This is an optimization exercise on Yosys and OpenROAD, whose aim is small area and few clock cycles, not a production implementation.
Function was checked by simulation only, so behaviour that the tests miss may differ from the original.

<file path="flow/constraint.sdc">
create_clock -name core_clock -period 10.0 [get_ports {bram_clk_a}]
set_input_delay 2.0000 -clock core_clock [delete_from_list [all_inputs] [get_ports {bram_clk_a}]]
set_output_delay 2.0000 -clock core_clock [all_outputs]
set_load 0.01 [all_outputs]
</file>
<file path="flow/design.v">
`timescale 1ns / 1ps
module nlms_bram #(
  parameter LOG2_HEIGHT = 'x,
  parameter WORD_WIDTH = 'x,
  parameter LOG2_RD_PORT_NUM_WORDS = 'x,
  localparam ADDR_WIDTH = LOG2_HEIGHT,
  localparam HEIGHT = 2**LOG2_HEIGHT,
  localparam RD_PORT_NUM_WORDS = 2**LOG2_RD_PORT_NUM_WORDS
)(
  input logic clk,
  input logic en_wport,
  input logic we,
  input logic [ADDR_WIDTH-1:0] waddr,
  input logic [WORD_WIDTH-1:0] wdata,
  input logic re,
  input logic [ADDR_WIDTH-1:0] raddr,
  output logic [RD_PORT_NUM_WORDS-1:0][WORD_WIDTH-1:0] rdata
);
  logic [ADDR_WIDTH-1:0] raddr_aligned;
     logic [WORD_WIDTH-1:0] mem_content [HEIGHT];   
     always @(posedge clk) begin
       if (en_wport) begin
         if (we)
           mem_content[waddr] <= wdata;
       end
     end 
  generate
  if(LOG2_RD_PORT_NUM_WORDS > 0) begin
    assign raddr_aligned = {raddr[ADDR_WIDTH-1:LOG2_RD_PORT_NUM_WORDS], {LOG2_RD_PORT_NUM_WORDS{1'b0}}};
  end else begin
    assign raddr_aligned = raddr;
  end
  endgenerate
  always @(posedge clk) begin
    if (re) begin
      for(integer i = 0; i < RD_PORT_NUM_WORDS; i += 1) begin
        rdata[i] <= mem_content[raddr_aligned + i];
      end
    end
  end 
endmodule
`timescale 1ns / 1ps
module nlms_mul #(
  parameter INPUT_WIDTH = 'x,
  parameter Q_FORMAT = 'x,
  localparam OFFSET_2_U2_CONVERTER = 2**(INPUT_WIDTH-1),
  localparam SCALING_SHIFT_WIDTH = $clog2(INPUT_WIDTH)
)(
  input logic clk,
  input logic nrst,
  input logic en,
  input logic input_data_valid,
  input logic [SCALING_SHIFT_WIDTH-1:0] actual_input_bits,
  input logic a_fract,
  input logic a_u2,
  input logic [INPUT_WIDTH-1:0] a,
  input logic b_fract,
  input logic b_u2,
  input logic [INPUT_WIDTH-1:0] b, 
  output logic [INPUT_WIDTH-1:0] product,
  output logic saturation,
  output logic new_product
);
logic type_res_stage_en_c;
logic a_fract_d_nxt_c;
logic a_fract_d_r;
logic [INPUT_WIDTH-1:0] a_shift;
logic signed [INPUT_WIDTH-1:0] a_sign_nxt_c;
logic signed [INPUT_WIDTH-1:0] a_sign_r;
logic b_fract_d_nxt_c;
logic b_fract_d_r;
logic [INPUT_WIDTH-1:0] b_shift;
logic signed [INPUT_WIDTH-1:0] b_sign_nxt_c;
logic signed [INPUT_WIDTH-1:0] b_sign_r;
logic in_type_res_stage_out_valid_en_c;
logic in_type_res_stage_out_valid_nxt_c;
logic in_type_res_stage_out_valid_r;
logic second_stage_en_c;
logic [SCALING_SHIFT_WIDTH-1:0] input_scaling_shift_c;
logic a_fract_d_d_nxt_c;
logic a_fract_d_d_r;
logic b_fract_d_d_nxt_c;
logic b_fract_d_d_r;
logic signed [2*INPUT_WIDTH:0] prod_raw_sign_nxt_c;
logic signed [2*INPUT_WIDTH:0] prod_raw_sign_r;
logic mul_stage_out_valid_en_c;
logic mul_stage_out_valid_nxt_c;
logic mul_stage_out_valid_r;
logic third_stage_en_c;
logic integer_integer_mul_c;
logic fract_integer_mul_c;
logic fract_fract_mul_c;
logic [INPUT_WIDTH-1:0] prod_shifted_c;
logic [INPUT_WIDTH-1:0] product_nxt_c;
logic [INPUT_WIDTH-1:0] product_r;
logic raw_prod_sign_bit_c;
logic saturation_fix_pos_c;
logic saturation_fix_neg_c;
logic saturation_int_pos_c;
logic saturation_int_neg_c;
logic saturation_nxt_c;
logic saturation_r;
logic out_type_res_stage_out_valid_en_c;
logic out_type_res_stage_out_valid_nxt_c;
logic out_type_res_stage_out_valid_r;
assign type_res_stage_en_c = en && input_data_valid;
assign input_scaling_shift_c = INPUT_WIDTH - (actual_input_bits + 1);
assign a_fract_d_nxt_c = a_fract;
always_ff @(posedge clk, negedge nrst) begin 
  if(!nrst) begin 
    a_fract_d_r <= '0; 
  end else if(type_res_stage_en_c) begin 
    a_fract_d_r <= a_fract_d_nxt_c; 
  end 
end
assign a_shift = a << input_scaling_shift_c;
assign a_sign_nxt_c = (a_u2) ? a : 
                      ((a_shift - OFFSET_2_U2_CONVERTER) >>> input_scaling_shift_c);
always_ff @(posedge clk, negedge nrst) begin 
  if(!nrst) begin 
    a_sign_r <= '0; 
  end else if(type_res_stage_en_c) begin 
    a_sign_r <= a_sign_nxt_c; 
  end 
end
assign b_fract_d_nxt_c = b_fract;
always_ff @(posedge clk, negedge nrst) begin 
  if(!nrst) begin 
    b_fract_d_r <= '0; 
  end else if(type_res_stage_en_c) begin 
    b_fract_d_r <= b_fract_d_nxt_c; 
  end 
end
assign b_shift = b << input_scaling_shift_c;
assign b_sign_nxt_c = (b_u2) ? b :
                      ((b_shift - OFFSET_2_U2_CONVERTER) >>> input_scaling_shift_c);
always_ff @(posedge clk, negedge nrst) begin 
  if(!nrst) begin 
    b_sign_r <= '0; 
  end else if(type_res_stage_en_c) begin 
    b_sign_r <= b_sign_nxt_c; 
  end 
end
assign in_type_res_stage_out_valid_en_c = en;
assign in_type_res_stage_out_valid_nxt_c = input_data_valid;
always_ff @(posedge clk, negedge nrst) begin 
  if(!nrst) begin 
    in_type_res_stage_out_valid_r <= '0; 
  end else if(in_type_res_stage_out_valid_en_c) begin 
    in_type_res_stage_out_valid_r <= in_type_res_stage_out_valid_nxt_c; 
  end 
end
assign second_stage_en_c = en && in_type_res_stage_out_valid_r;
assign a_fract_d_d_nxt_c = a_fract_d_r;
always_ff @(posedge clk, negedge nrst) begin 
  if(!nrst) begin 
    a_fract_d_d_r <= '0; 
  end else if(second_stage_en_c) begin 
    a_fract_d_d_r <= a_fract_d_d_nxt_c; 
  end 
end
assign b_fract_d_d_nxt_c = b_fract_d_r;
always_ff @(posedge clk, negedge nrst) begin 
  if(!nrst) begin 
    b_fract_d_d_r <= '0; 
  end else if(second_stage_en_c) begin 
    b_fract_d_d_r <= b_fract_d_d_nxt_c; 
  end 
end
assign prod_raw_sign_nxt_c = a_sign_r * b_sign_r;   
always_ff @(posedge clk, negedge nrst) begin 
  if(!nrst) begin 
    prod_raw_sign_r <= '0; 
  end else if(second_stage_en_c) begin 
    prod_raw_sign_r <= prod_raw_sign_nxt_c; 
  end 
end
assign mul_stage_out_valid_en_c = en;
assign mul_stage_out_valid_nxt_c = in_type_res_stage_out_valid_r;
always_ff @(posedge clk, negedge nrst) begin 
  if(!nrst) begin 
    mul_stage_out_valid_r <= '0; 
  end else if(mul_stage_out_valid_en_c) begin 
    mul_stage_out_valid_r <= mul_stage_out_valid_nxt_c; 
  end 
end
assign third_stage_en_c = en && mul_stage_out_valid_r;
assign integer_integer_mul_c = !(a_fract_d_d_r || b_fract_d_d_r);
assign fract_integer_mul_c = a_fract_d_d_r ^ b_fract_d_d_r;
assign fract_fract_mul_c = a_fract_d_d_r && b_fract_d_d_r;
assign prod_shifted_c = prod_raw_sign_r >>> Q_FORMAT;
always_comb begin
  if(integer_integer_mul_c || fract_integer_mul_c) begin   
    if(saturation_int_pos_c) begin
      product_nxt_c = {1'b0, {(INPUT_WIDTH-1){1'b1}}};
    end else if(saturation_int_neg_c) begin
      product_nxt_c = {1'b1, {(INPUT_WIDTH-1){1'b0}}};
    end else begin
      product_nxt_c = prod_raw_sign_r[INPUT_WIDTH-1:0];
    end
  end else begin   
    if(saturation_fix_pos_c) begin
      product_nxt_c = {1'b0, {(INPUT_WIDTH-2){1'b0}}, 1'b1};
    end else if(saturation_fix_neg_c) begin
      product_nxt_c = {1'b1, {(INPUT_WIDTH-1){1'b0}}};
    end else begin
      product_nxt_c = prod_shifted_c[INPUT_WIDTH-1:0];
    end
  end
end
always_ff @(posedge clk, negedge nrst) begin 
  if(!nrst) begin 
    product_r <= '0; 
  end else if(third_stage_en_c) begin 
    product_r <= product_nxt_c; 
  end 
end
assign raw_prod_sign_bit_c = prod_raw_sign_r[2*INPUT_WIDTH-1];
assign saturation_fix_pos_c = !raw_prod_sign_bit_c && (|prod_raw_sign_r[2*INPUT_WIDTH-2:INPUT_WIDTH+Q_FORMAT]);
assign saturation_fix_neg_c =  raw_prod_sign_bit_c && !(&prod_raw_sign_r[2*INPUT_WIDTH-2:INPUT_WIDTH+Q_FORMAT]);
assign saturation_int_pos_c = !raw_prod_sign_bit_c && (|prod_raw_sign_r[2*INPUT_WIDTH-2:INPUT_WIDTH]);
assign saturation_int_neg_c =  raw_prod_sign_bit_c && !(&prod_raw_sign_r[2*INPUT_WIDTH-2:INPUT_WIDTH]);
always_comb begin
  if(integer_integer_mul_c || fract_integer_mul_c) begin   
    saturation_nxt_c = saturation_int_pos_c || saturation_int_neg_c;
  end else begin   
    saturation_nxt_c = saturation_fix_pos_c || saturation_fix_neg_c;
  end
end
always_ff @(posedge clk, negedge nrst) begin 
  if(!nrst) begin 
    saturation_r <= '0; 
  end else if(third_stage_en_c) begin 
    saturation_r <= saturation_nxt_c; 
  end 
end
assign out_type_res_stage_out_valid_en_c = en;
assign out_type_res_stage_out_valid_nxt_c = mul_stage_out_valid_r;
always_ff @(posedge clk, negedge nrst) begin 
  if(!nrst) begin 
    out_type_res_stage_out_valid_r <= '0; 
  end else if(out_type_res_stage_out_valid_en_c) begin 
    out_type_res_stage_out_valid_r <= out_type_res_stage_out_valid_nxt_c; 
  end 
end
assign product = product_r;
assign saturation = saturation_r;
assign new_product = out_type_res_stage_out_valid_r;
endmodule
`timescale 1ns / 1ps
module nlms_multipliers #(
  parameter SAMPLE_WIDTH = 'x,
  parameter SAMPLE_Q_FORMAT = 'x,
  parameter NUM_MULS = 'x
)(
  input logic clk,
  input logic nrst,
  input logic en,
  input logic update_x_sum_of_squares,
  input logic calculate_adaptation_coef,
  input logic start_fir_filtration,
  input logic start_filter_adaptation,
  input logic abort_processing,
  input logic x_samples_u2,
  input logic x_fract,
  input [$clog2(SAMPLE_WIDTH)-1:0] actual_input_bits,
  output logic adaptation_coef_valid,
  input logic [SAMPLE_WIDTH-1:0] x_thrown_away,
  input logic [SAMPLE_WIDTH-1:0] x_0,
  input logic [NUM_MULS-1:0][SAMPLE_WIDTH-1:0] x_fifo_data,
  input logic x_fifo_valid,
  output logic x_fifo_ready,
  input logic x_fifo_last,
  input logic [NUM_MULS-1:0][SAMPLE_WIDTH-1:0] h_fetched_data,
  input logic h_fetched_valid,
  input logic h_fetched_last,
  output logic [NUM_MULS-1:0][SAMPLE_WIDTH-1:0] products_data,
  output logic products_new,
  output logic products_saturation,
  input logic [SAMPLE_WIDTH-1:0] err,
  input logic [SAMPLE_WIDTH-1:0] mi_final,
  input logic mi_final_valid
);
localparam MULS_FSM_LEN = 3;
localparam MULS_FSM_IDLE = MULS_FSM_LEN'('h0);
localparam MULS_FSM_FIR_FILTRATION = MULS_FSM_LEN'('h1);
localparam MULS_FSM_SUM_OF_SQUARES = MULS_FSM_LEN'('h2);
localparam MULS_FSM_ADAP_COEF = MULS_FSM_LEN'('h3);
localparam MULS_FSM_ADAPTATION = MULS_FSM_LEN'('h4);
logic stop_feeding_muls_en_c;
logic stop_feeding_muls_nxt_c;
logic stop_feeding_muls_r;
logic muls_fsm_state_en_c;
logic [MULS_FSM_LEN-1:0] muls_fsm_state_r;
logic [MULS_FSM_LEN-1:0] muls_fsm_state_nxt_c;
logic tran_MULS_FSM_IDLE_FIR_FILTRATION;
logic tran_MULS_FSM_IDLE_SUM_OF_SQUARES;
logic tran_MULS_FSM_IDLE_ADAP_COEF;
logic tran_MULS_FSM_IDLE_ADAPTATION;
logic mul_0_en_c;
logic adaptation_coef_get_en_c;
logic adaptation_coef_get_nxt_c;
logic adaptation_coef_get_r;
logic adaptation_coef_en_c;
logic [SAMPLE_WIDTH-1:0] adaptation_coef_nxt_c;
logic [SAMPLE_WIDTH-1:0] adaptation_coef_r;
logic adaptation_coef_valid_en_c;
logic adaptation_coef_valid_nxt_c;
logic adaptation_coef_valid_r;
logic mul_0_input_data_valid_nxt_c;
logic mul_0_input_data_valid_r;
logic mul_0_a_fract_nxt_c;
logic mul_0_a_fract_r;
logic mul_0_a_u2_nxt_c;
logic mul_0_a_u2_r;
logic [SAMPLE_WIDTH-1:0] mul_0_a_nxt_c;
logic [SAMPLE_WIDTH-1:0] mul_0_a_r;
logic mul_0_b_fract_nxt_c;
logic mul_0_b_fract_r;
logic mul_0_b_u2_nxt_c;
logic mul_0_b_u2_r;
logic [SAMPLE_WIDTH-1:0] mul_0_b_nxt_c;
logic [SAMPLE_WIDTH-1:0] mul_0_b_r;
logic [SAMPLE_WIDTH-1:0] mul_0_product_c;
logic mul_0_saturation_c;
logic mul_0_new_product_c;
logic mul_1_en_c;
logic mul_1_input_data_valid_nxt_c;
logic mul_1_input_data_valid_r;
logic mul_1_a_fract_nxt_c;
logic mul_1_a_fract_r;
logic mul_1_a_u2_nxt_c;
logic mul_1_a_u2_r;
logic [SAMPLE_WIDTH-1:0] mul_1_a_nxt_c;
logic [SAMPLE_WIDTH-1:0] mul_1_a_r;
logic mul_1_b_fract_nxt_c;
logic mul_1_b_fract_r;
logic mul_1_b_u2_nxt_c;
logic mul_1_b_u2_r;
logic [SAMPLE_WIDTH-1:0] mul_1_b_nxt_c;
logic [SAMPLE_WIDTH-1:0] mul_1_b_r;
logic [SAMPLE_WIDTH-1:0] mul_1_product_c;
logic mul_1_saturation_c;
logic mul_1_new_product_c;
logic mul_n_en_c;
logic mul_n_input_data_valid_nxt_c;
logic mul_n_input_data_valid_r; 
logic mul_n_a_fract_nxt_c;
logic mul_n_a_fract_r;
logic mul_n_a_u2_nxt_c;
logic mul_n_a_u2_r;
logic [(NUM_MULS-2)-1:0][SAMPLE_WIDTH-1:0] mul_n_a_nxt_c;
logic [(NUM_MULS-2)-1:0][SAMPLE_WIDTH-1:0] mul_n_a_r;
logic mul_n_b_fract_nxt_c;
logic mul_n_b_fract_r;
logic mul_n_b_u2_nxt_c;
logic mul_n_b_u2_r;
logic [(NUM_MULS-2)-1:0][SAMPLE_WIDTH-1:0] mul_n_b_nxt_c;
logic [(NUM_MULS-2)-1:0][SAMPLE_WIDTH-1:0] mul_n_b_r;
logic [(NUM_MULS-2)-1:0][SAMPLE_WIDTH-1:0] mul_n_product_c;
logic [(NUM_MULS-2)-1:0] mul_n_saturation_c;
logic [(NUM_MULS-2)-1:0] mul_n_new_product_c;
assign stop_feeding_muls_en_c = en;
assign stop_feeding_muls_nxt_c = x_fifo_last;
always_ff @(posedge clk, negedge nrst) begin 
  if(!nrst) begin 
    stop_feeding_muls_r <= '0; 
  end else if(stop_feeding_muls_en_c) begin 
    stop_feeding_muls_r <= stop_feeding_muls_nxt_c; 
  end 
end
assign muls_fsm_state_en_c = en;
always_comb begin
  case(muls_fsm_state_r)
    MULS_FSM_IDLE:
      muls_fsm_state_nxt_c = (start_fir_filtration) ? MULS_FSM_FIR_FILTRATION :
                            (update_x_sum_of_squares) ? MULS_FSM_SUM_OF_SQUARES :
                            (calculate_adaptation_coef) ? MULS_FSM_ADAP_COEF : 
                            (start_filter_adaptation) ? MULS_FSM_ADAPTATION :
                                                        MULS_FSM_IDLE;
     MULS_FSM_FIR_FILTRATION:
       muls_fsm_state_nxt_c = (stop_feeding_muls_r) ? MULS_FSM_IDLE : 
                                              MULS_FSM_FIR_FILTRATION;
     MULS_FSM_SUM_OF_SQUARES:
       muls_fsm_state_nxt_c = MULS_FSM_IDLE;
     MULS_FSM_ADAP_COEF:
       muls_fsm_state_nxt_c = MULS_FSM_IDLE;
     MULS_FSM_ADAPTATION:
       muls_fsm_state_nxt_c = (stop_feeding_muls_r) ? MULS_FSM_IDLE : 
                                              MULS_FSM_ADAPTATION;
     default:
       muls_fsm_state_nxt_c = 'x;
  endcase
end
always_ff @(posedge clk, negedge nrst) begin 
  if(!nrst) begin 
    muls_fsm_state_r <= '0; 
  end else if(muls_fsm_state_en_c) begin 
    muls_fsm_state_r <= muls_fsm_state_nxt_c; 
  end 
end
assign tran_MULS_FSM_IDLE_FIR_FILTRATION = (muls_fsm_state_r == MULS_FSM_IDLE) && (muls_fsm_state_nxt_c == MULS_FSM_FIR_FILTRATION);
assign tran_MULS_FSM_IDLE_SUM_OF_SQUARES = (muls_fsm_state_r == MULS_FSM_IDLE) && (muls_fsm_state_nxt_c == MULS_FSM_SUM_OF_SQUARES);
assign tran_MULS_FSM_IDLE_ADAP_COEF = (muls_fsm_state_r == MULS_FSM_IDLE) && (muls_fsm_state_nxt_c == MULS_FSM_ADAP_COEF);
assign tran_MULS_FSM_IDLE_ADAPTATION = (muls_fsm_state_r == MULS_FSM_IDLE) && (muls_fsm_state_nxt_c == MULS_FSM_ADAPTATION);
assign mul_0_en_c = en;
assign adaptation_coef_get_en_c = en;
always_comb begin
  if(muls_fsm_state_r == MULS_FSM_ADAP_COEF) begin
    adaptation_coef_get_nxt_c = 1'b1;
  end else if(mul_0_new_product_c) begin
    adaptation_coef_get_nxt_c = 1'b0;
  end else begin
    adaptation_coef_get_nxt_c = adaptation_coef_get_r;
  end
end
always_ff @(posedge clk, negedge nrst) begin 
  if(!nrst) begin 
    adaptation_coef_get_r <= '0; 
  end else if(adaptation_coef_get_en_c) begin 
    adaptation_coef_get_r <= adaptation_coef_get_nxt_c; 
  end 
end
assign adaptation_coef_en_c = en && (adaptation_coef_get_r && mul_0_new_product_c);
assign adaptation_coef_nxt_c = mul_0_product_c;
always_ff @(posedge clk, negedge nrst) begin 
  if(!nrst) begin 
    adaptation_coef_r <= '0; 
  end else if(adaptation_coef_en_c) begin 
    adaptation_coef_r <= adaptation_coef_nxt_c; 
  end 
end
assign adaptation_coef_valid_en_c = en && (adaptation_coef_get_r | start_filter_adaptation);
assign adaptation_coef_valid_nxt_c = mul_0_new_product_c;
always_ff @(posedge clk, negedge nrst) begin 
  if(!nrst) begin 
    adaptation_coef_valid_r <= '0; 
  end else if(adaptation_coef_valid_en_c) begin 
    adaptation_coef_valid_r <= adaptation_coef_valid_nxt_c; 
  end 
end
assign mul_0_input_data_valid_nxt_c = (tran_MULS_FSM_IDLE_SUM_OF_SQUARES || tran_MULS_FSM_IDLE_ADAP_COEF) ? 1'b1 : 
                                      (muls_fsm_state_nxt_c == MULS_FSM_FIR_FILTRATION) ? (h_fetched_valid && x_fifo_valid) :
                                      (muls_fsm_state_nxt_c == MULS_FSM_ADAPTATION) ? x_fifo_valid : 
                                                                                      '0;
always_ff @(posedge clk, negedge nrst) begin 
  if(!nrst) begin 
    mul_0_input_data_valid_r <= '0; 
  end else if(mul_0_en_c) begin 
    mul_0_input_data_valid_r <= mul_0_input_data_valid_nxt_c; 
  end 
end;
always_comb begin 
  case(muls_fsm_state_nxt_c) 
  MULS_FSM_IDLE: begin
    mul_0_a_fract_nxt_c = '0;
    mul_0_a_u2_nxt_c = '0;
    mul_0_a_nxt_c = '0;
    mul_0_b_fract_nxt_c = '0;
    mul_0_b_u2_nxt_c = '0;
    mul_0_b_nxt_c = '0;
  end
  MULS_FSM_SUM_OF_SQUARES: begin
    mul_0_a_fract_nxt_c = x_fract;
    mul_0_a_u2_nxt_c = x_samples_u2;
    mul_0_a_nxt_c = x_thrown_away;
    mul_0_b_fract_nxt_c = x_fract;
    mul_0_b_u2_nxt_c = x_samples_u2;
    mul_0_b_nxt_c = x_thrown_away;
  end
  MULS_FSM_ADAP_COEF: begin
    mul_0_a_fract_nxt_c = 1'b1;
    mul_0_a_u2_nxt_c = 1'b1;
    mul_0_a_nxt_c = err;
    mul_0_b_fract_nxt_c = 1'b1;
    mul_0_b_u2_nxt_c = 1'b1;
    mul_0_b_nxt_c = mi_final;
  end
  MULS_FSM_FIR_FILTRATION: begin
    mul_0_a_fract_nxt_c = x_fract;
    mul_0_a_u2_nxt_c = x_samples_u2;
    mul_0_a_nxt_c = x_fifo_data[0];
    mul_0_b_fract_nxt_c = 1'b1;
    mul_0_b_u2_nxt_c = 1'b1;
    mul_0_b_nxt_c = h_fetched_data[0];
  end
  MULS_FSM_ADAPTATION: begin
    mul_0_a_fract_nxt_c = x_fract;
    mul_0_a_u2_nxt_c = x_samples_u2;
    mul_0_a_nxt_c = x_fifo_data[0];
    mul_0_b_fract_nxt_c = 1'b1;
    mul_0_b_u2_nxt_c = 1'b1;
    mul_0_b_nxt_c = adaptation_coef_r;
  end
  default: begin
    mul_0_a_fract_nxt_c = 'x;
    mul_0_a_u2_nxt_c = 'x;
    mul_0_a_nxt_c = 'x;
    mul_0_b_fract_nxt_c = 'x;
    mul_0_b_u2_nxt_c = 'x;
    mul_0_b_nxt_c = 'x;
  end
  endcase
end
always_ff @(posedge clk, negedge nrst) begin 
  if(!nrst) begin 
    mul_0_a_fract_r <= '0; 
  end else if(mul_0_en_c) begin 
    mul_0_a_fract_r <= mul_0_a_fract_nxt_c; 
  end 
end;
always_ff @(posedge clk, negedge nrst) begin 
  if(!nrst) begin 
    mul_0_a_u2_r <= '0; 
  end else if(mul_0_en_c) begin 
    mul_0_a_u2_r <= mul_0_a_u2_nxt_c; 
  end 
end;
always_ff @(posedge clk, negedge nrst) begin 
  if(!nrst) begin 
    mul_0_a_r <= '0; 
  end else if(mul_0_en_c) begin 
    mul_0_a_r <= mul_0_a_nxt_c; 
  end 
end;
always_ff @(posedge clk, negedge nrst) begin 
  if(!nrst) begin 
    mul_0_b_fract_r <= '0; 
  end else if(mul_0_en_c) begin 
    mul_0_b_fract_r <= mul_0_b_fract_nxt_c; 
  end 
end;
always_ff @(posedge clk, negedge nrst) begin 
  if(!nrst) begin 
    mul_0_b_u2_r <= '0; 
  end else if(mul_0_en_c) begin 
    mul_0_b_u2_r <= mul_0_b_u2_nxt_c; 
  end 
end;
always_ff @(posedge clk, negedge nrst) begin 
  if(!nrst) begin 
    mul_0_b_r <= '0; 
  end else if(mul_0_en_c) begin 
    mul_0_b_r <= mul_0_b_nxt_c; 
  end 
end;
nlms_mul #(
  .INPUT_WIDTH(SAMPLE_WIDTH),
  .Q_FORMAT(SAMPLE_Q_FORMAT)
)mul_0(
  .clk(clk),
  .nrst(nrst),
  .en(en),
  .input_data_valid(mul_0_input_data_valid_r),
  .actual_input_bits(actual_input_bits),
  .a_fract(mul_0_a_fract_r),
  .a_u2(mul_0_a_u2_r),
  .a(mul_0_a_r),
  .b_fract(mul_0_b_fract_r),
  .b_u2(mul_0_b_u2_r),
  .b(mul_0_b_r),
  .product(mul_0_product_c),
  .saturation(mul_0_saturation_c),
  .new_product(mul_0_new_product_c)
);
assign mul_1_en_c = en;
assign mul_1_input_data_valid_nxt_c = (tran_MULS_FSM_IDLE_SUM_OF_SQUARES) ? 1'b1 : 
                                      (muls_fsm_state_nxt_c == MULS_FSM_FIR_FILTRATION) ? (h_fetched_valid && x_fifo_valid) :
                                      (muls_fsm_state_nxt_c == MULS_FSM_ADAPTATION) ? x_fifo_valid : 
                                                                                      '0;
always_ff @(posedge clk, negedge nrst) begin 
  if(!nrst) begin 
    mul_1_input_data_valid_r <= '0; 
  end else if(mul_n_en_c) begin 
    mul_1_input_data_valid_r <= mul_1_input_data_valid_nxt_c; 
  end 
end;
always_comb begin 
  case(muls_fsm_state_nxt_c) 
  MULS_FSM_IDLE: begin
    mul_1_a_fract_nxt_c = '0;
    mul_1_a_u2_nxt_c = '0;
    mul_1_a_nxt_c = '0;
    mul_1_b_fract_nxt_c = '0;
    mul_1_b_u2_nxt_c = '0;
    mul_1_b_nxt_c = '0;
  end
  MULS_FSM_SUM_OF_SQUARES: begin
    mul_1_a_fract_nxt_c = x_fract;
    mul_1_a_u2_nxt_c = x_samples_u2;
    mul_1_a_nxt_c = x_0;
    mul_1_b_fract_nxt_c = x_fract;
    mul_1_b_u2_nxt_c = x_samples_u2;
    mul_1_b_nxt_c = x_0;
  end
  MULS_FSM_ADAP_COEF: begin
    mul_1_a_fract_nxt_c = '0;
    mul_1_a_u2_nxt_c = '0;
    mul_1_a_nxt_c = '0;
    mul_1_b_fract_nxt_c = '0;
    mul_1_b_u2_nxt_c = '0;
    mul_1_b_nxt_c = '0;
  end
  MULS_FSM_FIR_FILTRATION: begin
    mul_1_a_fract_nxt_c = x_fract;
    mul_1_a_u2_nxt_c = x_samples_u2;
    mul_1_a_nxt_c = x_fifo_data[1];
    mul_1_b_fract_nxt_c = 1'b1;
    mul_1_b_u2_nxt_c = 1'b1;
    mul_1_b_nxt_c = h_fetched_data[1];
  end
  MULS_FSM_ADAPTATION: begin
    mul_1_a_fract_nxt_c = x_fract;
    mul_1_a_u2_nxt_c = x_samples_u2;
    mul_1_a_nxt_c = x_fifo_data[1];
    mul_1_b_fract_nxt_c = 1'b1;
    mul_1_b_u2_nxt_c = 1'b1;
    mul_1_b_nxt_c = adaptation_coef_r;
  end
  default: begin
    mul_1_a_fract_nxt_c = 'x;
    mul_1_a_u2_nxt_c = 'x;
    mul_1_a_nxt_c = 'x;
    mul_1_b_fract_nxt_c = 'x;
    mul_1_b_u2_nxt_c = 'x;
    mul_1_b_nxt_c = 'x;
  end
  endcase
end
always_ff @(posedge clk, negedge nrst) begin 
  if(!nrst) begin 
    mul_1_a_fract_r <= '0; 
  end else if(mul_1_en_c) begin 
    mul_1_a_fract_r <= mul_1_a_fract_nxt_c; 
  end 
end;
always_ff @(posedge clk, negedge nrst) begin 
  if(!nrst) begin 
    mul_1_a_u2_r <= '0; 
  end else if(mul_1_en_c) begin 
    mul_1_a_u2_r <= mul_1_a_u2_nxt_c; 
  end 
end;
always_ff @(posedge clk, negedge nrst) begin 
  if(!nrst) begin 
    mul_1_a_r <= '0; 
  end else if(mul_1_en_c) begin 
    mul_1_a_r <= mul_1_a_nxt_c; 
  end 
end;
always_ff @(posedge clk, negedge nrst) begin 
  if(!nrst) begin 
    mul_1_b_fract_r <= '0; 
  end else if(mul_1_en_c) begin 
    mul_1_b_fract_r <= mul_1_b_fract_nxt_c; 
  end 
end;
always_ff @(posedge clk, negedge nrst) begin 
  if(!nrst) begin 
    mul_1_b_u2_r <= '0; 
  end else if(mul_1_en_c) begin 
    mul_1_b_u2_r <= mul_1_b_u2_nxt_c; 
  end 
end;
always_ff @(posedge clk, negedge nrst) begin 
  if(!nrst) begin 
    mul_1_b_r <= '0; 
  end else if(mul_1_en_c) begin 
    mul_1_b_r <= mul_1_b_nxt_c; 
  end 
end;
nlms_mul #(
  .INPUT_WIDTH(SAMPLE_WIDTH),
  .Q_FORMAT(SAMPLE_Q_FORMAT)
)mul_1(
  .clk(clk),
  .nrst(nrst),
  .en(en),
  .input_data_valid(mul_1_input_data_valid_r),
  .actual_input_bits(actual_input_bits),
  .a_fract(mul_1_a_fract_r),
  .a_u2(mul_1_a_u2_r),
  .a(mul_1_a_r),
  .b_fract(mul_1_b_fract_r),
  .b_u2(mul_1_b_u2_r),
  .b(mul_1_b_r),
  .product(mul_1_product_c),
  .saturation(mul_1_saturation_c),
  .new_product(mul_1_new_product_c)
);
assign mul_n_en_c = en;
assign mul_n_input_data_valid_nxt_c = (muls_fsm_state_nxt_c == MULS_FSM_FIR_FILTRATION) ? (h_fetched_valid && x_fifo_valid) :
                                      (muls_fsm_state_nxt_c == MULS_FSM_ADAPTATION) ? x_fifo_valid : 
                                                                                      '0;
always_ff @(posedge clk, negedge nrst) begin 
  if(!nrst) begin 
    mul_n_input_data_valid_r <= '0; 
  end else if(mul_n_en_c) begin 
    mul_n_input_data_valid_r <= mul_n_input_data_valid_nxt_c; 
  end 
end;
always_comb begin 
  case(muls_fsm_state_nxt_c) 
  MULS_FSM_IDLE: begin
    mul_n_a_fract_nxt_c = '0;
    mul_n_a_u2_nxt_c = '0;
    mul_n_a_nxt_c = '0;
    mul_n_b_fract_nxt_c = '0;
    mul_n_b_u2_nxt_c = '0;
    mul_n_b_nxt_c = '0;
  end
  MULS_FSM_SUM_OF_SQUARES: begin
    mul_n_a_fract_nxt_c = '0;
    mul_n_a_u2_nxt_c = '0;
    mul_n_a_nxt_c = '0;
    mul_n_b_fract_nxt_c = '0;
    mul_n_b_u2_nxt_c = '0;
    mul_n_b_nxt_c = '0;
  end
  MULS_FSM_ADAP_COEF: begin
    mul_n_a_fract_nxt_c = '0;
    mul_n_a_u2_nxt_c = '0;
    mul_n_a_nxt_c = '0;
    mul_n_b_fract_nxt_c = '0;
    mul_n_b_u2_nxt_c = '0;
    mul_n_b_nxt_c = '0;
  end
  MULS_FSM_FIR_FILTRATION: begin
    mul_n_a_fract_nxt_c = x_fract;
    mul_n_a_u2_nxt_c = x_samples_u2;
    mul_n_a_nxt_c = x_fifo_data[NUM_MULS-1:2];
    mul_n_b_fract_nxt_c = 1'b1;
    mul_n_b_u2_nxt_c = 1'b1;
    mul_n_b_nxt_c = h_fetched_data[NUM_MULS-1:2];
  end
  MULS_FSM_ADAPTATION: begin
    mul_n_a_fract_nxt_c = x_fract;
    mul_n_a_u2_nxt_c = x_samples_u2;
    mul_n_a_nxt_c = x_fifo_data[NUM_MULS-1:2];
    mul_n_b_fract_nxt_c = 1'b1;
    mul_n_b_u2_nxt_c = 1'b1;
    mul_n_b_nxt_c = {(NUM_MULS-2){adaptation_coef_r}};
  end
  default: begin
    mul_n_a_fract_nxt_c = 'x;
    mul_n_a_u2_nxt_c = 'x;
    mul_n_a_nxt_c = 'x;
    mul_n_b_fract_nxt_c = 'x;
    mul_n_b_u2_nxt_c = 'x;
    mul_n_b_nxt_c = 'x;
  end
  endcase
end
always_ff @(posedge clk, negedge nrst) begin 
  if(!nrst) begin 
    mul_n_a_fract_r <= '0; 
  end else if(mul_n_en_c) begin 
    mul_n_a_fract_r <= mul_n_a_fract_nxt_c; 
  end 
end;
always_ff @(posedge clk, negedge nrst) begin 
  if(!nrst) begin 
    mul_n_a_u2_r <= '0; 
  end else if(mul_n_en_c) begin 
    mul_n_a_u2_r <= mul_n_a_u2_nxt_c; 
  end 
end;
always_ff @(posedge clk, negedge nrst) begin 
  if(!nrst) begin 
    mul_n_a_r <= '0; 
  end else if(mul_n_en_c) begin 
    mul_n_a_r <= mul_n_a_nxt_c; 
  end 
end;
always_ff @(posedge clk, negedge nrst) begin 
  if(!nrst) begin 
    mul_n_b_fract_r <= '0; 
  end else if(mul_n_en_c) begin 
    mul_n_b_fract_r <= mul_n_b_fract_nxt_c; 
  end 
end;
always_ff @(posedge clk, negedge nrst) begin 
  if(!nrst) begin 
    mul_n_b_u2_r <= '0; 
  end else if(mul_n_en_c) begin 
    mul_n_b_u2_r <= mul_n_b_u2_nxt_c; 
  end 
end;
always_ff @(posedge clk, negedge nrst) begin 
  if(!nrst) begin 
    mul_n_b_r <= '0; 
  end else if(mul_n_en_c) begin 
    mul_n_b_r <= mul_n_b_nxt_c; 
  end 
end;
genvar n;
generate
  for(n = 2; n < NUM_MULS; n++) begin : MUL_N_GEN
    nlms_mul #(
      .INPUT_WIDTH(SAMPLE_WIDTH),
      .Q_FORMAT(SAMPLE_Q_FORMAT)
    )mul_n(
      .clk(clk),
      .nrst(nrst),
      .en(en),
      .input_data_valid(mul_n_input_data_valid_r),
      .actual_input_bits(actual_input_bits),
      .a_fract(mul_n_a_fract_r),
      .a_u2(mul_n_a_u2_r),
      .a(mul_n_a_r[n-2]),
      .b_fract(mul_n_b_fract_r),
      .b_u2(mul_n_b_u2_r),
      .b(mul_n_b_r[n-2]),
      .product(mul_n_product_c[n-2]),
      .saturation(mul_n_saturation_c[n-2]),
      .new_product(mul_n_new_product_c[n-2])
    );
  end
endgenerate
assign adaptation_coef_valid = adaptation_coef_valid_r;
assign x_fifo_ready = ((muls_fsm_state_r == MULS_FSM_FIR_FILTRATION) || 
                       (muls_fsm_state_r == MULS_FSM_ADAPTATION));
assign products_new = mul_0_new_product_c && mul_1_new_product_c && |mul_n_new_product_c;
assign products_saturation = mul_0_saturation_c || mul_1_saturation_c || |mul_n_saturation_c;
assign products_data = {mul_n_product_c, mul_1_product_c, mul_0_product_c};
endmodule
`timescale 1ns / 1ps
module nlms_product_processor #(
  parameter SAMPLE_WIDTH = 'x,
  parameter SAMPLE_Q_FORMAT = 'x,
  parameter LOG2_NUM_MULS = 'x,
  localparam NUM_MULS = 2**LOG2_NUM_MULS
)(
  input logic clk,
  input logic nrst,
  input logic en,
  input logic update_x_sum_of_squares,
  input logic start_fir_filtration,
  input logic start_filter_adaptation,
  input logic y_as_out,
  input logic abort_processing,
  input logic clear_x_sum_of_squares,
  input logic set_x_sum_of_squares,
  input logic [SAMPLE_WIDTH-1:0] x_sum_of_squares_set_val,
  input logic [NUM_MULS-1:0][SAMPLE_WIDTH-1:0] products_data,
  input logic products_new,
  input logic products_saturation,
  output logic [SAMPLE_WIDTH-1:0] err,
  output logic [SAMPLE_WIDTH-1:0] x_sum_of_squares,
  output logic x_sum_of_squares_valid,
  input logic [NUM_MULS-1:0][SAMPLE_WIDTH-1:0] h_fetched_data,
  input logic h_fetched_valid,
  input logic h_fetched_last,
  input logic [SAMPLE_WIDTH-1:0] d_sample,
  output logic [SAMPLE_WIDTH-1:0] filter_output_data,
  output logic filter_output_valid,
  output logic [NUM_MULS-1:0][SAMPLE_WIDTH-1:0] h_adapted_data,
  output logic h_adapted_valid
);
logic fir_processing_en_c;
logic fir_processing_nxt_c;
logic fir_processing_r;
logic prev_products_new_nxt_c;
logic prev_products_new_r;
logic products_new_fell;
logic fir_processing_stop_c;
logic fir_y_en_c;
logic [SAMPLE_WIDTH-1:0] fir_curr_prod_sum_c;
logic [SAMPLE_WIDTH-1:0] fir_y_nxt_c;
logic [SAMPLE_WIDTH-1:0] fir_y_r;
logic err_en_c;
logic [SAMPLE_WIDTH-1:0] err_nxt_c;
logic [SAMPLE_WIDTH-1:0] err_r;
logic out_val_valid_en_c;
logic [SAMPLE_WIDTH-1:0] out_val_valid_nxt_c;
logic [SAMPLE_WIDTH-1:0] out_val_valid_r;
logic out_val_datal_en_c;
logic [SAMPLE_WIDTH-1:0] out_val_data_nxt_c;
logic [SAMPLE_WIDTH-1:0] out_val_data_r;
logic sum_of_squares_processing_en_c;
logic sum_of_squares_processing_nxt_c;
logic sum_of_squares_processing_r;
logic sum_of_squres_en_c;
logic [SAMPLE_WIDTH-1:0] sum_of_squres_update_c;
logic [SAMPLE_WIDTH-1:0] sum_of_squres_nxt_c;
logic [SAMPLE_WIDTH-1:0] sum_of_squres_r; 
logic x_sum_of_squares_valid_en_c;
logic x_sum_of_squares_valid_nxt_c;
logic x_sum_of_squares_valid_r;
logic adaptation_processing_en_c;
logic adaptation_processing_nxt_c;
logic adaptation_processing_r;
logic h_adapted_data_en_c;
logic [NUM_MULS-1:0][SAMPLE_WIDTH-1:0] h_adapted_data_nxt_c;
logic [NUM_MULS-1:0][SAMPLE_WIDTH-1:0] h_adapted_data_r; 
logic h_adapted_valid_en_c;
logic h_adapted_valid_nxt_c;
logic h_adapted_valid_r; 
assign prev_products_new_nxt_c = products_new;
always_ff @(posedge clk, negedge nrst) begin 
  if(!nrst) begin 
    prev_products_new_r <= '0; 
  end else if(fir_processing_en_c) begin 
    prev_products_new_r <= prev_products_new_nxt_c; 
  end 
end
assign products_new_fell = !products_new & prev_products_new_r;
assign fir_processing_en_c = en;
always_comb begin
  if(start_fir_filtration) begin
    fir_processing_nxt_c = 1'b1;
  end else if(products_new_fell) begin
    fir_processing_nxt_c = 1'b0;
  end else begin
    fir_processing_nxt_c = fir_processing_r;
  end
end
always_ff @(posedge clk, negedge nrst) begin 
  if(!nrst) begin 
    fir_processing_r <= '0; 
  end else if(fir_processing_en_c) begin 
    fir_processing_r <= fir_processing_nxt_c; 
  end 
end;
assign fir_processing_stop_c = fir_processing_r & products_new_fell;
assign fir_y_en_c = fir_processing_nxt_c;
always_comb begin
  fir_curr_prod_sum_c = products_data[0];
  for(integer i = 1; i < NUM_MULS; i = i+1) begin
    fir_curr_prod_sum_c += products_data[i];
  end
end
assign fir_y_nxt_c = (start_fir_filtration) ? '0 : fir_y_r + fir_curr_prod_sum_c;
always_ff @(posedge clk, negedge nrst) begin 
  if(!nrst) begin 
    fir_y_r <= '0; 
  end else if(fir_y_en_c) begin 
    fir_y_r <= fir_y_nxt_c; 
  end 
end
assign err_en_c = fir_processing_nxt_c;
assign err_nxt_c = (start_fir_filtration) ? d_sample : err_r - fir_curr_prod_sum_c;
always_ff @(posedge clk, negedge nrst) begin 
  if(!nrst) begin 
    err_r <= '0; 
  end else if(err_en_c) begin 
    err_r <= err_nxt_c; 
  end 
end
assign out_val_valid_en_c = en;
assign out_val_valid_nxt_c = fir_processing_stop_c;
always_ff @(posedge clk, negedge nrst) begin 
  if(!nrst) begin 
    out_val_valid_r <= '0; 
  end else if(out_val_valid_en_c) begin 
    out_val_valid_r <= out_val_valid_nxt_c; 
  end 
end
assign out_val_datal_en_c = fir_processing_stop_c;
assign out_val_data_nxt_c = (y_as_out) ? fir_y_r : err_r;
always_ff @(posedge clk, negedge nrst) begin 
  if(!nrst) begin 
    out_val_data_r <= '0; 
  end else if(out_val_datal_en_c) begin 
    out_val_data_r <= out_val_data_nxt_c; 
  end 
end
assign sum_of_squares_processing_en_c = en;
always_comb begin
  if(update_x_sum_of_squares) begin
    sum_of_squares_processing_nxt_c = 1'b1;
  end else if(products_new_fell) begin
    sum_of_squares_processing_nxt_c = 1'b0;
  end else begin
    sum_of_squares_processing_nxt_c = sum_of_squares_processing_r;
  end
end
always_ff @(posedge clk, negedge nrst) begin 
  if(!nrst) begin 
    sum_of_squares_processing_r <= '0; 
  end else if(sum_of_squares_processing_en_c) begin 
    sum_of_squares_processing_r <= sum_of_squares_processing_nxt_c; 
  end 
end;
assign sum_of_squres_en_c = sum_of_squares_processing_r && products_new;
assign sum_of_squres_update_c = sum_of_squres_r + products_data[0] - products_data[1];
assign sum_of_squres_nxt_c = (clear_x_sum_of_squares) ? '0 :
                                                        (set_x_sum_of_squares) ? x_sum_of_squares_set_val : 
                                                                                 sum_of_squres_update_c;
always_ff @(posedge clk, negedge nrst) begin 
  if(!nrst) begin 
    sum_of_squres_r <= '0; 
  end else if(sum_of_squres_en_c) begin 
    sum_of_squres_r <= sum_of_squres_nxt_c; 
  end 
end
assign x_sum_of_squares_valid_en_c = sum_of_squares_processing_r;
assign x_sum_of_squares_valid_nxt_c = products_new;
always_ff @(posedge clk, negedge nrst) begin 
  if(!nrst) begin 
    x_sum_of_squares_valid_r <= '0; 
  end else if(x_sum_of_squares_valid_en_c) begin 
    x_sum_of_squares_valid_r <= x_sum_of_squares_valid_nxt_c; 
  end 
end
assign adaptation_processing_en_c = en;
always_comb begin
  if(start_filter_adaptation) begin
    adaptation_processing_nxt_c = 1'b1;
  end else if(products_new_fell) begin
    adaptation_processing_nxt_c = 1'b0;
  end else begin
    adaptation_processing_nxt_c = adaptation_processing_r;
  end
end
always_ff @(posedge clk, negedge nrst) begin 
  if(!nrst) begin 
    adaptation_processing_r <= '0; 
  end else if(adaptation_processing_en_c) begin 
    adaptation_processing_r <= adaptation_processing_nxt_c; 
  end 
end;
assign h_adapted_data_en_c = adaptation_processing_nxt_c && products_new;
always_comb begin
  for(integer i = 0; i < NUM_MULS; i+=1) begin
    h_adapted_data_nxt_c[i] = h_fetched_data[i] + products_data[i];
  end
end
always_ff @(posedge clk, negedge nrst) begin 
  if(!nrst) begin 
    h_adapted_data_r <= '0; 
  end else if(h_adapted_data_en_c) begin 
    h_adapted_data_r <= h_adapted_data_nxt_c; 
  end 
end
assign h_adapted_valid_en_c = en;
assign h_adapted_valid_nxt_c = products_new & adaptation_processing_nxt_c;
always_ff @(posedge clk, negedge nrst) begin 
  if(!nrst) begin 
    h_adapted_valid_r <= '0; 
  end else if(h_adapted_valid_en_c) begin 
    h_adapted_valid_r <= h_adapted_valid_nxt_c; 
  end 
end
assign filter_output_data = out_val_data_r;
assign filter_output_valid = out_val_valid_r;
assign x_sum_of_squares = sum_of_squres_r;
assign x_sum_of_squares_valid = x_sum_of_squares_valid_r;
assign h_adapted_data = h_adapted_data_r;
assign h_adapted_valid = h_adapted_valid_r;
assign err = err_r;
endmodule
`timescale 1ns / 1ps
module nlms_datapath #(
  parameter SAMPLE_WIDTH = 'x,
  parameter SAMPLE_Q_FORMAT = 'x,
  parameter LOG2_NUM_MULS = 'x,
  localparam NUM_MULS = 2**LOG2_NUM_MULS
)(
  input logic clk,
  input logic nrst,
  input logic en,
  input logic update_x_sum_of_squares,
  input logic calculate_adaptation_coef,
  input logic start_fir_filtration,
  input logic start_filter_adaptation,
  input logic abort_processing,
  input logic x_samples_u2,
  input logic x_fract,
  input logic [$clog2(SAMPLE_WIDTH)-1:0] actual_input_bits,
  input logic y_as_out,
  input logic clear_x_sum_of_squares,
  input logic set_x_sum_of_squares,
  input logic [SAMPLE_WIDTH-1:0] x_sum_of_squares_set_val,
  output logic [SAMPLE_WIDTH-1:0] x_sum_of_squares_curr,
  output logic x_sum_of_squares_valid,
  output logic adaptation_coef_valid,
  input logic [SAMPLE_WIDTH-1:0] mi,
  input logic [SAMPLE_WIDTH-1:0] gamma,
  input logic [SAMPLE_WIDTH-1:0] x_thrown_away,
  input logic [SAMPLE_WIDTH-1:0] x_0,
  input logic [NUM_MULS-1:0][SAMPLE_WIDTH-1:0] x_fifo_data,
  input logic x_fifo_valid,
  input logic x_fifo_last,
  input logic [SAMPLE_WIDTH-1:0] d_sample,
  input logic [NUM_MULS-1:0][SAMPLE_WIDTH-1:0] h_fetched_data,
  input logic h_fetched_valid,
  output logic h_fetched_ready,
  input logic h_fetched_last,
  output logic h_adapted_valid,
  output logic [NUM_MULS-1:0][SAMPLE_WIDTH-1:0] h_adapted_data,
  output logic filter_output_valid,
  output logic [SAMPLE_WIDTH-1:0] filter_output_data
);
logic [NUM_MULS-1:0][SAMPLE_WIDTH-1:0] products_data;
logic products_new;
logic products_saturation;
logic [SAMPLE_WIDTH-1:0] err;
logic [SAMPLE_WIDTH-1:0] mi_final;
logic [SAMPLE_WIDTH-1:0] x_sum_of_squares;
nlms_multipliers #(
  .SAMPLE_WIDTH(SAMPLE_WIDTH),
  .SAMPLE_Q_FORMAT(SAMPLE_Q_FORMAT),
  .NUM_MULS(NUM_MULS)
)multipliers_INST(
  .clk(clk),
  .nrst(nrst),
  .en(en),
  .update_x_sum_of_squares(update_x_sum_of_squares),
  .calculate_adaptation_coef(calculate_adaptation_coef),
  .start_fir_filtration(start_fir_filtration),
  .start_filter_adaptation(start_filter_adaptation),
  .abort_processing(abort_processing),
  .x_samples_u2(x_samples_u2),
  .x_fract(x_fract),
  .actual_input_bits(actual_input_bits),
  .adaptation_coef_valid(adaptation_coef_valid),
  .x_thrown_away(x_thrown_away),
  .x_0(x_0),
  .x_fifo_data(x_fifo_data),
  .x_fifo_valid(x_fifo_valid),
  .x_fifo_last(x_fifo_last),
  .h_fetched_data(h_fetched_data),
  .h_fetched_valid(h_fetched_valid),
  .h_fetched_last(h_fetched_last),
  .products_data(products_data),
  .products_new(products_new),
  .products_saturation(products_saturation),
  .err(err),
  .mi_final(mi)
);
nlms_product_processor #(
  .SAMPLE_WIDTH(SAMPLE_WIDTH),
  .SAMPLE_Q_FORMAT(SAMPLE_Q_FORMAT),
  .LOG2_NUM_MULS(LOG2_NUM_MULS)
)nlms_product_processor_INST(
  .clk(clk),
  .nrst(nrst),
  .en(en),
  .update_x_sum_of_squares(update_x_sum_of_squares),
  .start_fir_filtration(start_fir_filtration),
  .start_filter_adaptation(start_filter_adaptation),
  .y_as_out(y_as_out),
  .abort_processing(abort_processing),
  .clear_x_sum_of_squares(clear_x_sum_of_squares),
  .set_x_sum_of_squares(set_x_sum_of_squares),
  .x_sum_of_squares_set_val(x_sum_of_squares_set_val),
  .products_data(products_data),
  .products_new(products_new),
  .products_saturation(products_saturation),
  .err(err),
  .x_sum_of_squares(x_sum_of_squares),
  .x_sum_of_squares_valid(x_sum_of_squares_valid),
  .h_fetched_data(h_fetched_data),
  .h_fetched_valid(h_fetched_valid),
  .h_fetched_last(h_fetched_last),
  .d_sample(d_sample),
  .filter_output_data(filter_output_data),
  .filter_output_valid(filter_output_valid),
  .h_adapted_data(h_adapted_data),
  .h_adapted_valid(h_adapted_valid)
);
assign x_sum_of_squares_curr = x_sum_of_squares;
assign h_fetched_ready = products_new;
endmodule
`timescale 1ns / 1ps
module nlms_x_fifo_buff #(
  parameter LOG2_H_BUFF_HEIGHT = 'x,
  parameter LOG2_X_D_BUFF_HEIGHT = 'x,
  parameter SAMPLE_WIDTH = 'x,
  parameter LOG2_NUM_MULS = 'x,
  localparam X_D_BUFF_ADDR_WIDH = LOG2_X_D_BUFF_HEIGHT,
  localparam H_BUFF_ADDR_WIDTH = LOG2_H_BUFF_HEIGHT,
  localparam NUM_MULS = 2**LOG2_NUM_MULS
)(
  input logic clk,
  input logic nrst,
  input logic en,
  input logic get_new_x_d_samples,
  input logic start_outputting_data,
  input logic reset_x_vals,
  input logic abort_processing,
  input logic [(H_BUFF_ADDR_WIDTH-LOG2_NUM_MULS-1):0] h_coefs_blocks,
  input logic reset_x_d_ptr,
  output logic samples_ready,
  output logic x_buff_re,
  output logic [X_D_BUFF_ADDR_WIDH-1:0] x_buff_raddr,
  input logic [SAMPLE_WIDTH-1:0] x_buff_rdata,
  output logic d_buff_re,
  output logic [X_D_BUFF_ADDR_WIDH-1:0] d_buff_raddr,
  input logic [SAMPLE_WIDTH-1:0] d_buff_rdata,
  output logic x_fifo_buff_we,
  output logic [H_BUFF_ADDR_WIDTH-1:0] x_fifo_buff_waddr,
  output logic [SAMPLE_WIDTH-1:0] x_fifo_buff_wdata,
  output logic x_fifo_buff_re,
  output logic [H_BUFF_ADDR_WIDTH-1:0] x_fifo_buff_raddr,
  input logic [NUM_MULS-1:0][SAMPLE_WIDTH-1:0] x_fifo_buff_rdata,
  output logic [NUM_MULS-1:0][SAMPLE_WIDTH-1:0] x_fifo_data,
  output logic x_fifo_valid,
  output logic x_fifo_last, 
  output logic [SAMPLE_WIDTH-1:0] x_thrown_away,
  output logic [SAMPLE_WIDTH-1:0] x_0,
  output logic [SAMPLE_WIDTH-1:0] d_sample
);
logic [H_BUFF_ADDR_WIDTH-1:0] h_coefs_count_c;
logic samples_ready_en_c;
logic samples_ready_nxt_c;
logic samples_ready_r;
logic curr_x_d_sample_addr_en_c;
logic [X_D_BUFF_ADDR_WIDH-1:0] curr_x_d_sample_addr_nxt_c;
logic [X_D_BUFF_ADDR_WIDH-1:0] curr_x_d_sample_addr_r;
logic x_d_re_en_c;
logic x_d_re_nxt_c;
logic x_d_re_r;
logic fifo_wptr_en_c;
logic [H_BUFF_ADDR_WIDTH-1:0] fifo_wptr_nxt_c;
logic [H_BUFF_ADDR_WIDTH-1:0] fifo_wptr_r;
logic d_sample_en_c;
logic [SAMPLE_WIDTH-1:0] d_sample_nxt_c;
logic [SAMPLE_WIDTH-1:0] d_sample_r;
logic x_0_addr_en_c;
logic [H_BUFF_ADDR_WIDTH-1:0] x_0_addr_nxt_c;
logic [H_BUFF_ADDR_WIDTH-1:0] x_0_addr_r;
logic x_thrown_away_en_c;
logic [SAMPLE_WIDTH-1:0] x_thrown_away_nxt_c;
logic [SAMPLE_WIDTH-1:0] x_thrown_away_r;
logic x_0_en_c;
logic [SAMPLE_WIDTH-1:0] x_0_nxt_c;
logic [SAMPLE_WIDTH-1:0] x_0_r;
logic fifo_we_en_c;
logic fifo_we_nxt_c;
logic fifo_we_r;
logic fifo_read_samples_cnt_en_c;
logic [H_BUFF_ADDR_WIDTH-1:0] fifo_read_samples_inc_c;
logic [H_BUFF_ADDR_WIDTH-1:0] fifo_read_samples_cnt_nxt_c;
logic [H_BUFF_ADDR_WIDTH-1:0] fifo_read_samples_cnt_r;
logic fifo_raddr_en_c;
logic [H_BUFF_ADDR_WIDTH-1:0] fifo_raddr_wrapped_c;
logic [H_BUFF_ADDR_WIDTH-1:0] fifo_raddr_nxt_c;
logic [H_BUFF_ADDR_WIDTH-1:0] fifo_raddr_r;
logic x_fifo_valid_en_c;
logic x_fifo_valid_nxt_c;
logic x_fifo_valid_r;
logic prev_rdata_en_c;
logic [NUM_MULS-1:0][SAMPLE_WIDTH-1:0] prev_rdata_nxt_c;
logic [NUM_MULS-1:0][SAMPLE_WIDTH-1:0] prev_rdata_r;
logic first_read_data_en_c;
logic [NUM_MULS-1:0][SAMPLE_WIDTH-1:0] first_read_data_nxt_c;
logic [NUM_MULS-1:0][SAMPLE_WIDTH-1:0] first_read_data_r;
logic [NUM_MULS-1:0][NUM_MULS-1:0][SAMPLE_WIDTH-1:0] sorted_data_c;
logic [NUM_MULS-1:0][NUM_MULS-1:0][SAMPLE_WIDTH-1:0] sorted_data_last_c;
logic  [LOG2_NUM_MULS-1:0] addr_in_block_c;
logic x_fifo_last_read_c;
logic x_fifo_last_read_d_r;
logic x_fifo_last_read_d_d_r;
logic x_fifo_re_en_c;
logic x_fifo_re_nxt_c;
logic x_fifo_re_r;
logic x_fifo_re_d_r;
logic [H_BUFF_ADDR_WIDTH-1:0] fifo_raddr_final_c;
logic fifo_re_final_c;
logic [NUM_MULS-1:0][SAMPLE_WIDTH-1:0] fifo_rdata_c;
localparam X_FIFO_FSM_LEN = 2;
localparam X_FIFO_FSM_IDLE = X_FIFO_FSM_LEN'('h0);
localparam X_FIFO_FSM_FETCH_SAMPLES = X_FIFO_FSM_LEN'('h1);
localparam X_FIFO_FSM_PUSH_TO_FIFO = X_FIFO_FSM_LEN'('h2);
localparam X_FIFO_FSM_OUTPUT_SAMPLES = X_FIFO_FSM_LEN'('h3);
logic fifo_fsm_state_en_c;
logic [X_FIFO_FSM_LEN-1:0] fifo_fsm_state_nxt_c;
logic [X_FIFO_FSM_LEN-1:0] fifo_fsm_state_r;
logic tran_FIFO_FSM_IDLE__OUTPUT_SAMPLES;
logic tran_FIFO_FSM_IDLE__FETCH_SAMPLES;
logic tran_FIFO_FSM_FETCH_SAMPLES__PUSH_TO_FIFO;
logic tran_FIFO_FSM_PUSH_TO_FIFO__IDLE;
assign fifo_fsm_state_en_c = en;
always_comb begin
  case(fifo_fsm_state_r)
    X_FIFO_FSM_IDLE:
      fifo_fsm_state_nxt_c = (get_new_x_d_samples) ? X_FIFO_FSM_FETCH_SAMPLES :
                             (start_outputting_data) ? X_FIFO_FSM_OUTPUT_SAMPLES : 
                                                       X_FIFO_FSM_IDLE;
    X_FIFO_FSM_OUTPUT_SAMPLES:
      fifo_fsm_state_nxt_c = (x_fifo_last_read_c || abort_processing) ? X_FIFO_FSM_IDLE : 
                                                                   X_FIFO_FSM_OUTPUT_SAMPLES;
    X_FIFO_FSM_FETCH_SAMPLES:
      fifo_fsm_state_nxt_c = X_FIFO_FSM_PUSH_TO_FIFO;
    X_FIFO_FSM_PUSH_TO_FIFO:
      fifo_fsm_state_nxt_c = X_FIFO_FSM_IDLE;
  endcase
end
always_ff @(posedge clk, negedge nrst) begin 
  if(!nrst) begin 
    fifo_fsm_state_r <= X_FIFO_FSM_IDLE; 
  end else if(fifo_fsm_state_en_c) begin 
    fifo_fsm_state_r <= fifo_fsm_state_nxt_c; 
  end 
end
assign tran_FIFO_FSM_IDLE__OUTPUT_SAMPLES = (fifo_fsm_state_r == X_FIFO_FSM_IDLE) && (fifo_fsm_state_nxt_c == X_FIFO_FSM_OUTPUT_SAMPLES);
assign tran_FIFO_FSM_FETCH_SAMPLES__PUSH_TO_FIFO = (fifo_fsm_state_r == X_FIFO_FSM_FETCH_SAMPLES) && (fifo_fsm_state_nxt_c == X_FIFO_FSM_PUSH_TO_FIFO);
assign tran_FIFO_FSM_PUSH_TO_FIFO__IDLE = (fifo_fsm_state_r == X_FIFO_FSM_PUSH_TO_FIFO) && (fifo_fsm_state_nxt_c == X_FIFO_FSM_IDLE);
assign tran_FIFO_FSM_IDLE__FETCH_SAMPLES = (fifo_fsm_state_r == X_FIFO_FSM_IDLE) && (fifo_fsm_state_nxt_c == X_FIFO_FSM_FETCH_SAMPLES);
assign h_coefs_count_c = h_coefs_blocks << LOG2_NUM_MULS;   
assign curr_x_d_sample_addr_en_c = en && (tran_FIFO_FSM_FETCH_SAMPLES__PUSH_TO_FIFO ||   
                                         reset_x_d_ptr);
assign curr_x_d_sample_addr_nxt_c = (reset_x_d_ptr) ? '0 : curr_x_d_sample_addr_r + X_D_BUFF_ADDR_WIDH'('h1);
always_ff @(posedge clk, negedge nrst) begin 
  if(!nrst) begin 
    curr_x_d_sample_addr_r <= '0; 
  end else if(curr_x_d_sample_addr_en_c) begin 
    curr_x_d_sample_addr_r <= curr_x_d_sample_addr_nxt_c; 
  end 
end
assign fifo_we_en_c = en && (tran_FIFO_FSM_FETCH_SAMPLES__PUSH_TO_FIFO ||   
                            tran_FIFO_FSM_PUSH_TO_FIFO__IDLE);   
assign fifo_we_nxt_c = tran_FIFO_FSM_FETCH_SAMPLES__PUSH_TO_FIFO;
always_ff @(posedge clk, negedge nrst) begin 
  if(!nrst) begin 
    fifo_we_r <= '0; 
  end else if(fifo_we_en_c) begin 
    fifo_we_r <= fifo_we_nxt_c; 
  end 
end
assign x_d_re_en_c = en && (tran_FIFO_FSM_IDLE__FETCH_SAMPLES ||   
                            tran_FIFO_FSM_FETCH_SAMPLES__PUSH_TO_FIFO);   
assign x_d_re_nxt_c = tran_FIFO_FSM_IDLE__FETCH_SAMPLES;
always_ff @(posedge clk, negedge nrst) begin 
  if(!nrst) begin 
    x_d_re_r <= '0; 
  end else if(x_d_re_en_c) begin 
    x_d_re_r <= x_d_re_nxt_c; 
  end 
end
assign x_thrown_away_en_c = en && (tran_FIFO_FSM_PUSH_TO_FIFO__IDLE);
assign x_thrown_away_nxt_c = fifo_rdata_c[fifo_wptr_r[LOG2_NUM_MULS-1:0]];
always_ff @(posedge clk, negedge nrst) begin 
  if(!nrst) begin 
    x_thrown_away_r <= '0; 
  end else if(x_thrown_away_en_c) begin 
    x_thrown_away_r <= x_thrown_away_nxt_c; 
  end 
end
assign samples_ready_en_c = en;
assign samples_ready_nxt_c = (tran_FIFO_FSM_PUSH_TO_FIFO__IDLE) ? 1'b1 : '0;
always_ff @(posedge clk, negedge nrst) begin 
  if(!nrst) begin 
    samples_ready_r <= '0; 
  end else if(samples_ready_en_c) begin 
    samples_ready_r <= samples_ready_nxt_c; 
  end 
end
assign d_sample_en_c = en &&(tran_FIFO_FSM_PUSH_TO_FIFO__IDLE);
assign d_sample_nxt_c = d_buff_rdata;
always_ff @(posedge clk, negedge nrst) begin 
  if(!nrst) begin 
    d_sample_r <= '0; 
  end else if(d_sample_en_c) begin 
    d_sample_r <= d_sample_nxt_c; 
  end 
end
assign x_0_addr_en_c = en && (tran_FIFO_FSM_FETCH_SAMPLES__PUSH_TO_FIFO);
assign x_0_addr_nxt_c = fifo_wptr_r;
always_ff @(posedge clk, negedge nrst) begin 
  if(!nrst) begin 
    x_0_addr_r <= '0; 
  end else if(x_0_addr_en_c) begin 
    x_0_addr_r <= x_0_addr_nxt_c; 
  end 
end
assign fifo_wptr_en_c = en && (tran_FIFO_FSM_PUSH_TO_FIFO__IDLE || reset_x_vals);
assign fifo_wptr_nxt_c = (reset_x_vals) ? '0 :   
                         ((fifo_wptr_r) == (h_coefs_count_c-1)) ? '0 :   
                         fifo_wptr_r + 1;   
always_ff @(posedge clk, negedge nrst) begin 
  if(!nrst) begin 
    fifo_wptr_r <= '0; 
  end else if(fifo_wptr_en_c) begin 
    fifo_wptr_r <= fifo_wptr_nxt_c; 
  end 
end
assign x_0_en_c = en && (tran_FIFO_FSM_PUSH_TO_FIFO__IDLE);
assign x_0_nxt_c = x_buff_rdata;
always_ff @(posedge clk, negedge nrst) begin 
  if(!nrst) begin 
    x_0_r <= '0; 
  end else if(x_0_en_c) begin 
    x_0_r <= x_0_nxt_c; 
  end 
end
assign fifo_read_samples_cnt_en_c = en && (!x_fifo_last_read_c && fifo_fsm_state_nxt_c == X_FIFO_FSM_OUTPUT_SAMPLES);
assign fifo_read_samples_inc_c = fifo_read_samples_cnt_r + NUM_MULS[H_BUFF_ADDR_WIDTH-1:0];
assign fifo_read_samples_cnt_nxt_c = (tran_FIFO_FSM_IDLE__OUTPUT_SAMPLES) ? '0 :   
                                                                    fifo_read_samples_inc_c;   
always_ff @(posedge clk, negedge nrst) begin 
  if(!nrst) begin 
    fifo_read_samples_cnt_r <= '0; 
  end else if(fifo_read_samples_cnt_en_c) begin 
    fifo_read_samples_cnt_r <= fifo_read_samples_cnt_nxt_c; 
  end 
end
assign x_fifo_last_read_c = (fifo_read_samples_cnt_r == (h_coefs_count_c-NUM_MULS[H_BUFF_ADDR_WIDTH-1:0]) && (fifo_fsm_state_r == X_FIFO_FSM_OUTPUT_SAMPLES));
always_ff @(posedge clk, negedge nrst) begin 
  if(!nrst) begin 
    x_fifo_last_read_d_r <= '0; 
  end else if(en) begin 
    x_fifo_last_read_d_r <= x_fifo_last_read_c; 
  end 
end   
always_ff @(posedge clk, negedge nrst) begin 
  if(!nrst) begin 
    x_fifo_last_read_d_d_r <= '0; 
  end else if(en) begin 
    x_fifo_last_read_d_d_r <= x_fifo_last_read_d_r; 
  end 
end   
assign fifo_raddr_en_c = en && ((!x_fifo_last_read_c && (fifo_fsm_state_nxt_c == X_FIFO_FSM_OUTPUT_SAMPLES)) || tran_FIFO_FSM_IDLE__OUTPUT_SAMPLES);
assign fifo_raddr_wrapped_c = h_coefs_count_c-NUM_MULS[H_BUFF_ADDR_WIDTH-1:0]+fifo_raddr_r;
assign fifo_raddr_nxt_c = (tran_FIFO_FSM_IDLE__OUTPUT_SAMPLES) ? x_0_addr_r :   
                                                                (fifo_raddr_r < NUM_MULS[H_BUFF_ADDR_WIDTH-1:0]) ? fifo_raddr_wrapped_c :  
                                                                fifo_raddr_r - NUM_MULS[H_BUFF_ADDR_WIDTH-1:0];   
always_ff @(posedge clk, negedge nrst) begin 
  if(!nrst) begin 
    fifo_raddr_r <= '0; 
  end else if(fifo_raddr_en_c) begin 
    fifo_raddr_r <= fifo_raddr_nxt_c; 
  end 
end
assign x_fifo_re_en_c = en;
assign x_fifo_re_nxt_c = (tran_FIFO_FSM_IDLE__OUTPUT_SAMPLES) ? 1'b1 : 
                         (x_fifo_last_read_c) ? 1'b0 :
                                                x_fifo_re_r;
always_ff @(posedge clk, negedge nrst) begin 
  if(!nrst) begin 
    x_fifo_re_r <= '0; 
  end else if(x_fifo_re_en_c) begin 
    x_fifo_re_r <= x_fifo_re_nxt_c; 
  end 
end
always_ff @(posedge clk, negedge nrst) begin 
  if(!nrst) begin 
    x_fifo_re_d_r <= '0; 
  end else if(en) begin 
    x_fifo_re_d_r <= x_fifo_re_r; 
  end 
end   
always_ff @(posedge clk, negedge nrst) begin 
  if(!nrst) begin 
    x_fifo_valid_r <= '0; 
  end else if(en) begin 
    x_fifo_valid_r <= x_fifo_re_d_r; 
  end 
end   
assign prev_rdata_en_c = x_fifo_re_d_r;
assign prev_rdata_nxt_c = fifo_rdata_c;
always_ff @(posedge clk, negedge nrst) begin 
  if(!nrst) begin 
    prev_rdata_r <= '0; 
  end else if(prev_rdata_en_c) begin 
    prev_rdata_r <= prev_rdata_nxt_c; 
  end 
end
assign first_read_data_en_c = fifo_read_samples_cnt_r == NUM_MULS;
assign first_read_data_nxt_c = fifo_rdata_c;
always_ff @(posedge clk, negedge nrst) begin 
  if(!nrst) begin 
    first_read_data_r <= '0; 
  end else if(first_read_data_en_c) begin 
    first_read_data_r <= first_read_data_nxt_c; 
  end 
end
assign addr_in_block_c = x_0_addr_r[LOG2_NUM_MULS-1:0];
assign sorted_data_c[NUM_MULS-1] = prev_rdata_r;
genvar i;
generate
  for(i = NUM_MULS-2; i >= 0; i = i-1) begin
    always_comb begin
      sorted_data_c[i] = {prev_rdata_r[i:0], fifo_rdata_c[NUM_MULS-1:i+1]};
    end
  end
endgenerate
assign sorted_data_last_c[NUM_MULS-1] = prev_rdata_r;
generate
  for(i = NUM_MULS-2; i >= 0; i = i-1) begin
    always_comb begin
      sorted_data_last_c[i] = {prev_rdata_r[i:0], first_read_data_r[NUM_MULS-1:i+1]};
    end
  end
endgenerate
assign fifo_raddr_final_c = (tran_FIFO_FSM_FETCH_SAMPLES__PUSH_TO_FIFO) ? fifo_wptr_r : fifo_raddr_r;                            
assign fifo_re_final_c = (tran_FIFO_FSM_FETCH_SAMPLES__PUSH_TO_FIFO) ? x_d_re_r : x_fifo_re_r;
assign x_fifo_buff_we = fifo_we_r;
assign x_fifo_buff_waddr = fifo_wptr_r;
assign x_fifo_buff_wdata = x_buff_rdata;
assign x_fifo_buff_re = fifo_re_final_c;
assign x_fifo_buff_raddr = fifo_raddr_final_c;
assign fifo_rdata_c = x_fifo_buff_rdata;
assign samples_ready = samples_ready_r;
assign x_0 = x_0_r;
assign d_sample = d_sample_r;
assign x_thrown_away = x_thrown_away_r;
assign x_fifo_data = (x_fifo_last_read_d_d_r) ? sorted_data_last_c[addr_in_block_c] : sorted_data_c[addr_in_block_c];
assign x_fifo_valid = x_fifo_valid_r;
assign x_fifo_last = x_fifo_last_read_d_d_r;
assign x_buff_re = x_d_re_r;
assign d_buff_re = x_d_re_r;
assign x_buff_raddr = curr_x_d_sample_addr_r;
assign d_buff_raddr = curr_x_d_sample_addr_r;
endmodule
`timescale 1ns / 1ps
module nlms_h_fetch_manager #(
  parameter LOG2_H_BUFF_HEIGHT = 'x,
  parameter SAMPLE_WIDTH = 'x,
  parameter LOG2_NUM_MULS = 'x,
  localparam H_BUFF_ADDR_WIDTH = LOG2_H_BUFF_HEIGHT,
  localparam NUM_MULS = 2**LOG2_NUM_MULS
)(
  input logic clk,
  input logic nrst, 
  input logic en,
  input logic start_fetching,
  input logic [(H_BUFF_ADDR_WIDTH-LOG2_NUM_MULS-1):0] h_coefs_blocks,
  input logic start_filter_adaptation,
  input logic abort_processing,
  output logic h_buff_re,
  output logic [H_BUFF_ADDR_WIDTH-LOG2_NUM_MULS-1:0] h_buff_raddr,
  input logic [NUM_MULS-1:0][SAMPLE_WIDTH-1:0] h_buff_rdata,
  output logic [NUM_MULS-1:0][SAMPLE_WIDTH-1:0] h_fetched_data,
  output logic h_fetched_valid,
  input logic h_fetched_ready,
  output logic h_fetched_last
);
logic h_fetching_en_c;
logic h_fetching_nxt_c;
logic h_fetching_r;
logic h_buff_re_en_c;
logic h_buff_re_c;
logic h_buff_re_d_r;
logic h_buff_re_d_d_r;
logic h_buff_re_final_c;
logic h_buff_raddr_en_c;
logic [H_BUFF_ADDR_WIDTH-LOG2_NUM_MULS-1:0] h_buff_raddr_inc_c;
logic [H_BUFF_ADDR_WIDTH-LOG2_NUM_MULS-1:0] h_buff_raddr_nxt_c;
logic [H_BUFF_ADDR_WIDTH-LOG2_NUM_MULS-1:0] h_buff_raddr_r;
logic h_buff_last_read_en_c;
logic h_buff_last_read_c;
logic h_buff_last_read_d_r;
logic h_fetched_last_r;
logic h_fetched_valid_en_c;
logic h_fetched_valid_nxt_c;
logic h_fetched_valid_r;
logic h_fetched_data_en_c;
logic [NUM_MULS-1:0][SAMPLE_WIDTH-1:0] h_fetched_data_int_c;
logic [NUM_MULS-1:0][SAMPLE_WIDTH-1:0] h_fetched_data_nxt_c;
logic [NUM_MULS-1:0][SAMPLE_WIDTH-1:0] h_fetched_data_r;
logic filter_adaptation_en_c;
logic filter_adaptation_nxt_c;
logic filter_adaptation_r;
logic continue_fetching_c;
assign continue_fetching_c = !(h_fetched_valid_r & !h_fetched_ready) || !filter_adaptation_r;
assign filter_adaptation_en_c = en && (start_filter_adaptation | h_fetched_last_r);
assign filter_adaptation_nxt_c = start_filter_adaptation;
always_ff @(posedge clk, negedge nrst) begin 
  if(!nrst) begin 
    filter_adaptation_r <= '0; 
  end else if(filter_adaptation_en_c) begin 
    filter_adaptation_r <= filter_adaptation_nxt_c; 
  end 
end
assign h_fetching_en_c = en && (h_buff_last_read_c || start_fetching);
assign h_fetching_nxt_c = start_fetching;
always_ff @(posedge clk, negedge nrst) begin 
  if(!nrst) begin 
    h_fetching_r <= '0; 
  end else if(h_fetching_en_c) begin 
    h_fetching_r <= h_fetching_nxt_c; 
  end 
end
assign h_buff_raddr_en_c = en && ((!h_buff_last_read_c && h_fetching_r) || start_fetching) && continue_fetching_c;
assign h_buff_raddr_inc_c = h_buff_raddr_r + H_BUFF_ADDR_WIDTH'('b1);
assign h_buff_raddr_nxt_c = (start_fetching) ? '0 :   
                                               h_buff_raddr_inc_c;   
always_ff @(posedge clk, negedge nrst) begin 
  if(!nrst) begin 
    h_buff_raddr_r <= '0; 
  end else if(h_buff_raddr_en_c) begin 
    h_buff_raddr_r <= h_buff_raddr_nxt_c; 
  end 
end
assign h_buff_last_read_c = (h_buff_raddr_r == (h_coefs_blocks - H_BUFF_ADDR_WIDTH'('b1))) && h_fetching_r && h_buff_re_final_c;
always_ff @(posedge clk, negedge nrst) begin 
  if(!nrst) begin 
    h_buff_last_read_d_r <= '0; 
  end else if(en) begin 
    h_buff_last_read_d_r <= h_buff_last_read_c; 
  end 
end   
always_ff @(posedge clk, negedge nrst) begin 
  if(!nrst) begin 
    h_fetched_last_r <= '0; 
  end else if(en) begin 
    h_fetched_last_r <= h_buff_last_read_d_r; 
  end 
end   
assign h_buff_re_en_c = en && continue_fetching_c;
assign h_buff_re_c = (start_fetching) ? 1'b1 : 
                                        (h_buff_last_read_c) ? 1'b0 :
                                                               h_buff_re_d_r;
always_ff @(posedge clk, negedge nrst) begin 
  if(!nrst) begin 
    h_buff_re_d_r <= '0; 
  end else if(h_buff_re_en_c) begin 
    h_buff_re_d_r <= h_buff_re_c; 
  end 
end
always_ff @(posedge clk, negedge nrst) begin 
  if(!nrst) begin 
    h_buff_re_d_d_r <= '0; 
  end else if(en) begin 
    h_buff_re_d_d_r <= h_buff_re_d_r; 
  end 
end   
always_ff @(posedge clk, negedge nrst) begin 
  if(!nrst) begin 
    h_fetched_valid_r <= '0; 
  end else if(en) begin 
    h_fetched_valid_r <= h_buff_re_d_d_r; 
  end 
end   
assign h_buff_re_final_c = h_buff_re_d_r && continue_fetching_c;
assign h_fetched_data_en_c = en && h_buff_re_d_d_r && continue_fetching_c;
assign h_fetched_data_int_c = h_buff_rdata;
always_comb begin
  for(integer i = 0; i < NUM_MULS; i=i+1) begin
    h_fetched_data_nxt_c[i] = h_fetched_data_int_c[NUM_MULS-1-i];
  end
end
always_ff @(posedge clk, negedge nrst) begin 
  if(!nrst) begin 
    h_fetched_data_r <= '0; 
  end else if(h_fetched_data_en_c) begin 
    h_fetched_data_r <= h_fetched_data_nxt_c; 
  end 
end
assign h_fetched_data = h_fetched_data_r;
assign h_fetched_valid = h_fetched_valid_r;
assign h_fetched_last = h_fetched_last_r;
assign h_buff_re = h_buff_re_final_c;
assign h_buff_raddr = h_buff_raddr_r;
endmodule
`timescale 1ns / 1ps
module nlms_h_write_manager #(
  parameter LOG2_H_BUFF_HEIGHT = 'x,
  parameter SAMPLE_WIDTH = 'x,
  parameter LOG2_NUM_MULS = 'x,
  localparam H_BUFF_ADDR_WIDTH = LOG2_H_BUFF_HEIGHT,
  localparam NUM_MULS = 2**LOG2_NUM_MULS,
  localparam H_COEFS_BLOCKS_WIDTH = H_BUFF_ADDR_WIDTH-LOG2_NUM_MULS
)(
  input logic clk,
  input logic nrst, 
  input logic en,
  input logic start_filter_adaptation,
  input logic [(H_COEFS_BLOCKS_WIDTH-1):0] h_coefs_blocks,
  output logic adaptation_finished,
  input logic [NUM_MULS-1:0][SAMPLE_WIDTH-1:0] h_adapted_data,
  input logic h_adapted_valid,
  output logic h_buff_we,
  output logic [H_BUFF_ADDR_WIDTH-LOG2_NUM_MULS-1:0] h_buff_waddr,
  output logic [NUM_MULS-1:0][SAMPLE_WIDTH-1:0] h_buff_wdata
);
logic written_blocks_cnt_en_c;
logic [(H_COEFS_BLOCKS_WIDTH-1):0] written_blocks_cnt_nxt_c;
logic [(H_COEFS_BLOCKS_WIDTH-1):0] written_blocks_cnt_r;
logic adaptation_finished_c;
logic h_buff_we_en_c;
logic h_buff_we_nxt_c;
logic h_buff_we_r;
logic h_buff_wdata_en_c;
logic [NUM_MULS-1:0][SAMPLE_WIDTH-1:0] h_buff_wdata_nxt_c;
logic [NUM_MULS-1:0][SAMPLE_WIDTH-1:0] h_buff_wdata_r;
assign written_blocks_cnt_en_c = en && (h_buff_we_r | start_filter_adaptation);
assign written_blocks_cnt_nxt_c = (start_filter_adaptation) ? '0 : 
                                                              written_blocks_cnt_r + (H_COEFS_BLOCKS_WIDTH-1)'('h1);
always_ff @(posedge clk, negedge nrst) begin 
  if(!nrst) begin 
    written_blocks_cnt_r <= '0; 
  end else if(written_blocks_cnt_en_c) begin 
    written_blocks_cnt_r <= written_blocks_cnt_nxt_c; 
  end 
end
assign h_buff_we_en_c = en;
assign h_buff_we_nxt_c = h_adapted_valid;
always_ff @(posedge clk, negedge nrst) begin 
  if(!nrst) begin 
    h_buff_we_r <= '0; 
  end else if(h_buff_we_en_c) begin 
    h_buff_we_r <= h_buff_we_nxt_c; 
  end 
end
assign h_buff_wdata_en_c = h_adapted_valid;
always_comb begin
  for(integer i = 0; i < NUM_MULS; i+=1) begin
    h_buff_wdata_nxt_c[i] = h_adapted_data[NUM_MULS-1-i];
  end
end
always_ff @(posedge clk, negedge nrst) begin 
  if(!nrst) begin 
    h_buff_wdata_r <= '0; 
  end else if(h_buff_wdata_en_c) begin 
    h_buff_wdata_r <= h_buff_wdata_nxt_c; 
  end 
end
assign adaptation_finished_c = (written_blocks_cnt_r == h_coefs_blocks - (H_COEFS_BLOCKS_WIDTH-1)'('h1));
assign adaptation_finished = adaptation_finished_c;
assign h_buff_we = h_buff_we_r;
assign h_buff_waddr = written_blocks_cnt_r;
assign h_buff_wdata = h_buff_wdata_r;
endmodule
`timescale 1ns / 1ps
module nlms_out_buff_write_manager #(
  parameter SAMPLE_WIDTH = 'x,
  parameter LOG2_X_D_BUFF_HEIGHT = 'x,
  localparam OUT_BUFF_ADDR_WIDTH = LOG2_X_D_BUFF_HEIGHT
)(
  input logic clk,
  input logic nrst,
  input logic en,
  input logic reset_out_ptr,
  output logic out_written,
  input logic [SAMPLE_WIDTH-1:0] filter_output_data,
  input logic filter_output_valid,
  output logic out_buff_we,
  output logic [OUT_BUFF_ADDR_WIDTH-1:0] out_buff_waddr,
  output logic [SAMPLE_WIDTH-1:0] out_buff_wdata
);
logic out_buff_we_en_c;
logic out_buff_we_nxt_c;
logic out_buff_we_r;
logic out_buff_waddr_en_c;
logic [OUT_BUFF_ADDR_WIDTH-1:0] out_buff_waddr_nxt_c;
logic [OUT_BUFF_ADDR_WIDTH-1:0] out_buff_waddr_r;
logic out_buff_wdata_en_c;
logic [SAMPLE_WIDTH-1:0] out_buff_wdata_nxt_c;
logic [SAMPLE_WIDTH-1:0] out_buff_wdata_r;
logic out_written_en_c;
logic out_written_nxt_c;
logic out_written_r;
assign out_buff_we_en_c = en;
assign out_buff_we_nxt_c = filter_output_valid;
always_ff @(posedge clk, negedge nrst) begin 
  if(!nrst) begin 
    out_buff_we_r <= '0; 
  end else if(out_buff_we_en_c) begin 
    out_buff_we_r <= out_buff_we_nxt_c; 
  end 
end
assign out_buff_waddr_en_c = en && (reset_out_ptr || out_buff_we_r);
assign out_buff_waddr_nxt_c = (reset_out_ptr) ? '0 : out_buff_waddr_r + OUT_BUFF_ADDR_WIDTH'('h1);
always_ff @(posedge clk, negedge nrst) begin 
  if(!nrst) begin 
    out_buff_waddr_r <= '0; 
  end else if(out_buff_waddr_en_c) begin 
    out_buff_waddr_r <= out_buff_waddr_nxt_c; 
  end 
end
assign out_buff_wdata_en_c = en && (filter_output_valid);
assign out_buff_wdata_nxt_c = filter_output_data;
always_ff @(posedge clk, negedge nrst) begin 
  if(!nrst) begin 
    out_buff_wdata_r <= '0; 
  end else if(out_buff_wdata_en_c) begin 
    out_buff_wdata_r <= out_buff_wdata_nxt_c; 
  end 
end
assign out_written_en_c = en;
assign out_written_nxt_c = out_buff_we_r;
always_ff @(posedge clk, negedge nrst) begin 
  if(!nrst) begin 
    out_written_r <= '0; 
  end else if(out_written_en_c) begin 
    out_written_r <= out_written_nxt_c; 
  end 
end
assign out_buff_we = out_buff_we_r;
assign out_buff_waddr = out_buff_waddr_r;
assign out_buff_wdata = out_buff_wdata_r;
assign out_written = out_written_r;
endmodule
`timescale 1ns / 1ps
module nlms_int_buff_control #(
  parameter LOG2_H_BUFF_HEIGHT = 'x,
  parameter LOG2_X_D_BUFF_HEIGHT = 'x,
  parameter SAMPLE_WIDTH = 'x,
  parameter LOG2_NUM_MULS = 'x,
  localparam X_D_BUFF_ADDR_WIDH = LOG2_X_D_BUFF_HEIGHT,
  localparam H_BUFF_ADDR_WIDTH = LOG2_H_BUFF_HEIGHT,
  localparam NUM_MULS = 2**LOG2_NUM_MULS
)(
  input logic clk, 
  input logic nrst, 
  input logic en,
  input logic x_fifo_get_new_x_d_samples,
  input logic x_fifo_start_outputting_data,
  input logic x_fifo_reset_x_vals,
  input logic start_filter_adaptation,
  input logic abort_processing,
  input logic [(H_BUFF_ADDR_WIDTH-LOG2_NUM_MULS-1):0] h_coefs_blocks,
  input logic x_fifo_reset_x_d_ptr,
  input logic reset_out_ptr,
  output logic out_written,
  output logic x_fifo_samples_ready,
  output logic adaptation_finished,
  output logic x_fifo_buff_we,
  output logic [H_BUFF_ADDR_WIDTH-1:0] x_fifo_buff_waddr,
  output logic [SAMPLE_WIDTH-1:0] x_fifo_buff_wdata,
  output logic x_fifo_buff_re,
  output logic [H_BUFF_ADDR_WIDTH-1:0] x_fifo_buff_raddr,
  input logic [NUM_MULS-1:0][SAMPLE_WIDTH-1:0] x_fifo_buff_rdata,
  output logic x_buff_re,
  output logic [X_D_BUFF_ADDR_WIDH-1:0] x_buff_raddr,
  input logic [SAMPLE_WIDTH-1:0] x_buff_rdata,
  output logic d_buff_re,
  output logic [X_D_BUFF_ADDR_WIDH-1:0] d_buff_raddr,
  input logic [SAMPLE_WIDTH-1:0] d_buff_rdata,
  output logic h_buff_re,
  output logic [H_BUFF_ADDR_WIDTH-LOG2_NUM_MULS-1:0] h_buff_raddr,
  input logic [NUM_MULS-1:0][SAMPLE_WIDTH-1:0] h_buff_rdata,
  output logic h_buff_we,
  output logic [H_BUFF_ADDR_WIDTH-LOG2_NUM_MULS-1:0] h_buff_waddr,
  output logic [NUM_MULS-1:0][SAMPLE_WIDTH-1:0] h_buff_wdata,
  output logic out_buff_we,
  output logic [X_D_BUFF_ADDR_WIDH-1:0] out_buff_waddr,
  output logic [SAMPLE_WIDTH-1:0] out_buff_wdata,
  output logic [SAMPLE_WIDTH-1:0] x_thrown_away,
  output logic [SAMPLE_WIDTH-1:0] x_0,
  output logic [NUM_MULS-1:0][SAMPLE_WIDTH-1:0] x_fifo_data,
  output logic x_fifo_valid,
  output logic x_fifo_last,
  output logic [SAMPLE_WIDTH-1:0] d_sample,
  output logic [NUM_MULS-1:0][SAMPLE_WIDTH-1:0] h_fetched_data,
  output logic h_fetched_valid,
  input logic h_fetched_ready,
  output logic h_fetched_last,
  input logic [NUM_MULS-1:0][SAMPLE_WIDTH-1:0] h_adapted_data,
  input logic h_adapted_valid, 
  input logic filter_output_valid,
  input logic [SAMPLE_WIDTH-1:0] filter_output_data
);
nlms_x_fifo_buff #(
  .LOG2_H_BUFF_HEIGHT(LOG2_H_BUFF_HEIGHT),
  .LOG2_X_D_BUFF_HEIGHT(LOG2_X_D_BUFF_HEIGHT),
  .SAMPLE_WIDTH(SAMPLE_WIDTH),
  .LOG2_NUM_MULS(LOG2_NUM_MULS)
) x_fifo_buff_INST(
  .clk(clk),
  .nrst(nrst),
  .en(en),
  .get_new_x_d_samples(x_fifo_get_new_x_d_samples),
  .start_outputting_data(x_fifo_start_outputting_data),
  .reset_x_vals(x_fifo_reset_x_vals),
  .abort_processing(abort_processing),
  .h_coefs_blocks(h_coefs_blocks),
  .reset_x_d_ptr(x_fifo_reset_x_d_ptr),
  .samples_ready(x_fifo_samples_ready),
  .x_fifo_buff_we(x_fifo_buff_we),
  .x_fifo_buff_waddr(x_fifo_buff_waddr),
  .x_fifo_buff_wdata(x_fifo_buff_wdata),
  .x_fifo_buff_re(x_fifo_buff_re),
  .x_fifo_buff_raddr(x_fifo_buff_raddr),
  .x_fifo_buff_rdata(x_fifo_buff_rdata),
  .x_buff_re(x_buff_re),
  .x_buff_raddr(x_buff_raddr),
  .x_buff_rdata(x_buff_rdata),
  .d_buff_re(d_buff_re),
  .d_buff_raddr(d_buff_raddr),
  .d_buff_rdata(d_buff_rdata),
  .x_fifo_data(x_fifo_data),
  .x_fifo_valid(x_fifo_valid),
  .x_fifo_last(x_fifo_last), 
  .x_thrown_away(x_thrown_away),
  .x_0(x_0),
  .d_sample(d_sample)
);
nlms_h_fetch_manager #(
  .LOG2_H_BUFF_HEIGHT(LOG2_H_BUFF_HEIGHT),
  .SAMPLE_WIDTH(SAMPLE_WIDTH),
  .LOG2_NUM_MULS(LOG2_NUM_MULS)
)nlms_h_fetch_manager_INST(
  .clk(clk),
  .nrst(nrst), 
  .en(en),
  .start_fetching(x_fifo_start_outputting_data),
  .h_coefs_blocks(h_coefs_blocks),
  .start_filter_adaptation(start_filter_adaptation),
  .abort_processing(abort_processing),
  .h_buff_re(h_buff_re),
  .h_buff_raddr(h_buff_raddr),
  .h_buff_rdata(h_buff_rdata),
  .h_fetched_data(h_fetched_data),
  .h_fetched_valid(h_fetched_valid),
  .h_fetched_ready(h_fetched_ready),
  .h_fetched_last(h_fetched_last)
);
nlms_h_write_manager #(
  .LOG2_H_BUFF_HEIGHT(LOG2_H_BUFF_HEIGHT),
  .SAMPLE_WIDTH(SAMPLE_WIDTH),
  .LOG2_NUM_MULS(LOG2_NUM_MULS)
)nlms_h_write_manager_INST(
  .clk(clk),
  .nrst(nrst), 
  .en(en),
  .start_filter_adaptation(start_filter_adaptation),
  .h_coefs_blocks(h_coefs_blocks),
  .adaptation_finished(adaptation_finished),
  .h_adapted_data(h_adapted_data),
  .h_adapted_valid(h_adapted_valid),
  .h_buff_we(h_buff_we),
  .h_buff_waddr(h_buff_waddr),
  .h_buff_wdata(h_buff_wdata)
);
nlms_out_buff_write_manager #(
  .SAMPLE_WIDTH(SAMPLE_WIDTH),
  .LOG2_X_D_BUFF_HEIGHT(LOG2_X_D_BUFF_HEIGHT)
) out_buff_manager_INST(
  .clk(clk),
  .nrst(nrst),
  .en(en),
  .reset_out_ptr(reset_out_ptr),
  .out_written(out_written),
  .filter_output_data(filter_output_data),
  .filter_output_valid(filter_output_valid),
  .out_buff_we(out_buff_we),
  .out_buff_waddr(out_buff_waddr),
  .out_buff_wdata(out_buff_wdata)
);
endmodule
`timescale 1ns / 1ps
module nlms_int_buffers #(
  parameter LOG2_H_BUFF_HEIGHT = 'x,
  parameter LOG2_X_D_BUFF_HEIGHT = 'x,
  parameter SAMPLE_WIDTH = 'x,
  parameter LOG2_NUM_MULS = 'x,
  localparam X_D_BUFF_ADDR_WIDH = LOG2_X_D_BUFF_HEIGHT,
  localparam H_BUFF_ADDR_WIDTH = LOG2_H_BUFF_HEIGHT,
  localparam NUM_MULS = 2**LOG2_NUM_MULS
)(
  input logic clk,
  input logic en,
  input logic nrst,
  input logic busy,
  input logic x_buff_re,
  input logic [X_D_BUFF_ADDR_WIDH-1:0] x_buff_raddr,
  output logic [SAMPLE_WIDTH-1:0] x_buff_rdata,
  input logic x_buff_we,
  input logic [X_D_BUFF_ADDR_WIDH-1:0] x_buff_waddr,
  input logic [SAMPLE_WIDTH-1:0] x_buff_wdata,
  input logic x_fifo_buff_re,
  input logic [H_BUFF_ADDR_WIDTH-1:0] x_fifo_buff_raddr,
  output logic [NUM_MULS-1:0][SAMPLE_WIDTH-1:0] x_fifo_buff_rdata,
  input logic x_fifo_buff_we,
  input logic [H_BUFF_ADDR_WIDTH-1:0] x_fifo_buff_waddr,
  input logic [SAMPLE_WIDTH-1:0] x_fifo_buff_wdata,
  input logic x_fifo_buff_system_we,
  input logic [H_BUFF_ADDR_WIDTH-1:0] x_fifo_buff_system_waddr,
  input logic [SAMPLE_WIDTH-1:0] x_fifo_buff_system_wdata,
  input logic d_buff_re,
  input logic [X_D_BUFF_ADDR_WIDH-1:0] d_buff_raddr,
  output logic [SAMPLE_WIDTH-1:0] d_buff_rdata, 
  input logic d_buff_we,
  input logic [X_D_BUFF_ADDR_WIDH-1:0] d_buff_waddr,
  input logic [SAMPLE_WIDTH-1:0] d_buff_wdata,
  input logic h_buff_re,
  input logic [H_BUFF_ADDR_WIDTH-LOG2_NUM_MULS-1:0] h_buff_raddr,
  output logic [NUM_MULS-1:0][SAMPLE_WIDTH-1:0] h_buff_rdata,
  input logic h_buff_we,
  input logic [H_BUFF_ADDR_WIDTH-LOG2_NUM_MULS-1:0] h_buff_waddr,
  input logic [NUM_MULS-1:0][SAMPLE_WIDTH-1:0] h_buff_wdata,
  input logic h_buff_system_we,
  input logic [H_BUFF_ADDR_WIDTH-LOG2_NUM_MULS-1:0] h_buff_system_waddr,
  input logic [NUM_MULS-1:0][SAMPLE_WIDTH-1:0] h_buff_system_wdata,
  input logic out_buff_re,
  input logic [X_D_BUFF_ADDR_WIDH-1:0] out_buff_raddr,
  output logic [SAMPLE_WIDTH-1:0] out_buff_rdata,
  input logic out_buff_we,
  input logic [X_D_BUFF_ADDR_WIDH-1:0] out_buff_waddr,
  input logic [SAMPLE_WIDTH-1:0] out_buff_wdata
);
logic x_buff_re_ping;
logic [X_D_BUFF_ADDR_WIDH-1:0] x_buff_raddr_ping;
logic [SAMPLE_WIDTH-1:0] x_buff_rdata_ping;
logic x_buff_we_ping;
logic [X_D_BUFF_ADDR_WIDH-1:0] x_buff_waddr_ping;
logic [SAMPLE_WIDTH-1:0] x_buff_wdata_ping;
logic d_buff_re_ping;
logic [X_D_BUFF_ADDR_WIDH-1:0] d_buff_raddr_ping;
logic [SAMPLE_WIDTH-1:0] d_buff_rdata_ping;
logic d_buff_we_ping;
logic [X_D_BUFF_ADDR_WIDH-1:0] d_buff_waddr_ping;
logic [SAMPLE_WIDTH-1:0] d_buff_wdata_ping;
logic out_buff_ping_re;
logic [X_D_BUFF_ADDR_WIDH-1:0] out_buff_ping_raddr;
logic [SAMPLE_WIDTH-1:0] out_buff_ping_rdata;
logic out_buff_ping_we;
logic [X_D_BUFF_ADDR_WIDH-1:0] out_buff_ping_waddr;
logic [SAMPLE_WIDTH-1:0] out_buff_ping_wdata;
logic x_fifo_buff_final_we_c;
logic [H_BUFF_ADDR_WIDTH-1:0] x_fifo_buff_final_waddr_c;
logic [SAMPLE_WIDTH-1:0] x_fifo_buff_final_wdata_c;
logic h_buff_final_we_c;
logic [H_BUFF_ADDR_WIDTH-LOG2_NUM_MULS-1:0] h_buff_final_waddr_c;
logic [NUM_MULS-1:0][SAMPLE_WIDTH-1:0] h_buff_final_wdata_c;
assign x_fifo_buff_final_we_c = (busy) ? x_fifo_buff_we : x_fifo_buff_system_we;
assign x_fifo_buff_final_waddr_c = (busy) ? x_fifo_buff_waddr : x_fifo_buff_system_waddr;
assign x_fifo_buff_final_wdata_c = (busy) ? x_fifo_buff_wdata : x_fifo_buff_system_wdata;
nlms_bram #(
  .LOG2_HEIGHT(LOG2_H_BUFF_HEIGHT),
  .WORD_WIDTH(SAMPLE_WIDTH),
  .LOG2_RD_PORT_NUM_WORDS(LOG2_NUM_MULS)
)x_fifo_buff_bram_INST(
  .clk(clk),
  .en_wport(x_fifo_buff_final_we_c),
  .we(x_fifo_buff_final_we_c),
  .waddr(x_fifo_buff_final_waddr_c),
  .wdata(x_fifo_buff_final_wdata_c),
  .re(x_fifo_buff_re),
  .raddr(x_fifo_buff_raddr),
  .rdata(x_fifo_buff_rdata)
);
assign x_buff_we_ping = x_buff_we;
assign x_buff_waddr_ping = x_buff_waddr;
assign x_buff_wdata_ping = x_buff_wdata;
assign x_buff_re_ping = x_buff_re;
assign x_buff_raddr_ping = x_buff_raddr;
nlms_bram #(
  .LOG2_HEIGHT(LOG2_X_D_BUFF_HEIGHT),
  .WORD_WIDTH(SAMPLE_WIDTH),
  .LOG2_RD_PORT_NUM_WORDS(0)
)x_buff_bram_ping_INST(
  .clk(clk),
  .en_wport(x_buff_we_ping),
  .we(x_buff_we_ping),
  .waddr(x_buff_waddr_ping),
  .wdata(x_buff_wdata_ping),
  .re(x_buff_re_ping),
  .raddr(x_buff_raddr_ping),
  .rdata(x_buff_rdata_ping)
);
assign x_buff_rdata = x_buff_rdata_ping;
assign d_buff_we_ping = d_buff_we;
assign d_buff_waddr_ping = d_buff_waddr;
assign d_buff_wdata_ping = d_buff_wdata;
assign d_buff_re_ping = d_buff_re;
assign d_buff_raddr_ping = d_buff_raddr;
nlms_bram #(
  .LOG2_HEIGHT(LOG2_X_D_BUFF_HEIGHT),
  .WORD_WIDTH(SAMPLE_WIDTH),
  .LOG2_RD_PORT_NUM_WORDS(0)
)d_buff_bram_ping_INST(
  .clk(clk),
  .en_wport(d_buff_we_ping),
  .we(d_buff_we_ping),
  .waddr(d_buff_waddr_ping),
  .wdata(d_buff_wdata_ping),
  .re(d_buff_re_ping),
  .raddr(d_buff_raddr_ping),
  .rdata(d_buff_rdata_ping)
);
assign d_buff_rdata = d_buff_rdata_ping;
assign h_buff_final_we_c = (busy) ? h_buff_we : h_buff_system_we;
assign h_buff_final_waddr_c = (busy) ? h_buff_waddr : h_buff_system_waddr;
assign h_buff_final_wdata_c = (busy) ? h_buff_wdata : h_buff_system_wdata;
nlms_bram #(
  .LOG2_HEIGHT(LOG2_H_BUFF_HEIGHT - LOG2_NUM_MULS),
  .WORD_WIDTH(NUM_MULS*SAMPLE_WIDTH),
  .LOG2_RD_PORT_NUM_WORDS(0)
)h_buff_bram_INST(
  .clk(clk),
  .en_wport(h_buff_final_we_c),
  .we(h_buff_final_we_c),
  .waddr(h_buff_final_waddr_c),
  .wdata(h_buff_final_wdata_c),
  .re(h_buff_re),
  .raddr(h_buff_raddr),
  .rdata(h_buff_rdata)
);
assign out_buff_ping_we = out_buff_we;
assign out_buff_ping_waddr = out_buff_waddr;
assign out_buff_ping_wdata = out_buff_wdata;
assign out_buff_ping_re = out_buff_re;
assign out_buff_ping_raddr = out_buff_raddr;
nlms_bram #(
  .LOG2_HEIGHT(LOG2_X_D_BUFF_HEIGHT),
  .WORD_WIDTH(SAMPLE_WIDTH),
  .LOG2_RD_PORT_NUM_WORDS(0)
)out_buff_bram_ping_INST(
  .clk(clk),
  .en_wport(out_buff_ping_we),
  .we(out_buff_ping_we),
  .waddr(out_buff_ping_waddr),
  .wdata(out_buff_ping_wdata),
  .re(out_buff_ping_re),
  .raddr(out_buff_ping_raddr),
  .rdata(out_buff_rdata)
);
endmodule
`timescale 1ns / 1ps
module nlms_flow_control #(
  parameter LOG2_X_D_BUFF_HEIGHT = 'x,
  localparam X_COUNT_WIDTH = LOG2_X_D_BUFF_HEIGHT,
  localparam OPERATION_WIDTH = 2,
  localparam FIR_OP = OPERATION_WIDTH'('h0),
  localparam LMS_OP = OPERATION_WIDTH'('h1),
  localparam NLMS_OP = OPERATION_WIDTH'('h2)
)(
  input logic clk,
  input logic nrst,
  input logic en,
  input logic start,
  input logic [OPERATION_WIDTH-1:0] operation,
  input logic [X_COUNT_WIDTH-1:0] x_count,
  output logic busy,
  input logic samples_ready,
  input logic out_written,
  input logic x_sum_of_squares_valid,
  input logic mi_final_valid,
  input logic adaptation_coef_valid,
  input logic adaptation_finished,
  output logic get_new_x_d_samples,
  output logic start_outputting_data,
  output logic reset_x_vals,
  output logic reset_x_d_ptr,
  output logic reset_out_ptr,
  output logic update_x_sum_of_squares,
  output logic calculate_adaptation_coef,
  output logic start_fir_filtration,
  output logic start_filter_adaptation
);
localparam MAIN_FLOW_FSM_WIDTH = 4;
typedef enum logic [MAIN_FLOW_FSM_WIDTH-1:0] {MAIN_FLOW_IDLE, MAIN_FLOW_GET_X_SAMPLE, MAIN_FLOW_UPDATE_X_SUM_OF_SQUARES,
              MAIN_FLOW_START_FIR_FILTRATION, MAIN_FLOW_CALCULATE_ADAPTATION_COEF,
              MAIN_FLOW_START_ADAPTATION} main_flow_fsm_states;
logic main_flow_fsm_sate_en_c;
main_flow_fsm_states main_flow_fsm_sate_nxt_c;
main_flow_fsm_states main_flow_fsm_sate_r;
logic main_flow_fsm_outputs_en_c;
logic get_new_x_d_samples_nxt_c;
logic start_outputting_data_nxt_c;
logic reset_x_vals_nxt_c;
logic reset_x_d_ptr_nxt_c;
logic reset_out_ptr_nxt_c;
logic update_x_sum_of_squares_nxt_c;
logic calculate_adaptation_coef_nxt_c;
logic start_fir_filtration_nxt_c;
logic start_filter_adaptation_nxt_c;
logic get_new_x_d_samples_r;
logic start_outputting_data_r;
logic reset_x_vals_r;
logic reset_x_d_ptr_r;
logic reset_out_ptr_r;
logic update_x_sum_of_squares_r;
logic calculate_adaptation_coef_r;
logic start_fir_filtration_r;
logic start_filter_adaptation_r;
logic fir_op_c;
logic lms_op_c;
logic nlms_op_c;
logic perform_next_iter_c;
logic performed_iters_en_c;
logic [X_COUNT_WIDTH-1:0] performed_iters_nxt_c;
logic [X_COUNT_WIDTH-1:0] performed_iters_r;
logic busy_en_c;
logic busy_nxt_c;
logic busy_r;
assign fir_op_c = (operation == FIR_OP);
assign lms_op_c = (operation == LMS_OP);
assign nlms_op_c = (operation == NLMS_OP);
assign performed_iters_en_c = en && (start || ((main_flow_fsm_sate_nxt_c == MAIN_FLOW_GET_X_SAMPLE) && 
                                     (main_flow_fsm_sate_r != MAIN_FLOW_IDLE && main_flow_fsm_sate_r != MAIN_FLOW_GET_X_SAMPLE)));
assign performed_iters_nxt_c = (start) ? '0 : performed_iters_r + X_COUNT_WIDTH'('h1);
always_ff @(posedge clk, negedge nrst) begin 
  if(!nrst) begin 
    performed_iters_r <= '0; 
  end else if(performed_iters_en_c) begin 
    performed_iters_r <= performed_iters_nxt_c; 
  end 
end
assign perform_next_iter_c = !(performed_iters_r == (x_count - X_COUNT_WIDTH'('h1)));
assign busy_en_c = en;
assign busy_nxt_c = !(main_flow_fsm_sate_nxt_c == MAIN_FLOW_IDLE);
always_ff @(posedge clk, negedge nrst) begin 
  if(!nrst) begin 
    busy_r <= '0; 
  end else if(busy_en_c) begin 
    busy_r <= busy_nxt_c; 
  end 
end
assign main_flow_fsm_sate_en_c = en;
always_comb begin
  case(main_flow_fsm_sate_r)
    MAIN_FLOW_IDLE: begin
      main_flow_fsm_sate_nxt_c = (start) ? MAIN_FLOW_GET_X_SAMPLE : 
                                           MAIN_FLOW_IDLE;
    end
    MAIN_FLOW_GET_X_SAMPLE: begin
      main_flow_fsm_sate_nxt_c = (!samples_ready) ? MAIN_FLOW_GET_X_SAMPLE :
                                                    (fir_op_c | lms_op_c) ? MAIN_FLOW_START_FIR_FILTRATION :
                                                                        MAIN_FLOW_UPDATE_X_SUM_OF_SQUARES;
    end
    MAIN_FLOW_UPDATE_X_SUM_OF_SQUARES: begin
      main_flow_fsm_sate_nxt_c = (x_sum_of_squares_valid) ? MAIN_FLOW_START_FIR_FILTRATION : 
                                                            MAIN_FLOW_UPDATE_X_SUM_OF_SQUARES;
    end
    MAIN_FLOW_START_FIR_FILTRATION: begin
      main_flow_fsm_sate_nxt_c = (!out_written) ? MAIN_FLOW_START_FIR_FILTRATION : 
                                                  (fir_op_c & perform_next_iter_c) ? MAIN_FLOW_GET_X_SAMPLE :
                                                                                     (fir_op_c & !perform_next_iter_c) ? MAIN_FLOW_IDLE :
                                                                                      MAIN_FLOW_CALCULATE_ADAPTATION_COEF;
    end
    MAIN_FLOW_CALCULATE_ADAPTATION_COEF: begin
      main_flow_fsm_sate_nxt_c = (!adaptation_coef_valid) ? MAIN_FLOW_CALCULATE_ADAPTATION_COEF :
                                                           MAIN_FLOW_START_ADAPTATION;
    end
    MAIN_FLOW_START_ADAPTATION: begin
      main_flow_fsm_sate_nxt_c = (!adaptation_finished) ? MAIN_FLOW_START_ADAPTATION :
                                                          (perform_next_iter_c) ? MAIN_FLOW_GET_X_SAMPLE :
                                                                                  MAIN_FLOW_IDLE;
    end
    default: begin
      main_flow_fsm_sate_nxt_c = MAIN_FLOW_IDLE;   
    end
  endcase
end
always_ff @(posedge clk, negedge nrst) begin 
  if(!nrst) begin 
    main_flow_fsm_sate_r <= MAIN_FLOW_IDLE; 
  end else if(main_flow_fsm_sate_en_c) begin 
    main_flow_fsm_sate_r <= main_flow_fsm_sate_nxt_c; 
  end 
end
assign main_flow_fsm_outputs_en_c = en;
always_comb begin
  case(main_flow_fsm_sate_nxt_c)
    MAIN_FLOW_IDLE: begin
      get_new_x_d_samples_nxt_c = '0;
      start_outputting_data_nxt_c = '0;
      reset_x_vals_nxt_c = '0;
      reset_x_d_ptr_nxt_c = '0;
      update_x_sum_of_squares_nxt_c = '0;
      calculate_adaptation_coef_nxt_c = '0;
      start_fir_filtration_nxt_c = '0;
      start_filter_adaptation_nxt_c = '0;
    end
    MAIN_FLOW_GET_X_SAMPLE: begin
      get_new_x_d_samples_nxt_c = (main_flow_fsm_sate_r != MAIN_FLOW_GET_X_SAMPLE);   
      start_outputting_data_nxt_c = '0;
      reset_x_vals_nxt_c = '0;
      reset_x_d_ptr_nxt_c = (main_flow_fsm_sate_r == MAIN_FLOW_IDLE);   
      update_x_sum_of_squares_nxt_c = '0;
      calculate_adaptation_coef_nxt_c = '0;
      start_fir_filtration_nxt_c = '0;
      start_filter_adaptation_nxt_c = '0;
    end
    MAIN_FLOW_UPDATE_X_SUM_OF_SQUARES: begin
      get_new_x_d_samples_nxt_c = '0;
      start_outputting_data_nxt_c = '0;
      reset_x_vals_nxt_c = '0;
      reset_x_d_ptr_nxt_c = '0;
      update_x_sum_of_squares_nxt_c = (main_flow_fsm_sate_r != MAIN_FLOW_UPDATE_X_SUM_OF_SQUARES);
      calculate_adaptation_coef_nxt_c = '0;
      start_fir_filtration_nxt_c = '0;
      start_filter_adaptation_nxt_c = '0;
    end
    MAIN_FLOW_START_FIR_FILTRATION: begin
      get_new_x_d_samples_nxt_c = '0;
      start_outputting_data_nxt_c = (main_flow_fsm_sate_r != MAIN_FLOW_START_FIR_FILTRATION);
      reset_x_vals_nxt_c = '0;
      reset_x_d_ptr_nxt_c = '0;
      update_x_sum_of_squares_nxt_c = '0;
      calculate_adaptation_coef_nxt_c = '0;
      start_fir_filtration_nxt_c = (main_flow_fsm_sate_r != MAIN_FLOW_START_FIR_FILTRATION);
      start_filter_adaptation_nxt_c = '0;
    end
    MAIN_FLOW_CALCULATE_ADAPTATION_COEF: begin
      get_new_x_d_samples_nxt_c = '0;
      start_outputting_data_nxt_c = '0;
      reset_x_vals_nxt_c = '0;
      reset_x_d_ptr_nxt_c = '0;
      update_x_sum_of_squares_nxt_c = '0;
      calculate_adaptation_coef_nxt_c = (main_flow_fsm_sate_r != MAIN_FLOW_CALCULATE_ADAPTATION_COEF);
      start_fir_filtration_nxt_c = '0;
      start_filter_adaptation_nxt_c = '0;
    end
    MAIN_FLOW_START_ADAPTATION: begin
      get_new_x_d_samples_nxt_c = '0;
      start_outputting_data_nxt_c = (main_flow_fsm_sate_r != MAIN_FLOW_START_ADAPTATION);
      reset_x_vals_nxt_c = '0;
      reset_x_d_ptr_nxt_c = '0;
      update_x_sum_of_squares_nxt_c = '0;
      calculate_adaptation_coef_nxt_c = '0;
      start_fir_filtration_nxt_c = '0;
      start_filter_adaptation_nxt_c = (main_flow_fsm_sate_r != MAIN_FLOW_START_ADAPTATION);
    end
    default: begin   
      get_new_x_d_samples_nxt_c = '0;
      start_outputting_data_nxt_c = '0;
      reset_x_vals_nxt_c = '0;
      reset_x_d_ptr_nxt_c = '0;
      update_x_sum_of_squares_nxt_c = '0;
      calculate_adaptation_coef_nxt_c = '0;
      start_fir_filtration_nxt_c = '0;
      start_filter_adaptation_nxt_c = '0;
    end
  endcase
end
always_ff @(posedge clk, negedge nrst) begin 
  if(!nrst) begin 
    get_new_x_d_samples_r <= '0; 
  end else if(main_flow_fsm_outputs_en_c) begin 
    get_new_x_d_samples_r <= get_new_x_d_samples_nxt_c; 
  end 
end
always_ff @(posedge clk, negedge nrst) begin 
  if(!nrst) begin 
    start_outputting_data_r <= '0; 
  end else if(main_flow_fsm_outputs_en_c) begin 
    start_outputting_data_r <= start_outputting_data_nxt_c; 
  end 
end
always_ff @(posedge clk, negedge nrst) begin 
  if(!nrst) begin 
    reset_x_vals_r <= '0; 
  end else if(main_flow_fsm_outputs_en_c) begin 
    reset_x_vals_r <= reset_x_vals_nxt_c; 
  end 
end
always_ff @(posedge clk, negedge nrst) begin 
  if(!nrst) begin 
    reset_x_d_ptr_r <= '0; 
  end else if(main_flow_fsm_outputs_en_c) begin 
    reset_x_d_ptr_r <= reset_x_d_ptr_nxt_c; 
  end 
end
always_ff @(posedge clk, negedge nrst) begin 
  if(!nrst) begin 
    update_x_sum_of_squares_r <= '0; 
  end else if(main_flow_fsm_outputs_en_c) begin 
    update_x_sum_of_squares_r <= update_x_sum_of_squares_nxt_c; 
  end 
end
always_ff @(posedge clk, negedge nrst) begin 
  if(!nrst) begin 
    calculate_adaptation_coef_r <= '0; 
  end else if(main_flow_fsm_outputs_en_c) begin 
    calculate_adaptation_coef_r <= calculate_adaptation_coef_nxt_c; 
  end 
end
always_ff @(posedge clk, negedge nrst) begin 
  if(!nrst) begin 
    start_fir_filtration_r <= '0; 
  end else if(main_flow_fsm_outputs_en_c) begin 
    start_fir_filtration_r <= start_fir_filtration_nxt_c; 
  end 
end
always_ff @(posedge clk, negedge nrst) begin 
  if(!nrst) begin 
    start_filter_adaptation_r <= '0; 
  end else if(main_flow_fsm_outputs_en_c) begin 
    start_filter_adaptation_r <= start_filter_adaptation_nxt_c; 
  end 
end
assign busy = busy_r;
assign get_new_x_d_samples = get_new_x_d_samples_r;
assign start_outputting_data = start_outputting_data_r;
assign reset_x_vals = reset_x_vals_r;
assign reset_x_d_ptr = reset_x_d_ptr_r;
assign reset_out_ptr = reset_x_d_ptr_r;
assign update_x_sum_of_squares = update_x_sum_of_squares_r;
assign calculate_adaptation_coef = calculate_adaptation_coef_r;
assign start_fir_filtration = start_fir_filtration_r;
assign start_filter_adaptation = start_filter_adaptation_r;
endmodule
`timescale 1ns / 1ps
module nlms_system_write #(
  parameter LOG2_H_BUFF_HEIGHT = 'x,
  parameter LOG2_X_D_BUFF_HEIGHT = 'x,
  parameter SAMPLE_WIDTH = 'x,
  parameter LOG2_NUM_MULS = 'x,
  parameter BRAM_ADDR_WIDTH = 'x,
  parameter BRAM_DATA_WIDTH = 'x,
  localparam X_D_BUFF_ADDR_WIDH = LOG2_X_D_BUFF_HEIGHT,
  localparam H_BUFF_ADDR_WIDTH = LOG2_H_BUFF_HEIGHT,
  localparam NUM_MULS = 2**LOG2_NUM_MULS,
  localparam X_BUFF_BASE_ADDR = 0,
  localparam D_BUFF_BASE_ADDR = 2**LOG2_X_D_BUFF_HEIGHT,
  localparam H_BUFF_BASE_ADDR = D_BUFF_BASE_ADDR + 2**LOG2_X_D_BUFF_HEIGHT,
  localparam X_FIFO_BUFF_BASE_ADDR = H_BUFF_BASE_ADDR + 2**LOG2_H_BUFF_HEIGHT,
  localparam OUT_BUFF_BASE_ADDR = X_FIFO_BUFF_BASE_ADDR + 2**LOG2_H_BUFF_HEIGHT,
  localparam CONFIG_REG_BASE_ADDR = OUT_BUFF_BASE_ADDR + 2**LOG2_X_D_BUFF_HEIGHT,
  localparam X_SAMPLES_COUNT_REG_BASE_ADDR = CONFIG_REG_BASE_ADDR + 1,
  localparam H_COEFS_BLOCKS_COUNT_REG_BASE_ADDR = X_SAMPLES_COUNT_REG_BASE_ADDR + 1,
  localparam CONTROL_REG_BASE_ADDR = H_COEFS_BLOCKS_COUNT_REG_BASE_ADDR + 1,
  localparam STATUS_REG_BASE_ADDR = CONTROL_REG_BASE_ADDR + 1,
  localparam MI_REG_BASE_ADDR = STATUS_REG_BASE_ADDR + 1,
  localparam GAMMA_REG_BASE_ADDR = MI_REG_BASE_ADDR + 1
)(
  input logic bram_rst_a,                              
  input logic bram_clk_a,                              
  input logic bram_en_a,                               
  input logic [BRAM_DATA_WIDTH/8-1:0] bram_we_a,       
  input logic [BRAM_ADDR_WIDTH-1:0] bram_addr_a,       
  input logic [BRAM_DATA_WIDTH-1:0] bram_wrdata_a,     
  output logic [BRAM_DATA_WIDTH-1:0] bram_rddata_a,    
  input logic bram_rst_b,                              
  input logic bram_clk_b,                              
  input logic bram_en_b,                               
  input logic [BRAM_DATA_WIDTH/8-1:0] bram_we_b,       
  input logic [BRAM_ADDR_WIDTH-1:0] bram_addr_b,       
  output logic [BRAM_DATA_WIDTH-1:0] bram_rddata_b,    
  input logic [BRAM_DATA_WIDTH-1:0] bram_wrdata_b,     
  output logic x_buff_we,
  output logic [X_D_BUFF_ADDR_WIDH-1:0] x_buff_waddr,
  output logic [SAMPLE_WIDTH-1:0] x_buff_wdata,
  output logic d_buff_we,
  output logic [X_D_BUFF_ADDR_WIDH-1:0] d_buff_waddr,
  output logic [SAMPLE_WIDTH-1:0] d_buff_wdata,
  output logic h_buff_we,
  output logic [H_BUFF_ADDR_WIDTH-LOG2_NUM_MULS-1:0] h_buff_waddr,
  output logic [NUM_MULS-1:0][SAMPLE_WIDTH-1:0] h_buff_wdata,
  output logic x_fifo_buff_we,
  output logic [H_BUFF_ADDR_WIDTH-1:0] x_fifo_buff_waddr,
  output logic [SAMPLE_WIDTH-1:0] x_fifo_buff_wdata,
  output logic out_buff_re,
  output logic [X_D_BUFF_ADDR_WIDH-1:0] out_buff_raddr,
  input logic [SAMPLE_WIDTH-1:0] out_buff_rdata,
  output logic [1:0] operation,
  output logic y_as_out,
  output logic x_samples_u2,
  output logic x_fract,
  output logic [$clog2(SAMPLE_WIDTH)-1:0] act_input_bits,
  output logic [X_D_BUFF_ADDR_WIDH-1:0] x_samples_count,
  output logic [(H_BUFF_ADDR_WIDTH-LOG2_NUM_MULS-1):0] h_coef_blocks_count,
  output logic abort_processing,
  output logic [SAMPLE_WIDTH-1:0] mi,
  output logic [SAMPLE_WIDTH-1:0] gamma,
  output logic start,
  input logic busy,
  output logic clk,
  output logic nrst,
  output logic en
);
logic bram_we_c;
logic [BRAM_ADDR_WIDTH-1:0] bram_waddr_c;
logic [SAMPLE_WIDTH-1:0] bram_wdata_c;
logic bram_re_c;
logic [BRAM_ADDR_WIDTH-1:0] bram_raddr_c;
logic [SAMPLE_WIDTH-1:0] bram_rdata_c;
logic access_to_x_buff_c;
logic access_to_d_buff_c;
logic access_to_h_buff_c;
logic access_to_x_fifo_buff_c;
logic access_to_out_buff_c;
logic access_to_config_reg_c;
logic access_to_x_samples_count_reg_c;
logic access_to_h_coef_blocks_count_reg_c;
logic access_to_control_reg_c;
logic access_to_control_reg_prev_r;
logic access_to_status_reg_c;
logic access_to_mi_reg_c;
logic access_to_gamma_reg_c;
logic [BRAM_ADDR_WIDTH-1:0] adj_addr_x_buff_c;
logic [BRAM_ADDR_WIDTH-1:0] adj_addr_d_buff_c;
logic [BRAM_ADDR_WIDTH-1:0] adj_addr_h_buff_c;
logic [BRAM_ADDR_WIDTH-1:0] adj_addr_x_fifo_buff_c;
logic [BRAM_ADDR_WIDTH-1:0] adj_addr_out_buff_c;
logic [BRAM_ADDR_WIDTH-1:0] adj_addr_config_reg_c;
logic [BRAM_ADDR_WIDTH-1:0] adj_addr_x_samples_count_reg_c;
logic [BRAM_ADDR_WIDTH-1:0] adj_addr_h_coef_blocks_count_reg_c;
logic [BRAM_ADDR_WIDTH-1:0] adj_addr_control_reg_c;
logic [BRAM_ADDR_WIDTH-1:0] adj_addr_status_reg_c;
logic h_buff_writes_cnt_en_c;
logic [LOG2_NUM_MULS-1:0] h_buff_writes_cnt_nxt_c;
logic [LOG2_NUM_MULS-1:0] h_buff_writes_cnt_r;
logic h_buff_we_en_c;
logic h_buff_we_nxt_c;
logic h_buff_we_r;
logic h_buff_waddr_en_c;
logic [H_BUFF_ADDR_WIDTH-LOG2_NUM_MULS-1:0] h_buff_waddr_nxt_c;
logic [H_BUFF_ADDR_WIDTH-LOG2_NUM_MULS-1:0] h_buff_waddr_r;
logic  h_buff_temp_buff_en_c;
logic [NUM_MULS-1:0][SAMPLE_WIDTH-1:0] h_buff_temp_buff_nxt_c;
logic [NUM_MULS-1:0][SAMPLE_WIDTH-1:0] h_buff_temp_buff_r;
logic [SAMPLE_WIDTH-1:0] config_reg_r;
logic [SAMPLE_WIDTH-1:0] x_samples_count_reg_r;
logic [SAMPLE_WIDTH-1:0] h_coefs_blocks_count_reg_r;
logic [SAMPLE_WIDTH-1:0] mi_reg_r;
logic [SAMPLE_WIDTH-1:0] gamma_reg_r;
logic [SAMPLE_WIDTH-1:0] control_reg_nxt_c;
logic [SAMPLE_WIDTH-1:0] control_reg_r;
logic [SAMPLE_WIDTH-1:0] status_reg_r;
logic prev_access_to_out_buff_r;
assign bram_we_c = bram_en_a && |bram_we_a;
assign bram_waddr_c = {2'b00, bram_addr_a[BRAM_ADDR_WIDTH-1:2]};   
assign bram_wdata_c = bram_wrdata_a[SAMPLE_WIDTH-1:0];
assign bram_re_c = bram_en_b;
assign bram_raddr_c = {2'b00, bram_addr_b[BRAM_ADDR_WIDTH-1:2]};   
assign bram_rddata_b = {{(BRAM_DATA_WIDTH-SAMPLE_WIDTH){1'b0}}, bram_rdata_c};
assign access_to_x_buff_c = (!bram_we_c && !bram_re_c) ? '0 : (bram_waddr_c >= X_BUFF_BASE_ADDR[BRAM_ADDR_WIDTH-1:0]) && (bram_waddr_c < D_BUFF_BASE_ADDR[BRAM_ADDR_WIDTH-1:0]);
assign access_to_d_buff_c = (!bram_we_c && !bram_re_c) ? '0 : (bram_waddr_c >= D_BUFF_BASE_ADDR[BRAM_ADDR_WIDTH-1:0]) && (bram_waddr_c < H_BUFF_BASE_ADDR[BRAM_ADDR_WIDTH-1:0]);
assign access_to_h_buff_c = (!bram_we_c && !bram_re_c) ? '0 : (bram_waddr_c >= H_BUFF_BASE_ADDR[BRAM_ADDR_WIDTH-1:0]) && (bram_waddr_c < X_FIFO_BUFF_BASE_ADDR[BRAM_ADDR_WIDTH-1:0]);
assign access_to_x_fifo_buff_c = (!bram_we_c && !bram_re_c) ? '0 : (bram_waddr_c >= X_FIFO_BUFF_BASE_ADDR[BRAM_ADDR_WIDTH-1:0]) && (bram_waddr_c < OUT_BUFF_BASE_ADDR[BRAM_ADDR_WIDTH-1:0]);
assign access_to_out_buff_c = (!bram_we_c && !bram_re_c) ? '0 : (bram_raddr_c >= OUT_BUFF_BASE_ADDR[BRAM_ADDR_WIDTH-1:0]) && (bram_raddr_c < CONFIG_REG_BASE_ADDR[BRAM_ADDR_WIDTH-1:0]);
assign access_to_config_reg_c = (!bram_we_c) ? '0 : (bram_waddr_c == CONFIG_REG_BASE_ADDR);
assign access_to_x_samples_count_reg_c = (!bram_we_c) ? '0 : (bram_waddr_c == X_SAMPLES_COUNT_REG_BASE_ADDR);
assign access_to_h_coef_blocks_count_reg_c = (!bram_we_c) ? '0 : (bram_waddr_c == H_COEFS_BLOCKS_COUNT_REG_BASE_ADDR);
assign access_to_control_reg_c = (!bram_we_c) ? '0 : (bram_waddr_c == CONTROL_REG_BASE_ADDR);
assign access_to_status_reg_c = (!bram_we_c && !bram_re_c) ? '0 : (bram_waddr_c == STATUS_REG_BASE_ADDR);
assign access_to_mi_reg_c = (!bram_we_c) ? '0 : (bram_waddr_c == MI_REG_BASE_ADDR);
assign access_to_gamma_reg_c = (!bram_we_c) ? '0 : (bram_waddr_c == GAMMA_REG_BASE_ADDR);
assign adj_addr_x_buff_c = bram_waddr_c - X_BUFF_BASE_ADDR[BRAM_ADDR_WIDTH-1:0];
assign adj_addr_d_buff_c = bram_waddr_c - D_BUFF_BASE_ADDR[BRAM_ADDR_WIDTH-1:0];
assign adj_addr_h_buff_c = bram_waddr_c - H_BUFF_BASE_ADDR[BRAM_ADDR_WIDTH-1:0];
assign adj_addr_x_fifo_buff_c = bram_waddr_c - X_FIFO_BUFF_BASE_ADDR[BRAM_ADDR_WIDTH-1:0];
assign adj_addr_out_buff_c = bram_raddr_c - OUT_BUFF_BASE_ADDR[BRAM_ADDR_WIDTH-1:0];
assign x_buff_we = access_to_x_buff_c && bram_we_c;
assign x_buff_waddr = adj_addr_x_buff_c;
assign x_buff_wdata = bram_wdata_c;
assign d_buff_we = access_to_d_buff_c && bram_we_c;
assign d_buff_waddr = adj_addr_d_buff_c;
assign d_buff_wdata = bram_wdata_c;
assign x_fifo_buff_we = access_to_x_fifo_buff_c && bram_we_c;
assign x_fifo_buff_waddr = adj_addr_x_fifo_buff_c;
assign x_fifo_buff_wdata = bram_wdata_c;
assign out_buff_re = access_to_out_buff_c && bram_re_c;
assign out_buff_raddr = adj_addr_out_buff_c;
always_ff @(posedge clk, negedge nrst) begin 
  if(!nrst) begin 
    prev_access_to_out_buff_r <= '0; 
  end else if(en) begin 
    prev_access_to_out_buff_r <= access_to_out_buff_c; 
  end 
end
assign bram_rdata_c = (prev_access_to_out_buff_r) ? out_buff_rdata :  
                                                    {{(SAMPLE_WIDTH-1){1'b0}}, busy};
assign h_buff_writes_cnt_en_c = en && (access_to_h_buff_c && bram_we_c);
assign h_buff_writes_cnt_nxt_c = (h_buff_writes_cnt_r == NUM_MULS-1) ? '0 : (h_buff_writes_cnt_r + 1);
always_ff @(posedge clk, negedge nrst) begin 
  if(!nrst) begin 
    h_buff_writes_cnt_r <= '0; 
  end else if(h_buff_writes_cnt_en_c) begin 
    h_buff_writes_cnt_r <= h_buff_writes_cnt_nxt_c; 
  end 
end
assign h_buff_we_en_c = en;
assign h_buff_we_nxt_c = access_to_h_buff_c && bram_we_c && (h_buff_writes_cnt_r == (NUM_MULS-1));
always_ff @(posedge clk, negedge nrst) begin 
  if(!nrst) begin 
    h_buff_we_r <= '0; 
  end else if(h_buff_we_en_c) begin 
    h_buff_we_r <= h_buff_we_nxt_c; 
  end 
end
assign h_buff_temp_buff_en_c = en && (access_to_h_buff_c && bram_we_c);
always_comb begin
  for(integer i = 0; i < NUM_MULS; i+=1) begin
    if(h_buff_writes_cnt_r == i) begin
      h_buff_temp_buff_nxt_c[i] = bram_wdata_c;
    end else begin
      h_buff_temp_buff_nxt_c[i] = h_buff_temp_buff_r[i];
    end
  end
end
always_ff @(posedge clk, negedge nrst) begin 
  if(!nrst) begin 
    h_buff_temp_buff_r <= '0; 
  end else if(h_buff_temp_buff_en_c) begin 
    h_buff_temp_buff_r <= h_buff_temp_buff_nxt_c; 
  end 
end
assign h_buff_waddr_en_c = en && (access_to_h_buff_c && bram_we_c && (h_buff_writes_cnt_r == '0));
assign h_buff_waddr_nxt_c = adj_addr_h_buff_c[BRAM_ADDR_WIDTH-1:LOG2_NUM_MULS];
always_ff @(posedge clk, negedge nrst) begin 
  if(!nrst) begin 
    h_buff_waddr_r <= '0; 
  end else if(h_buff_waddr_en_c) begin 
    h_buff_waddr_r <= h_buff_waddr_nxt_c; 
  end 
end
assign h_buff_we = h_buff_we_r;
assign h_buff_waddr = h_buff_waddr_r;
assign h_buff_wdata = h_buff_temp_buff_r;
always_ff @(posedge clk, negedge nrst) begin 
  if(!nrst) begin 
    config_reg_r <= '0; 
  end else if(access_to_config_reg_c) begin 
    config_reg_r <= bram_wdata_c; 
  end 
end
always_ff @(posedge clk, negedge nrst) begin 
  if(!nrst) begin 
    x_samples_count_reg_r <= '0; 
  end else if(access_to_x_samples_count_reg_c) begin 
    x_samples_count_reg_r <= bram_wdata_c; 
  end 
end
always_ff @(posedge clk, negedge nrst) begin 
  if(!nrst) begin 
    h_coefs_blocks_count_reg_r <= '0; 
  end else if(access_to_h_coef_blocks_count_reg_c) begin 
    h_coefs_blocks_count_reg_r <= bram_wdata_c; 
  end 
end
always_ff @(posedge clk, negedge nrst) begin 
  if(!nrst) begin 
    mi_reg_r <= '0; 
  end else if(access_to_mi_reg_c) begin 
    mi_reg_r <= bram_wdata_c; 
  end 
end
always_ff @(posedge clk, negedge nrst) begin 
  if(!nrst) begin 
    gamma_reg_r <= '0; 
  end else if(access_to_gamma_reg_c) begin 
    gamma_reg_r <= bram_wdata_c; 
  end 
end
always_ff @(posedge clk, negedge nrst) begin 
  if(!nrst) begin 
    access_to_control_reg_prev_r <= '0; 
  end else if(en) begin 
    access_to_control_reg_prev_r <= access_to_control_reg_c; 
  end 
end
assign control_reg_nxt_c = (control_reg_r[0]) ? '0 : bram_wdata_c;
always_ff @(posedge clk, negedge nrst) begin 
  if(!nrst) begin 
    control_reg_r <= '0; 
  end else if(access_to_control_reg_c || access_to_control_reg_prev_r) begin 
    control_reg_r <= control_reg_nxt_c; 
  end 
end
assign operation = config_reg_r[1:0];
assign y_as_out = config_reg_r[2];
assign x_samples_u2 = config_reg_r[3];
assign x_fract = config_reg_r[4];
assign act_input_bits = config_reg_r[8:5];
assign x_samples_count = x_samples_count_reg_r[X_D_BUFF_ADDR_WIDH-1:0];
assign h_coef_blocks_count = h_coefs_blocks_count_reg_r[(H_BUFF_ADDR_WIDTH-LOG2_NUM_MULS-1):0];
assign mi = mi_reg_r;
assign gamma = gamma_reg_r;
assign start = control_reg_r[0];
assign bram_rddata_a = '0;
assign clk = bram_clk_a;
assign nrst = !bram_rst_a;
assign en = 1'b1;
assign abort_processing = 1'b0;
endmodule
module nlms_top #(
  parameter LOG2_H_BUFF_HEIGHT = $clog2(32),
  parameter LOG2_X_D_BUFF_HEIGHT = $clog2(32),
  parameter SAMPLE_WIDTH = 16,
  parameter LOG2_NUM_MULS = $clog2(4),
  parameter SAMPLE_Q_FORMAT = 8,
  parameter BRAM_ADDR_WIDTH = 12,
  parameter BRAM_DATA_WIDTH = 32,
  localparam X_D_BUFF_ADDR_WIDH = LOG2_X_D_BUFF_HEIGHT,
  localparam H_BUFF_ADDR_WIDTH = LOG2_H_BUFF_HEIGHT,
  localparam NUM_MULS = 2**LOG2_NUM_MULS
)(  
  input logic bram_rst_a,                              
  input logic bram_clk_a,                              
  input logic bram_en_a,                               
  input logic [BRAM_DATA_WIDTH/8-1:0] bram_we_a,       
  input logic [BRAM_ADDR_WIDTH-1:0] bram_addr_a,       
  input logic [BRAM_DATA_WIDTH-1:0] bram_wrdata_a,     
  output logic [BRAM_DATA_WIDTH-1:0] bram_rddata_a,    
  input logic bram_rst_b,                              
  input logic bram_clk_b,                              
  input logic bram_en_b,                               
  input logic [BRAM_DATA_WIDTH/8-1:0] bram_we_b,       
  input logic [BRAM_ADDR_WIDTH-1:0] bram_addr_b,       
  output logic [BRAM_DATA_WIDTH-1:0] bram_rddata_b,    
  input logic [BRAM_DATA_WIDTH-1:0] bram_wrdata_b     
);
logic clk;
logic en;
logic nrst;
logic update_x_sum_of_squares;
logic calculate_adaptation_coef;
logic start_fir_filtration;
logic start_filter_adaptation;
logic abort_processing;
logic x_samples_u2;
logic x_fract;
logic [$clog2(SAMPLE_WIDTH)-1:0] actual_input_bits;
logic y_as_out;
logic x_sum_of_squares_valid;
logic adaptation_coef_valid;
logic adaptation_finished;
logic [SAMPLE_WIDTH-1:0] mi;
logic [SAMPLE_WIDTH-1:0] gamma;
logic start;
logic [1:0] operation;
logic [X_D_BUFF_ADDR_WIDH-1:0] x_count;
logic busy;
logic x_fifo_get_new_x_d_samples;
logic x_fifo_start_outputting_data;
logic x_fifo_reset_x_vals;
logic [(H_BUFF_ADDR_WIDTH-LOG2_NUM_MULS-1):0] h_coefs_blocks;
logic x_fifo_reset_x_d_ptr;
logic x_fifo_samples_ready;
logic out_written;
logic reset_out_ptr;
logic x_fifo_buff_re;
logic [H_BUFF_ADDR_WIDTH-1:0] x_fifo_buff_raddr;
logic [NUM_MULS-1:0][SAMPLE_WIDTH-1:0] x_fifo_buff_rdata;
logic x_fifo_buff_we;
logic [H_BUFF_ADDR_WIDTH-1:0] x_fifo_buff_waddr;
logic [SAMPLE_WIDTH-1:0] x_fifo_buff_wdata;
logic x_fifo_buff_system_we;
logic [H_BUFF_ADDR_WIDTH-1:0] x_fifo_buff_system_waddr;
logic [SAMPLE_WIDTH-1:0] x_fifo_buff_system_wdata;
logic x_buff_re;
logic [X_D_BUFF_ADDR_WIDH-1:0] x_buff_raddr;
logic [SAMPLE_WIDTH-1:0] x_buff_rdata;
logic x_buff_we;
logic [X_D_BUFF_ADDR_WIDH-1:0] x_buff_waddr;
logic [SAMPLE_WIDTH-1:0] x_buff_wdata;
logic d_buff_re;
logic [X_D_BUFF_ADDR_WIDH-1:0] d_buff_raddr;
logic [SAMPLE_WIDTH-1:0] d_buff_rdata;
logic d_buff_we;
logic [X_D_BUFF_ADDR_WIDH-1:0] d_buff_waddr;
logic [SAMPLE_WIDTH-1:0] d_buff_wdata;
logic h_buff_re;
logic [H_BUFF_ADDR_WIDTH-LOG2_NUM_MULS-1:0] h_buff_raddr;
logic [NUM_MULS-1:0][SAMPLE_WIDTH-1:0] h_buff_rdata;
logic h_buff_system_we;
logic [H_BUFF_ADDR_WIDTH-LOG2_NUM_MULS-1:0] h_buff_system_waddr;
logic [NUM_MULS-1:0][SAMPLE_WIDTH-1:0] h_buff_system_wdata;
logic h_buff_we;
logic [H_BUFF_ADDR_WIDTH-LOG2_NUM_MULS-1:0] h_buff_waddr;
logic [NUM_MULS-1:0][SAMPLE_WIDTH-1:0] h_buff_wdata;
logic out_buff_we;
logic [X_D_BUFF_ADDR_WIDH-1:0] out_buff_waddr;
logic [SAMPLE_WIDTH-1:0] out_buff_wdata;
logic out_buff_re;
logic [X_D_BUFF_ADDR_WIDH-1:0] out_buff_raddr;
logic [SAMPLE_WIDTH-1:0] out_buff_rdata;
logic [SAMPLE_WIDTH-1:0] x_thrown_away;
logic [SAMPLE_WIDTH-1:0] x_0;
logic [NUM_MULS-1:0][SAMPLE_WIDTH-1:0] x_fifo_data;
logic x_fifo_valid;
logic x_fifo_last;
logic [SAMPLE_WIDTH-1:0] d_sample;
logic [NUM_MULS-1:0][SAMPLE_WIDTH-1:0] h_fetched_data;
logic h_fetched_valid;
logic h_fetched_ready;
logic h_fetched_last;
logic [NUM_MULS-1:0][SAMPLE_WIDTH-1:0] h_adapted_data;
logic h_adapted_valid;
logic filter_output_valid;
logic [SAMPLE_WIDTH-1:0] filter_output_data;
nlms_system_write #(
  .LOG2_H_BUFF_HEIGHT(LOG2_H_BUFF_HEIGHT),
  .LOG2_X_D_BUFF_HEIGHT(LOG2_X_D_BUFF_HEIGHT),
  .SAMPLE_WIDTH(SAMPLE_WIDTH),
  .LOG2_NUM_MULS(LOG2_NUM_MULS),
  .BRAM_ADDR_WIDTH(BRAM_ADDR_WIDTH),
  .BRAM_DATA_WIDTH(BRAM_DATA_WIDTH)
)nlms_system_write_INST (
  .bram_rst_a(bram_rst_a),                              
  .bram_clk_a(bram_clk_a),                              
  .bram_en_a(bram_en_a),                               
  .bram_we_a(bram_we_a),       
  .bram_addr_a(bram_addr_a),       
  .bram_wrdata_a(bram_wrdata_a),     
  .bram_rddata_a(bram_rddata_a),    
  .bram_rst_b(bram_rst_b),                              
  .bram_clk_b(bram_clk_b),                              
  .bram_en_b(bram_en_b),                               
  .bram_we_b(bram_we_b),       
  .bram_addr_b(bram_addr_b),       
  .bram_rddata_b(bram_rddata_b),    
  .bram_wrdata_b(bram_wrdata_b),     
  .x_buff_we(x_buff_we),
  .x_buff_waddr(x_buff_waddr),
  .x_buff_wdata(x_buff_wdata),
  .d_buff_we(d_buff_we),
  .d_buff_waddr(d_buff_waddr),
  .d_buff_wdata(d_buff_wdata),
  .h_buff_we(h_buff_system_we),
  .h_buff_waddr(h_buff_system_waddr),
  .h_buff_wdata(h_buff_system_wdata),
  .x_fifo_buff_we(x_fifo_buff_system_we),
  .x_fifo_buff_waddr(x_fifo_buff_system_waddr),
  .x_fifo_buff_wdata(x_fifo_buff_system_wdata),
  .out_buff_re(out_buff_re),
  .out_buff_raddr(out_buff_raddr),
  .out_buff_rdata(out_buff_rdata),
  .operation(operation),
  .y_as_out(y_as_out),
  .x_samples_u2(x_samples_u2),
  .x_fract(x_fract),
  .act_input_bits(actual_input_bits),
  .x_samples_count(x_count),
  .h_coef_blocks_count(h_coefs_blocks),
  .abort_processing(abort_processing),
  .mi(mi),
  .gamma(gamma),
  .start(start),
  .busy(busy),
  .clk(clk),
  .nrst(nrst),
  .en(en)
);
nlms_flow_control #(
  .LOG2_X_D_BUFF_HEIGHT(LOG2_X_D_BUFF_HEIGHT)
)nlms_flow_control_INST(
  .clk(clk),
  .nrst(nrst),
  .en(en),
  .start(start),
  .operation(operation),
  .x_count(x_count),
  .busy(busy),
  .samples_ready(x_fifo_samples_ready),
  .out_written(out_written),
  .x_sum_of_squares_valid(x_sum_of_squares_valid),
  .mi_final_valid(1'b1),
  .adaptation_coef_valid(adaptation_coef_valid),
  .adaptation_finished(adaptation_finished),
  .get_new_x_d_samples(x_fifo_get_new_x_d_samples),
  .start_outputting_data(x_fifo_start_outputting_data),
  .reset_x_vals(x_fifo_reset_x_vals),
  .reset_x_d_ptr(x_fifo_reset_x_d_ptr),
  .reset_out_ptr(reset_out_ptr),
  .update_x_sum_of_squares(update_x_sum_of_squares),
  .calculate_adaptation_coef(calculate_adaptation_coef),
  .start_fir_filtration(start_fir_filtration),
  .start_filter_adaptation(start_filter_adaptation)
);
nlms_int_buffers #(
  .LOG2_H_BUFF_HEIGHT(LOG2_H_BUFF_HEIGHT),
  .LOG2_X_D_BUFF_HEIGHT(LOG2_X_D_BUFF_HEIGHT),
  .SAMPLE_WIDTH(SAMPLE_WIDTH),
  .LOG2_NUM_MULS(LOG2_NUM_MULS)
)nlms_int_buffers_INST(
  .clk(clk),
  .en(en),
  .nrst(nrst),
  .busy(busy),
  .x_fifo_buff_we(x_fifo_buff_we),
  .x_fifo_buff_waddr(x_fifo_buff_waddr),
  .x_fifo_buff_wdata(x_fifo_buff_wdata),
  .x_fifo_buff_system_we(x_fifo_buff_system_we),
  .x_fifo_buff_system_waddr(x_fifo_buff_system_waddr),
  .x_fifo_buff_system_wdata(x_fifo_buff_system_wdata),
  .x_fifo_buff_re(x_fifo_buff_re),
  .x_fifo_buff_raddr(x_fifo_buff_raddr),
  .x_fifo_buff_rdata(x_fifo_buff_rdata),
  .x_buff_re(x_buff_re),
  .x_buff_raddr(x_buff_raddr),
  .x_buff_rdata(x_buff_rdata),
  .x_buff_we(x_buff_we),
  .x_buff_waddr(x_buff_waddr),
  .x_buff_wdata(x_buff_wdata),
  .d_buff_re(d_buff_re),
  .d_buff_raddr(d_buff_raddr),
  .d_buff_rdata(d_buff_rdata),
  .d_buff_we(d_buff_we),
  .d_buff_waddr(d_buff_waddr),
  .d_buff_wdata(d_buff_wdata),
  .h_buff_re(h_buff_re),
  .h_buff_raddr(h_buff_raddr),
  .h_buff_rdata(h_buff_rdata),
  .h_buff_we(h_buff_we),
  .h_buff_waddr(h_buff_waddr),
  .h_buff_wdata(h_buff_wdata),
  .h_buff_system_we(h_buff_system_we),
  .h_buff_system_waddr(h_buff_system_waddr),
  .h_buff_system_wdata(h_buff_system_wdata),
  .out_buff_re(out_buff_re),
  .out_buff_raddr(out_buff_raddr),
  .out_buff_rdata(out_buff_rdata),
  .out_buff_we(out_buff_we),
  .out_buff_waddr(out_buff_waddr),
  .out_buff_wdata(out_buff_wdata)
);
nlms_int_buff_control #(
  .LOG2_H_BUFF_HEIGHT(LOG2_H_BUFF_HEIGHT),
  .LOG2_X_D_BUFF_HEIGHT(LOG2_X_D_BUFF_HEIGHT),
  .SAMPLE_WIDTH(SAMPLE_WIDTH),
  .LOG2_NUM_MULS(LOG2_NUM_MULS)
)nlms_int_buff_control_INST(
  .clk(clk),
  .en(en),
  .nrst(nrst),
  .x_fifo_get_new_x_d_samples(x_fifo_get_new_x_d_samples),
  .x_fifo_start_outputting_data(x_fifo_start_outputting_data),
  .x_fifo_reset_x_vals(x_fifo_reset_x_vals),
  .start_filter_adaptation(start_filter_adaptation),
  .abort_processing(abort_processing),
  .h_coefs_blocks(h_coefs_blocks),
  .x_fifo_reset_x_d_ptr(x_fifo_reset_x_d_ptr),
  .x_fifo_samples_ready(x_fifo_samples_ready),
  .out_written(out_written),
  .reset_out_ptr(reset_out_ptr),
  .adaptation_finished(adaptation_finished),
  .x_fifo_buff_we(x_fifo_buff_we),
  .x_fifo_buff_waddr(x_fifo_buff_waddr),
  .x_fifo_buff_wdata(x_fifo_buff_wdata),
  .x_fifo_buff_re(x_fifo_buff_re),
  .x_fifo_buff_raddr(x_fifo_buff_raddr),
  .x_fifo_buff_rdata(x_fifo_buff_rdata),
  .x_buff_re(x_buff_re),
  .x_buff_raddr(x_buff_raddr),
  .x_buff_rdata(x_buff_rdata),
  .d_buff_re(d_buff_re),
  .d_buff_raddr(d_buff_raddr),
  .d_buff_rdata(d_buff_rdata), 
  .h_buff_re(h_buff_re),
  .h_buff_raddr(h_buff_raddr),
  .h_buff_rdata(h_buff_rdata),
  .h_buff_we(h_buff_we),
  .h_buff_waddr(h_buff_waddr),
  .h_buff_wdata(h_buff_wdata),
  .out_buff_we(out_buff_we),
  .out_buff_waddr(out_buff_waddr),
  .out_buff_wdata(out_buff_wdata),
  .x_thrown_away(x_thrown_away),
  .x_0(x_0),
  .x_fifo_data(x_fifo_data),
  .x_fifo_valid(x_fifo_valid),
  .x_fifo_last(x_fifo_last),
  .d_sample(d_sample),
  .h_fetched_data(h_fetched_data),
  .h_fetched_valid(h_fetched_valid),
  .h_fetched_ready(h_fetched_ready),
  .h_fetched_last(h_fetched_last),
  .h_adapted_valid(h_adapted_valid),
  .h_adapted_data(h_adapted_data),
  .filter_output_valid(filter_output_valid),
  .filter_output_data(filter_output_data) 
);
nlms_datapath #(
  .SAMPLE_WIDTH(SAMPLE_WIDTH),
  .SAMPLE_Q_FORMAT(SAMPLE_Q_FORMAT),
  .LOG2_NUM_MULS(LOG2_NUM_MULS)
)nlms_datapath_INST(
  .clk(clk),
  .en(en),
  .nrst(nrst),
  .update_x_sum_of_squares(update_x_sum_of_squares),
  .calculate_adaptation_coef(calculate_adaptation_coef),
  .start_fir_filtration(start_fir_filtration),
  .start_filter_adaptation(start_filter_adaptation),
  .abort_processing(abort_processing),
  .x_samples_u2(x_samples_u2),
  .x_fract(x_fract),
  .actual_input_bits(actual_input_bits),
  .y_as_out(y_as_out),
  .clear_x_sum_of_squares(1'b0),
  .set_x_sum_of_squares(1'b0),
  .x_sum_of_squares_set_val({SAMPLE_WIDTH{1'b0}}),
  .x_sum_of_squares_curr(),
  .x_sum_of_squares_valid(x_sum_of_squares_valid),
  .adaptation_coef_valid(adaptation_coef_valid),
  .mi(mi),
  .gamma(gamma),
  .x_thrown_away(x_thrown_away),
  .x_0(x_0),
  .x_fifo_data(x_fifo_data),
  .x_fifo_valid(x_fifo_valid),
  .x_fifo_last(x_fifo_last),
  .d_sample(d_sample),
  .h_fetched_data(h_fetched_data),
  .h_fetched_valid(h_fetched_valid),
  .h_fetched_ready(h_fetched_ready),
  .h_fetched_last(h_fetched_last),
  .h_adapted_valid(h_adapted_valid),
  .h_adapted_data(h_adapted_data),
  .filter_output_valid(filter_output_valid),
  .filter_output_data(filter_output_data)
);
endmodule
</file>
<file path="flow/config.mk">
export PLATFORM = sky130hd
export DESIGN_NAME = nlms_top
export DESIGN_NICKNAME = nlms_top
export VERILOG_FILES = /design/flow/design.v
export SDC_FILE = /design/flow/constraint.sdc
export NUM_CORES = 4
export LEC_CHECK = 0
export CAP_MARGIN = 20
export CORE_MARGIN = 2
export CORE_UTILIZATION = 35
export PLACE_DENSITY = 0.5
export SLEW_MARGIN = 20
</file>
<file path="flow/run.sh">
#!/bin/bash
# synth_recipe.tcl (not shown) runs the flow's synth.tcl, then flattens the netlist and writes it again
# the make line also repeats each setting of config.mk as NAME=value (left out here)
make -C /OpenROAD-flow-scripts/flow DESIGN_CONFIG=/design/flow/config.mk WORK_HOME=/design/flow/orfs CLKGATE_MAP_FILE= SYNTH_SCRIPT=/design/flow/synth_recipe.tcl finish
</file>
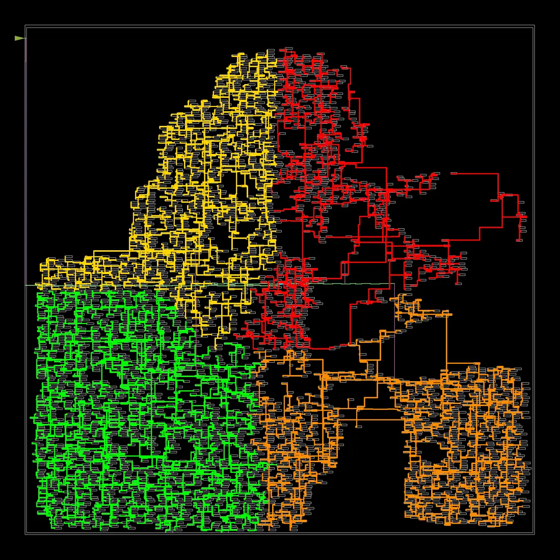
Figure 1: clock tree branches.
root buffer cell: clkbuf_16
CTS H-tree lvls: 5
Num CTS Buffers: 413
clock sinks: 3838
seq_cells: 3838

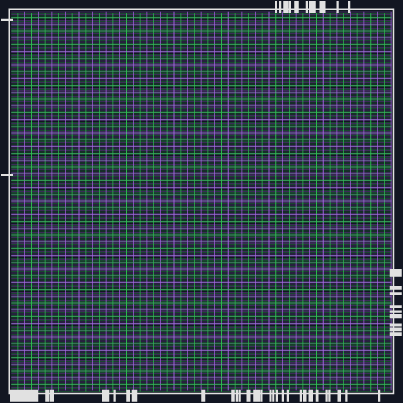
Figure 2: floorplan with the power grid.
Scale: 0.5 px per micron. Pins as bars on the die edge.
- VDD: purple
- VSS: green
- met5 straps: 55
- met1 rails: 280
Core Box Area: 577000 sq um
DIE WIDTH: 766 microns

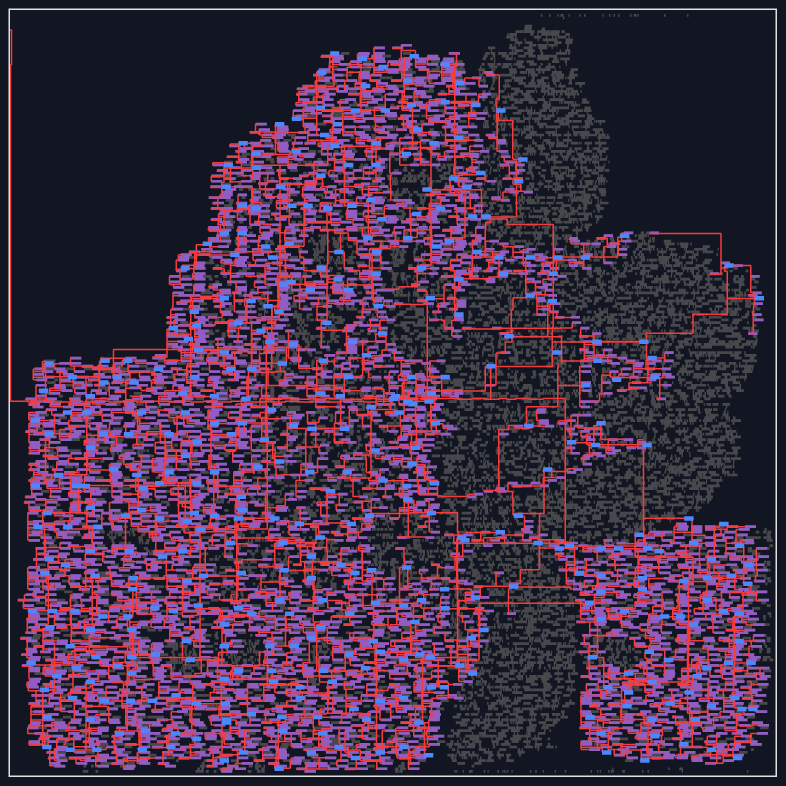
Figure 3: routed clock nets over the placement.
Scale: 1 px per micron.
- clock drivers: blue (count 413)
- flip-flops: purple (count 3838)
- clock wires: red (length 50.6 mm)
- routed clock nets: 414
- flops lie: widely spread

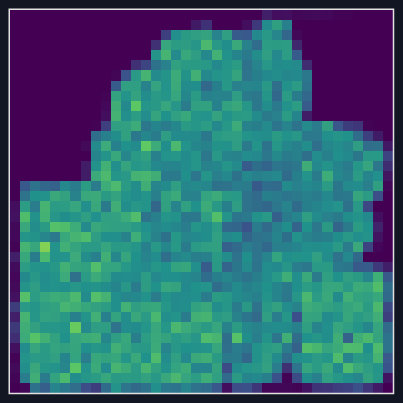
Figure 4: local utilization.
Scale: 0.5 px per micron. 38 x 38 tiles, from dark purple (low) to yellow (high), 0 to 100% covered.
- tiles over 75% full: 0.20%
- emptiest ninth of the die: top left
- nearly empty tiles: 22%
- fullest tile: 81%
Initial Util: 35.2%
Final Core Density: 39.3%

==> summary.md <==
| Metric | Value |
|---|---|
| Top Metal Used | met5 |
| Fraction of area in non-clock buffers | under 10% |
| Dominant cells by area after synthesis | edfxtp_1, dfrtp_1, fa_1 |
| Slowest CP cell | o41ai_1 |
| Synthesized instance count | 14100 |
| Post-synthesis mux area share | 16.3% |
| Synth Cell Area | 203000 sq um |
| Non-clk bufs | between 300 and 400 |
| Slowest cell delay on critical path | between 800 and 900 ps |
| RSZ-0062 raised after global routing | no |
| WS Path Type | reg2reg |
| CP Launch Type | flop |
| 1st-iter DRT viols | about 10000 |
| Post_cts resized | 0 |
| Run status | no timing/DRC/antenna violations |
| Minimum clock period | roughly 7300 ps |
| Fillers | approximately 54000 |
| Metal3 WL | 27100 microns |
| Post-Route Setup TNS | 0 ps |
| YS warnings | 12 |
| RePlAce Congestion | 0.900 |
| Multi-In Gates | about 8000 |
| Ys async rst share | ~29% |
| R2R cell count | 19 |
| Later-pin clock latency in the skew report | between 1000 and 1500 ps |
| Cell area after layout | around 230000 sq um |
Testbench counts, summed over its fixed seeds: cycles 44,793.

==> port drivers added, routing unchanged <==
The flow's constraints put no driver on any port. The routed layout listed below was extracted and timed again, unchanged, in two steps. Step 1 assumes that a clkbuf_16 drives the clock port and a buf_2 every other input. Step 2, shift: input delay + t, output delay - t, t = (earliest + latest rising clock arrival at the registers) / 2. This alone moves slack from input paths to output paths. Slacks: no drivers / after step 1 / after step 2; pairs: no drivers / after step 1.
shift t [ns]: 1.120
slack for setup (ns): 2.730 / 2.730 / 2.730
hold WS [ns]: 0.347 / 0.347 / 0.347
worst data-port slew with drivers (ns): 0.14
After both steps this run still meets setup and hold. The setup slack of this run moves by 0.000 ns with the drivers and by 0.000 ns with both steps.
